This is an optimization exercise on Yosys and OpenROAD, whose aim is small area, a short achievable clock period and few clock cycles per item, not a production implementation. Where RTL was checked, it was by simulation tests only, not by an equivalence proof against the original. The series may have gaps, and a smaller design here may also do less where the tests do not look. The RTL of runs 1 to 3 was laid out without a check of its function.

**config.mk**
```make
export PLATFORM = sky130hd
export DESIGN_NAME = sha_256
export DESIGN_NICKNAME = sha_256
export VERILOG_FILES = /design/flow/design.v
export SDC_FILE = /design/flow/constraint.sdc
export NUM_CORES = 8
export LEC_CHECK = 0
export ABC_CLOCK_PERIOD_IN_PS = 54000
export CAP_MARGIN = 40
export CORE_MARGIN = 2
export CORE_UTILIZATION = 30
export PLACE_DENSITY = 0.45
export SETUP_SLACK_MARGIN = 0.5
export SLEW_MARGIN = 40
```
**constraint.sdc**
```tcl
create_clock -name core_clock -period 64.0 [get_ports {clk}]
set_input_delay 12.8000 -clock core_clock [delete_from_list [all_inputs] [get_ports {clk}]]
set_output_delay 12.8000 -clock core_clock [all_outputs]
set_load 0.01 [all_outputs]
```
**design.v**
```verilog
module sha_256 #(parameter input_width = 24) (clk, rst, in_valid, in_ready, data_in, out_valid, digest);
input clk;
input rst;
input in_valid;
output in_ready;
input [input_width-1:0] data_in;
output out_valid;
output [255:0] digest;
reg [3:0] j;         
reg first_q;          
reg rdy_q;            
reg run_q;            
reg nxt_q;            
reg ov_q;
reg [31:0] a_q, b_q, c_q, d_q, e_q, f_q, g_q, h_q;
reg [31:0] w0_q;
reg [31:0] w1_q;
reg [31:0] w2_q;
reg [31:0] w3_q;
reg [31:0] w4_q;
reg [31:0] w5_q;
reg [31:0] w6_q;
reg [31:0] w7_q;
reg [31:0] w8_q;
reg [31:0] w9_q;
reg [31:0] w10_q;
reg [31:0] w11_q;
reg [31:0] w12_q;
reg [31:0] w13_q;
reg [31:0] w14_q;
reg [31:0] w15_q;
assign in_ready = rdy_q;
assign out_valid = ov_q;
assign digest = {a_q, b_q, c_q, d_q, e_q, f_q, g_q, h_q};
wire acc = in_valid & rdy_q;
wire last = (j == 4'd15);
reg [3:0] j_nx;
always @(*) begin
    if (j == 4'd12) j_nx = (run_q | acc) ? 4'd13 : 4'd12;
    else if (j == 4'd15) j_nx = nxt_q ? 4'd0 : 4'd12;
    else j_nx = j + 4'd1;
end
always @(posedge clk) begin
    if (rst) begin
        j <= 4'd12; first_q <= 1'b0; rdy_q <= 1'b1; run_q <= 1'b0; nxt_q <= 1'b0; ov_q <= 1'b0;
    end else begin
        j <= j_nx;
        first_q <= (j_nx == 4'd0);
        rdy_q <= (j_nx == 4'd12);
        if (j == 4'd12) nxt_q <= acc; else if (last) nxt_q <= 1'b0;
        if (last) run_q <= nxt_q;
        ov_q <= last & run_q;
    end
end
wire jd0 = (j == 4'd0);
wire jd1 = (j == 4'd1);
wire jd2 = (j == 4'd2);
wire jd3 = (j == 4'd3);
wire jd4 = (j == 4'd4);
wire jd5 = (j == 4'd5);
wire jd6 = (j == 4'd6);
wire jd7 = (j == 4'd7);
wire jd8 = (j == 4'd8);
wire jd9 = (j == 4'd9);
wire jd10 = (j == 4'd10);
wire jd11 = (j == 4'd11);
wire jd12 = (j == 4'd12);
wire jd13 = (j == 4'd13);
wire jd14 = (j == 4'd14);
wire jd15 = (j == 4'd15);
wire [31:0] k0 = ({32{jd0}} & 32'h428a2f98) | ({32{jd1}} & 32'h3956c25b) | ({32{jd2}} & 32'hd807aa98) | ({32{jd3}} & 32'h72be5d74) | ({32{jd4}} & 32'he49b69c1) | ({32{jd5}} & 32'h2de92c6f) | ({32{jd6}} & 32'h983e5152) | ({32{jd7}} & 32'hc6e00bf3) | ({32{jd8}} & 32'h27b70a85) | ({32{jd9}} & 32'h650a7354) | ({32{jd10}} & 32'ha2bfe8a1) | ({32{jd11}} & 32'hd192e819) | ({32{jd12}} & 32'h19a4c116) | ({32{jd13}} & 32'h391c0cb3) | ({32{jd14}} & 32'h748f82ee) | ({32{jd15}} & 32'h90befffa);
wire [31:0] k1 = ({32{jd0}} & 32'h71374491) | ({32{jd1}} & 32'h59f111f1) | ({32{jd2}} & 32'h12835b01) | ({32{jd3}} & 32'h80deb1fe) | ({32{jd4}} & 32'hefbe4786) | ({32{jd5}} & 32'h4a7484aa) | ({32{jd6}} & 32'ha831c66d) | ({32{jd7}} & 32'hd5a79147) | ({32{jd8}} & 32'h2e1b2138) | ({32{jd9}} & 32'h766a0abb) | ({32{jd10}} & 32'ha81a664b) | ({32{jd11}} & 32'hd6990624) | ({32{jd12}} & 32'h1e376c08) | ({32{jd13}} & 32'h4ed8aa4a) | ({32{jd14}} & 32'h78a5636f) | ({32{jd15}} & 32'ha4506ceb);
wire [31:0] k2 = ({32{jd0}} & 32'hb5c0fbcf) | ({32{jd1}} & 32'h923f82a4) | ({32{jd2}} & 32'h243185be) | ({32{jd3}} & 32'h9bdc06a7) | ({32{jd4}} & 32'h0fc19dc6) | ({32{jd5}} & 32'h5cb0a9dc) | ({32{jd6}} & 32'hb00327c8) | ({32{jd7}} & 32'h06ca6351) | ({32{jd8}} & 32'h4d2c6dfc) | ({32{jd9}} & 32'h81c2c92e) | ({32{jd10}} & 32'hc24b8b70) | ({32{jd11}} & 32'hf40e3585) | ({32{jd12}} & 32'h2748774c) | ({32{jd13}} & 32'h5b9cca4f) | ({32{jd14}} & 32'h84c87814) | ({32{jd15}} & 32'hbef9a3f7);
wire [31:0] k3 = ({32{jd0}} & 32'he9b5dba5) | ({32{jd1}} & 32'hab1c5ed5) | ({32{jd2}} & 32'h550c7dc3) | ({32{jd3}} & 32'hc19bf174) | ({32{jd4}} & 32'h240ca1cc) | ({32{jd5}} & 32'h76f988da) | ({32{jd6}} & 32'hbf597fc7) | ({32{jd7}} & 32'h14292967) | ({32{jd8}} & 32'h53380d13) | ({32{jd9}} & 32'h92722c85) | ({32{jd10}} & 32'hc76c51a3) | ({32{jd11}} & 32'h106aa070) | ({32{jd12}} & 32'h34b0bcb5) | ({32{jd13}} & 32'h682e6ff3) | ({32{jd14}} & 32'h8cc70208) | ({32{jd15}} & 32'h307b5f59);
wire [31:0] a0 = first_q ? 32'h6a09e667 : a_q;
wire [31:0] b0 = first_q ? 32'hbb67ae85 : b_q;
wire [31:0] c0 = first_q ? 32'h3c6ef372 : c_q;
wire [31:0] d0 = first_q ? 32'ha54ff53a : d_q;
wire [31:0] e0 = first_q ? 32'h510e527f : e_q;
wire [31:0] f0 = first_q ? 32'h9b05688c : f_q;
wire [31:0] g0 = first_q ? 32'h1f83d9ab : g_q;
wire [31:0] h0 = first_q ? 32'h5be0cd19 : h_q;
wire [31:0] x0_s = h0 ^ w0_q ^ k0;
wire [31:0] x0_m = (h0 & w0_q) | (k0 & (h0 | w0_q));
wire [31:0] x0_c = {x0_m[30:0], 1'b0};
wire [31:0] S1_0 = ({e0[5:0], e0[31:6]} ^ {e0[10:0], e0[31:11]} ^ {e0[24:0], e0[31:25]});
wire [31:0] ch0 = (e0 & f0) | (~e0 & g0);
wire [31:0] S0_0 = ({a0[1:0], a0[31:2]} ^ {a0[12:0], a0[31:13]} ^ {a0[21:0], a0[31:22]});
wire [31:0] mj0 = (b0 & c0) | (a0 & (b0 | c0));
wire [31:0] y0_s = S1_0 ^ ch0 ^ x0_s;
wire [31:0] y0_m = (S1_0 & ch0) | (x0_s & (S1_0 | ch0));
wire [31:0] y0_c = {y0_m[30:0], 1'b0};
wire [31:0] t0_s = y0_s ^ y0_c ^ x0_c;
wire [31:0] t0_m = (y0_s & y0_c) | (x0_c & (y0_s | y0_c));
wire [31:0] t0_c = {t0_m[30:0], 1'b0};
wire [31:0] e0p_s = t0_s ^ t0_c ^ d0;
wire [31:0] e0p_m = (t0_s & t0_c) | (d0 & (t0_s | t0_c));
wire [31:0] e0p_c = {e0p_m[30:0], 1'b0};
wire [31:0] e1;
wire [31:0] ae0_p0 = e0p_s ^ e0p_c;
wire [31:0] ae0_g0 = e0p_s & e0p_c;
wire ae0_n1_g = ae0_g0[1] | (ae0_p0[1] & ae0_g0[0]);
wire ae0_n2_g = ae0_g0[3] | (ae0_p0[3] & ae0_g0[2]);
wire ae0_n2_p = ae0_p0[3] & ae0_p0[2];
wire ae0_n3_g = ae0_g0[5] | (ae0_p0[5] & ae0_g0[4]);
wire ae0_n3_p = ae0_p0[5] & ae0_p0[4];
wire ae0_n4_g = ae0_g0[7] | (ae0_p0[7] & ae0_g0[6]);
wire ae0_n4_p = ae0_p0[7] & ae0_p0[6];
wire ae0_n5_g = ae0_g0[9] | (ae0_p0[9] & ae0_g0[8]);
wire ae0_n5_p = ae0_p0[9] & ae0_p0[8];
wire ae0_n6_g = ae0_g0[11] | (ae0_p0[11] & ae0_g0[10]);
wire ae0_n6_p = ae0_p0[11] & ae0_p0[10];
wire ae0_n7_g = ae0_g0[13] | (ae0_p0[13] & ae0_g0[12]);
wire ae0_n7_p = ae0_p0[13] & ae0_p0[12];
wire ae0_n8_g = ae0_g0[15] | (ae0_p0[15] & ae0_g0[14]);
wire ae0_n8_p = ae0_p0[15] & ae0_p0[14];
wire ae0_n9_g = ae0_g0[17] | (ae0_p0[17] & ae0_g0[16]);
wire ae0_n9_p = ae0_p0[17] & ae0_p0[16];
wire ae0_n10_g = ae0_g0[19] | (ae0_p0[19] & ae0_g0[18]);
wire ae0_n10_p = ae0_p0[19] & ae0_p0[18];
wire ae0_n11_g = ae0_g0[21] | (ae0_p0[21] & ae0_g0[20]);
wire ae0_n11_p = ae0_p0[21] & ae0_p0[20];
wire ae0_n12_g = ae0_g0[23] | (ae0_p0[23] & ae0_g0[22]);
wire ae0_n12_p = ae0_p0[23] & ae0_p0[22];
wire ae0_n13_g = ae0_g0[25] | (ae0_p0[25] & ae0_g0[24]);
wire ae0_n13_p = ae0_p0[25] & ae0_p0[24];
wire ae0_n14_g = ae0_g0[27] | (ae0_p0[27] & ae0_g0[26]);
wire ae0_n14_p = ae0_p0[27] & ae0_p0[26];
wire ae0_n15_g = ae0_g0[29] | (ae0_p0[29] & ae0_g0[28]);
wire ae0_n15_p = ae0_p0[29] & ae0_p0[28];
wire ae0_n16_g = ae0_g0[31] | (ae0_p0[31] & ae0_g0[30]);
wire ae0_n16_p = ae0_p0[31] & ae0_p0[30];
wire ae0_n17_g = ae0_g0[2] | (ae0_p0[2] & ae0_n1_g);
wire ae0_n18_g = ae0_n2_g | (ae0_n2_p & ae0_n1_g);
wire ae0_n19_g = ae0_g0[6] | (ae0_p0[6] & ae0_n3_g);
wire ae0_n19_p = ae0_p0[6] & ae0_n3_p;
wire ae0_n20_g = ae0_n4_g | (ae0_n4_p & ae0_n3_g);
wire ae0_n20_p = ae0_n4_p & ae0_n3_p;
wire ae0_n21_g = ae0_g0[10] | (ae0_p0[10] & ae0_n5_g);
wire ae0_n21_p = ae0_p0[10] & ae0_n5_p;
wire ae0_n22_g = ae0_n6_g | (ae0_n6_p & ae0_n5_g);
wire ae0_n22_p = ae0_n6_p & ae0_n5_p;
wire ae0_n23_g = ae0_g0[14] | (ae0_p0[14] & ae0_n7_g);
wire ae0_n23_p = ae0_p0[14] & ae0_n7_p;
wire ae0_n24_g = ae0_n8_g | (ae0_n8_p & ae0_n7_g);
wire ae0_n24_p = ae0_n8_p & ae0_n7_p;
wire ae0_n25_g = ae0_g0[18] | (ae0_p0[18] & ae0_n9_g);
wire ae0_n25_p = ae0_p0[18] & ae0_n9_p;
wire ae0_n26_g = ae0_n10_g | (ae0_n10_p & ae0_n9_g);
wire ae0_n26_p = ae0_n10_p & ae0_n9_p;
wire ae0_n27_g = ae0_g0[22] | (ae0_p0[22] & ae0_n11_g);
wire ae0_n27_p = ae0_p0[22] & ae0_n11_p;
wire ae0_n28_g = ae0_n12_g | (ae0_n12_p & ae0_n11_g);
wire ae0_n28_p = ae0_n12_p & ae0_n11_p;
wire ae0_n29_g = ae0_g0[26] | (ae0_p0[26] & ae0_n13_g);
wire ae0_n29_p = ae0_p0[26] & ae0_n13_p;
wire ae0_n30_g = ae0_n14_g | (ae0_n14_p & ae0_n13_g);
wire ae0_n30_p = ae0_n14_p & ae0_n13_p;
wire ae0_n31_g = ae0_g0[30] | (ae0_p0[30] & ae0_n15_g);
wire ae0_n31_p = ae0_p0[30] & ae0_n15_p;
wire ae0_n32_g = ae0_n16_g | (ae0_n16_p & ae0_n15_g);
wire ae0_n32_p = ae0_n16_p & ae0_n15_p;
wire ae0_n33_g = ae0_g0[4] | (ae0_p0[4] & ae0_n18_g);
wire ae0_n34_g = ae0_n3_g | (ae0_n3_p & ae0_n18_g);
wire ae0_n35_g = ae0_n19_g | (ae0_n19_p & ae0_n18_g);
wire ae0_n36_g = ae0_n20_g | (ae0_n20_p & ae0_n18_g);
wire ae0_n37_g = ae0_g0[12] | (ae0_p0[12] & ae0_n22_g);
wire ae0_n37_p = ae0_p0[12] & ae0_n22_p;
wire ae0_n38_g = ae0_n7_g | (ae0_n7_p & ae0_n22_g);
wire ae0_n38_p = ae0_n7_p & ae0_n22_p;
wire ae0_n39_g = ae0_n23_g | (ae0_n23_p & ae0_n22_g);
wire ae0_n39_p = ae0_n23_p & ae0_n22_p;
wire ae0_n40_g = ae0_n24_g | (ae0_n24_p & ae0_n22_g);
wire ae0_n40_p = ae0_n24_p & ae0_n22_p;
wire ae0_n41_g = ae0_g0[20] | (ae0_p0[20] & ae0_n26_g);
wire ae0_n41_p = ae0_p0[20] & ae0_n26_p;
wire ae0_n42_g = ae0_n11_g | (ae0_n11_p & ae0_n26_g);
wire ae0_n42_p = ae0_n11_p & ae0_n26_p;
wire ae0_n43_g = ae0_n27_g | (ae0_n27_p & ae0_n26_g);
wire ae0_n43_p = ae0_n27_p & ae0_n26_p;
wire ae0_n44_g = ae0_n28_g | (ae0_n28_p & ae0_n26_g);
wire ae0_n44_p = ae0_n28_p & ae0_n26_p;
wire ae0_n45_g = ae0_g0[28] | (ae0_p0[28] & ae0_n30_g);
wire ae0_n45_p = ae0_p0[28] & ae0_n30_p;
wire ae0_n46_g = ae0_n15_g | (ae0_n15_p & ae0_n30_g);
wire ae0_n46_p = ae0_n15_p & ae0_n30_p;
wire ae0_n47_g = ae0_n31_g | (ae0_n31_p & ae0_n30_g);
wire ae0_n47_p = ae0_n31_p & ae0_n30_p;
wire ae0_n48_g = ae0_n32_g | (ae0_n32_p & ae0_n30_g);
wire ae0_n48_p = ae0_n32_p & ae0_n30_p;
wire ae0_n49_g = ae0_g0[8] | (ae0_p0[8] & ae0_n36_g);
wire ae0_n50_g = ae0_n5_g | (ae0_n5_p & ae0_n36_g);
wire ae0_n51_g = ae0_n21_g | (ae0_n21_p & ae0_n36_g);
wire ae0_n52_g = ae0_n22_g | (ae0_n22_p & ae0_n36_g);
wire ae0_n53_g = ae0_n37_g | (ae0_n37_p & ae0_n36_g);
wire ae0_n54_g = ae0_n38_g | (ae0_n38_p & ae0_n36_g);
wire ae0_n55_g = ae0_n39_g | (ae0_n39_p & ae0_n36_g);
wire ae0_n56_g = ae0_n40_g | (ae0_n40_p & ae0_n36_g);
wire ae0_n57_g = ae0_g0[24] | (ae0_p0[24] & ae0_n44_g);
wire ae0_n57_p = ae0_p0[24] & ae0_n44_p;
wire ae0_n58_g = ae0_n13_g | (ae0_n13_p & ae0_n44_g);
wire ae0_n58_p = ae0_n13_p & ae0_n44_p;
wire ae0_n59_g = ae0_n29_g | (ae0_n29_p & ae0_n44_g);
wire ae0_n59_p = ae0_n29_p & ae0_n44_p;
wire ae0_n60_g = ae0_n30_g | (ae0_n30_p & ae0_n44_g);
wire ae0_n60_p = ae0_n30_p & ae0_n44_p;
wire ae0_n61_g = ae0_n45_g | (ae0_n45_p & ae0_n44_g);
wire ae0_n61_p = ae0_n45_p & ae0_n44_p;
wire ae0_n62_g = ae0_n46_g | (ae0_n46_p & ae0_n44_g);
wire ae0_n62_p = ae0_n46_p & ae0_n44_p;
wire ae0_n63_g = ae0_n47_g | (ae0_n47_p & ae0_n44_g);
wire ae0_n63_p = ae0_n47_p & ae0_n44_p;
wire ae0_n64_g = ae0_n48_g | (ae0_n48_p & ae0_n44_g);
wire ae0_n64_p = ae0_n48_p & ae0_n44_p;
wire ae0_n65_g = ae0_g0[16] | (ae0_p0[16] & ae0_n56_g);
wire ae0_n66_g = ae0_n9_g | (ae0_n9_p & ae0_n56_g);
wire ae0_n67_g = ae0_n25_g | (ae0_n25_p & ae0_n56_g);
wire ae0_n68_g = ae0_n26_g | (ae0_n26_p & ae0_n56_g);
wire ae0_n69_g = ae0_n41_g | (ae0_n41_p & ae0_n56_g);
wire ae0_n70_g = ae0_n42_g | (ae0_n42_p & ae0_n56_g);
wire ae0_n71_g = ae0_n43_g | (ae0_n43_p & ae0_n56_g);
wire ae0_n72_g = ae0_n44_g | (ae0_n44_p & ae0_n56_g);
wire ae0_n73_g = ae0_n57_g | (ae0_n57_p & ae0_n56_g);
wire ae0_n74_g = ae0_n58_g | (ae0_n58_p & ae0_n56_g);
wire ae0_n75_g = ae0_n59_g | (ae0_n59_p & ae0_n56_g);
wire ae0_n76_g = ae0_n60_g | (ae0_n60_p & ae0_n56_g);
wire ae0_n77_g = ae0_n61_g | (ae0_n61_p & ae0_n56_g);
wire ae0_n78_g = ae0_n62_g | (ae0_n62_p & ae0_n56_g);
wire ae0_n79_g = ae0_n63_g | (ae0_n63_p & ae0_n56_g);
wire ae0_n80_g = ae0_n64_g | (ae0_n64_p & ae0_n56_g);
wire [31:0] ae0_c = {ae0_n79_g, ae0_n78_g, ae0_n77_g, ae0_n76_g, ae0_n75_g, ae0_n74_g, ae0_n73_g, ae0_n72_g, ae0_n71_g, ae0_n70_g, ae0_n69_g, ae0_n68_g, ae0_n67_g, ae0_n66_g, ae0_n65_g, ae0_n56_g, ae0_n55_g, ae0_n54_g, ae0_n53_g, ae0_n52_g, ae0_n51_g, ae0_n50_g, ae0_n49_g, ae0_n36_g, ae0_n35_g, ae0_n34_g, ae0_n33_g, ae0_n18_g, ae0_n17_g, ae0_n1_g, ae0_g0[0], 1'b0};
assign e1 = ae0_p0 ^ ae0_c;
wire [31:0] u0_s = t0_s ^ t0_c ^ mj0;
wire [31:0] u0_m = (t0_s & t0_c) | (mj0 & (t0_s | t0_c));
wire [31:0] u0_c = {u0_m[30:0], 1'b0};
wire [31:0] v0_s = u0_s ^ u0_c ^ S0_0;
wire [31:0] v0_m = (u0_s & u0_c) | (S0_0 & (u0_s | u0_c));
wire [31:0] v0_c = {v0_m[30:0], 1'b0};
wire [31:0] a1;
wire [31:0] aa0_p0 = v0_s ^ v0_c;
wire [31:0] aa0_g0 = v0_s & v0_c;
wire aa0_n1_g = aa0_g0[1] | (aa0_p0[1] & aa0_g0[0]);
wire aa0_n2_g = aa0_g0[3] | (aa0_p0[3] & aa0_g0[2]);
wire aa0_n2_p = aa0_p0[3] & aa0_p0[2];
wire aa0_n3_g = aa0_g0[5] | (aa0_p0[5] & aa0_g0[4]);
wire aa0_n3_p = aa0_p0[5] & aa0_p0[4];
wire aa0_n4_g = aa0_g0[7] | (aa0_p0[7] & aa0_g0[6]);
wire aa0_n4_p = aa0_p0[7] & aa0_p0[6];
wire aa0_n5_g = aa0_g0[9] | (aa0_p0[9] & aa0_g0[8]);
wire aa0_n5_p = aa0_p0[9] & aa0_p0[8];
wire aa0_n6_g = aa0_g0[11] | (aa0_p0[11] & aa0_g0[10]);
wire aa0_n6_p = aa0_p0[11] & aa0_p0[10];
wire aa0_n7_g = aa0_g0[13] | (aa0_p0[13] & aa0_g0[12]);
wire aa0_n7_p = aa0_p0[13] & aa0_p0[12];
wire aa0_n8_g = aa0_g0[15] | (aa0_p0[15] & aa0_g0[14]);
wire aa0_n8_p = aa0_p0[15] & aa0_p0[14];
wire aa0_n9_g = aa0_g0[17] | (aa0_p0[17] & aa0_g0[16]);
wire aa0_n9_p = aa0_p0[17] & aa0_p0[16];
wire aa0_n10_g = aa0_g0[19] | (aa0_p0[19] & aa0_g0[18]);
wire aa0_n10_p = aa0_p0[19] & aa0_p0[18];
wire aa0_n11_g = aa0_g0[21] | (aa0_p0[21] & aa0_g0[20]);
wire aa0_n11_p = aa0_p0[21] & aa0_p0[20];
wire aa0_n12_g = aa0_g0[23] | (aa0_p0[23] & aa0_g0[22]);
wire aa0_n12_p = aa0_p0[23] & aa0_p0[22];
wire aa0_n13_g = aa0_g0[25] | (aa0_p0[25] & aa0_g0[24]);
wire aa0_n13_p = aa0_p0[25] & aa0_p0[24];
wire aa0_n14_g = aa0_g0[27] | (aa0_p0[27] & aa0_g0[26]);
wire aa0_n14_p = aa0_p0[27] & aa0_p0[26];
wire aa0_n15_g = aa0_g0[29] | (aa0_p0[29] & aa0_g0[28]);
wire aa0_n15_p = aa0_p0[29] & aa0_p0[28];
wire aa0_n16_g = aa0_g0[31] | (aa0_p0[31] & aa0_g0[30]);
wire aa0_n16_p = aa0_p0[31] & aa0_p0[30];
wire aa0_n17_g = aa0_g0[2] | (aa0_p0[2] & aa0_n1_g);
wire aa0_n18_g = aa0_n2_g | (aa0_n2_p & aa0_n1_g);
wire aa0_n19_g = aa0_g0[6] | (aa0_p0[6] & aa0_n3_g);
wire aa0_n19_p = aa0_p0[6] & aa0_n3_p;
wire aa0_n20_g = aa0_n4_g | (aa0_n4_p & aa0_n3_g);
wire aa0_n20_p = aa0_n4_p & aa0_n3_p;
wire aa0_n21_g = aa0_g0[10] | (aa0_p0[10] & aa0_n5_g);
wire aa0_n21_p = aa0_p0[10] & aa0_n5_p;
wire aa0_n22_g = aa0_n6_g | (aa0_n6_p & aa0_n5_g);
wire aa0_n22_p = aa0_n6_p & aa0_n5_p;
wire aa0_n23_g = aa0_g0[14] | (aa0_p0[14] & aa0_n7_g);
wire aa0_n23_p = aa0_p0[14] & aa0_n7_p;
wire aa0_n24_g = aa0_n8_g | (aa0_n8_p & aa0_n7_g);
wire aa0_n24_p = aa0_n8_p & aa0_n7_p;
wire aa0_n25_g = aa0_g0[18] | (aa0_p0[18] & aa0_n9_g);
wire aa0_n25_p = aa0_p0[18] & aa0_n9_p;
wire aa0_n26_g = aa0_n10_g | (aa0_n10_p & aa0_n9_g);
wire aa0_n26_p = aa0_n10_p & aa0_n9_p;
wire aa0_n27_g = aa0_g0[22] | (aa0_p0[22] & aa0_n11_g);
wire aa0_n27_p = aa0_p0[22] & aa0_n11_p;
wire aa0_n28_g = aa0_n12_g | (aa0_n12_p & aa0_n11_g);
wire aa0_n28_p = aa0_n12_p & aa0_n11_p;
wire aa0_n29_g = aa0_g0[26] | (aa0_p0[26] & aa0_n13_g);
wire aa0_n29_p = aa0_p0[26] & aa0_n13_p;
wire aa0_n30_g = aa0_n14_g | (aa0_n14_p & aa0_n13_g);
wire aa0_n30_p = aa0_n14_p & aa0_n13_p;
wire aa0_n31_g = aa0_g0[30] | (aa0_p0[30] & aa0_n15_g);
wire aa0_n31_p = aa0_p0[30] & aa0_n15_p;
wire aa0_n32_g = aa0_n16_g | (aa0_n16_p & aa0_n15_g);
wire aa0_n32_p = aa0_n16_p & aa0_n15_p;
wire aa0_n33_g = aa0_g0[4] | (aa0_p0[4] & aa0_n18_g);
wire aa0_n34_g = aa0_n3_g | (aa0_n3_p & aa0_n18_g);
wire aa0_n35_g = aa0_n19_g | (aa0_n19_p & aa0_n18_g);
wire aa0_n36_g = aa0_n20_g | (aa0_n20_p & aa0_n18_g);
wire aa0_n37_g = aa0_g0[12] | (aa0_p0[12] & aa0_n22_g);
wire aa0_n37_p = aa0_p0[12] & aa0_n22_p;
wire aa0_n38_g = aa0_n7_g | (aa0_n7_p & aa0_n22_g);
wire aa0_n38_p = aa0_n7_p & aa0_n22_p;
wire aa0_n39_g = aa0_n23_g | (aa0_n23_p & aa0_n22_g);
wire aa0_n39_p = aa0_n23_p & aa0_n22_p;
wire aa0_n40_g = aa0_n24_g | (aa0_n24_p & aa0_n22_g);
wire aa0_n40_p = aa0_n24_p & aa0_n22_p;
wire aa0_n41_g = aa0_g0[20] | (aa0_p0[20] & aa0_n26_g);
wire aa0_n41_p = aa0_p0[20] & aa0_n26_p;
wire aa0_n42_g = aa0_n11_g | (aa0_n11_p & aa0_n26_g);
wire aa0_n42_p = aa0_n11_p & aa0_n26_p;
wire aa0_n43_g = aa0_n27_g | (aa0_n27_p & aa0_n26_g);
wire aa0_n43_p = aa0_n27_p & aa0_n26_p;
wire aa0_n44_g = aa0_n28_g | (aa0_n28_p & aa0_n26_g);
wire aa0_n44_p = aa0_n28_p & aa0_n26_p;
wire aa0_n45_g = aa0_g0[28] | (aa0_p0[28] & aa0_n30_g);
wire aa0_n45_p = aa0_p0[28] & aa0_n30_p;
wire aa0_n46_g = aa0_n15_g | (aa0_n15_p & aa0_n30_g);
wire aa0_n46_p = aa0_n15_p & aa0_n30_p;
wire aa0_n47_g = aa0_n31_g | (aa0_n31_p & aa0_n30_g);
wire aa0_n47_p = aa0_n31_p & aa0_n30_p;
wire aa0_n48_g = aa0_n32_g | (aa0_n32_p & aa0_n30_g);
wire aa0_n48_p = aa0_n32_p & aa0_n30_p;
wire aa0_n49_g = aa0_g0[8] | (aa0_p0[8] & aa0_n36_g);
wire aa0_n50_g = aa0_n5_g | (aa0_n5_p & aa0_n36_g);
wire aa0_n51_g = aa0_n21_g | (aa0_n21_p & aa0_n36_g);
wire aa0_n52_g = aa0_n22_g | (aa0_n22_p & aa0_n36_g);
wire aa0_n53_g = aa0_n37_g | (aa0_n37_p & aa0_n36_g);
wire aa0_n54_g = aa0_n38_g | (aa0_n38_p & aa0_n36_g);
wire aa0_n55_g = aa0_n39_g | (aa0_n39_p & aa0_n36_g);
wire aa0_n56_g = aa0_n40_g | (aa0_n40_p & aa0_n36_g);
wire aa0_n57_g = aa0_g0[24] | (aa0_p0[24] & aa0_n44_g);
wire aa0_n57_p = aa0_p0[24] & aa0_n44_p;
wire aa0_n58_g = aa0_n13_g | (aa0_n13_p & aa0_n44_g);
wire aa0_n58_p = aa0_n13_p & aa0_n44_p;
wire aa0_n59_g = aa0_n29_g | (aa0_n29_p & aa0_n44_g);
wire aa0_n59_p = aa0_n29_p & aa0_n44_p;
wire aa0_n60_g = aa0_n30_g | (aa0_n30_p & aa0_n44_g);
wire aa0_n60_p = aa0_n30_p & aa0_n44_p;
wire aa0_n61_g = aa0_n45_g | (aa0_n45_p & aa0_n44_g);
wire aa0_n61_p = aa0_n45_p & aa0_n44_p;
wire aa0_n62_g = aa0_n46_g | (aa0_n46_p & aa0_n44_g);
wire aa0_n62_p = aa0_n46_p & aa0_n44_p;
wire aa0_n63_g = aa0_n47_g | (aa0_n47_p & aa0_n44_g);
wire aa0_n63_p = aa0_n47_p & aa0_n44_p;
wire aa0_n64_g = aa0_n48_g | (aa0_n48_p & aa0_n44_g);
wire aa0_n64_p = aa0_n48_p & aa0_n44_p;
wire aa0_n65_g = aa0_g0[16] | (aa0_p0[16] & aa0_n56_g);
wire aa0_n66_g = aa0_n9_g | (aa0_n9_p & aa0_n56_g);
wire aa0_n67_g = aa0_n25_g | (aa0_n25_p & aa0_n56_g);
wire aa0_n68_g = aa0_n26_g | (aa0_n26_p & aa0_n56_g);
wire aa0_n69_g = aa0_n41_g | (aa0_n41_p & aa0_n56_g);
wire aa0_n70_g = aa0_n42_g | (aa0_n42_p & aa0_n56_g);
wire aa0_n71_g = aa0_n43_g | (aa0_n43_p & aa0_n56_g);
wire aa0_n72_g = aa0_n44_g | (aa0_n44_p & aa0_n56_g);
wire aa0_n73_g = aa0_n57_g | (aa0_n57_p & aa0_n56_g);
wire aa0_n74_g = aa0_n58_g | (aa0_n58_p & aa0_n56_g);
wire aa0_n75_g = aa0_n59_g | (aa0_n59_p & aa0_n56_g);
wire aa0_n76_g = aa0_n60_g | (aa0_n60_p & aa0_n56_g);
wire aa0_n77_g = aa0_n61_g | (aa0_n61_p & aa0_n56_g);
wire aa0_n78_g = aa0_n62_g | (aa0_n62_p & aa0_n56_g);
wire aa0_n79_g = aa0_n63_g | (aa0_n63_p & aa0_n56_g);
wire aa0_n80_g = aa0_n64_g | (aa0_n64_p & aa0_n56_g);
wire [31:0] aa0_c = {aa0_n79_g, aa0_n78_g, aa0_n77_g, aa0_n76_g, aa0_n75_g, aa0_n74_g, aa0_n73_g, aa0_n72_g, aa0_n71_g, aa0_n70_g, aa0_n69_g, aa0_n68_g, aa0_n67_g, aa0_n66_g, aa0_n65_g, aa0_n56_g, aa0_n55_g, aa0_n54_g, aa0_n53_g, aa0_n52_g, aa0_n51_g, aa0_n50_g, aa0_n49_g, aa0_n36_g, aa0_n35_g, aa0_n34_g, aa0_n33_g, aa0_n18_g, aa0_n17_g, aa0_n1_g, aa0_g0[0], 1'b0};
assign a1 = aa0_p0 ^ aa0_c;
wire [31:0] x1_s = g0 ^ w1_q ^ k1;
wire [31:0] x1_m = (g0 & w1_q) | (k1 & (g0 | w1_q));
wire [31:0] x1_c = {x1_m[30:0], 1'b0};
wire [31:0] S1_1 = ({e1[5:0], e1[31:6]} ^ {e1[10:0], e1[31:11]} ^ {e1[24:0], e1[31:25]});
wire [31:0] ch1 = (e1 & e0) | (~e1 & f0);
wire [31:0] S0_1 = ({a1[1:0], a1[31:2]} ^ {a1[12:0], a1[31:13]} ^ {a1[21:0], a1[31:22]});
wire [31:0] mj1 = (a0 & b0) | (a1 & (a0 | b0));
wire [31:0] xa1;
wire [31:0] xa1_p0 = x1_s ^ x1_c;
wire [31:0] xa1_g0 = x1_s & x1_c;
wire xa1_n1_g = xa1_g0[1] | (xa1_p0[1] & xa1_g0[0]);
wire xa1_n2_g = xa1_g0[3] | (xa1_p0[3] & xa1_g0[2]);
wire xa1_n2_p = xa1_p0[3] & xa1_p0[2];
wire xa1_n3_g = xa1_g0[5] | (xa1_p0[5] & xa1_g0[4]);
wire xa1_n3_p = xa1_p0[5] & xa1_p0[4];
wire xa1_n4_g = xa1_g0[7] | (xa1_p0[7] & xa1_g0[6]);
wire xa1_n4_p = xa1_p0[7] & xa1_p0[6];
wire xa1_n5_g = xa1_g0[9] | (xa1_p0[9] & xa1_g0[8]);
wire xa1_n5_p = xa1_p0[9] & xa1_p0[8];
wire xa1_n6_g = xa1_g0[11] | (xa1_p0[11] & xa1_g0[10]);
wire xa1_n6_p = xa1_p0[11] & xa1_p0[10];
wire xa1_n7_g = xa1_g0[13] | (xa1_p0[13] & xa1_g0[12]);
wire xa1_n7_p = xa1_p0[13] & xa1_p0[12];
wire xa1_n8_g = xa1_g0[15] | (xa1_p0[15] & xa1_g0[14]);
wire xa1_n8_p = xa1_p0[15] & xa1_p0[14];
wire xa1_n9_g = xa1_g0[17] | (xa1_p0[17] & xa1_g0[16]);
wire xa1_n9_p = xa1_p0[17] & xa1_p0[16];
wire xa1_n10_g = xa1_g0[19] | (xa1_p0[19] & xa1_g0[18]);
wire xa1_n10_p = xa1_p0[19] & xa1_p0[18];
wire xa1_n11_g = xa1_g0[21] | (xa1_p0[21] & xa1_g0[20]);
wire xa1_n11_p = xa1_p0[21] & xa1_p0[20];
wire xa1_n12_g = xa1_g0[23] | (xa1_p0[23] & xa1_g0[22]);
wire xa1_n12_p = xa1_p0[23] & xa1_p0[22];
wire xa1_n13_g = xa1_g0[25] | (xa1_p0[25] & xa1_g0[24]);
wire xa1_n13_p = xa1_p0[25] & xa1_p0[24];
wire xa1_n14_g = xa1_g0[27] | (xa1_p0[27] & xa1_g0[26]);
wire xa1_n14_p = xa1_p0[27] & xa1_p0[26];
wire xa1_n15_g = xa1_g0[29] | (xa1_p0[29] & xa1_g0[28]);
wire xa1_n15_p = xa1_p0[29] & xa1_p0[28];
wire xa1_n16_g = xa1_g0[31] | (xa1_p0[31] & xa1_g0[30]);
wire xa1_n16_p = xa1_p0[31] & xa1_p0[30];
wire xa1_n17_g = xa1_g0[2] | (xa1_p0[2] & xa1_n1_g);
wire xa1_n18_g = xa1_n2_g | (xa1_n2_p & xa1_n1_g);
wire xa1_n19_g = xa1_g0[6] | (xa1_p0[6] & xa1_n3_g);
wire xa1_n19_p = xa1_p0[6] & xa1_n3_p;
wire xa1_n20_g = xa1_n4_g | (xa1_n4_p & xa1_n3_g);
wire xa1_n20_p = xa1_n4_p & xa1_n3_p;
wire xa1_n21_g = xa1_g0[10] | (xa1_p0[10] & xa1_n5_g);
wire xa1_n21_p = xa1_p0[10] & xa1_n5_p;
wire xa1_n22_g = xa1_n6_g | (xa1_n6_p & xa1_n5_g);
wire xa1_n22_p = xa1_n6_p & xa1_n5_p;
wire xa1_n23_g = xa1_g0[14] | (xa1_p0[14] & xa1_n7_g);
wire xa1_n23_p = xa1_p0[14] & xa1_n7_p;
wire xa1_n24_g = xa1_n8_g | (xa1_n8_p & xa1_n7_g);
wire xa1_n24_p = xa1_n8_p & xa1_n7_p;
wire xa1_n25_g = xa1_g0[18] | (xa1_p0[18] & xa1_n9_g);
wire xa1_n25_p = xa1_p0[18] & xa1_n9_p;
wire xa1_n26_g = xa1_n10_g | (xa1_n10_p & xa1_n9_g);
wire xa1_n26_p = xa1_n10_p & xa1_n9_p;
wire xa1_n27_g = xa1_g0[22] | (xa1_p0[22] & xa1_n11_g);
wire xa1_n27_p = xa1_p0[22] & xa1_n11_p;
wire xa1_n28_g = xa1_n12_g | (xa1_n12_p & xa1_n11_g);
wire xa1_n28_p = xa1_n12_p & xa1_n11_p;
wire xa1_n29_g = xa1_g0[26] | (xa1_p0[26] & xa1_n13_g);
wire xa1_n29_p = xa1_p0[26] & xa1_n13_p;
wire xa1_n30_g = xa1_n14_g | (xa1_n14_p & xa1_n13_g);
wire xa1_n30_p = xa1_n14_p & xa1_n13_p;
wire xa1_n31_g = xa1_g0[30] | (xa1_p0[30] & xa1_n15_g);
wire xa1_n31_p = xa1_p0[30] & xa1_n15_p;
wire xa1_n32_g = xa1_n16_g | (xa1_n16_p & xa1_n15_g);
wire xa1_n32_p = xa1_n16_p & xa1_n15_p;
wire xa1_n33_g = xa1_g0[4] | (xa1_p0[4] & xa1_n18_g);
wire xa1_n34_g = xa1_n3_g | (xa1_n3_p & xa1_n18_g);
wire xa1_n35_g = xa1_n19_g | (xa1_n19_p & xa1_n18_g);
wire xa1_n36_g = xa1_n20_g | (xa1_n20_p & xa1_n18_g);
wire xa1_n37_g = xa1_g0[12] | (xa1_p0[12] & xa1_n22_g);
wire xa1_n37_p = xa1_p0[12] & xa1_n22_p;
wire xa1_n38_g = xa1_n7_g | (xa1_n7_p & xa1_n22_g);
wire xa1_n38_p = xa1_n7_p & xa1_n22_p;
wire xa1_n39_g = xa1_n23_g | (xa1_n23_p & xa1_n22_g);
wire xa1_n39_p = xa1_n23_p & xa1_n22_p;
wire xa1_n40_g = xa1_n24_g | (xa1_n24_p & xa1_n22_g);
wire xa1_n40_p = xa1_n24_p & xa1_n22_p;
wire xa1_n41_g = xa1_g0[20] | (xa1_p0[20] & xa1_n26_g);
wire xa1_n41_p = xa1_p0[20] & xa1_n26_p;
wire xa1_n42_g = xa1_n11_g | (xa1_n11_p & xa1_n26_g);
wire xa1_n42_p = xa1_n11_p & xa1_n26_p;
wire xa1_n43_g = xa1_n27_g | (xa1_n27_p & xa1_n26_g);
wire xa1_n43_p = xa1_n27_p & xa1_n26_p;
wire xa1_n44_g = xa1_n28_g | (xa1_n28_p & xa1_n26_g);
wire xa1_n44_p = xa1_n28_p & xa1_n26_p;
wire xa1_n45_g = xa1_g0[28] | (xa1_p0[28] & xa1_n30_g);
wire xa1_n45_p = xa1_p0[28] & xa1_n30_p;
wire xa1_n46_g = xa1_n15_g | (xa1_n15_p & xa1_n30_g);
wire xa1_n46_p = xa1_n15_p & xa1_n30_p;
wire xa1_n47_g = xa1_n31_g | (xa1_n31_p & xa1_n30_g);
wire xa1_n47_p = xa1_n31_p & xa1_n30_p;
wire xa1_n48_g = xa1_n32_g | (xa1_n32_p & xa1_n30_g);
wire xa1_n48_p = xa1_n32_p & xa1_n30_p;
wire xa1_n49_g = xa1_g0[8] | (xa1_p0[8] & xa1_n36_g);
wire xa1_n50_g = xa1_n5_g | (xa1_n5_p & xa1_n36_g);
wire xa1_n51_g = xa1_n21_g | (xa1_n21_p & xa1_n36_g);
wire xa1_n52_g = xa1_n22_g | (xa1_n22_p & xa1_n36_g);
wire xa1_n53_g = xa1_n37_g | (xa1_n37_p & xa1_n36_g);
wire xa1_n54_g = xa1_n38_g | (xa1_n38_p & xa1_n36_g);
wire xa1_n55_g = xa1_n39_g | (xa1_n39_p & xa1_n36_g);
wire xa1_n56_g = xa1_n40_g | (xa1_n40_p & xa1_n36_g);
wire xa1_n57_g = xa1_g0[24] | (xa1_p0[24] & xa1_n44_g);
wire xa1_n57_p = xa1_p0[24] & xa1_n44_p;
wire xa1_n58_g = xa1_n13_g | (xa1_n13_p & xa1_n44_g);
wire xa1_n58_p = xa1_n13_p & xa1_n44_p;
wire xa1_n59_g = xa1_n29_g | (xa1_n29_p & xa1_n44_g);
wire xa1_n59_p = xa1_n29_p & xa1_n44_p;
wire xa1_n60_g = xa1_n30_g | (xa1_n30_p & xa1_n44_g);
wire xa1_n60_p = xa1_n30_p & xa1_n44_p;
wire xa1_n61_g = xa1_n45_g | (xa1_n45_p & xa1_n44_g);
wire xa1_n61_p = xa1_n45_p & xa1_n44_p;
wire xa1_n62_g = xa1_n46_g | (xa1_n46_p & xa1_n44_g);
wire xa1_n62_p = xa1_n46_p & xa1_n44_p;
wire xa1_n63_g = xa1_n47_g | (xa1_n47_p & xa1_n44_g);
wire xa1_n63_p = xa1_n47_p & xa1_n44_p;
wire xa1_n64_g = xa1_n48_g | (xa1_n48_p & xa1_n44_g);
wire xa1_n64_p = xa1_n48_p & xa1_n44_p;
wire xa1_n65_g = xa1_g0[16] | (xa1_p0[16] & xa1_n56_g);
wire xa1_n66_g = xa1_n9_g | (xa1_n9_p & xa1_n56_g);
wire xa1_n67_g = xa1_n25_g | (xa1_n25_p & xa1_n56_g);
wire xa1_n68_g = xa1_n26_g | (xa1_n26_p & xa1_n56_g);
wire xa1_n69_g = xa1_n41_g | (xa1_n41_p & xa1_n56_g);
wire xa1_n70_g = xa1_n42_g | (xa1_n42_p & xa1_n56_g);
wire xa1_n71_g = xa1_n43_g | (xa1_n43_p & xa1_n56_g);
wire xa1_n72_g = xa1_n44_g | (xa1_n44_p & xa1_n56_g);
wire xa1_n73_g = xa1_n57_g | (xa1_n57_p & xa1_n56_g);
wire xa1_n74_g = xa1_n58_g | (xa1_n58_p & xa1_n56_g);
wire xa1_n75_g = xa1_n59_g | (xa1_n59_p & xa1_n56_g);
wire xa1_n76_g = xa1_n60_g | (xa1_n60_p & xa1_n56_g);
wire xa1_n77_g = xa1_n61_g | (xa1_n61_p & xa1_n56_g);
wire xa1_n78_g = xa1_n62_g | (xa1_n62_p & xa1_n56_g);
wire xa1_n79_g = xa1_n63_g | (xa1_n63_p & xa1_n56_g);
wire xa1_n80_g = xa1_n64_g | (xa1_n64_p & xa1_n56_g);
wire [31:0] xa1_c = {xa1_n79_g, xa1_n78_g, xa1_n77_g, xa1_n76_g, xa1_n75_g, xa1_n74_g, xa1_n73_g, xa1_n72_g, xa1_n71_g, xa1_n70_g, xa1_n69_g, xa1_n68_g, xa1_n67_g, xa1_n66_g, xa1_n65_g, xa1_n56_g, xa1_n55_g, xa1_n54_g, xa1_n53_g, xa1_n52_g, xa1_n51_g, xa1_n50_g, xa1_n49_g, xa1_n36_g, xa1_n35_g, xa1_n34_g, xa1_n33_g, xa1_n18_g, xa1_n17_g, xa1_n1_g, xa1_g0[0], 1'b0};
assign xa1 = xa1_p0 ^ xa1_c;
wire [31:0] t1_s = S1_1 ^ ch1 ^ xa1;
wire [31:0] t1_m = (S1_1 & ch1) | (xa1 & (S1_1 | ch1));
wire [31:0] t1_c = {t1_m[30:0], 1'b0};
wire [31:0] e1p_s = t1_s ^ t1_c ^ c0;
wire [31:0] e1p_m = (t1_s & t1_c) | (c0 & (t1_s | t1_c));
wire [31:0] e1p_c = {e1p_m[30:0], 1'b0};
wire [31:0] e2;
wire [31:0] ae1_p0 = e1p_s ^ e1p_c;
wire [31:0] ae1_g0 = e1p_s & e1p_c;
wire ae1_n1_g = ae1_g0[1] | (ae1_p0[1] & ae1_g0[0]);
wire ae1_n2_g = ae1_g0[3] | (ae1_p0[3] & ae1_g0[2]);
wire ae1_n2_p = ae1_p0[3] & ae1_p0[2];
wire ae1_n3_g = ae1_g0[5] | (ae1_p0[5] & ae1_g0[4]);
wire ae1_n3_p = ae1_p0[5] & ae1_p0[4];
wire ae1_n4_g = ae1_g0[7] | (ae1_p0[7] & ae1_g0[6]);
wire ae1_n4_p = ae1_p0[7] & ae1_p0[6];
wire ae1_n5_g = ae1_g0[9] | (ae1_p0[9] & ae1_g0[8]);
wire ae1_n5_p = ae1_p0[9] & ae1_p0[8];
wire ae1_n6_g = ae1_g0[11] | (ae1_p0[11] & ae1_g0[10]);
wire ae1_n6_p = ae1_p0[11] & ae1_p0[10];
wire ae1_n7_g = ae1_g0[13] | (ae1_p0[13] & ae1_g0[12]);
wire ae1_n7_p = ae1_p0[13] & ae1_p0[12];
wire ae1_n8_g = ae1_g0[15] | (ae1_p0[15] & ae1_g0[14]);
wire ae1_n8_p = ae1_p0[15] & ae1_p0[14];
wire ae1_n9_g = ae1_g0[17] | (ae1_p0[17] & ae1_g0[16]);
wire ae1_n9_p = ae1_p0[17] & ae1_p0[16];
wire ae1_n10_g = ae1_g0[19] | (ae1_p0[19] & ae1_g0[18]);
wire ae1_n10_p = ae1_p0[19] & ae1_p0[18];
wire ae1_n11_g = ae1_g0[21] | (ae1_p0[21] & ae1_g0[20]);
wire ae1_n11_p = ae1_p0[21] & ae1_p0[20];
wire ae1_n12_g = ae1_g0[23] | (ae1_p0[23] & ae1_g0[22]);
wire ae1_n12_p = ae1_p0[23] & ae1_p0[22];
wire ae1_n13_g = ae1_g0[25] | (ae1_p0[25] & ae1_g0[24]);
wire ae1_n13_p = ae1_p0[25] & ae1_p0[24];
wire ae1_n14_g = ae1_g0[27] | (ae1_p0[27] & ae1_g0[26]);
wire ae1_n14_p = ae1_p0[27] & ae1_p0[26];
wire ae1_n15_g = ae1_g0[29] | (ae1_p0[29] & ae1_g0[28]);
wire ae1_n15_p = ae1_p0[29] & ae1_p0[28];
wire ae1_n16_g = ae1_g0[31] | (ae1_p0[31] & ae1_g0[30]);
wire ae1_n16_p = ae1_p0[31] & ae1_p0[30];
wire ae1_n17_g = ae1_g0[2] | (ae1_p0[2] & ae1_n1_g);
wire ae1_n18_g = ae1_n2_g | (ae1_n2_p & ae1_n1_g);
wire ae1_n19_g = ae1_g0[6] | (ae1_p0[6] & ae1_n3_g);
wire ae1_n19_p = ae1_p0[6] & ae1_n3_p;
wire ae1_n20_g = ae1_n4_g | (ae1_n4_p & ae1_n3_g);
wire ae1_n20_p = ae1_n4_p & ae1_n3_p;
wire ae1_n21_g = ae1_g0[10] | (ae1_p0[10] & ae1_n5_g);
wire ae1_n21_p = ae1_p0[10] & ae1_n5_p;
wire ae1_n22_g = ae1_n6_g | (ae1_n6_p & ae1_n5_g);
wire ae1_n22_p = ae1_n6_p & ae1_n5_p;
wire ae1_n23_g = ae1_g0[14] | (ae1_p0[14] & ae1_n7_g);
wire ae1_n23_p = ae1_p0[14] & ae1_n7_p;
wire ae1_n24_g = ae1_n8_g | (ae1_n8_p & ae1_n7_g);
wire ae1_n24_p = ae1_n8_p & ae1_n7_p;
wire ae1_n25_g = ae1_g0[18] | (ae1_p0[18] & ae1_n9_g);
wire ae1_n25_p = ae1_p0[18] & ae1_n9_p;
wire ae1_n26_g = ae1_n10_g | (ae1_n10_p & ae1_n9_g);
wire ae1_n26_p = ae1_n10_p & ae1_n9_p;
wire ae1_n27_g = ae1_g0[22] | (ae1_p0[22] & ae1_n11_g);
wire ae1_n27_p = ae1_p0[22] & ae1_n11_p;
wire ae1_n28_g = ae1_n12_g | (ae1_n12_p & ae1_n11_g);
wire ae1_n28_p = ae1_n12_p & ae1_n11_p;
wire ae1_n29_g = ae1_g0[26] | (ae1_p0[26] & ae1_n13_g);
wire ae1_n29_p = ae1_p0[26] & ae1_n13_p;
wire ae1_n30_g = ae1_n14_g | (ae1_n14_p & ae1_n13_g);
wire ae1_n30_p = ae1_n14_p & ae1_n13_p;
wire ae1_n31_g = ae1_g0[30] | (ae1_p0[30] & ae1_n15_g);
wire ae1_n31_p = ae1_p0[30] & ae1_n15_p;
wire ae1_n32_g = ae1_n16_g | (ae1_n16_p & ae1_n15_g);
wire ae1_n32_p = ae1_n16_p & ae1_n15_p;
wire ae1_n33_g = ae1_g0[4] | (ae1_p0[4] & ae1_n18_g);
wire ae1_n34_g = ae1_n3_g | (ae1_n3_p & ae1_n18_g);
wire ae1_n35_g = ae1_n19_g | (ae1_n19_p & ae1_n18_g);
wire ae1_n36_g = ae1_n20_g | (ae1_n20_p & ae1_n18_g);
wire ae1_n37_g = ae1_g0[12] | (ae1_p0[12] & ae1_n22_g);
wire ae1_n37_p = ae1_p0[12] & ae1_n22_p;
wire ae1_n38_g = ae1_n7_g | (ae1_n7_p & ae1_n22_g);
wire ae1_n38_p = ae1_n7_p & ae1_n22_p;
wire ae1_n39_g = ae1_n23_g | (ae1_n23_p & ae1_n22_g);
wire ae1_n39_p = ae1_n23_p & ae1_n22_p;
wire ae1_n40_g = ae1_n24_g | (ae1_n24_p & ae1_n22_g);
wire ae1_n40_p = ae1_n24_p & ae1_n22_p;
wire ae1_n41_g = ae1_g0[20] | (ae1_p0[20] & ae1_n26_g);
wire ae1_n41_p = ae1_p0[20] & ae1_n26_p;
wire ae1_n42_g = ae1_n11_g | (ae1_n11_p & ae1_n26_g);
wire ae1_n42_p = ae1_n11_p & ae1_n26_p;
wire ae1_n43_g = ae1_n27_g | (ae1_n27_p & ae1_n26_g);
wire ae1_n43_p = ae1_n27_p & ae1_n26_p;
wire ae1_n44_g = ae1_n28_g | (ae1_n28_p & ae1_n26_g);
wire ae1_n44_p = ae1_n28_p & ae1_n26_p;
wire ae1_n45_g = ae1_g0[28] | (ae1_p0[28] & ae1_n30_g);
wire ae1_n45_p = ae1_p0[28] & ae1_n30_p;
wire ae1_n46_g = ae1_n15_g | (ae1_n15_p & ae1_n30_g);
wire ae1_n46_p = ae1_n15_p & ae1_n30_p;
wire ae1_n47_g = ae1_n31_g | (ae1_n31_p & ae1_n30_g);
wire ae1_n47_p = ae1_n31_p & ae1_n30_p;
wire ae1_n48_g = ae1_n32_g | (ae1_n32_p & ae1_n30_g);
wire ae1_n48_p = ae1_n32_p & ae1_n30_p;
wire ae1_n49_g = ae1_g0[8] | (ae1_p0[8] & ae1_n36_g);
wire ae1_n50_g = ae1_n5_g | (ae1_n5_p & ae1_n36_g);
wire ae1_n51_g = ae1_n21_g | (ae1_n21_p & ae1_n36_g);
wire ae1_n52_g = ae1_n22_g | (ae1_n22_p & ae1_n36_g);
wire ae1_n53_g = ae1_n37_g | (ae1_n37_p & ae1_n36_g);
wire ae1_n54_g = ae1_n38_g | (ae1_n38_p & ae1_n36_g);
wire ae1_n55_g = ae1_n39_g | (ae1_n39_p & ae1_n36_g);
wire ae1_n56_g = ae1_n40_g | (ae1_n40_p & ae1_n36_g);
wire ae1_n57_g = ae1_g0[24] | (ae1_p0[24] & ae1_n44_g);
wire ae1_n57_p = ae1_p0[24] & ae1_n44_p;
wire ae1_n58_g = ae1_n13_g | (ae1_n13_p & ae1_n44_g);
wire ae1_n58_p = ae1_n13_p & ae1_n44_p;
wire ae1_n59_g = ae1_n29_g | (ae1_n29_p & ae1_n44_g);
wire ae1_n59_p = ae1_n29_p & ae1_n44_p;
wire ae1_n60_g = ae1_n30_g | (ae1_n30_p & ae1_n44_g);
wire ae1_n60_p = ae1_n30_p & ae1_n44_p;
wire ae1_n61_g = ae1_n45_g | (ae1_n45_p & ae1_n44_g);
wire ae1_n61_p = ae1_n45_p & ae1_n44_p;
wire ae1_n62_g = ae1_n46_g | (ae1_n46_p & ae1_n44_g);
wire ae1_n62_p = ae1_n46_p & ae1_n44_p;
wire ae1_n63_g = ae1_n47_g | (ae1_n47_p & ae1_n44_g);
wire ae1_n63_p = ae1_n47_p & ae1_n44_p;
wire ae1_n64_g = ae1_n48_g | (ae1_n48_p & ae1_n44_g);
wire ae1_n64_p = ae1_n48_p & ae1_n44_p;
wire ae1_n65_g = ae1_g0[16] | (ae1_p0[16] & ae1_n56_g);
wire ae1_n66_g = ae1_n9_g | (ae1_n9_p & ae1_n56_g);
wire ae1_n67_g = ae1_n25_g | (ae1_n25_p & ae1_n56_g);
wire ae1_n68_g = ae1_n26_g | (ae1_n26_p & ae1_n56_g);
wire ae1_n69_g = ae1_n41_g | (ae1_n41_p & ae1_n56_g);
wire ae1_n70_g = ae1_n42_g | (ae1_n42_p & ae1_n56_g);
wire ae1_n71_g = ae1_n43_g | (ae1_n43_p & ae1_n56_g);
wire ae1_n72_g = ae1_n44_g | (ae1_n44_p & ae1_n56_g);
wire ae1_n73_g = ae1_n57_g | (ae1_n57_p & ae1_n56_g);
wire ae1_n74_g = ae1_n58_g | (ae1_n58_p & ae1_n56_g);
wire ae1_n75_g = ae1_n59_g | (ae1_n59_p & ae1_n56_g);
wire ae1_n76_g = ae1_n60_g | (ae1_n60_p & ae1_n56_g);
wire ae1_n77_g = ae1_n61_g | (ae1_n61_p & ae1_n56_g);
wire ae1_n78_g = ae1_n62_g | (ae1_n62_p & ae1_n56_g);
wire ae1_n79_g = ae1_n63_g | (ae1_n63_p & ae1_n56_g);
wire ae1_n80_g = ae1_n64_g | (ae1_n64_p & ae1_n56_g);
wire [31:0] ae1_c = {ae1_n79_g, ae1_n78_g, ae1_n77_g, ae1_n76_g, ae1_n75_g, ae1_n74_g, ae1_n73_g, ae1_n72_g, ae1_n71_g, ae1_n70_g, ae1_n69_g, ae1_n68_g, ae1_n67_g, ae1_n66_g, ae1_n65_g, ae1_n56_g, ae1_n55_g, ae1_n54_g, ae1_n53_g, ae1_n52_g, ae1_n51_g, ae1_n50_g, ae1_n49_g, ae1_n36_g, ae1_n35_g, ae1_n34_g, ae1_n33_g, ae1_n18_g, ae1_n17_g, ae1_n1_g, ae1_g0[0], 1'b0};
assign e2 = ae1_p0 ^ ae1_c;
wire [31:0] u1_s = t1_s ^ t1_c ^ mj1;
wire [31:0] u1_m = (t1_s & t1_c) | (mj1 & (t1_s | t1_c));
wire [31:0] u1_c = {u1_m[30:0], 1'b0};
wire [31:0] v1_s = u1_s ^ u1_c ^ S0_1;
wire [31:0] v1_m = (u1_s & u1_c) | (S0_1 & (u1_s | u1_c));
wire [31:0] v1_c = {v1_m[30:0], 1'b0};
wire [31:0] a2;
wire [31:0] aa1_p0 = v1_s ^ v1_c;
wire [31:0] aa1_g0 = v1_s & v1_c;
wire aa1_n1_g = aa1_g0[1] | (aa1_p0[1] & aa1_g0[0]);
wire aa1_n2_g = aa1_g0[3] | (aa1_p0[3] & aa1_g0[2]);
wire aa1_n2_p = aa1_p0[3] & aa1_p0[2];
wire aa1_n3_g = aa1_g0[5] | (aa1_p0[5] & aa1_g0[4]);
wire aa1_n3_p = aa1_p0[5] & aa1_p0[4];
wire aa1_n4_g = aa1_g0[7] | (aa1_p0[7] & aa1_g0[6]);
wire aa1_n4_p = aa1_p0[7] & aa1_p0[6];
wire aa1_n5_g = aa1_g0[9] | (aa1_p0[9] & aa1_g0[8]);
wire aa1_n5_p = aa1_p0[9] & aa1_p0[8];
wire aa1_n6_g = aa1_g0[11] | (aa1_p0[11] & aa1_g0[10]);
wire aa1_n6_p = aa1_p0[11] & aa1_p0[10];
wire aa1_n7_g = aa1_g0[13] | (aa1_p0[13] & aa1_g0[12]);
wire aa1_n7_p = aa1_p0[13] & aa1_p0[12];
wire aa1_n8_g = aa1_g0[15] | (aa1_p0[15] & aa1_g0[14]);
wire aa1_n8_p = aa1_p0[15] & aa1_p0[14];
wire aa1_n9_g = aa1_g0[17] | (aa1_p0[17] & aa1_g0[16]);
wire aa1_n9_p = aa1_p0[17] & aa1_p0[16];
wire aa1_n10_g = aa1_g0[19] | (aa1_p0[19] & aa1_g0[18]);
wire aa1_n10_p = aa1_p0[19] & aa1_p0[18];
wire aa1_n11_g = aa1_g0[21] | (aa1_p0[21] & aa1_g0[20]);
wire aa1_n11_p = aa1_p0[21] & aa1_p0[20];
wire aa1_n12_g = aa1_g0[23] | (aa1_p0[23] & aa1_g0[22]);
wire aa1_n12_p = aa1_p0[23] & aa1_p0[22];
wire aa1_n13_g = aa1_g0[25] | (aa1_p0[25] & aa1_g0[24]);
wire aa1_n13_p = aa1_p0[25] & aa1_p0[24];
wire aa1_n14_g = aa1_g0[27] | (aa1_p0[27] & aa1_g0[26]);
wire aa1_n14_p = aa1_p0[27] & aa1_p0[26];
wire aa1_n15_g = aa1_g0[29] | (aa1_p0[29] & aa1_g0[28]);
wire aa1_n15_p = aa1_p0[29] & aa1_p0[28];
wire aa1_n16_g = aa1_g0[31] | (aa1_p0[31] & aa1_g0[30]);
wire aa1_n16_p = aa1_p0[31] & aa1_p0[30];
wire aa1_n17_g = aa1_g0[2] | (aa1_p0[2] & aa1_n1_g);
wire aa1_n18_g = aa1_n2_g | (aa1_n2_p & aa1_n1_g);
wire aa1_n19_g = aa1_g0[6] | (aa1_p0[6] & aa1_n3_g);
wire aa1_n19_p = aa1_p0[6] & aa1_n3_p;
wire aa1_n20_g = aa1_n4_g | (aa1_n4_p & aa1_n3_g);
wire aa1_n20_p = aa1_n4_p & aa1_n3_p;
wire aa1_n21_g = aa1_g0[10] | (aa1_p0[10] & aa1_n5_g);
wire aa1_n21_p = aa1_p0[10] & aa1_n5_p;
wire aa1_n22_g = aa1_n6_g | (aa1_n6_p & aa1_n5_g);
wire aa1_n22_p = aa1_n6_p & aa1_n5_p;
wire aa1_n23_g = aa1_g0[14] | (aa1_p0[14] & aa1_n7_g);
wire aa1_n23_p = aa1_p0[14] & aa1_n7_p;
wire aa1_n24_g = aa1_n8_g | (aa1_n8_p & aa1_n7_g);
wire aa1_n24_p = aa1_n8_p & aa1_n7_p;
wire aa1_n25_g = aa1_g0[18] | (aa1_p0[18] & aa1_n9_g);
wire aa1_n25_p = aa1_p0[18] & aa1_n9_p;
wire aa1_n26_g = aa1_n10_g | (aa1_n10_p & aa1_n9_g);
wire aa1_n26_p = aa1_n10_p & aa1_n9_p;
wire aa1_n27_g = aa1_g0[22] | (aa1_p0[22] & aa1_n11_g);
wire aa1_n27_p = aa1_p0[22] & aa1_n11_p;
wire aa1_n28_g = aa1_n12_g | (aa1_n12_p & aa1_n11_g);
wire aa1_n28_p = aa1_n12_p & aa1_n11_p;
wire aa1_n29_g = aa1_g0[26] | (aa1_p0[26] & aa1_n13_g);
wire aa1_n29_p = aa1_p0[26] & aa1_n13_p;
wire aa1_n30_g = aa1_n14_g | (aa1_n14_p & aa1_n13_g);
wire aa1_n30_p = aa1_n14_p & aa1_n13_p;
wire aa1_n31_g = aa1_g0[30] | (aa1_p0[30] & aa1_n15_g);
wire aa1_n31_p = aa1_p0[30] & aa1_n15_p;
wire aa1_n32_g = aa1_n16_g | (aa1_n16_p & aa1_n15_g);
wire aa1_n32_p = aa1_n16_p & aa1_n15_p;
wire aa1_n33_g = aa1_g0[4] | (aa1_p0[4] & aa1_n18_g);
wire aa1_n34_g = aa1_n3_g | (aa1_n3_p & aa1_n18_g);
wire aa1_n35_g = aa1_n19_g | (aa1_n19_p & aa1_n18_g);
wire aa1_n36_g = aa1_n20_g | (aa1_n20_p & aa1_n18_g);
wire aa1_n37_g = aa1_g0[12] | (aa1_p0[12] & aa1_n22_g);
wire aa1_n37_p = aa1_p0[12] & aa1_n22_p;
wire aa1_n38_g = aa1_n7_g | (aa1_n7_p & aa1_n22_g);
wire aa1_n38_p = aa1_n7_p & aa1_n22_p;
wire aa1_n39_g = aa1_n23_g | (aa1_n23_p & aa1_n22_g);
wire aa1_n39_p = aa1_n23_p & aa1_n22_p;
wire aa1_n40_g = aa1_n24_g | (aa1_n24_p & aa1_n22_g);
wire aa1_n40_p = aa1_n24_p & aa1_n22_p;
wire aa1_n41_g = aa1_g0[20] | (aa1_p0[20] & aa1_n26_g);
wire aa1_n41_p = aa1_p0[20] & aa1_n26_p;
wire aa1_n42_g = aa1_n11_g | (aa1_n11_p & aa1_n26_g);
wire aa1_n42_p = aa1_n11_p & aa1_n26_p;
wire aa1_n43_g = aa1_n27_g | (aa1_n27_p & aa1_n26_g);
wire aa1_n43_p = aa1_n27_p & aa1_n26_p;
wire aa1_n44_g = aa1_n28_g | (aa1_n28_p & aa1_n26_g);
wire aa1_n44_p = aa1_n28_p & aa1_n26_p;
wire aa1_n45_g = aa1_g0[28] | (aa1_p0[28] & aa1_n30_g);
wire aa1_n45_p = aa1_p0[28] & aa1_n30_p;
wire aa1_n46_g = aa1_n15_g | (aa1_n15_p & aa1_n30_g);
wire aa1_n46_p = aa1_n15_p & aa1_n30_p;
wire aa1_n47_g = aa1_n31_g | (aa1_n31_p & aa1_n30_g);
wire aa1_n47_p = aa1_n31_p & aa1_n30_p;
wire aa1_n48_g = aa1_n32_g | (aa1_n32_p & aa1_n30_g);
wire aa1_n48_p = aa1_n32_p & aa1_n30_p;
wire aa1_n49_g = aa1_g0[8] | (aa1_p0[8] & aa1_n36_g);
wire aa1_n50_g = aa1_n5_g | (aa1_n5_p & aa1_n36_g);
wire aa1_n51_g = aa1_n21_g | (aa1_n21_p & aa1_n36_g);
wire aa1_n52_g = aa1_n22_g | (aa1_n22_p & aa1_n36_g);
wire aa1_n53_g = aa1_n37_g | (aa1_n37_p & aa1_n36_g);
wire aa1_n54_g = aa1_n38_g | (aa1_n38_p & aa1_n36_g);
wire aa1_n55_g = aa1_n39_g | (aa1_n39_p & aa1_n36_g);
wire aa1_n56_g = aa1_n40_g | (aa1_n40_p & aa1_n36_g);
wire aa1_n57_g = aa1_g0[24] | (aa1_p0[24] & aa1_n44_g);
wire aa1_n57_p = aa1_p0[24] & aa1_n44_p;
wire aa1_n58_g = aa1_n13_g | (aa1_n13_p & aa1_n44_g);
wire aa1_n58_p = aa1_n13_p & aa1_n44_p;
wire aa1_n59_g = aa1_n29_g | (aa1_n29_p & aa1_n44_g);
wire aa1_n59_p = aa1_n29_p & aa1_n44_p;
wire aa1_n60_g = aa1_n30_g | (aa1_n30_p & aa1_n44_g);
wire aa1_n60_p = aa1_n30_p & aa1_n44_p;
wire aa1_n61_g = aa1_n45_g | (aa1_n45_p & aa1_n44_g);
wire aa1_n61_p = aa1_n45_p & aa1_n44_p;
wire aa1_n62_g = aa1_n46_g | (aa1_n46_p & aa1_n44_g);
wire aa1_n62_p = aa1_n46_p & aa1_n44_p;
wire aa1_n63_g = aa1_n47_g | (aa1_n47_p & aa1_n44_g);
wire aa1_n63_p = aa1_n47_p & aa1_n44_p;
wire aa1_n64_g = aa1_n48_g | (aa1_n48_p & aa1_n44_g);
wire aa1_n64_p = aa1_n48_p & aa1_n44_p;
wire aa1_n65_g = aa1_g0[16] | (aa1_p0[16] & aa1_n56_g);
wire aa1_n66_g = aa1_n9_g | (aa1_n9_p & aa1_n56_g);
wire aa1_n67_g = aa1_n25_g | (aa1_n25_p & aa1_n56_g);
wire aa1_n68_g = aa1_n26_g | (aa1_n26_p & aa1_n56_g);
wire aa1_n69_g = aa1_n41_g | (aa1_n41_p & aa1_n56_g);
wire aa1_n70_g = aa1_n42_g | (aa1_n42_p & aa1_n56_g);
wire aa1_n71_g = aa1_n43_g | (aa1_n43_p & aa1_n56_g);
wire aa1_n72_g = aa1_n44_g | (aa1_n44_p & aa1_n56_g);
wire aa1_n73_g = aa1_n57_g | (aa1_n57_p & aa1_n56_g);
wire aa1_n74_g = aa1_n58_g | (aa1_n58_p & aa1_n56_g);
wire aa1_n75_g = aa1_n59_g | (aa1_n59_p & aa1_n56_g);
wire aa1_n76_g = aa1_n60_g | (aa1_n60_p & aa1_n56_g);
wire aa1_n77_g = aa1_n61_g | (aa1_n61_p & aa1_n56_g);
wire aa1_n78_g = aa1_n62_g | (aa1_n62_p & aa1_n56_g);
wire aa1_n79_g = aa1_n63_g | (aa1_n63_p & aa1_n56_g);
wire aa1_n80_g = aa1_n64_g | (aa1_n64_p & aa1_n56_g);
wire [31:0] aa1_c = {aa1_n79_g, aa1_n78_g, aa1_n77_g, aa1_n76_g, aa1_n75_g, aa1_n74_g, aa1_n73_g, aa1_n72_g, aa1_n71_g, aa1_n70_g, aa1_n69_g, aa1_n68_g, aa1_n67_g, aa1_n66_g, aa1_n65_g, aa1_n56_g, aa1_n55_g, aa1_n54_g, aa1_n53_g, aa1_n52_g, aa1_n51_g, aa1_n50_g, aa1_n49_g, aa1_n36_g, aa1_n35_g, aa1_n34_g, aa1_n33_g, aa1_n18_g, aa1_n17_g, aa1_n1_g, aa1_g0[0], 1'b0};
assign a2 = aa1_p0 ^ aa1_c;
wire [31:0] x2_s = f0 ^ w2_q ^ k2;
wire [31:0] x2_m = (f0 & w2_q) | (k2 & (f0 | w2_q));
wire [31:0] x2_c = {x2_m[30:0], 1'b0};
wire [31:0] S1_2 = ({e2[5:0], e2[31:6]} ^ {e2[10:0], e2[31:11]} ^ {e2[24:0], e2[31:25]});
wire [31:0] ch2 = (e2 & e1) | (~e2 & e0);
wire [31:0] S0_2 = ({a2[1:0], a2[31:2]} ^ {a2[12:0], a2[31:13]} ^ {a2[21:0], a2[31:22]});
wire [31:0] mj2 = (a1 & a0) | (a2 & (a1 | a0));
wire [31:0] xa2;
wire [31:0] xa2_p0 = x2_s ^ x2_c;
wire [31:0] xa2_g0 = x2_s & x2_c;
wire xa2_n1_g = xa2_g0[1] | (xa2_p0[1] & xa2_g0[0]);
wire xa2_n2_g = xa2_g0[3] | (xa2_p0[3] & xa2_g0[2]);
wire xa2_n2_p = xa2_p0[3] & xa2_p0[2];
wire xa2_n3_g = xa2_g0[5] | (xa2_p0[5] & xa2_g0[4]);
wire xa2_n3_p = xa2_p0[5] & xa2_p0[4];
wire xa2_n4_g = xa2_g0[7] | (xa2_p0[7] & xa2_g0[6]);
wire xa2_n4_p = xa2_p0[7] & xa2_p0[6];
wire xa2_n5_g = xa2_g0[9] | (xa2_p0[9] & xa2_g0[8]);
wire xa2_n5_p = xa2_p0[9] & xa2_p0[8];
wire xa2_n6_g = xa2_g0[11] | (xa2_p0[11] & xa2_g0[10]);
wire xa2_n6_p = xa2_p0[11] & xa2_p0[10];
wire xa2_n7_g = xa2_g0[13] | (xa2_p0[13] & xa2_g0[12]);
wire xa2_n7_p = xa2_p0[13] & xa2_p0[12];
wire xa2_n8_g = xa2_g0[15] | (xa2_p0[15] & xa2_g0[14]);
wire xa2_n8_p = xa2_p0[15] & xa2_p0[14];
wire xa2_n9_g = xa2_g0[17] | (xa2_p0[17] & xa2_g0[16]);
wire xa2_n9_p = xa2_p0[17] & xa2_p0[16];
wire xa2_n10_g = xa2_g0[19] | (xa2_p0[19] & xa2_g0[18]);
wire xa2_n10_p = xa2_p0[19] & xa2_p0[18];
wire xa2_n11_g = xa2_g0[21] | (xa2_p0[21] & xa2_g0[20]);
wire xa2_n11_p = xa2_p0[21] & xa2_p0[20];
wire xa2_n12_g = xa2_g0[23] | (xa2_p0[23] & xa2_g0[22]);
wire xa2_n12_p = xa2_p0[23] & xa2_p0[22];
wire xa2_n13_g = xa2_g0[25] | (xa2_p0[25] & xa2_g0[24]);
wire xa2_n13_p = xa2_p0[25] & xa2_p0[24];
wire xa2_n14_g = xa2_g0[27] | (xa2_p0[27] & xa2_g0[26]);
wire xa2_n14_p = xa2_p0[27] & xa2_p0[26];
wire xa2_n15_g = xa2_g0[29] | (xa2_p0[29] & xa2_g0[28]);
wire xa2_n15_p = xa2_p0[29] & xa2_p0[28];
wire xa2_n16_g = xa2_g0[31] | (xa2_p0[31] & xa2_g0[30]);
wire xa2_n16_p = xa2_p0[31] & xa2_p0[30];
wire xa2_n17_g = xa2_g0[2] | (xa2_p0[2] & xa2_n1_g);
wire xa2_n18_g = xa2_n2_g | (xa2_n2_p & xa2_n1_g);
wire xa2_n19_g = xa2_g0[6] | (xa2_p0[6] & xa2_n3_g);
wire xa2_n19_p = xa2_p0[6] & xa2_n3_p;
wire xa2_n20_g = xa2_n4_g | (xa2_n4_p & xa2_n3_g);
wire xa2_n20_p = xa2_n4_p & xa2_n3_p;
wire xa2_n21_g = xa2_g0[10] | (xa2_p0[10] & xa2_n5_g);
wire xa2_n21_p = xa2_p0[10] & xa2_n5_p;
wire xa2_n22_g = xa2_n6_g | (xa2_n6_p & xa2_n5_g);
wire xa2_n22_p = xa2_n6_p & xa2_n5_p;
wire xa2_n23_g = xa2_g0[14] | (xa2_p0[14] & xa2_n7_g);
wire xa2_n23_p = xa2_p0[14] & xa2_n7_p;
wire xa2_n24_g = xa2_n8_g | (xa2_n8_p & xa2_n7_g);
wire xa2_n24_p = xa2_n8_p & xa2_n7_p;
wire xa2_n25_g = xa2_g0[18] | (xa2_p0[18] & xa2_n9_g);
wire xa2_n25_p = xa2_p0[18] & xa2_n9_p;
wire xa2_n26_g = xa2_n10_g | (xa2_n10_p & xa2_n9_g);
wire xa2_n26_p = xa2_n10_p & xa2_n9_p;
wire xa2_n27_g = xa2_g0[22] | (xa2_p0[22] & xa2_n11_g);
wire xa2_n27_p = xa2_p0[22] & xa2_n11_p;
wire xa2_n28_g = xa2_n12_g | (xa2_n12_p & xa2_n11_g);
wire xa2_n28_p = xa2_n12_p & xa2_n11_p;
wire xa2_n29_g = xa2_g0[26] | (xa2_p0[26] & xa2_n13_g);
wire xa2_n29_p = xa2_p0[26] & xa2_n13_p;
wire xa2_n30_g = xa2_n14_g | (xa2_n14_p & xa2_n13_g);
wire xa2_n30_p = xa2_n14_p & xa2_n13_p;
wire xa2_n31_g = xa2_g0[30] | (xa2_p0[30] & xa2_n15_g);
wire xa2_n31_p = xa2_p0[30] & xa2_n15_p;
wire xa2_n32_g = xa2_n16_g | (xa2_n16_p & xa2_n15_g);
wire xa2_n32_p = xa2_n16_p & xa2_n15_p;
wire xa2_n33_g = xa2_g0[4] | (xa2_p0[4] & xa2_n18_g);
wire xa2_n34_g = xa2_n3_g | (xa2_n3_p & xa2_n18_g);
wire xa2_n35_g = xa2_n19_g | (xa2_n19_p & xa2_n18_g);
wire xa2_n36_g = xa2_n20_g | (xa2_n20_p & xa2_n18_g);
wire xa2_n37_g = xa2_g0[12] | (xa2_p0[12] & xa2_n22_g);
wire xa2_n37_p = xa2_p0[12] & xa2_n22_p;
wire xa2_n38_g = xa2_n7_g | (xa2_n7_p & xa2_n22_g);
wire xa2_n38_p = xa2_n7_p & xa2_n22_p;
wire xa2_n39_g = xa2_n23_g | (xa2_n23_p & xa2_n22_g);
wire xa2_n39_p = xa2_n23_p & xa2_n22_p;
wire xa2_n40_g = xa2_n24_g | (xa2_n24_p & xa2_n22_g);
wire xa2_n40_p = xa2_n24_p & xa2_n22_p;
wire xa2_n41_g = xa2_g0[20] | (xa2_p0[20] & xa2_n26_g);
wire xa2_n41_p = xa2_p0[20] & xa2_n26_p;
wire xa2_n42_g = xa2_n11_g | (xa2_n11_p & xa2_n26_g);
wire xa2_n42_p = xa2_n11_p & xa2_n26_p;
wire xa2_n43_g = xa2_n27_g | (xa2_n27_p & xa2_n26_g);
wire xa2_n43_p = xa2_n27_p & xa2_n26_p;
wire xa2_n44_g = xa2_n28_g | (xa2_n28_p & xa2_n26_g);
wire xa2_n44_p = xa2_n28_p & xa2_n26_p;
wire xa2_n45_g = xa2_g0[28] | (xa2_p0[28] & xa2_n30_g);
wire xa2_n45_p = xa2_p0[28] & xa2_n30_p;
wire xa2_n46_g = xa2_n15_g | (xa2_n15_p & xa2_n30_g);
wire xa2_n46_p = xa2_n15_p & xa2_n30_p;
wire xa2_n47_g = xa2_n31_g | (xa2_n31_p & xa2_n30_g);
wire xa2_n47_p = xa2_n31_p & xa2_n30_p;
wire xa2_n48_g = xa2_n32_g | (xa2_n32_p & xa2_n30_g);
wire xa2_n48_p = xa2_n32_p & xa2_n30_p;
wire xa2_n49_g = xa2_g0[8] | (xa2_p0[8] & xa2_n36_g);
wire xa2_n50_g = xa2_n5_g | (xa2_n5_p & xa2_n36_g);
wire xa2_n51_g = xa2_n21_g | (xa2_n21_p & xa2_n36_g);
wire xa2_n52_g = xa2_n22_g | (xa2_n22_p & xa2_n36_g);
wire xa2_n53_g = xa2_n37_g | (xa2_n37_p & xa2_n36_g);
wire xa2_n54_g = xa2_n38_g | (xa2_n38_p & xa2_n36_g);
wire xa2_n55_g = xa2_n39_g | (xa2_n39_p & xa2_n36_g);
wire xa2_n56_g = xa2_n40_g | (xa2_n40_p & xa2_n36_g);
wire xa2_n57_g = xa2_g0[24] | (xa2_p0[24] & xa2_n44_g);
wire xa2_n57_p = xa2_p0[24] & xa2_n44_p;
wire xa2_n58_g = xa2_n13_g | (xa2_n13_p & xa2_n44_g);
wire xa2_n58_p = xa2_n13_p & xa2_n44_p;
wire xa2_n59_g = xa2_n29_g | (xa2_n29_p & xa2_n44_g);
wire xa2_n59_p = xa2_n29_p & xa2_n44_p;
wire xa2_n60_g = xa2_n30_g | (xa2_n30_p & xa2_n44_g);
wire xa2_n60_p = xa2_n30_p & xa2_n44_p;
wire xa2_n61_g = xa2_n45_g | (xa2_n45_p & xa2_n44_g);
wire xa2_n61_p = xa2_n45_p & xa2_n44_p;
wire xa2_n62_g = xa2_n46_g | (xa2_n46_p & xa2_n44_g);
wire xa2_n62_p = xa2_n46_p & xa2_n44_p;
wire xa2_n63_g = xa2_n47_g | (xa2_n47_p & xa2_n44_g);
wire xa2_n63_p = xa2_n47_p & xa2_n44_p;
wire xa2_n64_g = xa2_n48_g | (xa2_n48_p & xa2_n44_g);
wire xa2_n64_p = xa2_n48_p & xa2_n44_p;
wire xa2_n65_g = xa2_g0[16] | (xa2_p0[16] & xa2_n56_g);
wire xa2_n66_g = xa2_n9_g | (xa2_n9_p & xa2_n56_g);
wire xa2_n67_g = xa2_n25_g | (xa2_n25_p & xa2_n56_g);
wire xa2_n68_g = xa2_n26_g | (xa2_n26_p & xa2_n56_g);
wire xa2_n69_g = xa2_n41_g | (xa2_n41_p & xa2_n56_g);
wire xa2_n70_g = xa2_n42_g | (xa2_n42_p & xa2_n56_g);
wire xa2_n71_g = xa2_n43_g | (xa2_n43_p & xa2_n56_g);
wire xa2_n72_g = xa2_n44_g | (xa2_n44_p & xa2_n56_g);
wire xa2_n73_g = xa2_n57_g | (xa2_n57_p & xa2_n56_g);
wire xa2_n74_g = xa2_n58_g | (xa2_n58_p & xa2_n56_g);
wire xa2_n75_g = xa2_n59_g | (xa2_n59_p & xa2_n56_g);
wire xa2_n76_g = xa2_n60_g | (xa2_n60_p & xa2_n56_g);
wire xa2_n77_g = xa2_n61_g | (xa2_n61_p & xa2_n56_g);
wire xa2_n78_g = xa2_n62_g | (xa2_n62_p & xa2_n56_g);
wire xa2_n79_g = xa2_n63_g | (xa2_n63_p & xa2_n56_g);
wire xa2_n80_g = xa2_n64_g | (xa2_n64_p & xa2_n56_g);
wire [31:0] xa2_c = {xa2_n79_g, xa2_n78_g, xa2_n77_g, xa2_n76_g, xa2_n75_g, xa2_n74_g, xa2_n73_g, xa2_n72_g, xa2_n71_g, xa2_n70_g, xa2_n69_g, xa2_n68_g, xa2_n67_g, xa2_n66_g, xa2_n65_g, xa2_n56_g, xa2_n55_g, xa2_n54_g, xa2_n53_g, xa2_n52_g, xa2_n51_g, xa2_n50_g, xa2_n49_g, xa2_n36_g, xa2_n35_g, xa2_n34_g, xa2_n33_g, xa2_n18_g, xa2_n17_g, xa2_n1_g, xa2_g0[0], 1'b0};
assign xa2 = xa2_p0 ^ xa2_c;
wire [31:0] t2_s = S1_2 ^ ch2 ^ xa2;
wire [31:0] t2_m = (S1_2 & ch2) | (xa2 & (S1_2 | ch2));
wire [31:0] t2_c = {t2_m[30:0], 1'b0};
wire [31:0] e2p_s = t2_s ^ t2_c ^ b0;
wire [31:0] e2p_m = (t2_s & t2_c) | (b0 & (t2_s | t2_c));
wire [31:0] e2p_c = {e2p_m[30:0], 1'b0};
wire [31:0] e3;
wire [31:0] ae2_p0 = e2p_s ^ e2p_c;
wire [31:0] ae2_g0 = e2p_s & e2p_c;
wire ae2_n1_g = ae2_g0[1] | (ae2_p0[1] & ae2_g0[0]);
wire ae2_n2_g = ae2_g0[3] | (ae2_p0[3] & ae2_g0[2]);
wire ae2_n2_p = ae2_p0[3] & ae2_p0[2];
wire ae2_n3_g = ae2_g0[5] | (ae2_p0[5] & ae2_g0[4]);
wire ae2_n3_p = ae2_p0[5] & ae2_p0[4];
wire ae2_n4_g = ae2_g0[7] | (ae2_p0[7] & ae2_g0[6]);
wire ae2_n4_p = ae2_p0[7] & ae2_p0[6];
wire ae2_n5_g = ae2_g0[9] | (ae2_p0[9] & ae2_g0[8]);
wire ae2_n5_p = ae2_p0[9] & ae2_p0[8];
wire ae2_n6_g = ae2_g0[11] | (ae2_p0[11] & ae2_g0[10]);
wire ae2_n6_p = ae2_p0[11] & ae2_p0[10];
wire ae2_n7_g = ae2_g0[13] | (ae2_p0[13] & ae2_g0[12]);
wire ae2_n7_p = ae2_p0[13] & ae2_p0[12];
wire ae2_n8_g = ae2_g0[15] | (ae2_p0[15] & ae2_g0[14]);
wire ae2_n8_p = ae2_p0[15] & ae2_p0[14];
wire ae2_n9_g = ae2_g0[17] | (ae2_p0[17] & ae2_g0[16]);
wire ae2_n9_p = ae2_p0[17] & ae2_p0[16];
wire ae2_n10_g = ae2_g0[19] | (ae2_p0[19] & ae2_g0[18]);
wire ae2_n10_p = ae2_p0[19] & ae2_p0[18];
wire ae2_n11_g = ae2_g0[21] | (ae2_p0[21] & ae2_g0[20]);
wire ae2_n11_p = ae2_p0[21] & ae2_p0[20];
wire ae2_n12_g = ae2_g0[23] | (ae2_p0[23] & ae2_g0[22]);
wire ae2_n12_p = ae2_p0[23] & ae2_p0[22];
wire ae2_n13_g = ae2_g0[25] | (ae2_p0[25] & ae2_g0[24]);
wire ae2_n13_p = ae2_p0[25] & ae2_p0[24];
wire ae2_n14_g = ae2_g0[27] | (ae2_p0[27] & ae2_g0[26]);
wire ae2_n14_p = ae2_p0[27] & ae2_p0[26];
wire ae2_n15_g = ae2_g0[29] | (ae2_p0[29] & ae2_g0[28]);
wire ae2_n15_p = ae2_p0[29] & ae2_p0[28];
wire ae2_n16_g = ae2_g0[31] | (ae2_p0[31] & ae2_g0[30]);
wire ae2_n16_p = ae2_p0[31] & ae2_p0[30];
wire ae2_n17_g = ae2_g0[2] | (ae2_p0[2] & ae2_n1_g);
wire ae2_n18_g = ae2_n2_g | (ae2_n2_p & ae2_n1_g);
wire ae2_n19_g = ae2_g0[6] | (ae2_p0[6] & ae2_n3_g);
wire ae2_n19_p = ae2_p0[6] & ae2_n3_p;
wire ae2_n20_g = ae2_n4_g | (ae2_n4_p & ae2_n3_g);
wire ae2_n20_p = ae2_n4_p & ae2_n3_p;
wire ae2_n21_g = ae2_g0[10] | (ae2_p0[10] & ae2_n5_g);
wire ae2_n21_p = ae2_p0[10] & ae2_n5_p;
wire ae2_n22_g = ae2_n6_g | (ae2_n6_p & ae2_n5_g);
wire ae2_n22_p = ae2_n6_p & ae2_n5_p;
wire ae2_n23_g = ae2_g0[14] | (ae2_p0[14] & ae2_n7_g);
wire ae2_n23_p = ae2_p0[14] & ae2_n7_p;
wire ae2_n24_g = ae2_n8_g | (ae2_n8_p & ae2_n7_g);
wire ae2_n24_p = ae2_n8_p & ae2_n7_p;
wire ae2_n25_g = ae2_g0[18] | (ae2_p0[18] & ae2_n9_g);
wire ae2_n25_p = ae2_p0[18] & ae2_n9_p;
wire ae2_n26_g = ae2_n10_g | (ae2_n10_p & ae2_n9_g);
wire ae2_n26_p = ae2_n10_p & ae2_n9_p;
wire ae2_n27_g = ae2_g0[22] | (ae2_p0[22] & ae2_n11_g);
wire ae2_n27_p = ae2_p0[22] & ae2_n11_p;
wire ae2_n28_g = ae2_n12_g | (ae2_n12_p & ae2_n11_g);
wire ae2_n28_p = ae2_n12_p & ae2_n11_p;
wire ae2_n29_g = ae2_g0[26] | (ae2_p0[26] & ae2_n13_g);
wire ae2_n29_p = ae2_p0[26] & ae2_n13_p;
wire ae2_n30_g = ae2_n14_g | (ae2_n14_p & ae2_n13_g);
wire ae2_n30_p = ae2_n14_p & ae2_n13_p;
wire ae2_n31_g = ae2_g0[30] | (ae2_p0[30] & ae2_n15_g);
wire ae2_n31_p = ae2_p0[30] & ae2_n15_p;
wire ae2_n32_g = ae2_n16_g | (ae2_n16_p & ae2_n15_g);
wire ae2_n32_p = ae2_n16_p & ae2_n15_p;
wire ae2_n33_g = ae2_g0[4] | (ae2_p0[4] & ae2_n18_g);
wire ae2_n34_g = ae2_n3_g | (ae2_n3_p & ae2_n18_g);
wire ae2_n35_g = ae2_n19_g | (ae2_n19_p & ae2_n18_g);
wire ae2_n36_g = ae2_n20_g | (ae2_n20_p & ae2_n18_g);
wire ae2_n37_g = ae2_g0[12] | (ae2_p0[12] & ae2_n22_g);
wire ae2_n37_p = ae2_p0[12] & ae2_n22_p;
wire ae2_n38_g = ae2_n7_g | (ae2_n7_p & ae2_n22_g);
wire ae2_n38_p = ae2_n7_p & ae2_n22_p;
wire ae2_n39_g = ae2_n23_g | (ae2_n23_p & ae2_n22_g);
wire ae2_n39_p = ae2_n23_p & ae2_n22_p;
wire ae2_n40_g = ae2_n24_g | (ae2_n24_p & ae2_n22_g);
wire ae2_n40_p = ae2_n24_p & ae2_n22_p;
wire ae2_n41_g = ae2_g0[20] | (ae2_p0[20] & ae2_n26_g);
wire ae2_n41_p = ae2_p0[20] & ae2_n26_p;
wire ae2_n42_g = ae2_n11_g | (ae2_n11_p & ae2_n26_g);
wire ae2_n42_p = ae2_n11_p & ae2_n26_p;
wire ae2_n43_g = ae2_n27_g | (ae2_n27_p & ae2_n26_g);
wire ae2_n43_p = ae2_n27_p & ae2_n26_p;
wire ae2_n44_g = ae2_n28_g | (ae2_n28_p & ae2_n26_g);
wire ae2_n44_p = ae2_n28_p & ae2_n26_p;
wire ae2_n45_g = ae2_g0[28] | (ae2_p0[28] & ae2_n30_g);
wire ae2_n45_p = ae2_p0[28] & ae2_n30_p;
wire ae2_n46_g = ae2_n15_g | (ae2_n15_p & ae2_n30_g);
wire ae2_n46_p = ae2_n15_p & ae2_n30_p;
wire ae2_n47_g = ae2_n31_g | (ae2_n31_p & ae2_n30_g);
wire ae2_n47_p = ae2_n31_p & ae2_n30_p;
wire ae2_n48_g = ae2_n32_g | (ae2_n32_p & ae2_n30_g);
wire ae2_n48_p = ae2_n32_p & ae2_n30_p;
wire ae2_n49_g = ae2_g0[8] | (ae2_p0[8] & ae2_n36_g);
wire ae2_n50_g = ae2_n5_g | (ae2_n5_p & ae2_n36_g);
wire ae2_n51_g = ae2_n21_g | (ae2_n21_p & ae2_n36_g);
wire ae2_n52_g = ae2_n22_g | (ae2_n22_p & ae2_n36_g);
wire ae2_n53_g = ae2_n37_g | (ae2_n37_p & ae2_n36_g);
wire ae2_n54_g = ae2_n38_g | (ae2_n38_p & ae2_n36_g);
wire ae2_n55_g = ae2_n39_g | (ae2_n39_p & ae2_n36_g);
wire ae2_n56_g = ae2_n40_g | (ae2_n40_p & ae2_n36_g);
wire ae2_n57_g = ae2_g0[24] | (ae2_p0[24] & ae2_n44_g);
wire ae2_n57_p = ae2_p0[24] & ae2_n44_p;
wire ae2_n58_g = ae2_n13_g | (ae2_n13_p & ae2_n44_g);
wire ae2_n58_p = ae2_n13_p & ae2_n44_p;
wire ae2_n59_g = ae2_n29_g | (ae2_n29_p & ae2_n44_g);
wire ae2_n59_p = ae2_n29_p & ae2_n44_p;
wire ae2_n60_g = ae2_n30_g | (ae2_n30_p & ae2_n44_g);
wire ae2_n60_p = ae2_n30_p & ae2_n44_p;
wire ae2_n61_g = ae2_n45_g | (ae2_n45_p & ae2_n44_g);
wire ae2_n61_p = ae2_n45_p & ae2_n44_p;
wire ae2_n62_g = ae2_n46_g | (ae2_n46_p & ae2_n44_g);
wire ae2_n62_p = ae2_n46_p & ae2_n44_p;
wire ae2_n63_g = ae2_n47_g | (ae2_n47_p & ae2_n44_g);
wire ae2_n63_p = ae2_n47_p & ae2_n44_p;
wire ae2_n64_g = ae2_n48_g | (ae2_n48_p & ae2_n44_g);
wire ae2_n64_p = ae2_n48_p & ae2_n44_p;
wire ae2_n65_g = ae2_g0[16] | (ae2_p0[16] & ae2_n56_g);
wire ae2_n66_g = ae2_n9_g | (ae2_n9_p & ae2_n56_g);
wire ae2_n67_g = ae2_n25_g | (ae2_n25_p & ae2_n56_g);
wire ae2_n68_g = ae2_n26_g | (ae2_n26_p & ae2_n56_g);
wire ae2_n69_g = ae2_n41_g | (ae2_n41_p & ae2_n56_g);
wire ae2_n70_g = ae2_n42_g | (ae2_n42_p & ae2_n56_g);
wire ae2_n71_g = ae2_n43_g | (ae2_n43_p & ae2_n56_g);
wire ae2_n72_g = ae2_n44_g | (ae2_n44_p & ae2_n56_g);
wire ae2_n73_g = ae2_n57_g | (ae2_n57_p & ae2_n56_g);
wire ae2_n74_g = ae2_n58_g | (ae2_n58_p & ae2_n56_g);
wire ae2_n75_g = ae2_n59_g | (ae2_n59_p & ae2_n56_g);
wire ae2_n76_g = ae2_n60_g | (ae2_n60_p & ae2_n56_g);
wire ae2_n77_g = ae2_n61_g | (ae2_n61_p & ae2_n56_g);
wire ae2_n78_g = ae2_n62_g | (ae2_n62_p & ae2_n56_g);
wire ae2_n79_g = ae2_n63_g | (ae2_n63_p & ae2_n56_g);
wire ae2_n80_g = ae2_n64_g | (ae2_n64_p & ae2_n56_g);
wire [31:0] ae2_c = {ae2_n79_g, ae2_n78_g, ae2_n77_g, ae2_n76_g, ae2_n75_g, ae2_n74_g, ae2_n73_g, ae2_n72_g, ae2_n71_g, ae2_n70_g, ae2_n69_g, ae2_n68_g, ae2_n67_g, ae2_n66_g, ae2_n65_g, ae2_n56_g, ae2_n55_g, ae2_n54_g, ae2_n53_g, ae2_n52_g, ae2_n51_g, ae2_n50_g, ae2_n49_g, ae2_n36_g, ae2_n35_g, ae2_n34_g, ae2_n33_g, ae2_n18_g, ae2_n17_g, ae2_n1_g, ae2_g0[0], 1'b0};
assign e3 = ae2_p0 ^ ae2_c;
wire [31:0] u2_s = t2_s ^ t2_c ^ mj2;
wire [31:0] u2_m = (t2_s & t2_c) | (mj2 & (t2_s | t2_c));
wire [31:0] u2_c = {u2_m[30:0], 1'b0};
wire [31:0] v2_s = u2_s ^ u2_c ^ S0_2;
wire [31:0] v2_m = (u2_s & u2_c) | (S0_2 & (u2_s | u2_c));
wire [31:0] v2_c = {v2_m[30:0], 1'b0};
wire [31:0] a3;
wire [31:0] aa2_p0 = v2_s ^ v2_c;
wire [31:0] aa2_g0 = v2_s & v2_c;
wire aa2_n1_g = aa2_g0[1] | (aa2_p0[1] & aa2_g0[0]);
wire aa2_n2_g = aa2_g0[3] | (aa2_p0[3] & aa2_g0[2]);
wire aa2_n2_p = aa2_p0[3] & aa2_p0[2];
wire aa2_n3_g = aa2_g0[5] | (aa2_p0[5] & aa2_g0[4]);
wire aa2_n3_p = aa2_p0[5] & aa2_p0[4];
wire aa2_n4_g = aa2_g0[7] | (aa2_p0[7] & aa2_g0[6]);
wire aa2_n4_p = aa2_p0[7] & aa2_p0[6];
wire aa2_n5_g = aa2_g0[9] | (aa2_p0[9] & aa2_g0[8]);
wire aa2_n5_p = aa2_p0[9] & aa2_p0[8];
wire aa2_n6_g = aa2_g0[11] | (aa2_p0[11] & aa2_g0[10]);
wire aa2_n6_p = aa2_p0[11] & aa2_p0[10];
wire aa2_n7_g = aa2_g0[13] | (aa2_p0[13] & aa2_g0[12]);
wire aa2_n7_p = aa2_p0[13] & aa2_p0[12];
wire aa2_n8_g = aa2_g0[15] | (aa2_p0[15] & aa2_g0[14]);
wire aa2_n8_p = aa2_p0[15] & aa2_p0[14];
wire aa2_n9_g = aa2_g0[17] | (aa2_p0[17] & aa2_g0[16]);
wire aa2_n9_p = aa2_p0[17] & aa2_p0[16];
wire aa2_n10_g = aa2_g0[19] | (aa2_p0[19] & aa2_g0[18]);
wire aa2_n10_p = aa2_p0[19] & aa2_p0[18];
wire aa2_n11_g = aa2_g0[21] | (aa2_p0[21] & aa2_g0[20]);
wire aa2_n11_p = aa2_p0[21] & aa2_p0[20];
wire aa2_n12_g = aa2_g0[23] | (aa2_p0[23] & aa2_g0[22]);
wire aa2_n12_p = aa2_p0[23] & aa2_p0[22];
wire aa2_n13_g = aa2_g0[25] | (aa2_p0[25] & aa2_g0[24]);
wire aa2_n13_p = aa2_p0[25] & aa2_p0[24];
wire aa2_n14_g = aa2_g0[27] | (aa2_p0[27] & aa2_g0[26]);
wire aa2_n14_p = aa2_p0[27] & aa2_p0[26];
wire aa2_n15_g = aa2_g0[29] | (aa2_p0[29] & aa2_g0[28]);
wire aa2_n15_p = aa2_p0[29] & aa2_p0[28];
wire aa2_n16_g = aa2_g0[31] | (aa2_p0[31] & aa2_g0[30]);
wire aa2_n16_p = aa2_p0[31] & aa2_p0[30];
wire aa2_n17_g = aa2_g0[2] | (aa2_p0[2] & aa2_n1_g);
wire aa2_n18_g = aa2_n2_g | (aa2_n2_p & aa2_n1_g);
wire aa2_n19_g = aa2_g0[6] | (aa2_p0[6] & aa2_n3_g);
wire aa2_n19_p = aa2_p0[6] & aa2_n3_p;
wire aa2_n20_g = aa2_n4_g | (aa2_n4_p & aa2_n3_g);
wire aa2_n20_p = aa2_n4_p & aa2_n3_p;
wire aa2_n21_g = aa2_g0[10] | (aa2_p0[10] & aa2_n5_g);
wire aa2_n21_p = aa2_p0[10] & aa2_n5_p;
wire aa2_n22_g = aa2_n6_g | (aa2_n6_p & aa2_n5_g);
wire aa2_n22_p = aa2_n6_p & aa2_n5_p;
wire aa2_n23_g = aa2_g0[14] | (aa2_p0[14] & aa2_n7_g);
wire aa2_n23_p = aa2_p0[14] & aa2_n7_p;
wire aa2_n24_g = aa2_n8_g | (aa2_n8_p & aa2_n7_g);
wire aa2_n24_p = aa2_n8_p & aa2_n7_p;
wire aa2_n25_g = aa2_g0[18] | (aa2_p0[18] & aa2_n9_g);
wire aa2_n25_p = aa2_p0[18] & aa2_n9_p;
wire aa2_n26_g = aa2_n10_g | (aa2_n10_p & aa2_n9_g);
wire aa2_n26_p = aa2_n10_p & aa2_n9_p;
wire aa2_n27_g = aa2_g0[22] | (aa2_p0[22] & aa2_n11_g);
wire aa2_n27_p = aa2_p0[22] & aa2_n11_p;
wire aa2_n28_g = aa2_n12_g | (aa2_n12_p & aa2_n11_g);
wire aa2_n28_p = aa2_n12_p & aa2_n11_p;
wire aa2_n29_g = aa2_g0[26] | (aa2_p0[26] & aa2_n13_g);
wire aa2_n29_p = aa2_p0[26] & aa2_n13_p;
wire aa2_n30_g = aa2_n14_g | (aa2_n14_p & aa2_n13_g);
wire aa2_n30_p = aa2_n14_p & aa2_n13_p;
wire aa2_n31_g = aa2_g0[30] | (aa2_p0[30] & aa2_n15_g);
wire aa2_n31_p = aa2_p0[30] & aa2_n15_p;
wire aa2_n32_g = aa2_n16_g | (aa2_n16_p & aa2_n15_g);
wire aa2_n32_p = aa2_n16_p & aa2_n15_p;
wire aa2_n33_g = aa2_g0[4] | (aa2_p0[4] & aa2_n18_g);
wire aa2_n34_g = aa2_n3_g | (aa2_n3_p & aa2_n18_g);
wire aa2_n35_g = aa2_n19_g | (aa2_n19_p & aa2_n18_g);
wire aa2_n36_g = aa2_n20_g | (aa2_n20_p & aa2_n18_g);
wire aa2_n37_g = aa2_g0[12] | (aa2_p0[12] & aa2_n22_g);
wire aa2_n37_p = aa2_p0[12] & aa2_n22_p;
wire aa2_n38_g = aa2_n7_g | (aa2_n7_p & aa2_n22_g);
wire aa2_n38_p = aa2_n7_p & aa2_n22_p;
wire aa2_n39_g = aa2_n23_g | (aa2_n23_p & aa2_n22_g);
wire aa2_n39_p = aa2_n23_p & aa2_n22_p;
wire aa2_n40_g = aa2_n24_g | (aa2_n24_p & aa2_n22_g);
wire aa2_n40_p = aa2_n24_p & aa2_n22_p;
wire aa2_n41_g = aa2_g0[20] | (aa2_p0[20] & aa2_n26_g);
wire aa2_n41_p = aa2_p0[20] & aa2_n26_p;
wire aa2_n42_g = aa2_n11_g | (aa2_n11_p & aa2_n26_g);
wire aa2_n42_p = aa2_n11_p & aa2_n26_p;
wire aa2_n43_g = aa2_n27_g | (aa2_n27_p & aa2_n26_g);
wire aa2_n43_p = aa2_n27_p & aa2_n26_p;
wire aa2_n44_g = aa2_n28_g | (aa2_n28_p & aa2_n26_g);
wire aa2_n44_p = aa2_n28_p & aa2_n26_p;
wire aa2_n45_g = aa2_g0[28] | (aa2_p0[28] & aa2_n30_g);
wire aa2_n45_p = aa2_p0[28] & aa2_n30_p;
wire aa2_n46_g = aa2_n15_g | (aa2_n15_p & aa2_n30_g);
wire aa2_n46_p = aa2_n15_p & aa2_n30_p;
wire aa2_n47_g = aa2_n31_g | (aa2_n31_p & aa2_n30_g);
wire aa2_n47_p = aa2_n31_p & aa2_n30_p;
wire aa2_n48_g = aa2_n32_g | (aa2_n32_p & aa2_n30_g);
wire aa2_n48_p = aa2_n32_p & aa2_n30_p;
wire aa2_n49_g = aa2_g0[8] | (aa2_p0[8] & aa2_n36_g);
wire aa2_n50_g = aa2_n5_g | (aa2_n5_p & aa2_n36_g);
wire aa2_n51_g = aa2_n21_g | (aa2_n21_p & aa2_n36_g);
wire aa2_n52_g = aa2_n22_g | (aa2_n22_p & aa2_n36_g);
wire aa2_n53_g = aa2_n37_g | (aa2_n37_p & aa2_n36_g);
wire aa2_n54_g = aa2_n38_g | (aa2_n38_p & aa2_n36_g);
wire aa2_n55_g = aa2_n39_g | (aa2_n39_p & aa2_n36_g);
wire aa2_n56_g = aa2_n40_g | (aa2_n40_p & aa2_n36_g);
wire aa2_n57_g = aa2_g0[24] | (aa2_p0[24] & aa2_n44_g);
wire aa2_n57_p = aa2_p0[24] & aa2_n44_p;
wire aa2_n58_g = aa2_n13_g | (aa2_n13_p & aa2_n44_g);
wire aa2_n58_p = aa2_n13_p & aa2_n44_p;
wire aa2_n59_g = aa2_n29_g | (aa2_n29_p & aa2_n44_g);
wire aa2_n59_p = aa2_n29_p & aa2_n44_p;
wire aa2_n60_g = aa2_n30_g | (aa2_n30_p & aa2_n44_g);
wire aa2_n60_p = aa2_n30_p & aa2_n44_p;
wire aa2_n61_g = aa2_n45_g | (aa2_n45_p & aa2_n44_g);
wire aa2_n61_p = aa2_n45_p & aa2_n44_p;
wire aa2_n62_g = aa2_n46_g | (aa2_n46_p & aa2_n44_g);
wire aa2_n62_p = aa2_n46_p & aa2_n44_p;
wire aa2_n63_g = aa2_n47_g | (aa2_n47_p & aa2_n44_g);
wire aa2_n63_p = aa2_n47_p & aa2_n44_p;
wire aa2_n64_g = aa2_n48_g | (aa2_n48_p & aa2_n44_g);
wire aa2_n64_p = aa2_n48_p & aa2_n44_p;
wire aa2_n65_g = aa2_g0[16] | (aa2_p0[16] & aa2_n56_g);
wire aa2_n66_g = aa2_n9_g | (aa2_n9_p & aa2_n56_g);
wire aa2_n67_g = aa2_n25_g | (aa2_n25_p & aa2_n56_g);
wire aa2_n68_g = aa2_n26_g | (aa2_n26_p & aa2_n56_g);
wire aa2_n69_g = aa2_n41_g | (aa2_n41_p & aa2_n56_g);
wire aa2_n70_g = aa2_n42_g | (aa2_n42_p & aa2_n56_g);
wire aa2_n71_g = aa2_n43_g | (aa2_n43_p & aa2_n56_g);
wire aa2_n72_g = aa2_n44_g | (aa2_n44_p & aa2_n56_g);
wire aa2_n73_g = aa2_n57_g | (aa2_n57_p & aa2_n56_g);
wire aa2_n74_g = aa2_n58_g | (aa2_n58_p & aa2_n56_g);
wire aa2_n75_g = aa2_n59_g | (aa2_n59_p & aa2_n56_g);
wire aa2_n76_g = aa2_n60_g | (aa2_n60_p & aa2_n56_g);
wire aa2_n77_g = aa2_n61_g | (aa2_n61_p & aa2_n56_g);
wire aa2_n78_g = aa2_n62_g | (aa2_n62_p & aa2_n56_g);
wire aa2_n79_g = aa2_n63_g | (aa2_n63_p & aa2_n56_g);
wire aa2_n80_g = aa2_n64_g | (aa2_n64_p & aa2_n56_g);
wire [31:0] aa2_c = {aa2_n79_g, aa2_n78_g, aa2_n77_g, aa2_n76_g, aa2_n75_g, aa2_n74_g, aa2_n73_g, aa2_n72_g, aa2_n71_g, aa2_n70_g, aa2_n69_g, aa2_n68_g, aa2_n67_g, aa2_n66_g, aa2_n65_g, aa2_n56_g, aa2_n55_g, aa2_n54_g, aa2_n53_g, aa2_n52_g, aa2_n51_g, aa2_n50_g, aa2_n49_g, aa2_n36_g, aa2_n35_g, aa2_n34_g, aa2_n33_g, aa2_n18_g, aa2_n17_g, aa2_n1_g, aa2_g0[0], 1'b0};
assign a3 = aa2_p0 ^ aa2_c;
wire [31:0] x3_s = e0 ^ w3_q ^ k3;
wire [31:0] x3_m = (e0 & w3_q) | (k3 & (e0 | w3_q));
wire [31:0] x3_c = {x3_m[30:0], 1'b0};
wire [31:0] S1_3 = ({e3[5:0], e3[31:6]} ^ {e3[10:0], e3[31:11]} ^ {e3[24:0], e3[31:25]});
wire [31:0] ch3 = (e3 & e2) | (~e3 & e1);
wire [31:0] S0_3 = ({a3[1:0], a3[31:2]} ^ {a3[12:0], a3[31:13]} ^ {a3[21:0], a3[31:22]});
wire [31:0] mj3 = (a2 & a1) | (a3 & (a2 | a1));
wire [31:0] xa3;
wire [31:0] xa3_p0 = x3_s ^ x3_c;
wire [31:0] xa3_g0 = x3_s & x3_c;
wire xa3_n1_g = xa3_g0[1] | (xa3_p0[1] & xa3_g0[0]);
wire xa3_n2_g = xa3_g0[3] | (xa3_p0[3] & xa3_g0[2]);
wire xa3_n2_p = xa3_p0[3] & xa3_p0[2];
wire xa3_n3_g = xa3_g0[5] | (xa3_p0[5] & xa3_g0[4]);
wire xa3_n3_p = xa3_p0[5] & xa3_p0[4];
wire xa3_n4_g = xa3_g0[7] | (xa3_p0[7] & xa3_g0[6]);
wire xa3_n4_p = xa3_p0[7] & xa3_p0[6];
wire xa3_n5_g = xa3_g0[9] | (xa3_p0[9] & xa3_g0[8]);
wire xa3_n5_p = xa3_p0[9] & xa3_p0[8];
wire xa3_n6_g = xa3_g0[11] | (xa3_p0[11] & xa3_g0[10]);
wire xa3_n6_p = xa3_p0[11] & xa3_p0[10];
wire xa3_n7_g = xa3_g0[13] | (xa3_p0[13] & xa3_g0[12]);
wire xa3_n7_p = xa3_p0[13] & xa3_p0[12];
wire xa3_n8_g = xa3_g0[15] | (xa3_p0[15] & xa3_g0[14]);
wire xa3_n8_p = xa3_p0[15] & xa3_p0[14];
wire xa3_n9_g = xa3_g0[17] | (xa3_p0[17] & xa3_g0[16]);
wire xa3_n9_p = xa3_p0[17] & xa3_p0[16];
wire xa3_n10_g = xa3_g0[19] | (xa3_p0[19] & xa3_g0[18]);
wire xa3_n10_p = xa3_p0[19] & xa3_p0[18];
wire xa3_n11_g = xa3_g0[21] | (xa3_p0[21] & xa3_g0[20]);
wire xa3_n11_p = xa3_p0[21] & xa3_p0[20];
wire xa3_n12_g = xa3_g0[23] | (xa3_p0[23] & xa3_g0[22]);
wire xa3_n12_p = xa3_p0[23] & xa3_p0[22];
wire xa3_n13_g = xa3_g0[25] | (xa3_p0[25] & xa3_g0[24]);
wire xa3_n13_p = xa3_p0[25] & xa3_p0[24];
wire xa3_n14_g = xa3_g0[27] | (xa3_p0[27] & xa3_g0[26]);
wire xa3_n14_p = xa3_p0[27] & xa3_p0[26];
wire xa3_n15_g = xa3_g0[29] | (xa3_p0[29] & xa3_g0[28]);
wire xa3_n15_p = xa3_p0[29] & xa3_p0[28];
wire xa3_n16_g = xa3_g0[31] | (xa3_p0[31] & xa3_g0[30]);
wire xa3_n16_p = xa3_p0[31] & xa3_p0[30];
wire xa3_n17_g = xa3_g0[2] | (xa3_p0[2] & xa3_n1_g);
wire xa3_n18_g = xa3_n2_g | (xa3_n2_p & xa3_n1_g);
wire xa3_n19_g = xa3_g0[6] | (xa3_p0[6] & xa3_n3_g);
wire xa3_n19_p = xa3_p0[6] & xa3_n3_p;
wire xa3_n20_g = xa3_n4_g | (xa3_n4_p & xa3_n3_g);
wire xa3_n20_p = xa3_n4_p & xa3_n3_p;
wire xa3_n21_g = xa3_g0[10] | (xa3_p0[10] & xa3_n5_g);
wire xa3_n21_p = xa3_p0[10] & xa3_n5_p;
wire xa3_n22_g = xa3_n6_g | (xa3_n6_p & xa3_n5_g);
wire xa3_n22_p = xa3_n6_p & xa3_n5_p;
wire xa3_n23_g = xa3_g0[14] | (xa3_p0[14] & xa3_n7_g);
wire xa3_n23_p = xa3_p0[14] & xa3_n7_p;
wire xa3_n24_g = xa3_n8_g | (xa3_n8_p & xa3_n7_g);
wire xa3_n24_p = xa3_n8_p & xa3_n7_p;
wire xa3_n25_g = xa3_g0[18] | (xa3_p0[18] & xa3_n9_g);
wire xa3_n25_p = xa3_p0[18] & xa3_n9_p;
wire xa3_n26_g = xa3_n10_g | (xa3_n10_p & xa3_n9_g);
wire xa3_n26_p = xa3_n10_p & xa3_n9_p;
wire xa3_n27_g = xa3_g0[22] | (xa3_p0[22] & xa3_n11_g);
wire xa3_n27_p = xa3_p0[22] & xa3_n11_p;
wire xa3_n28_g = xa3_n12_g | (xa3_n12_p & xa3_n11_g);
wire xa3_n28_p = xa3_n12_p & xa3_n11_p;
wire xa3_n29_g = xa3_g0[26] | (xa3_p0[26] & xa3_n13_g);
wire xa3_n29_p = xa3_p0[26] & xa3_n13_p;
wire xa3_n30_g = xa3_n14_g | (xa3_n14_p & xa3_n13_g);
wire xa3_n30_p = xa3_n14_p & xa3_n13_p;
wire xa3_n31_g = xa3_g0[30] | (xa3_p0[30] & xa3_n15_g);
wire xa3_n31_p = xa3_p0[30] & xa3_n15_p;
wire xa3_n32_g = xa3_n16_g | (xa3_n16_p & xa3_n15_g);
wire xa3_n32_p = xa3_n16_p & xa3_n15_p;
wire xa3_n33_g = xa3_g0[4] | (xa3_p0[4] & xa3_n18_g);
wire xa3_n34_g = xa3_n3_g | (xa3_n3_p & xa3_n18_g);
wire xa3_n35_g = xa3_n19_g | (xa3_n19_p & xa3_n18_g);
wire xa3_n36_g = xa3_n20_g | (xa3_n20_p & xa3_n18_g);
wire xa3_n37_g = xa3_g0[12] | (xa3_p0[12] & xa3_n22_g);
wire xa3_n37_p = xa3_p0[12] & xa3_n22_p;
wire xa3_n38_g = xa3_n7_g | (xa3_n7_p & xa3_n22_g);
wire xa3_n38_p = xa3_n7_p & xa3_n22_p;
wire xa3_n39_g = xa3_n23_g | (xa3_n23_p & xa3_n22_g);
wire xa3_n39_p = xa3_n23_p & xa3_n22_p;
wire xa3_n40_g = xa3_n24_g | (xa3_n24_p & xa3_n22_g);
wire xa3_n40_p = xa3_n24_p & xa3_n22_p;
wire xa3_n41_g = xa3_g0[20] | (xa3_p0[20] & xa3_n26_g);
wire xa3_n41_p = xa3_p0[20] & xa3_n26_p;
wire xa3_n42_g = xa3_n11_g | (xa3_n11_p & xa3_n26_g);
wire xa3_n42_p = xa3_n11_p & xa3_n26_p;
wire xa3_n43_g = xa3_n27_g | (xa3_n27_p & xa3_n26_g);
wire xa3_n43_p = xa3_n27_p & xa3_n26_p;
wire xa3_n44_g = xa3_n28_g | (xa3_n28_p & xa3_n26_g);
wire xa3_n44_p = xa3_n28_p & xa3_n26_p;
wire xa3_n45_g = xa3_g0[28] | (xa3_p0[28] & xa3_n30_g);
wire xa3_n45_p = xa3_p0[28] & xa3_n30_p;
wire xa3_n46_g = xa3_n15_g | (xa3_n15_p & xa3_n30_g);
wire xa3_n46_p = xa3_n15_p & xa3_n30_p;
wire xa3_n47_g = xa3_n31_g | (xa3_n31_p & xa3_n30_g);
wire xa3_n47_p = xa3_n31_p & xa3_n30_p;
wire xa3_n48_g = xa3_n32_g | (xa3_n32_p & xa3_n30_g);
wire xa3_n48_p = xa3_n32_p & xa3_n30_p;
wire xa3_n49_g = xa3_g0[8] | (xa3_p0[8] & xa3_n36_g);
wire xa3_n50_g = xa3_n5_g | (xa3_n5_p & xa3_n36_g);
wire xa3_n51_g = xa3_n21_g | (xa3_n21_p & xa3_n36_g);
wire xa3_n52_g = xa3_n22_g | (xa3_n22_p & xa3_n36_g);
wire xa3_n53_g = xa3_n37_g | (xa3_n37_p & xa3_n36_g);
wire xa3_n54_g = xa3_n38_g | (xa3_n38_p & xa3_n36_g);
wire xa3_n55_g = xa3_n39_g | (xa3_n39_p & xa3_n36_g);
wire xa3_n56_g = xa3_n40_g | (xa3_n40_p & xa3_n36_g);
wire xa3_n57_g = xa3_g0[24] | (xa3_p0[24] & xa3_n44_g);
wire xa3_n57_p = xa3_p0[24] & xa3_n44_p;
wire xa3_n58_g = xa3_n13_g | (xa3_n13_p & xa3_n44_g);
wire xa3_n58_p = xa3_n13_p & xa3_n44_p;
wire xa3_n59_g = xa3_n29_g | (xa3_n29_p & xa3_n44_g);
wire xa3_n59_p = xa3_n29_p & xa3_n44_p;
wire xa3_n60_g = xa3_n30_g | (xa3_n30_p & xa3_n44_g);
wire xa3_n60_p = xa3_n30_p & xa3_n44_p;
wire xa3_n61_g = xa3_n45_g | (xa3_n45_p & xa3_n44_g);
wire xa3_n61_p = xa3_n45_p & xa3_n44_p;
wire xa3_n62_g = xa3_n46_g | (xa3_n46_p & xa3_n44_g);
wire xa3_n62_p = xa3_n46_p & xa3_n44_p;
wire xa3_n63_g = xa3_n47_g | (xa3_n47_p & xa3_n44_g);
wire xa3_n63_p = xa3_n47_p & xa3_n44_p;
wire xa3_n64_g = xa3_n48_g | (xa3_n48_p & xa3_n44_g);
wire xa3_n64_p = xa3_n48_p & xa3_n44_p;
wire xa3_n65_g = xa3_g0[16] | (xa3_p0[16] & xa3_n56_g);
wire xa3_n66_g = xa3_n9_g | (xa3_n9_p & xa3_n56_g);
wire xa3_n67_g = xa3_n25_g | (xa3_n25_p & xa3_n56_g);
wire xa3_n68_g = xa3_n26_g | (xa3_n26_p & xa3_n56_g);
wire xa3_n69_g = xa3_n41_g | (xa3_n41_p & xa3_n56_g);
wire xa3_n70_g = xa3_n42_g | (xa3_n42_p & xa3_n56_g);
wire xa3_n71_g = xa3_n43_g | (xa3_n43_p & xa3_n56_g);
wire xa3_n72_g = xa3_n44_g | (xa3_n44_p & xa3_n56_g);
wire xa3_n73_g = xa3_n57_g | (xa3_n57_p & xa3_n56_g);
wire xa3_n74_g = xa3_n58_g | (xa3_n58_p & xa3_n56_g);
wire xa3_n75_g = xa3_n59_g | (xa3_n59_p & xa3_n56_g);
wire xa3_n76_g = xa3_n60_g | (xa3_n60_p & xa3_n56_g);
wire xa3_n77_g = xa3_n61_g | (xa3_n61_p & xa3_n56_g);
wire xa3_n78_g = xa3_n62_g | (xa3_n62_p & xa3_n56_g);
wire xa3_n79_g = xa3_n63_g | (xa3_n63_p & xa3_n56_g);
wire xa3_n80_g = xa3_n64_g | (xa3_n64_p & xa3_n56_g);
wire [31:0] xa3_c = {xa3_n79_g, xa3_n78_g, xa3_n77_g, xa3_n76_g, xa3_n75_g, xa3_n74_g, xa3_n73_g, xa3_n72_g, xa3_n71_g, xa3_n70_g, xa3_n69_g, xa3_n68_g, xa3_n67_g, xa3_n66_g, xa3_n65_g, xa3_n56_g, xa3_n55_g, xa3_n54_g, xa3_n53_g, xa3_n52_g, xa3_n51_g, xa3_n50_g, xa3_n49_g, xa3_n36_g, xa3_n35_g, xa3_n34_g, xa3_n33_g, xa3_n18_g, xa3_n17_g, xa3_n1_g, xa3_g0[0], 1'b0};
assign xa3 = xa3_p0 ^ xa3_c;
wire [31:0] t3_s = S1_3 ^ ch3 ^ xa3;
wire [31:0] t3_m = (S1_3 & ch3) | (xa3 & (S1_3 | ch3));
wire [31:0] t3_c = {t3_m[30:0], 1'b0};
wire [31:0] dd3 = a0 + (last ? 32'he7046c18 : 32'h0);
wire [31:0] e3p_s = t3_s ^ t3_c ^ dd3;
wire [31:0] e3p_m = (t3_s & t3_c) | (dd3 & (t3_s | t3_c));
wire [31:0] e3p_c = {e3p_m[30:0], 1'b0};
wire [31:0] e4;
wire [31:0] ae3_p0 = e3p_s ^ e3p_c;
wire [31:0] ae3_g0 = e3p_s & e3p_c;
wire ae3_n1_g = ae3_g0[1] | (ae3_p0[1] & ae3_g0[0]);
wire ae3_n2_g = ae3_g0[3] | (ae3_p0[3] & ae3_g0[2]);
wire ae3_n2_p = ae3_p0[3] & ae3_p0[2];
wire ae3_n3_g = ae3_g0[5] | (ae3_p0[5] & ae3_g0[4]);
wire ae3_n3_p = ae3_p0[5] & ae3_p0[4];
wire ae3_n4_g = ae3_g0[7] | (ae3_p0[7] & ae3_g0[6]);
wire ae3_n4_p = ae3_p0[7] & ae3_p0[6];
wire ae3_n5_g = ae3_g0[9] | (ae3_p0[9] & ae3_g0[8]);
wire ae3_n5_p = ae3_p0[9] & ae3_p0[8];
wire ae3_n6_g = ae3_g0[11] | (ae3_p0[11] & ae3_g0[10]);
wire ae3_n6_p = ae3_p0[11] & ae3_p0[10];
wire ae3_n7_g = ae3_g0[13] | (ae3_p0[13] & ae3_g0[12]);
wire ae3_n7_p = ae3_p0[13] & ae3_p0[12];
wire ae3_n8_g = ae3_g0[15] | (ae3_p0[15] & ae3_g0[14]);
wire ae3_n8_p = ae3_p0[15] & ae3_p0[14];
wire ae3_n9_g = ae3_g0[17] | (ae3_p0[17] & ae3_g0[16]);
wire ae3_n9_p = ae3_p0[17] & ae3_p0[16];
wire ae3_n10_g = ae3_g0[19] | (ae3_p0[19] & ae3_g0[18]);
wire ae3_n10_p = ae3_p0[19] & ae3_p0[18];
wire ae3_n11_g = ae3_g0[21] | (ae3_p0[21] & ae3_g0[20]);
wire ae3_n11_p = ae3_p0[21] & ae3_p0[20];
wire ae3_n12_g = ae3_g0[23] | (ae3_p0[23] & ae3_g0[22]);
wire ae3_n12_p = ae3_p0[23] & ae3_p0[22];
wire ae3_n13_g = ae3_g0[25] | (ae3_p0[25] & ae3_g0[24]);
wire ae3_n13_p = ae3_p0[25] & ae3_p0[24];
wire ae3_n14_g = ae3_g0[27] | (ae3_p0[27] & ae3_g0[26]);
wire ae3_n14_p = ae3_p0[27] & ae3_p0[26];
wire ae3_n15_g = ae3_g0[29] | (ae3_p0[29] & ae3_g0[28]);
wire ae3_n15_p = ae3_p0[29] & ae3_p0[28];
wire ae3_n16_g = ae3_g0[31] | (ae3_p0[31] & ae3_g0[30]);
wire ae3_n16_p = ae3_p0[31] & ae3_p0[30];
wire ae3_n17_g = ae3_g0[2] | (ae3_p0[2] & ae3_n1_g);
wire ae3_n18_g = ae3_n2_g | (ae3_n2_p & ae3_n1_g);
wire ae3_n19_g = ae3_g0[6] | (ae3_p0[6] & ae3_n3_g);
wire ae3_n19_p = ae3_p0[6] & ae3_n3_p;
wire ae3_n20_g = ae3_n4_g | (ae3_n4_p & ae3_n3_g);
wire ae3_n20_p = ae3_n4_p & ae3_n3_p;
wire ae3_n21_g = ae3_g0[10] | (ae3_p0[10] & ae3_n5_g);
wire ae3_n21_p = ae3_p0[10] & ae3_n5_p;
wire ae3_n22_g = ae3_n6_g | (ae3_n6_p & ae3_n5_g);
wire ae3_n22_p = ae3_n6_p & ae3_n5_p;
wire ae3_n23_g = ae3_g0[14] | (ae3_p0[14] & ae3_n7_g);
wire ae3_n23_p = ae3_p0[14] & ae3_n7_p;
wire ae3_n24_g = ae3_n8_g | (ae3_n8_p & ae3_n7_g);
wire ae3_n24_p = ae3_n8_p & ae3_n7_p;
wire ae3_n25_g = ae3_g0[18] | (ae3_p0[18] & ae3_n9_g);
wire ae3_n25_p = ae3_p0[18] & ae3_n9_p;
wire ae3_n26_g = ae3_n10_g | (ae3_n10_p & ae3_n9_g);
wire ae3_n26_p = ae3_n10_p & ae3_n9_p;
wire ae3_n27_g = ae3_g0[22] | (ae3_p0[22] & ae3_n11_g);
wire ae3_n27_p = ae3_p0[22] & ae3_n11_p;
wire ae3_n28_g = ae3_n12_g | (ae3_n12_p & ae3_n11_g);
wire ae3_n28_p = ae3_n12_p & ae3_n11_p;
wire ae3_n29_g = ae3_g0[26] | (ae3_p0[26] & ae3_n13_g);
wire ae3_n29_p = ae3_p0[26] & ae3_n13_p;
wire ae3_n30_g = ae3_n14_g | (ae3_n14_p & ae3_n13_g);
wire ae3_n30_p = ae3_n14_p & ae3_n13_p;
wire ae3_n31_g = ae3_g0[30] | (ae3_p0[30] & ae3_n15_g);
wire ae3_n31_p = ae3_p0[30] & ae3_n15_p;
wire ae3_n32_g = ae3_n16_g | (ae3_n16_p & ae3_n15_g);
wire ae3_n32_p = ae3_n16_p & ae3_n15_p;
wire ae3_n33_g = ae3_g0[4] | (ae3_p0[4] & ae3_n18_g);
wire ae3_n34_g = ae3_n3_g | (ae3_n3_p & ae3_n18_g);
wire ae3_n35_g = ae3_n19_g | (ae3_n19_p & ae3_n18_g);
wire ae3_n36_g = ae3_n20_g | (ae3_n20_p & ae3_n18_g);
wire ae3_n37_g = ae3_g0[12] | (ae3_p0[12] & ae3_n22_g);
wire ae3_n37_p = ae3_p0[12] & ae3_n22_p;
wire ae3_n38_g = ae3_n7_g | (ae3_n7_p & ae3_n22_g);
wire ae3_n38_p = ae3_n7_p & ae3_n22_p;
wire ae3_n39_g = ae3_n23_g | (ae3_n23_p & ae3_n22_g);
wire ae3_n39_p = ae3_n23_p & ae3_n22_p;
wire ae3_n40_g = ae3_n24_g | (ae3_n24_p & ae3_n22_g);
wire ae3_n40_p = ae3_n24_p & ae3_n22_p;
wire ae3_n41_g = ae3_g0[20] | (ae3_p0[20] & ae3_n26_g);
wire ae3_n41_p = ae3_p0[20] & ae3_n26_p;
wire ae3_n42_g = ae3_n11_g | (ae3_n11_p & ae3_n26_g);
wire ae3_n42_p = ae3_n11_p & ae3_n26_p;
wire ae3_n43_g = ae3_n27_g | (ae3_n27_p & ae3_n26_g);
wire ae3_n43_p = ae3_n27_p & ae3_n26_p;
wire ae3_n44_g = ae3_n28_g | (ae3_n28_p & ae3_n26_g);
wire ae3_n44_p = ae3_n28_p & ae3_n26_p;
wire ae3_n45_g = ae3_g0[28] | (ae3_p0[28] & ae3_n30_g);
wire ae3_n45_p = ae3_p0[28] & ae3_n30_p;
wire ae3_n46_g = ae3_n15_g | (ae3_n15_p & ae3_n30_g);
wire ae3_n46_p = ae3_n15_p & ae3_n30_p;
wire ae3_n47_g = ae3_n31_g | (ae3_n31_p & ae3_n30_g);
wire ae3_n47_p = ae3_n31_p & ae3_n30_p;
wire ae3_n48_g = ae3_n32_g | (ae3_n32_p & ae3_n30_g);
wire ae3_n48_p = ae3_n32_p & ae3_n30_p;
wire ae3_n49_g = ae3_g0[8] | (ae3_p0[8] & ae3_n36_g);
wire ae3_n50_g = ae3_n5_g | (ae3_n5_p & ae3_n36_g);
wire ae3_n51_g = ae3_n21_g | (ae3_n21_p & ae3_n36_g);
wire ae3_n52_g = ae3_n22_g | (ae3_n22_p & ae3_n36_g);
wire ae3_n53_g = ae3_n37_g | (ae3_n37_p & ae3_n36_g);
wire ae3_n54_g = ae3_n38_g | (ae3_n38_p & ae3_n36_g);
wire ae3_n55_g = ae3_n39_g | (ae3_n39_p & ae3_n36_g);
wire ae3_n56_g = ae3_n40_g | (ae3_n40_p & ae3_n36_g);
wire ae3_n57_g = ae3_g0[24] | (ae3_p0[24] & ae3_n44_g);
wire ae3_n57_p = ae3_p0[24] & ae3_n44_p;
wire ae3_n58_g = ae3_n13_g | (ae3_n13_p & ae3_n44_g);
wire ae3_n58_p = ae3_n13_p & ae3_n44_p;
wire ae3_n59_g = ae3_n29_g | (ae3_n29_p & ae3_n44_g);
wire ae3_n59_p = ae3_n29_p & ae3_n44_p;
wire ae3_n60_g = ae3_n30_g | (ae3_n30_p & ae3_n44_g);
wire ae3_n60_p = ae3_n30_p & ae3_n44_p;
wire ae3_n61_g = ae3_n45_g | (ae3_n45_p & ae3_n44_g);
wire ae3_n61_p = ae3_n45_p & ae3_n44_p;
wire ae3_n62_g = ae3_n46_g | (ae3_n46_p & ae3_n44_g);
wire ae3_n62_p = ae3_n46_p & ae3_n44_p;
wire ae3_n63_g = ae3_n47_g | (ae3_n47_p & ae3_n44_g);
wire ae3_n63_p = ae3_n47_p & ae3_n44_p;
wire ae3_n64_g = ae3_n48_g | (ae3_n48_p & ae3_n44_g);
wire ae3_n64_p = ae3_n48_p & ae3_n44_p;
wire ae3_n65_g = ae3_g0[16] | (ae3_p0[16] & ae3_n56_g);
wire ae3_n66_g = ae3_n9_g | (ae3_n9_p & ae3_n56_g);
wire ae3_n67_g = ae3_n25_g | (ae3_n25_p & ae3_n56_g);
wire ae3_n68_g = ae3_n26_g | (ae3_n26_p & ae3_n56_g);
wire ae3_n69_g = ae3_n41_g | (ae3_n41_p & ae3_n56_g);
wire ae3_n70_g = ae3_n42_g | (ae3_n42_p & ae3_n56_g);
wire ae3_n71_g = ae3_n43_g | (ae3_n43_p & ae3_n56_g);
wire ae3_n72_g = ae3_n44_g | (ae3_n44_p & ae3_n56_g);
wire ae3_n73_g = ae3_n57_g | (ae3_n57_p & ae3_n56_g);
wire ae3_n74_g = ae3_n58_g | (ae3_n58_p & ae3_n56_g);
wire ae3_n75_g = ae3_n59_g | (ae3_n59_p & ae3_n56_g);
wire ae3_n76_g = ae3_n60_g | (ae3_n60_p & ae3_n56_g);
wire ae3_n77_g = ae3_n61_g | (ae3_n61_p & ae3_n56_g);
wire ae3_n78_g = ae3_n62_g | (ae3_n62_p & ae3_n56_g);
wire ae3_n79_g = ae3_n63_g | (ae3_n63_p & ae3_n56_g);
wire ae3_n80_g = ae3_n64_g | (ae3_n64_p & ae3_n56_g);
wire [31:0] ae3_c = {ae3_n79_g, ae3_n78_g, ae3_n77_g, ae3_n76_g, ae3_n75_g, ae3_n74_g, ae3_n73_g, ae3_n72_g, ae3_n71_g, ae3_n70_g, ae3_n69_g, ae3_n68_g, ae3_n67_g, ae3_n66_g, ae3_n65_g, ae3_n56_g, ae3_n55_g, ae3_n54_g, ae3_n53_g, ae3_n52_g, ae3_n51_g, ae3_n50_g, ae3_n49_g, ae3_n36_g, ae3_n35_g, ae3_n34_g, ae3_n33_g, ae3_n18_g, ae3_n17_g, ae3_n1_g, ae3_g0[0], 1'b0};
assign e4 = ae3_p0 ^ ae3_c;
wire [31:0] u3_s = t3_s ^ t3_c ^ mj3;
wire [31:0] u3_m = (t3_s & t3_c) | (mj3 & (t3_s | t3_c));
wire [31:0] u3_c = {u3_m[30:0], 1'b0};
wire [31:0] v3_s = u3_s ^ u3_c ^ S0_3;
wire [31:0] v3_m = (u3_s & u3_c) | (S0_3 & (u3_s | u3_c));
wire [31:0] v3_c = {v3_m[30:0], 1'b0};
wire [31:0] a4;
wire [31:0] aa3_p0 = v3_s ^ v3_c;
wire [31:0] aa3_g0 = v3_s & v3_c;
wire aa3_n1_g = aa3_g0[1] | (aa3_p0[1] & aa3_g0[0]);
wire aa3_n2_g = aa3_g0[3] | (aa3_p0[3] & aa3_g0[2]);
wire aa3_n2_p = aa3_p0[3] & aa3_p0[2];
wire aa3_n3_g = aa3_g0[5] | (aa3_p0[5] & aa3_g0[4]);
wire aa3_n3_p = aa3_p0[5] & aa3_p0[4];
wire aa3_n4_g = aa3_g0[7] | (aa3_p0[7] & aa3_g0[6]);
wire aa3_n4_p = aa3_p0[7] & aa3_p0[6];
wire aa3_n5_g = aa3_g0[9] | (aa3_p0[9] & aa3_g0[8]);
wire aa3_n5_p = aa3_p0[9] & aa3_p0[8];
wire aa3_n6_g = aa3_g0[11] | (aa3_p0[11] & aa3_g0[10]);
wire aa3_n6_p = aa3_p0[11] & aa3_p0[10];
wire aa3_n7_g = aa3_g0[13] | (aa3_p0[13] & aa3_g0[12]);
wire aa3_n7_p = aa3_p0[13] & aa3_p0[12];
wire aa3_n8_g = aa3_g0[15] | (aa3_p0[15] & aa3_g0[14]);
wire aa3_n8_p = aa3_p0[15] & aa3_p0[14];
wire aa3_n9_g = aa3_g0[17] | (aa3_p0[17] & aa3_g0[16]);
wire aa3_n9_p = aa3_p0[17] & aa3_p0[16];
wire aa3_n10_g = aa3_g0[19] | (aa3_p0[19] & aa3_g0[18]);
wire aa3_n10_p = aa3_p0[19] & aa3_p0[18];
wire aa3_n11_g = aa3_g0[21] | (aa3_p0[21] & aa3_g0[20]);
wire aa3_n11_p = aa3_p0[21] & aa3_p0[20];
wire aa3_n12_g = aa3_g0[23] | (aa3_p0[23] & aa3_g0[22]);
wire aa3_n12_p = aa3_p0[23] & aa3_p0[22];
wire aa3_n13_g = aa3_g0[25] | (aa3_p0[25] & aa3_g0[24]);
wire aa3_n13_p = aa3_p0[25] & aa3_p0[24];
wire aa3_n14_g = aa3_g0[27] | (aa3_p0[27] & aa3_g0[26]);
wire aa3_n14_p = aa3_p0[27] & aa3_p0[26];
wire aa3_n15_g = aa3_g0[29] | (aa3_p0[29] & aa3_g0[28]);
wire aa3_n15_p = aa3_p0[29] & aa3_p0[28];
wire aa3_n16_g = aa3_g0[31] | (aa3_p0[31] & aa3_g0[30]);
wire aa3_n16_p = aa3_p0[31] & aa3_p0[30];
wire aa3_n17_g = aa3_g0[2] | (aa3_p0[2] & aa3_n1_g);
wire aa3_n18_g = aa3_n2_g | (aa3_n2_p & aa3_n1_g);
wire aa3_n19_g = aa3_g0[6] | (aa3_p0[6] & aa3_n3_g);
wire aa3_n19_p = aa3_p0[6] & aa3_n3_p;
wire aa3_n20_g = aa3_n4_g | (aa3_n4_p & aa3_n3_g);
wire aa3_n20_p = aa3_n4_p & aa3_n3_p;
wire aa3_n21_g = aa3_g0[10] | (aa3_p0[10] & aa3_n5_g);
wire aa3_n21_p = aa3_p0[10] & aa3_n5_p;
wire aa3_n22_g = aa3_n6_g | (aa3_n6_p & aa3_n5_g);
wire aa3_n22_p = aa3_n6_p & aa3_n5_p;
wire aa3_n23_g = aa3_g0[14] | (aa3_p0[14] & aa3_n7_g);
wire aa3_n23_p = aa3_p0[14] & aa3_n7_p;
wire aa3_n24_g = aa3_n8_g | (aa3_n8_p & aa3_n7_g);
wire aa3_n24_p = aa3_n8_p & aa3_n7_p;
wire aa3_n25_g = aa3_g0[18] | (aa3_p0[18] & aa3_n9_g);
wire aa3_n25_p = aa3_p0[18] & aa3_n9_p;
wire aa3_n26_g = aa3_n10_g | (aa3_n10_p & aa3_n9_g);
wire aa3_n26_p = aa3_n10_p & aa3_n9_p;
wire aa3_n27_g = aa3_g0[22] | (aa3_p0[22] & aa3_n11_g);
wire aa3_n27_p = aa3_p0[22] & aa3_n11_p;
wire aa3_n28_g = aa3_n12_g | (aa3_n12_p & aa3_n11_g);
wire aa3_n28_p = aa3_n12_p & aa3_n11_p;
wire aa3_n29_g = aa3_g0[26] | (aa3_p0[26] & aa3_n13_g);
wire aa3_n29_p = aa3_p0[26] & aa3_n13_p;
wire aa3_n30_g = aa3_n14_g | (aa3_n14_p & aa3_n13_g);
wire aa3_n30_p = aa3_n14_p & aa3_n13_p;
wire aa3_n31_g = aa3_g0[30] | (aa3_p0[30] & aa3_n15_g);
wire aa3_n31_p = aa3_p0[30] & aa3_n15_p;
wire aa3_n32_g = aa3_n16_g | (aa3_n16_p & aa3_n15_g);
wire aa3_n32_p = aa3_n16_p & aa3_n15_p;
wire aa3_n33_g = aa3_g0[4] | (aa3_p0[4] & aa3_n18_g);
wire aa3_n34_g = aa3_n3_g | (aa3_n3_p & aa3_n18_g);
wire aa3_n35_g = aa3_n19_g | (aa3_n19_p & aa3_n18_g);
wire aa3_n36_g = aa3_n20_g | (aa3_n20_p & aa3_n18_g);
wire aa3_n37_g = aa3_g0[12] | (aa3_p0[12] & aa3_n22_g);
wire aa3_n37_p = aa3_p0[12] & aa3_n22_p;
wire aa3_n38_g = aa3_n7_g | (aa3_n7_p & aa3_n22_g);
wire aa3_n38_p = aa3_n7_p & aa3_n22_p;
wire aa3_n39_g = aa3_n23_g | (aa3_n23_p & aa3_n22_g);
wire aa3_n39_p = aa3_n23_p & aa3_n22_p;
wire aa3_n40_g = aa3_n24_g | (aa3_n24_p & aa3_n22_g);
wire aa3_n40_p = aa3_n24_p & aa3_n22_p;
wire aa3_n41_g = aa3_g0[20] | (aa3_p0[20] & aa3_n26_g);
wire aa3_n41_p = aa3_p0[20] & aa3_n26_p;
wire aa3_n42_g = aa3_n11_g | (aa3_n11_p & aa3_n26_g);
wire aa3_n42_p = aa3_n11_p & aa3_n26_p;
wire aa3_n43_g = aa3_n27_g | (aa3_n27_p & aa3_n26_g);
wire aa3_n43_p = aa3_n27_p & aa3_n26_p;
wire aa3_n44_g = aa3_n28_g | (aa3_n28_p & aa3_n26_g);
wire aa3_n44_p = aa3_n28_p & aa3_n26_p;
wire aa3_n45_g = aa3_g0[28] | (aa3_p0[28] & aa3_n30_g);
wire aa3_n45_p = aa3_p0[28] & aa3_n30_p;
wire aa3_n46_g = aa3_n15_g | (aa3_n15_p & aa3_n30_g);
wire aa3_n46_p = aa3_n15_p & aa3_n30_p;
wire aa3_n47_g = aa3_n31_g | (aa3_n31_p & aa3_n30_g);
wire aa3_n47_p = aa3_n31_p & aa3_n30_p;
wire aa3_n48_g = aa3_n32_g | (aa3_n32_p & aa3_n30_g);
wire aa3_n48_p = aa3_n32_p & aa3_n30_p;
wire aa3_n49_g = aa3_g0[8] | (aa3_p0[8] & aa3_n36_g);
wire aa3_n50_g = aa3_n5_g | (aa3_n5_p & aa3_n36_g);
wire aa3_n51_g = aa3_n21_g | (aa3_n21_p & aa3_n36_g);
wire aa3_n52_g = aa3_n22_g | (aa3_n22_p & aa3_n36_g);
wire aa3_n53_g = aa3_n37_g | (aa3_n37_p & aa3_n36_g);
wire aa3_n54_g = aa3_n38_g | (aa3_n38_p & aa3_n36_g);
wire aa3_n55_g = aa3_n39_g | (aa3_n39_p & aa3_n36_g);
wire aa3_n56_g = aa3_n40_g | (aa3_n40_p & aa3_n36_g);
wire aa3_n57_g = aa3_g0[24] | (aa3_p0[24] & aa3_n44_g);
wire aa3_n57_p = aa3_p0[24] & aa3_n44_p;
wire aa3_n58_g = aa3_n13_g | (aa3_n13_p & aa3_n44_g);
wire aa3_n58_p = aa3_n13_p & aa3_n44_p;
wire aa3_n59_g = aa3_n29_g | (aa3_n29_p & aa3_n44_g);
wire aa3_n59_p = aa3_n29_p & aa3_n44_p;
wire aa3_n60_g = aa3_n30_g | (aa3_n30_p & aa3_n44_g);
wire aa3_n60_p = aa3_n30_p & aa3_n44_p;
wire aa3_n61_g = aa3_n45_g | (aa3_n45_p & aa3_n44_g);
wire aa3_n61_p = aa3_n45_p & aa3_n44_p;
wire aa3_n62_g = aa3_n46_g | (aa3_n46_p & aa3_n44_g);
wire aa3_n62_p = aa3_n46_p & aa3_n44_p;
wire aa3_n63_g = aa3_n47_g | (aa3_n47_p & aa3_n44_g);
wire aa3_n63_p = aa3_n47_p & aa3_n44_p;
wire aa3_n64_g = aa3_n48_g | (aa3_n48_p & aa3_n44_g);
wire aa3_n64_p = aa3_n48_p & aa3_n44_p;
wire aa3_n65_g = aa3_g0[16] | (aa3_p0[16] & aa3_n56_g);
wire aa3_n66_g = aa3_n9_g | (aa3_n9_p & aa3_n56_g);
wire aa3_n67_g = aa3_n25_g | (aa3_n25_p & aa3_n56_g);
wire aa3_n68_g = aa3_n26_g | (aa3_n26_p & aa3_n56_g);
wire aa3_n69_g = aa3_n41_g | (aa3_n41_p & aa3_n56_g);
wire aa3_n70_g = aa3_n42_g | (aa3_n42_p & aa3_n56_g);
wire aa3_n71_g = aa3_n43_g | (aa3_n43_p & aa3_n56_g);
wire aa3_n72_g = aa3_n44_g | (aa3_n44_p & aa3_n56_g);
wire aa3_n73_g = aa3_n57_g | (aa3_n57_p & aa3_n56_g);
wire aa3_n74_g = aa3_n58_g | (aa3_n58_p & aa3_n56_g);
wire aa3_n75_g = aa3_n59_g | (aa3_n59_p & aa3_n56_g);
wire aa3_n76_g = aa3_n60_g | (aa3_n60_p & aa3_n56_g);
wire aa3_n77_g = aa3_n61_g | (aa3_n61_p & aa3_n56_g);
wire aa3_n78_g = aa3_n62_g | (aa3_n62_p & aa3_n56_g);
wire aa3_n79_g = aa3_n63_g | (aa3_n63_p & aa3_n56_g);
wire aa3_n80_g = aa3_n64_g | (aa3_n64_p & aa3_n56_g);
wire [31:0] aa3_c = {aa3_n79_g, aa3_n78_g, aa3_n77_g, aa3_n76_g, aa3_n75_g, aa3_n74_g, aa3_n73_g, aa3_n72_g, aa3_n71_g, aa3_n70_g, aa3_n69_g, aa3_n68_g, aa3_n67_g, aa3_n66_g, aa3_n65_g, aa3_n56_g, aa3_n55_g, aa3_n54_g, aa3_n53_g, aa3_n52_g, aa3_n51_g, aa3_n50_g, aa3_n49_g, aa3_n36_g, aa3_n35_g, aa3_n34_g, aa3_n33_g, aa3_n18_g, aa3_n17_g, aa3_n1_g, aa3_g0[0], 1'b0};
assign a4 = aa3_p0 ^ aa3_c;
always @(posedge clk) a_q <= a4;
wire [31:0] b_nx = a3 + (last ? 32'hbb67ae85 : 32'h0);
always @(posedge clk) b_q <= b_nx;
wire [31:0] c_nx = a2 + (last ? 32'h3c6ef372 : 32'h0);
always @(posedge clk) c_q <= c_nx;
wire [31:0] d_nx = a1 + (last ? 32'ha54ff53a : 32'h0);
always @(posedge clk) d_q <= d_nx;
always @(posedge clk) e_q <= e4;
wire [31:0] f_nx = e3 + (last ? 32'h9b05688c : 32'h0);
always @(posedge clk) f_q <= f_nx;
wire [31:0] g_nx = e2 + (last ? 32'h1f83d9ab : 32'h0);
always @(posedge clk) g_q <= g_nx;
wire [31:0] h_nx = e1 + (last ? 32'h5be0cd19 : 32'h0);
always @(posedge clk) h_q <= h_nx;
wire [31:0] sg1_0 = ({w14_q[16:0], w14_q[31:17]} ^ {w14_q[18:0], w14_q[31:19]} ^ (w14_q >> 10));
wire [31:0] sg0_0 = ({w1_q[6:0], w1_q[31:7]} ^ {w1_q[17:0], w1_q[31:18]} ^ (w1_q >> 3));
wire [31:0] q0_s = w0_q ^ w9_q ^ sg0_0;
wire [31:0] q0_m = (w0_q & w9_q) | (sg0_0 & (w0_q | w9_q));
wire [31:0] q0_c = {q0_m[30:0], 1'b0};
wire [31:0] r0_s = q0_s ^ q0_c ^ sg1_0;
wire [31:0] r0_m = (q0_s & q0_c) | (sg1_0 & (q0_s | q0_c));
wire [31:0] r0_c = {r0_m[30:0], 1'b0};
wire [31:0] cw0 = r0_s + r0_c;
reg [31:0] nw0;
always @(*) begin
    case (j)
        4'd0: nw0 = cw0;
        4'd1: nw0 = cw0;
        4'd2: nw0 = cw0;
        4'd3: nw0 = cw0;
        4'd4: nw0 = cw0;
        4'd5: nw0 = cw0;
        4'd6: nw0 = cw0;
        4'd7: nw0 = cw0;
        4'd8: nw0 = cw0;
        4'd9: nw0 = cw0;
        4'd10: nw0 = cw0;
        4'd11: nw0 = cw0;
        4'd12: nw0 = {data_in, 8'h80};
        4'd13: nw0 = 32'h00000000;
        4'd14: nw0 = 32'h00000000;
        4'd15: nw0 = 32'h00000000;
        default: nw0 = 32'h0;
    endcase
end
wire [31:0] sg1_1 = ({w15_q[16:0], w15_q[31:17]} ^ {w15_q[18:0], w15_q[31:19]} ^ (w15_q >> 10));
wire [31:0] sg0_1 = ({w2_q[6:0], w2_q[31:7]} ^ {w2_q[17:0], w2_q[31:18]} ^ (w2_q >> 3));
wire [31:0] q1_s = w1_q ^ w10_q ^ sg0_1;
wire [31:0] q1_m = (w1_q & w10_q) | (sg0_1 & (w1_q | w10_q));
wire [31:0] q1_c = {q1_m[30:0], 1'b0};
wire [31:0] r1_s = q1_s ^ q1_c ^ sg1_1;
wire [31:0] r1_m = (q1_s & q1_c) | (sg1_1 & (q1_s | q1_c));
wire [31:0] r1_c = {r1_m[30:0], 1'b0};
wire [31:0] cw1 = r1_s + r1_c;
reg [31:0] nw1;
always @(*) begin
    case (j)
        4'd0: nw1 = cw1;
        4'd1: nw1 = cw1;
        4'd2: nw1 = cw1;
        4'd3: nw1 = cw1;
        4'd4: nw1 = cw1;
        4'd5: nw1 = cw1;
        4'd6: nw1 = cw1;
        4'd7: nw1 = cw1;
        4'd8: nw1 = cw1;
        4'd9: nw1 = cw1;
        4'd10: nw1 = cw1;
        4'd11: nw1 = cw1;
        4'd12: nw1 = 32'h00000000;
        4'd13: nw1 = 32'h00000000;
        4'd14: nw1 = 32'h00000000;
        4'd15: nw1 = 32'h00000000;
        default: nw1 = 32'h0;
    endcase
end
wire [31:0] sg1_2 = ({nw0[16:0], nw0[31:17]} ^ {nw0[18:0], nw0[31:19]} ^ (nw0 >> 10));
wire [31:0] sg0_2 = ({w3_q[6:0], w3_q[31:7]} ^ {w3_q[17:0], w3_q[31:18]} ^ (w3_q >> 3));
wire [31:0] q2_s = w2_q ^ w11_q ^ sg0_2;
wire [31:0] q2_m = (w2_q & w11_q) | (sg0_2 & (w2_q | w11_q));
wire [31:0] q2_c = {q2_m[30:0], 1'b0};
wire [31:0] r2_s = q2_s ^ q2_c ^ sg1_2;
wire [31:0] r2_m = (q2_s & q2_c) | (sg1_2 & (q2_s | q2_c));
wire [31:0] r2_c = {r2_m[30:0], 1'b0};
wire [31:0] cw2 = r2_s + r2_c;
reg [31:0] nw2;
always @(*) begin
    case (j)
        4'd0: nw2 = cw2;
        4'd1: nw2 = cw2;
        4'd2: nw2 = cw2;
        4'd3: nw2 = cw2;
        4'd4: nw2 = cw2;
        4'd5: nw2 = cw2;
        4'd6: nw2 = cw2;
        4'd7: nw2 = cw2;
        4'd8: nw2 = cw2;
        4'd9: nw2 = cw2;
        4'd10: nw2 = cw2;
        4'd11: nw2 = cw2;
        4'd12: nw2 = 32'h00000000;
        4'd13: nw2 = 32'h00000000;
        4'd14: nw2 = 32'h00000000;
        4'd15: nw2 = 32'h00000000;
        default: nw2 = 32'h0;
    endcase
end
wire [31:0] sg1_3 = ({nw1[16:0], nw1[31:17]} ^ {nw1[18:0], nw1[31:19]} ^ (nw1 >> 10));
wire [31:0] sg0_3 = ({w4_q[6:0], w4_q[31:7]} ^ {w4_q[17:0], w4_q[31:18]} ^ (w4_q >> 3));
wire [31:0] q3_s = w3_q ^ w12_q ^ sg0_3;
wire [31:0] q3_m = (w3_q & w12_q) | (sg0_3 & (w3_q | w12_q));
wire [31:0] q3_c = {q3_m[30:0], 1'b0};
wire [31:0] r3_s = q3_s ^ q3_c ^ sg1_3;
wire [31:0] r3_m = (q3_s & q3_c) | (sg1_3 & (q3_s | q3_c));
wire [31:0] r3_c = {r3_m[30:0], 1'b0};
wire [31:0] cw3 = r3_s + r3_c;
reg [31:0] nw3;
always @(*) begin
    case (j)
        4'd0: nw3 = cw3;
        4'd1: nw3 = cw3;
        4'd2: nw3 = cw3;
        4'd3: nw3 = cw3;
        4'd4: nw3 = cw3;
        4'd5: nw3 = cw3;
        4'd6: nw3 = cw3;
        4'd7: nw3 = cw3;
        4'd8: nw3 = cw3;
        4'd9: nw3 = cw3;
        4'd10: nw3 = cw3;
        4'd11: nw3 = cw3;
        4'd12: nw3 = 32'h00000000;
        4'd13: nw3 = 32'h00000000;
        4'd14: nw3 = 32'h00000000;
        4'd15: nw3 = 32'h00000018;
        default: nw3 = 32'h0;
    endcase
end
always @(posedge clk) begin
    w0_q <= w4_q;
    w1_q <= w5_q;
    w2_q <= w6_q;
    w3_q <= w7_q;
    w4_q <= w8_q;
    w5_q <= w9_q;
    w6_q <= w10_q;
    w7_q <= w11_q;
    w8_q <= w12_q;
    w9_q <= w13_q;
    w10_q <= w14_q;
    w11_q <= w15_q;
    w12_q <= nw0;
    w13_q <= nw1;
    w14_q <= nw2;
    w15_q <= nw3;
end
endmodule
```
**run.sh**
```bash
#!/bin/bash
# synth_recipe.tcl (not shown) runs the flow's synth.tcl, then flattens the netlist and writes it again
# the make line also repeats each setting of config.mk as NAME=value (left out here)
make -C /OpenROAD-flow-scripts/flow DESIGN_CONFIG=/design/flow/config.mk WORK_HOME=/design/flow/orfs CLKGATE_MAP_FILE= SYNTH_SCRIPT=/design/flow/synth_recipe.tcl finish
```
Figure 1. Zoomed window (run 1).
Region (378, 378) to (398, 398) um. Cells in grey, sequential cells in the stronger grey; small squares are vias.
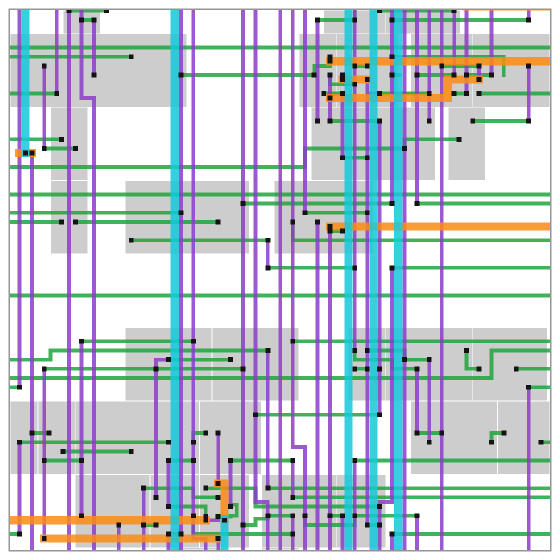
Key: met2 = purple; met1 = green; met4 = cyan; met3 = orange
25 logic cells have their middle in the window. Most frequent: inv_1 (5), ha_1 (3), buf_4 (3). Sequential cells in the window: 0.

Figure 2. Signal routing as the flow saved it (run 1).
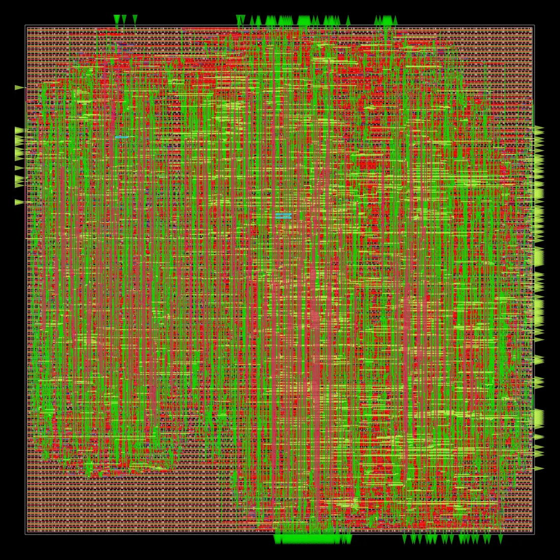
met2 wire length: 219 mm
via count: 65321
DRT Wirelength: 487 mm
WL met1: 187 mm
metal3 WL: 28.1 mm

==> impl_results.md, run 1 <==
* Status: finished clean
* Final std cells w/o fill at 12675
* Dpl cell area at 0.0880 mm^2
* CP max stage delay at 670 ps
* Drt first pass iters at 8
* Overall Global Routing Usage at 36.0%
* Max Freq at 43.4 MHz
* Cell taking the most area after synthesis: fa_1
* Setup Fix Bufs, Post-CTS at 0
* CP arrival at 23800 ps
* Port Buf Inserts at 284
* H-tree levels at 3
* 1st-iter DRT viols at 6633
* Clk latency of the worst-skew pair at 840 ps
* Setup ws final at 40950 ps
* Synth Flop Type: dfxtp_1
* Die Ht at 517 um
* CP max-delay cell: xnor2_2
* Synth cell count leaders: 1456 x inv_1, 1220 x xnor2_1, 931 x fa_1
* Worst-path clk slew at 70 ps
* Max-slew violation count at 0
* Startpoint Class: flop
* Vias/cell at 5.15
* Critical Path Sink Type: flop
* Area share of the largest cell type after synthesis at 23.6%
* Post-DRT Antenna Nets at 0
* Post-synth ARST share at 0%
* GP Congestion at 1.06
Figure 3. Signal wires by layer (run 1).
Drawn at 1 px/um.
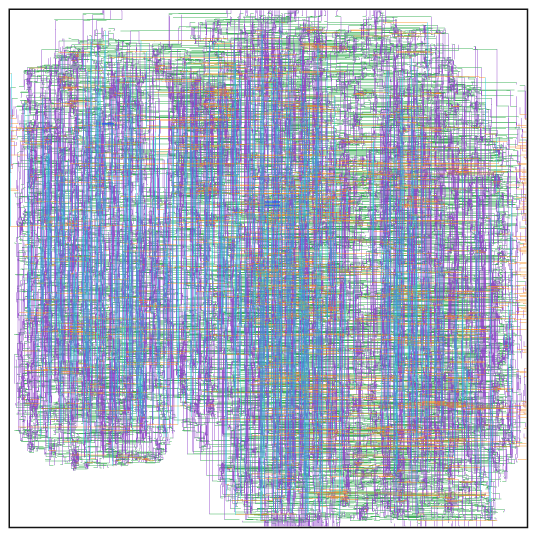
Key: met5 = blue [wire length 38.6 um]; met1 = green [wire length 187 mm]; met4 = cyan [wire length 53.2 mm]; met3 = orange [wire length 28.1 mm]; met2 = purple [wire length 219 mm]

[run 1: path summary, 6_finish.rpt]
| check | from | to | slack [ps] | cells past startpoint |
|---|---|---|---|---|
| worst min register to register | w6_q[3] | w2_q[3] | 290 | 0 |
| worst max-delay path | j[0] | a_q[31] | 40950 | 77 |
| worst min-delay path | w6_q[3] | w2_q[3] | 290 | 0 |
| worst max register to register | j[0] | a_q[31] | 40950 | 77 |
[run 1: logic make-up after synthesis]
| family | share of synthesized area, % |
|---|---|
| simple gates | 9.20 |
| fa+ha+maj | 33.8 |
| xor+xnor | 17.7 |
| mux | 1.12 |
| compound gates | 10.5 |
| flops | 19.7 |
| buf+inv | 7.95 |
[run 1: cell type report]
class / instances / area (um^2)
antenna: 28 / 70.1
multi-input combinational: 6120 / 57500
clock inverter: 61 / 1010
sequential: 777 / 15600
fill: 27033 / 170000
timing repair buffer: 589 / 5140
clock buffer: 123 / 2690
tap: 3515 / 4400
inverter: 1462 / 5490
[run 1: per-stage QoR]
step	hold WS, ps
4_1_cts	293
5_1_grt	298
6_report	287
3_5_place_dp	312
2_1_floorplan	310
3_3_place_gp	310
[run 1: critical path: cells and delay by family (launching register included)]
| kind | cells | cell delay (ps) |
|---|---|---|
| simple gates | 8 | 1610 |
| compound gates | 31 | 8270 |
| flops | 1 | 390 |
| buf+inv | 12 | 2220 |
| fa+ha+maj | 15 | 6780 |
| xor+xnor | 11 | 3630 |
[run 1: layer usage]
| metal | GRT usage (%) | wire length [um] |
|---|---|---|
| met5 | 0 | 38 |
| met4 | 32.1 | 53200 |
| met3 | 5.02 | 28100 |
| met2 | 57.1 | 219000 |
| met1 | 42.4 | 187000 |
[run 1: placed cells by master, fill, tap and decap left out, types with 252 or more instances in the layout]
cell type        instances
inv_1                 1455
xnor2_1               1197
fa_1                   930
dfxtp_1                768
ha_1                   588
nor2_1                 556
a21oi_1                415
nand2_1                374
xor2_1                 339
buf_4                  304
clkdlybuf4s50_1        284
o21ai_0                252
==> run 2: changes to the inputs <==
--- a/design.v
+++ b/design.v
@@ -1711,5 +1711,5 @@
     endcase
 end
-wire [31:0] sg1_2 = ({nw0[16:0], nw0[31:17]} ^ {nw0[18:0], nw0[31:19]} ^ (nw0 >> 10));
+wire [31:0] sg1_2 = ({cw0[16:0], cw0[31:17]} ^ {cw0[18:0], cw0[31:19]} ^ (cw0 >> 10));
 wire [31:0] sg0_2 = ({w3_q[6:0], w3_q[31:7]} ^ {w3_q[17:0], w3_q[31:18]} ^ (w3_q >> 3));
 wire [31:0] q2_s = w2_q ^ w11_q ^ sg0_2;
@@ -1742,5 +1742,5 @@
     endcase
 end
-wire [31:0] sg1_3 = ({nw1[16:0], nw1[31:17]} ^ {nw1[18:0], nw1[31:19]} ^ (nw1 >> 10));
+wire [31:0] sg1_3 = ({cw1[16:0], cw1[31:17]} ^ {cw1[18:0], cw1[31:19]} ^ (cw1 >> 10));
 wire [31:0] sg0_3 = ({w4_q[6:0], w4_q[31:7]} ^ {w4_q[17:0], w4_q[31:18]} ^ (w4_q >> 3));
 wire [31:0] q3_s = w3_q ^ w12_q ^ sg0_3;
==> flow/run.sh (new file) <==
#!/bin/bash
# The standard layout (standard synthesis unchanged), with the resizer's setup repair
# asked for a larger slack margin so that it works on the long round paths.
set -euo pipefail
bash standard.sh SETUP_SLACK_MARGIN=50 finish > standard_flow.log 2>&1
==> standard.sh (new file) <==
#!/bin/bash
# synth_recipe.tcl (not shown) runs the flow's synth.tcl, then flattens the netlist and writes it again
# the make line also repeats each setting of config.mk as NAME=value (left out here)
make -C /OpenROAD-flow-scripts/flow DESIGN_CONFIG=/design/flow/config.mk WORK_HOME=/design/flow/orfs CLKGATE_MAP_FILE= SYNTH_SCRIPT=/design/flow/synth_recipe.tcl "${@:-finish}"
==> config.mk (replaced) <==
export PLATFORM = sky130hd
export DESIGN_NAME = sha_256
export DESIGN_NICKNAME = sha_256
export VERILOG_FILES = /design/flow/design.v
export SDC_FILE = /design/flow/constraint.sdc
export NUM_CORES = 8
export LEC_CHECK = 0
export CAP_MARGIN = 40
export CORE_MARGIN = 2
export CORE_UTILIZATION = 40
export PLACE_DENSITY = 0.55
export SLEW_MARGIN = 40
removed: run.sh
Figure 4. Signal routing as the flow saved it (run 2).
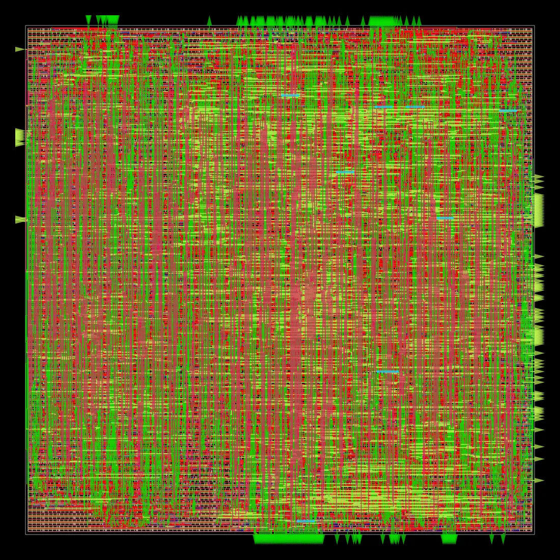
Routed WL per cell: 39.9 um
Top Metal Used: met5
metal3 WL: 45.2 mm
DRT Wirelength: 497 mm
WL met1: 168 mm

==> impl_results.md, run 2 <==
* CP max-delay cell: a21oi_1 (was xnor2_2)
* WHS at 263 ps (was 287 ps)
* Synth Flop Type: dfxtp_1 (unchanged)
* 1st-iter DRT viols at 8479 (was 6633)
* Drt first pass iters at 8 (unchanged)
* Die Ht at 451 um (was 517 um)
* Least-Margin Pin Slew at 1140 ps (was 1010 ps)
* First-pass GRT wire length at 642 mm (was 627 mm)
* Most common cell after layout, fill and taps aside: inv_1 (unchanged)
* Hold Violations, Final at 0 (unchanged)
* Clk latency of the worst-skew pair at 870 ps (was 840 ps)
* CP max stage delay at 870 ps (was 670 ps)
* Final std cells w/o fill at 12456 (was 12675)
* Setup TNS at 0 ps (unchanged)
* Fillers at 18659 (was 27033)
* Top-level I/O count at 285 (unchanged)
* Area share of the largest cell type after synthesis at 23.3% (was 23.6%)
* CP arrival at 20070 ps (was 23800 ps)
* Post-synth ARST share at 0% (unchanged)
* Post-DRT Antenna Nets at 0 (unchanged)
* Grt ovf at 0 (unchanged)
* Cell variety after synth at 106 (was 88)
* Status: finished clean (unchanged)
* Clock Skew at 98.9 ps (was 78.5 ps)
* Core area at 0.199 mm^2 (was 0.262 mm^2)
* Max-slew violation count at 0 (unchanged)
* Startpoint Class: flop (unchanged)
* Port Buf Inserts at 284 (unchanged)
* Critical Path Sink Type: flop (unchanged)
* Cell taking the most area after synthesis: fa_1 (unchanged)
* Max Freq at 51.6 MHz (was 43.4 MHz)
* Synth cell count leaders: 1428 x inv_1, 1209 x xnor2_1, 931 x fa_1 (was 1456 x inv_1, 1220 x xnor2_1, 931 x fa_1)
* Vias in the first global route at 69711 (was 64919)
* GP Congestion at 1.11 (was 1.06)
* Multi-input gate area at 0.0622 mm^2 (was 0.0575 mm^2)
* Final min period at 19370 ps (was 23050 ps)
* H-tree levels at 3 (unchanged)
* Overall Global Routing Usage at 47.8% (was 36.0%)
* Register area at 0.0163 mm^2 (was 0.0156 mm^2)
* Worst Path Required at 64700 ps (was 64750 ps)
* Vias/cell at 5.76 (was 5.15)
* Via count at 71703 (was 65321)
* Post-synth EDFFs at 0 (unchanged)
* Dpl cell area at 0.0885 mm^2 (was 0.0880 mm^2)
* Worst-path clk slew at 60 ps (was 70 ps)
* TritonCTS clock tree: built (unchanged)
* Commonest non-fill, non-tap cells in the layout: 1379 x inv_1, 1128 x xnor2_1, 890 x fa_1 (was 1455 x inv_1, 1197 x xnor2_1, 930 x fa_1)
* Final period util at 30.3% (was 36.0%)
Figure 5. Zoomed window (run 2).
Region (328, 328) to (348, 348) um. Cells in grey, sequential cells in the stronger grey; small squares are vias.
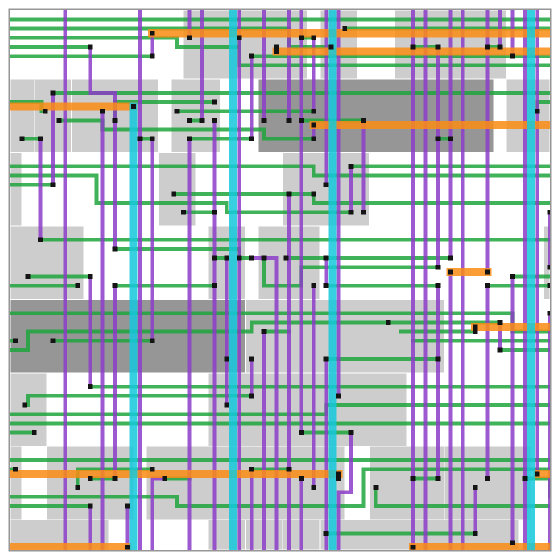
Key: met1 = green; met4 = cyan; met3 = orange; met2 = purple
Sequential cells in the window: 2. Netlist names of flops here include d_q (2). 20 logic cells have their middle in the window. Most frequent: inv_1 (5), xnor2_1 (3).

[run 2: logic make-up (layout without fill, tap and decap cells)]
family,Yosys count,count (layout),synth area share (%)
AOI/OAI and AO/OA,1376,1376,11.1
xor gates and xnor gates,1566,1566,17.4
adders and majority gates,1572,1572,33.2
other,0,20,0
DFF,777,777,19.4
muxes,78,78,1.04
buffers and inverters,1653,2766,7.79
and+or+nand+nor,1645,1645,10.1
[run 2: per-layer routing]
metal / routed length [um] / global-route usage (%)
met3: 45200 / 11.9
met5: 114 / 0.0710
met4: 72400 / 53.8
met2: 212000 / 72.1
met1: 168000 / 51.9
[run 2: repair_timing]
action / in CTS / in global routing
buffers inserted: 421 / 188
resized for setup: 2285 / 407
pin swaps: 196 / 166
cloned: 9 / 2
setup endpoints to repair: 393 / 375
hold endpoints to repair: 0 / 0
[run 2: worst paths after layout]
kind,cells past startpoint,startpoint,to,slack (ps)
setup reg to reg,75,j[1],a_q[31],44630
hold reg to reg,0,w5_q[16],w1_q[16],260
hold / removal,0,w5_q[16],w1_q[16],260
setup / recovery,75,j[1],a_q[31],44630
[run 2: through the flow]
step	setup WS (ps)	utilization [%]
global route	44190	51.5
floorplan	46060	-
detailed placement	42530	44.4
CTS	45030	50.1
global placement	42770	44.3
finish	44630	51.6
[run 2: final cells by class]
cell class	instances	share of cell area (%)
flip-flops and latches	777	15.9
multi-input cells	6237	60.6
clock inverters	54	0.739
inverters	1430	5.27
well taps	2656	3.24
clock buffers	125	2.63
diodes	20	0.0487
repair buffers	1157	11.6
[run 2: critical path, delay by kind of cell (launching register included)]
family,cells,cell delay (ps)
simple gates,11,2170
compound gates,27,6350
buf+inv,17,2390
xor+xnor,4,600
flops,1,390
fa+ha+maj,16,7330
Figure 6. Signal wires by layer (run 2).
Drawn at 1 px/um.
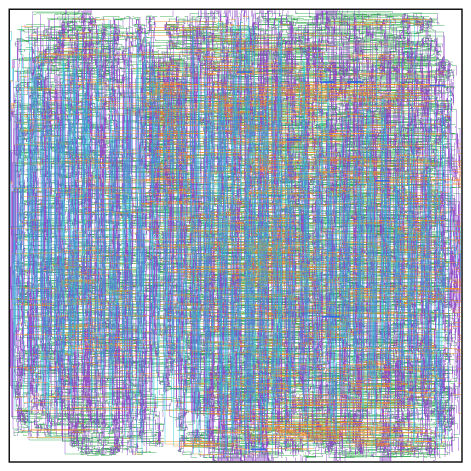

==> run 3: changes to the inputs <==
==> flow/run.sh (replaced) <==
#!/bin/bash
# The standard layout (standard synthesis unchanged), with the resizer's setup repair
# asked for a larger slack margin so that it works on the long round paths.
set -euo pipefail
bash standard.sh SETUP_SLACK_MARGIN=46 finish > standard_flow.log 2>&1
Figure 7. Signal wires by layer (run 3).
Drawn at 1 px/um.
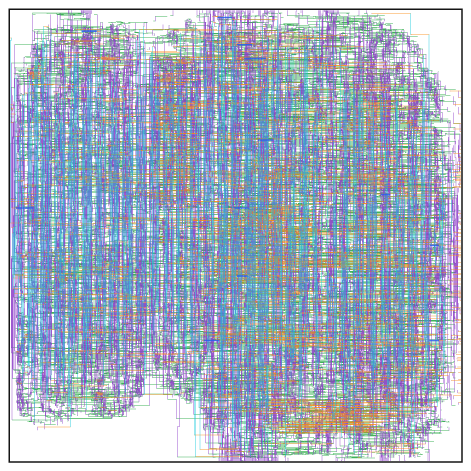
Key: met5 = blue [wire length 150 um]; met2 = purple [wire length 191 mm]; met3 = orange [wire length 42.9 mm]; met1 = green [wire length 157 mm]; met4 = cyan [wire length 65.8 mm]
Routed WL per cell: 37.9 um
via count: 69630
Overall Global Routing Usage: 44.0%

Figure 8. Zoomed window (run 3).
Region (328, 328) to (348, 348) um. Cells in grey, sequential cells in the stronger grey; small squares are vias.
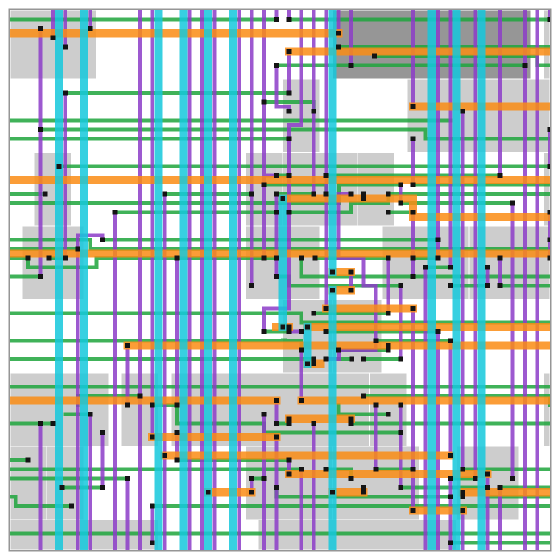
Key: met2 = purple; met4 = cyan; met3 = orange; met1 = green
20 logic cells have their middle in the window. Most frequent: nor2_1 (4), xnor2_1 (4). Sequential cells in the window: 1. Netlist names of flops here include d_q (1).

==> impl_results.md, run 3 <==
* Status: finished clean (unchanged)
* Drt first pass iters at 9 (was 8)
* Worst-path clk slew at 70 ps (was 60 ps)
* GRT busiest layer: met2 (unchanged)
* Port Buf Inserts at 284 (unchanged)
* RR Endpoint: a_q[31] (unchanged)
* Die Ht at 451 um (unchanged)
* Hold Violations, Final at 0 (unchanged)
* Grt ovf at 0 (unchanged)
* Reg2Reg Setup Slack at 44790 ps (was 44630 ps)
* First-pass GRT wire length at 598 mm (was 642 mm)
* Cell taking the most area after synthesis: fa_1 (unchanged)
* Post-synth ARST share at 0% (unchanged)
* Area share of the largest cell type after synthesis at 23.3% (unchanged)
* Hold EP: w2_q[21] (was w1_q[16])
* Clock Skew at 93.1 ps (was 98.9 ps)
* Grt met2 use at 65.4% (was 72.1%)
* Max Freq at 52.0 MHz (was 51.6 MHz)
* Commonest non-fill, non-tap cells in the layout: 1401 x inv_1, 1151 x xnor2_1, 906 x fa_1 (was 1379 x inv_1, 1128 x xnor2_1, 890 x fa_1)
* Final min period at 19210 ps (was 19370 ps)
* Setup TNS at 0 ps (unchanged)
* Post-DRT Antenna Nets at 0 (unchanged)
* Critical Path Sink Type: flop (unchanged)
* Cell variety after synth at 106 (unchanged)
* Vias in the first global route at 68255 (was 69711)
* Top-level I/O count at 285 (unchanged)
## run 3: routing by layer
| metal | up-vias | part of all wire, % |
|---|---|---|
| met5 | - | 0.033 |
| met4 | 24 | 14 |
| met3 | 1875 | 9.4 |
| li1 | 28932 | - |
| met1 | 33938 | 34 |
| met2 | 4861 | 42 |
## run 3: kinds of logic after synthesis
group,synth area share (%)
buffers and inverters,7.79
and+or+nand+nor,10.1
adders and majority gates,33.2
xor gates and xnor gates,17.4
AOI/OAI and AO/OA,11.1
DFF,19.4
muxes,1.04
## run 3: layout make-up
cell class              instances  share of cell area [%]
diodes                         31                  0.0815
clock buffers                 112                    2.63
clock inverters                66                   0.912
inverters                    1430                    5.68
multi-input cells            6237                    63.8
flip-flops and latches        777                    16.4
well taps                    2656                    3.49
repair buffers                731                    7.09
## run 3: worst max-delay path: cells and delay by family, from the launching register on
kind / cells / cell delay [ps]
fa+ha+maj: 15 / 6740
compound gates: 28 / 5230
flops: 1 / 400
xor+xnor: 7 / 1160
buf+inv: 14 / 2080
simple gates: 16 / 3350
## run 3: worst max-delay path by stage
stage / from / to / slack [ps]
floorplan: first_q / a_q[31] / 46000
global placement: j[3] / a_q[31] / 42470
detailed placement: j[2] / a_q[31] / 41960
CTS: j[0] / a_q[31] / 45120
global route: j[1] / a_q[31] / 44400
finish: j[2] / a_q[31] / 44790
## run 3: metrics by stage
step,cells,utilization [%],hold WS (ps),worst slack [ps]
detailed placement,11645,44.2,312,41960
CTS,11928,47.0,271,45120
global route,12011,47.8,266,44400
floorplan,8667,-,310,46000
global placement,11643,44.0,310,42470
finish,12040,47.8,268,44790
## run 3: what timing repair did
item                                    in CTS  in global routing
endpoints found under the setup margin      77                 38
pin swaps                                  105                122
gates resized for setup                    247                147
gates cloned                                10                  4
setup buffers                               95                 76
Figure 9. Signal routing as the flow saved it (run 3).
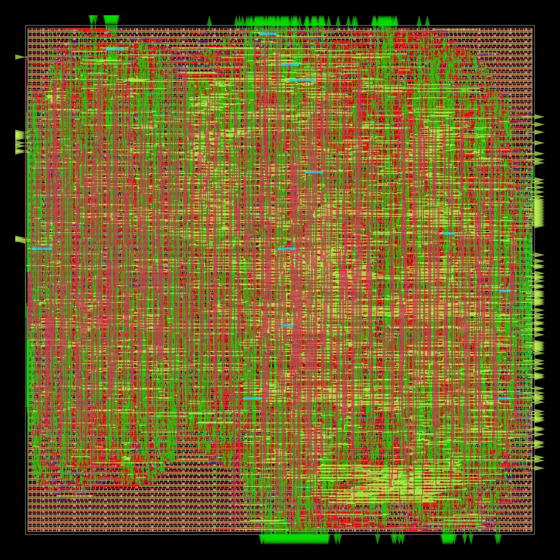

==> run 4: changes to the inputs <==
--- a/design.v
+++ b/design.v
@@ -81,16 +81,11 @@
 wire [31:0] g0 = first_q ? 32'h1f83d9ab : g_q;
 wire [31:0] h0 = first_q ? 32'h5be0cd19 : h_q;
-wire [31:0] x0_s = h0 ^ w0_q ^ k0;
-wire [31:0] x0_m = (h0 & w0_q) | (k0 & (h0 | w0_q));
-wire [31:0] x0_c = {x0_m[30:0], 1'b0};
 wire [31:0] S1_0 = ({e0[5:0], e0[31:6]} ^ {e0[10:0], e0[31:11]} ^ {e0[24:0], e0[31:25]});
 wire [31:0] ch0 = (e0 & f0) | (~e0 & g0);
 wire [31:0] S0_0 = ({a0[1:0], a0[31:2]} ^ {a0[12:0], a0[31:13]} ^ {a0[21:0], a0[31:22]});
 wire [31:0] mj0 = (b0 & c0) | (a0 & (b0 | c0));
-wire [31:0] y0_s = S1_0 ^ ch0 ^ x0_s;
-wire [31:0] y0_m = (S1_0 & ch0) | (x0_s & (S1_0 | ch0));
-wire [31:0] y0_c = {y0_m[30:0], 1'b0};
-wire [31:0] t0_s = y0_s ^ y0_c ^ x0_c;
-wire [31:0] t0_m = (y0_s & y0_c) | (x0_c & (y0_s | y0_c));
+reg [31:0] x0_q;
+wire [31:0] t0_s = S1_0 ^ ch0 ^ x0_q;
+wire [31:0] t0_m = (S1_0 & ch0) | (x0_q & (S1_0 | ch0));
 wire [31:0] t0_c = {t0_m[30:0], 1'b0};
 wire [31:0] e0p_s = t0_s ^ t0_c ^ d0;
@@ -1649,4 +1644,11 @@
 wire [31:0] h_nx = e1 + (last ? 32'h5be0cd19 : 32'h0);
 always @(posedge clk) h_q <= h_nx;
+wire [31:0] k0n = ({32{jd0}} & 32'h3956c25b) | ({32{jd1}} & 32'hd807aa98) | ({32{jd2}} & 32'h72be5d74) | ({32{jd3}} & 32'he49b69c1) | ({32{jd4}} & 32'h2de92c6f) | ({32{jd5}} & 32'h983e5152) | ({32{jd6}} & 32'hc6e00bf3) | ({32{jd7}} & 32'h27b70a85) | ({32{jd8}} & 32'h650a7354) | ({32{jd9}} & 32'ha2bfe8a1) | ({32{jd10}} & 32'hd192e819) | ({32{jd11}} & 32'h19a4c116) | ({32{jd12}} & 32'h391c0cb3) | ({32{jd13}} & 32'h748f82ee) | ({32{jd14}} & 32'h90befffa) | ({32{jd15}} & 32'h428a2f98);
+wire [31:0] h0n = last ? 32'h5be0cd19 : e1;
+wire [31:0] x0n_s = h0n ^ w4_q ^ k0n;
+wire [31:0] x0n_m = (h0n & w4_q) | (k0n & (h0n | w4_q));
+wire [31:0] x0n_c = {x0n_m[30:0], 1'b0};
+wire [31:0] x0_nx = x0n_s + x0n_c;
+always @(posedge clk) x0_q <= x0_nx;
 wire [31:0] sg1_0 = ({w14_q[16:0], w14_q[31:17]} ^ {w14_q[18:0], w14_q[31:19]} ^ (w14_q >> 10));
 wire [31:0] sg0_0 = ({w1_q[6:0], w1_q[31:7]} ^ {w1_q[17:0], w1_q[31:18]} ^ (w1_q >> 3));
Figure 10. Signal routing as the flow saved it (run 4).
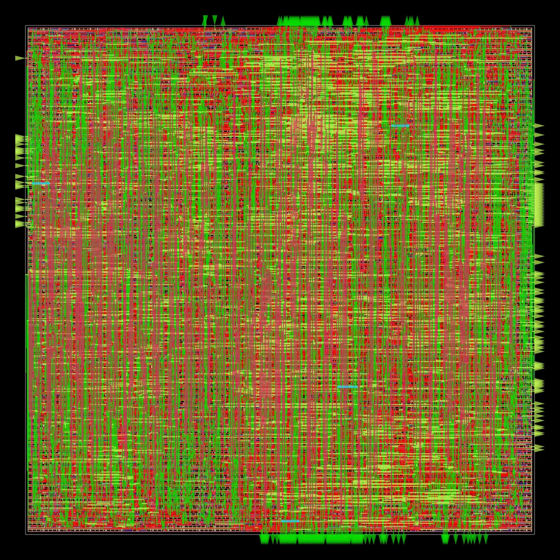
DRT Wirelength: 494 mm
metal3 WL: 43.0 mm
Overall Global Routing Usage: 47.9%

==> impl_results.md, run 4 <==
* Commonest non-fill, non-tap cells in the layout: 1467 x inv_1, 1192 x xnor2_1, 874 x fa_1 (was 1401 x inv_1, 1151 x xnor2_1, 906 x fa_1)
* H-tree levels at 3 (unchanged)
* Largest family of logic cells by synthesized area: adder cells (unchanged)
* 1st-iter DRT viols at 8850 (was 8188)
* CP max-delay cell: a211oi_4 (was fa_1)
* Crit path buf inv count at 15 (was 14)
* Post-synthesis simple-gate area fraction at 9.33% (was 10.1%)
* Cell taking the most area after synthesis: fa_1 (unchanged)
* Critical Path Sink Type: flop (unchanged)
* Max Freq at 52.7 MHz (was 52.0 MHz)
* Clock Skew at 51.8 ps (was 93.1 ps)
* Most common cell after layout, fill and taps aside: inv_1 (unchanged)
* Hold Violations, Final at 0 (unchanged)
* Status: finished clean (unchanged)
* Grt ovf at 0 (unchanged)
* Dpl cell area at 0.0886 mm^2 (was 0.0880 mm^2)
* Fillers at 19245 (was 18942)
* Hold path startpoint: w13_q[14] (was w6_q[21])
* Via count at 69664 (was 69630)
* Worst Path Required at 64690 ps (was 64650 ps)
* WHS at 309 ps (was 268 ps)
* Post-synth EDFFs at 0 (unchanged)
* Port Buf Inserts at 284 (unchanged)
* Vias in the first global route at 68081 (was 68255)
* Cell variety after synth at 90 (was 106)
* Post-DRT Antenna Nets at 0 (unchanged)
* Top Family by Delay on Critical Path: compound AO/OA/AOI/OAI gates (was adder cells)
* Hold EP: w9_q[14] (was w2_q[21])
* Post-synthesis xor/xnor area fraction at 17.9% (was 17.4%)
* Drt first pass iters at 6 (was 9)
* Final period util at 29.7% (was 30.0%)
* Area share of the largest cell type after synthesis at 22.3% (was 23.3%)
* Least-Margin Pin Slew at 986 ps (was 993 ps)
* Reg2Reg Setup Slack at 45020 ps (was 44790 ps)
* TritonCTS clock tree: built (unchanged)
* CP arrival at 19670 ps (was 19860 ps)
* Setup TNS at 0 ps (unchanged)
* Clk latency of the worst-skew pair at 840 ps (was 850 ps)
* Post-synth ARST share at 0% (unchanged)
* Die Ht at 451 um (about the same)
* RR Startpoint: first_q (was j[2])
* Synth Flop Type: dfxtp_1 (unchanged)
* Max-slew violation count at 0 (unchanged)
Figure 11. Zoomed window (run 4).
Region (328, 328) to (348, 348) um. Cells in grey, sequential cells in the stronger grey; small squares are vias.
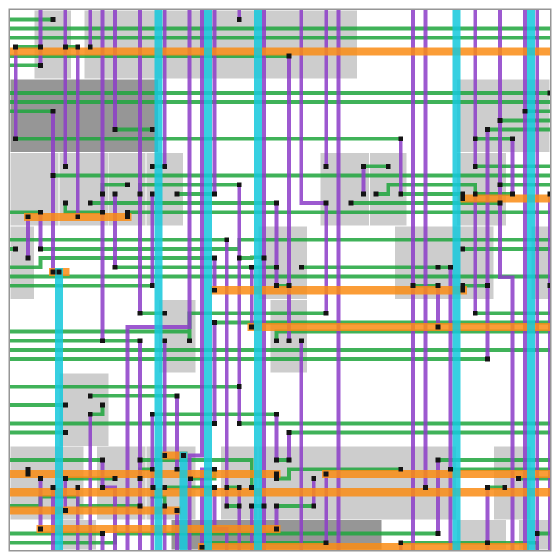
Key: met4 = cyan; met1 = green; met2 = purple; met3 = orange
Netlist names of flops here include e_q (1). Most frequent: nor2_1 (4), nand2_1 (4), o21ai_0 (4). Sequential cells in the window: 1. 21 logic cells have their middle in the window.

-- run 4: kinds of logic after synthesis --
group,Yosys count
DFF,809
adders and majority gates,1606
and+or+nand+nor,1616
xor gates and xnor gates,1618
AOI/OAI and AO/OA,1322
muxes,62
buffers and inverters,1691
-- run 4: area by class of cell --
type	instances	area, um^2	area share (%)
Multi-Input combinational cell	6224	59600	62.7
Sequential cell	809	16200	17.1
Timing Repair Buffer	728	6700	7.06
Inverter	1486	5610	5.91
Tap cell	2656	3320	3.50
Clock buffer	130	2710	2.86
Clock inverter	52	743	0.783
Antenna cell	23	57.6	0.0606
Timing Repair inverter	1	8.76	0.00922
-- run 4: layer usage --
layer  global-route usage (%)  wire length [um]  up-vias  share of wire, %
li1                         -                 -    28924                 -
met1                     54.5            174000    34694                35
met2                     71.3            210000     4491                42
met3                     10.8             43000     1547               8.7
met4                     51.3             66900        8                14
met5                   0.0237                57        -             0.012
-- run 4: worst max-delay path by stage --
stage,from,to,cells after the start
global placement,first_q,a_q[31],82
floorplan,first_q,a_q[31],83
CTS,first_q,a_q[31],81
finish,first_q,a_q[31],78
global route,first_q,a_q[31],83
detailed placement,first_q,a_q[31],82
-- run 4: stage by stage --
step	instances	utilization (%)	worst slack [ps]
2_1_floorplan	8724	-	46000
3_3_place_gp	11758	44.2	41680
3_5_place_dp	11759	44.5	41570
4_1_cts	12042	47.2	44730
5_1_grt	12093	47.7	44620
6_report	12109	47.7	45020
-- run 4: timing repair --
action | CTS | global route
cloned | 10 | 0
buffers inserted | 91 | 44
resized for setup | 200 | 88
pin swaps | 106 | 111
endpoints found under the setup margin | 75 | 46
Figure 12. Signal wires by layer (run 4).
Drawn at 1 px/um.
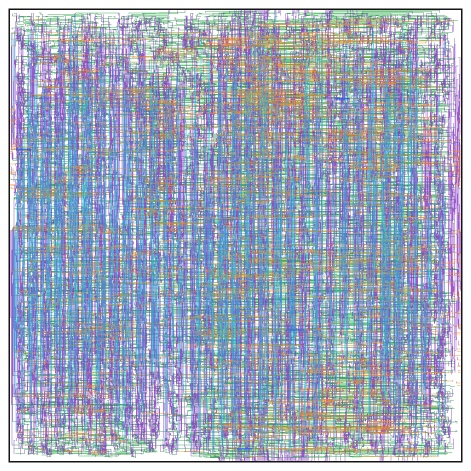

==> run 5: changes to the inputs <==
==> run.sh (new file) <==
#!/bin/bash
# synth_recipe.tcl (not shown) runs the flow's synth.tcl, then flattens the netlist and writes it again
# the make line also repeats each setting of config.mk as NAME=value (left out here)
make -C /OpenROAD-flow-scripts/flow DESIGN_CONFIG=/design/flow/config.mk WORK_HOME=/design/flow/orfs CLKGATE_MAP_FILE= SYNTH_SCRIPT=/design/flow/synth_recipe.tcl finish
--- a/config.mk
+++ b/config.mk
@@ -6,7 +6,9 @@
 export NUM_CORES = 8
 export LEC_CHECK = 0
+export ABC_CLOCK_PERIOD_IN_PS = 54000
 export CAP_MARGIN = 40
 export CORE_MARGIN = 2
-export CORE_UTILIZATION = 40
-export PLACE_DENSITY = 0.55
+export CORE_UTILIZATION = 30
+export PLACE_DENSITY = 0.45
+export SETUP_SLACK_MARGIN = 0.5
 export SLEW_MARGIN = 40
removed: flow/run.sh
removed: standard.sh
Figure 13. Signal wires by layer (run 5).
Drawn at 1 px/um.
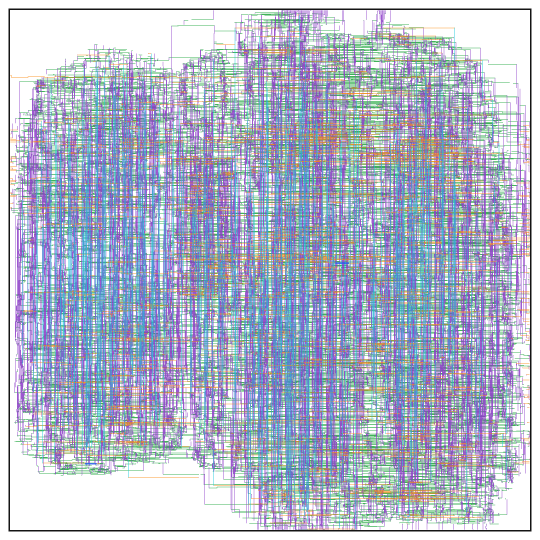
Key: met1 = green [wire length 187 mm]; met3 = orange [wire length 29.9 mm]; met2 = purple [wire length 216 mm]; met5 = blue [wire length 22.1 um]; met4 = cyan [wire length 51.9 mm]

Figure 14. Zoomed window (run 5).
Region (380, 380) to (400, 400) um. Cells in grey, sequential cells in the stronger grey; small squares are vias.
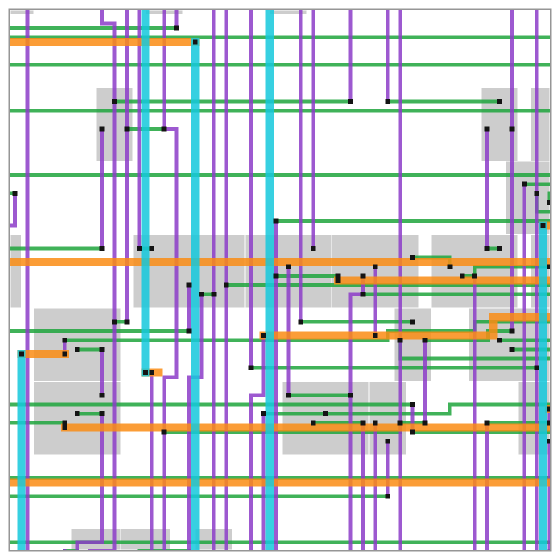
Key: met3 = orange; met4 = cyan; met1 = green; met2 = purple
Most frequent: xnor2_1 (8), nand2_1 (4), mux2_2 (1). Sequential cells in the window: 0. 13 logic cells have their middle in the window.

==> impl_results.md, run 5 <==
* RR Startpoint: first_q (unchanged)
* Synth cell count leaders: 1481 x inv_1, 1262 x xnor2_1, 891 x fa_1 (unchanged)
* 1st-iter DRT viols at 6559 (was 8850)
* Vias in the first global route at 66406 (was 68081)
* Max-slew violation count at 0 (unchanged)
* Setup Fix Bufs, Post-CTS at 0 (was 91)
* Cts repair resizes at 0 (was 200)
* Crit path to: a_q[31] (unchanged)
* CP arrival at 24330 ps (was 19670 ps)
* Least-Margin Pin Slew at 974 ps (was 986 ps)
* Worst-path clk slew at 70 ps (was 80 ps)
* Cell variety after synth at 90 (unchanged)
* Routed WL per cell at 37.7 um (was 40.8 um)
* Die Ht at 520 um (was 451 um)
* TritonCTS clock tree: built (unchanged)
* Post-synth ARST share at 0% (unchanged)
* Vias/cell at 5.16 (was 5.75)
* Most common cell after layout, fill and taps aside: inv_1 (unchanged)
* Via count at 66443 (was 69664)
* RR Endpoint: a_q[31] (unchanged)
* Commonest non-fill, non-tap cells in the layout: 1480 x inv_1, 1217 x xnor2_1, 891 x fa_1 (was 1467 x inv_1, 1192 x xnor2_1, 874 x fa_1)
* R2R cell count at 82 (was 78)
* Hold EP: w9_q[21] (was w9_q[14])
* Max Freq at 42.3 MHz (was 52.7 MHz)
* Drt first pass iters at 28 (was 6)
* Status: finished clean (unchanged)
* DRT Wirelength at 485 mm (was 494 mm)
[run 5: cell counts after synthesis]
Identical to the previous run, type by type.
[run 5: stage by stage]
step / setup slack [ps] / hold WS [ps] / instance area (um^2) / instances
detailed placement: 40730 / 312 / 89500 / 12654
global placement: 40660 / 310 / 89100 / 12650
global route: 38960 / 266 / 93200 / 12856
finish: 40350 / 266 / 93200 / 12868
CTS: 40580 / 255 / 93100 / 12841
floorplan: 43940 / 310 / 79900 / 8724
[run 5: worst max-delay path: cells and delay by family (launching register included)]
kind | cells | cell delay (ps)
AO/OA/AOI/OAI | 37 | 9340
adder cells (fa/ha/maj) | 13 | 5660
XOR/XNOR | 12 | 3260
AND/OR/NAND/NOR | 11 | 2230
buffers and inverters | 9 | 2130
flip-flops | 1 | 730
[run 5: logic make-up after synthesis]
| kind of cell | synth area share (%) |
|---|---|
| multiplexers | 0.836 |
| AO/OA/AOI/OAI | 10.5 |
| AND/OR/NAND/NOR | 9.33 |
| adder cells (fa/ha/maj) | 33.3 |
| XOR/XNOR | 17.9 |
| buffers and inverters | 7.95 |
| flip-flops | 20.3 |
[run 5: layout make-up]
| cell class | instances | area [um^2] | share of cell area [%] |
|---|---|---|---|
| diodes | 27 | 67.6 | 0.0725 |
| well taps | 3533 | 4420 | 4.74 |
| flip-flops and latches | 809 | 16200 | 17.4 |
| inverters | 1486 | 5590 | 5.99 |
| clock inverters | 57 | 838 | 0.899 |
| repair buffers | 602 | 5250 | 5.63 |
| clock buffers | 130 | 2770 | 2.97 |
| multi-input cells | 6224 | 58100 | 62.3 |
[run 5: routing by layer]
| metal | GRT usage, % | vias to the layer above | wire (um) |
|---|---|---|---|
| met5 | 0 | - | 22 |
| li1 | - | 28638 | - |
| met2 | 56.0 | 3181 | 216000 |
| met1 | 41.7 | 33575 | 187000 |
| met3 | 5.37 | 1045 | 29900 |
| met4 | 29.9 | 4 | 51900 |

## what the ideal ports hide
How much do the figures lean on ideal ports? The routed layouts below were timed once more, with nothing changed but the port constraints.
Step 1, drivers: a clkbuf_16 drives clk and a buf_2 each remaining input, both assumed.
Step 2 adds t to the input delays and takes it off the output delays; t is the mean of the earliest and latest rising clock arrival at the registers after step 1. Input paths then give back, and output paths get back, about the clock's delay inside the block.
a / b / c = ideal ports / drivers / drivers and shift; a / b = the first two.
run | t, ns | slack for setup (ns) | slew at the worst register clock pin (ns)
run 1 | 0.895 | 40.950 / 40.950 / 40.950 | 0.08 / 0.08
run 2 | 0.915 | 44.629 / 44.629 / 44.629 | 0.09 / 0.09
run 3 | 0.901 | 44.788 / 44.788 / 44.788 | 0.09 / 0.09
run 4 | 0.918 | 45.016 / 45.016 / 45.016 | 0.08 / 0.08
run 5 | 0.913 | 40.354 / 40.354 / 40.354 | 0.08 / 0.08
After both steps every run listed still meets setup and hold.
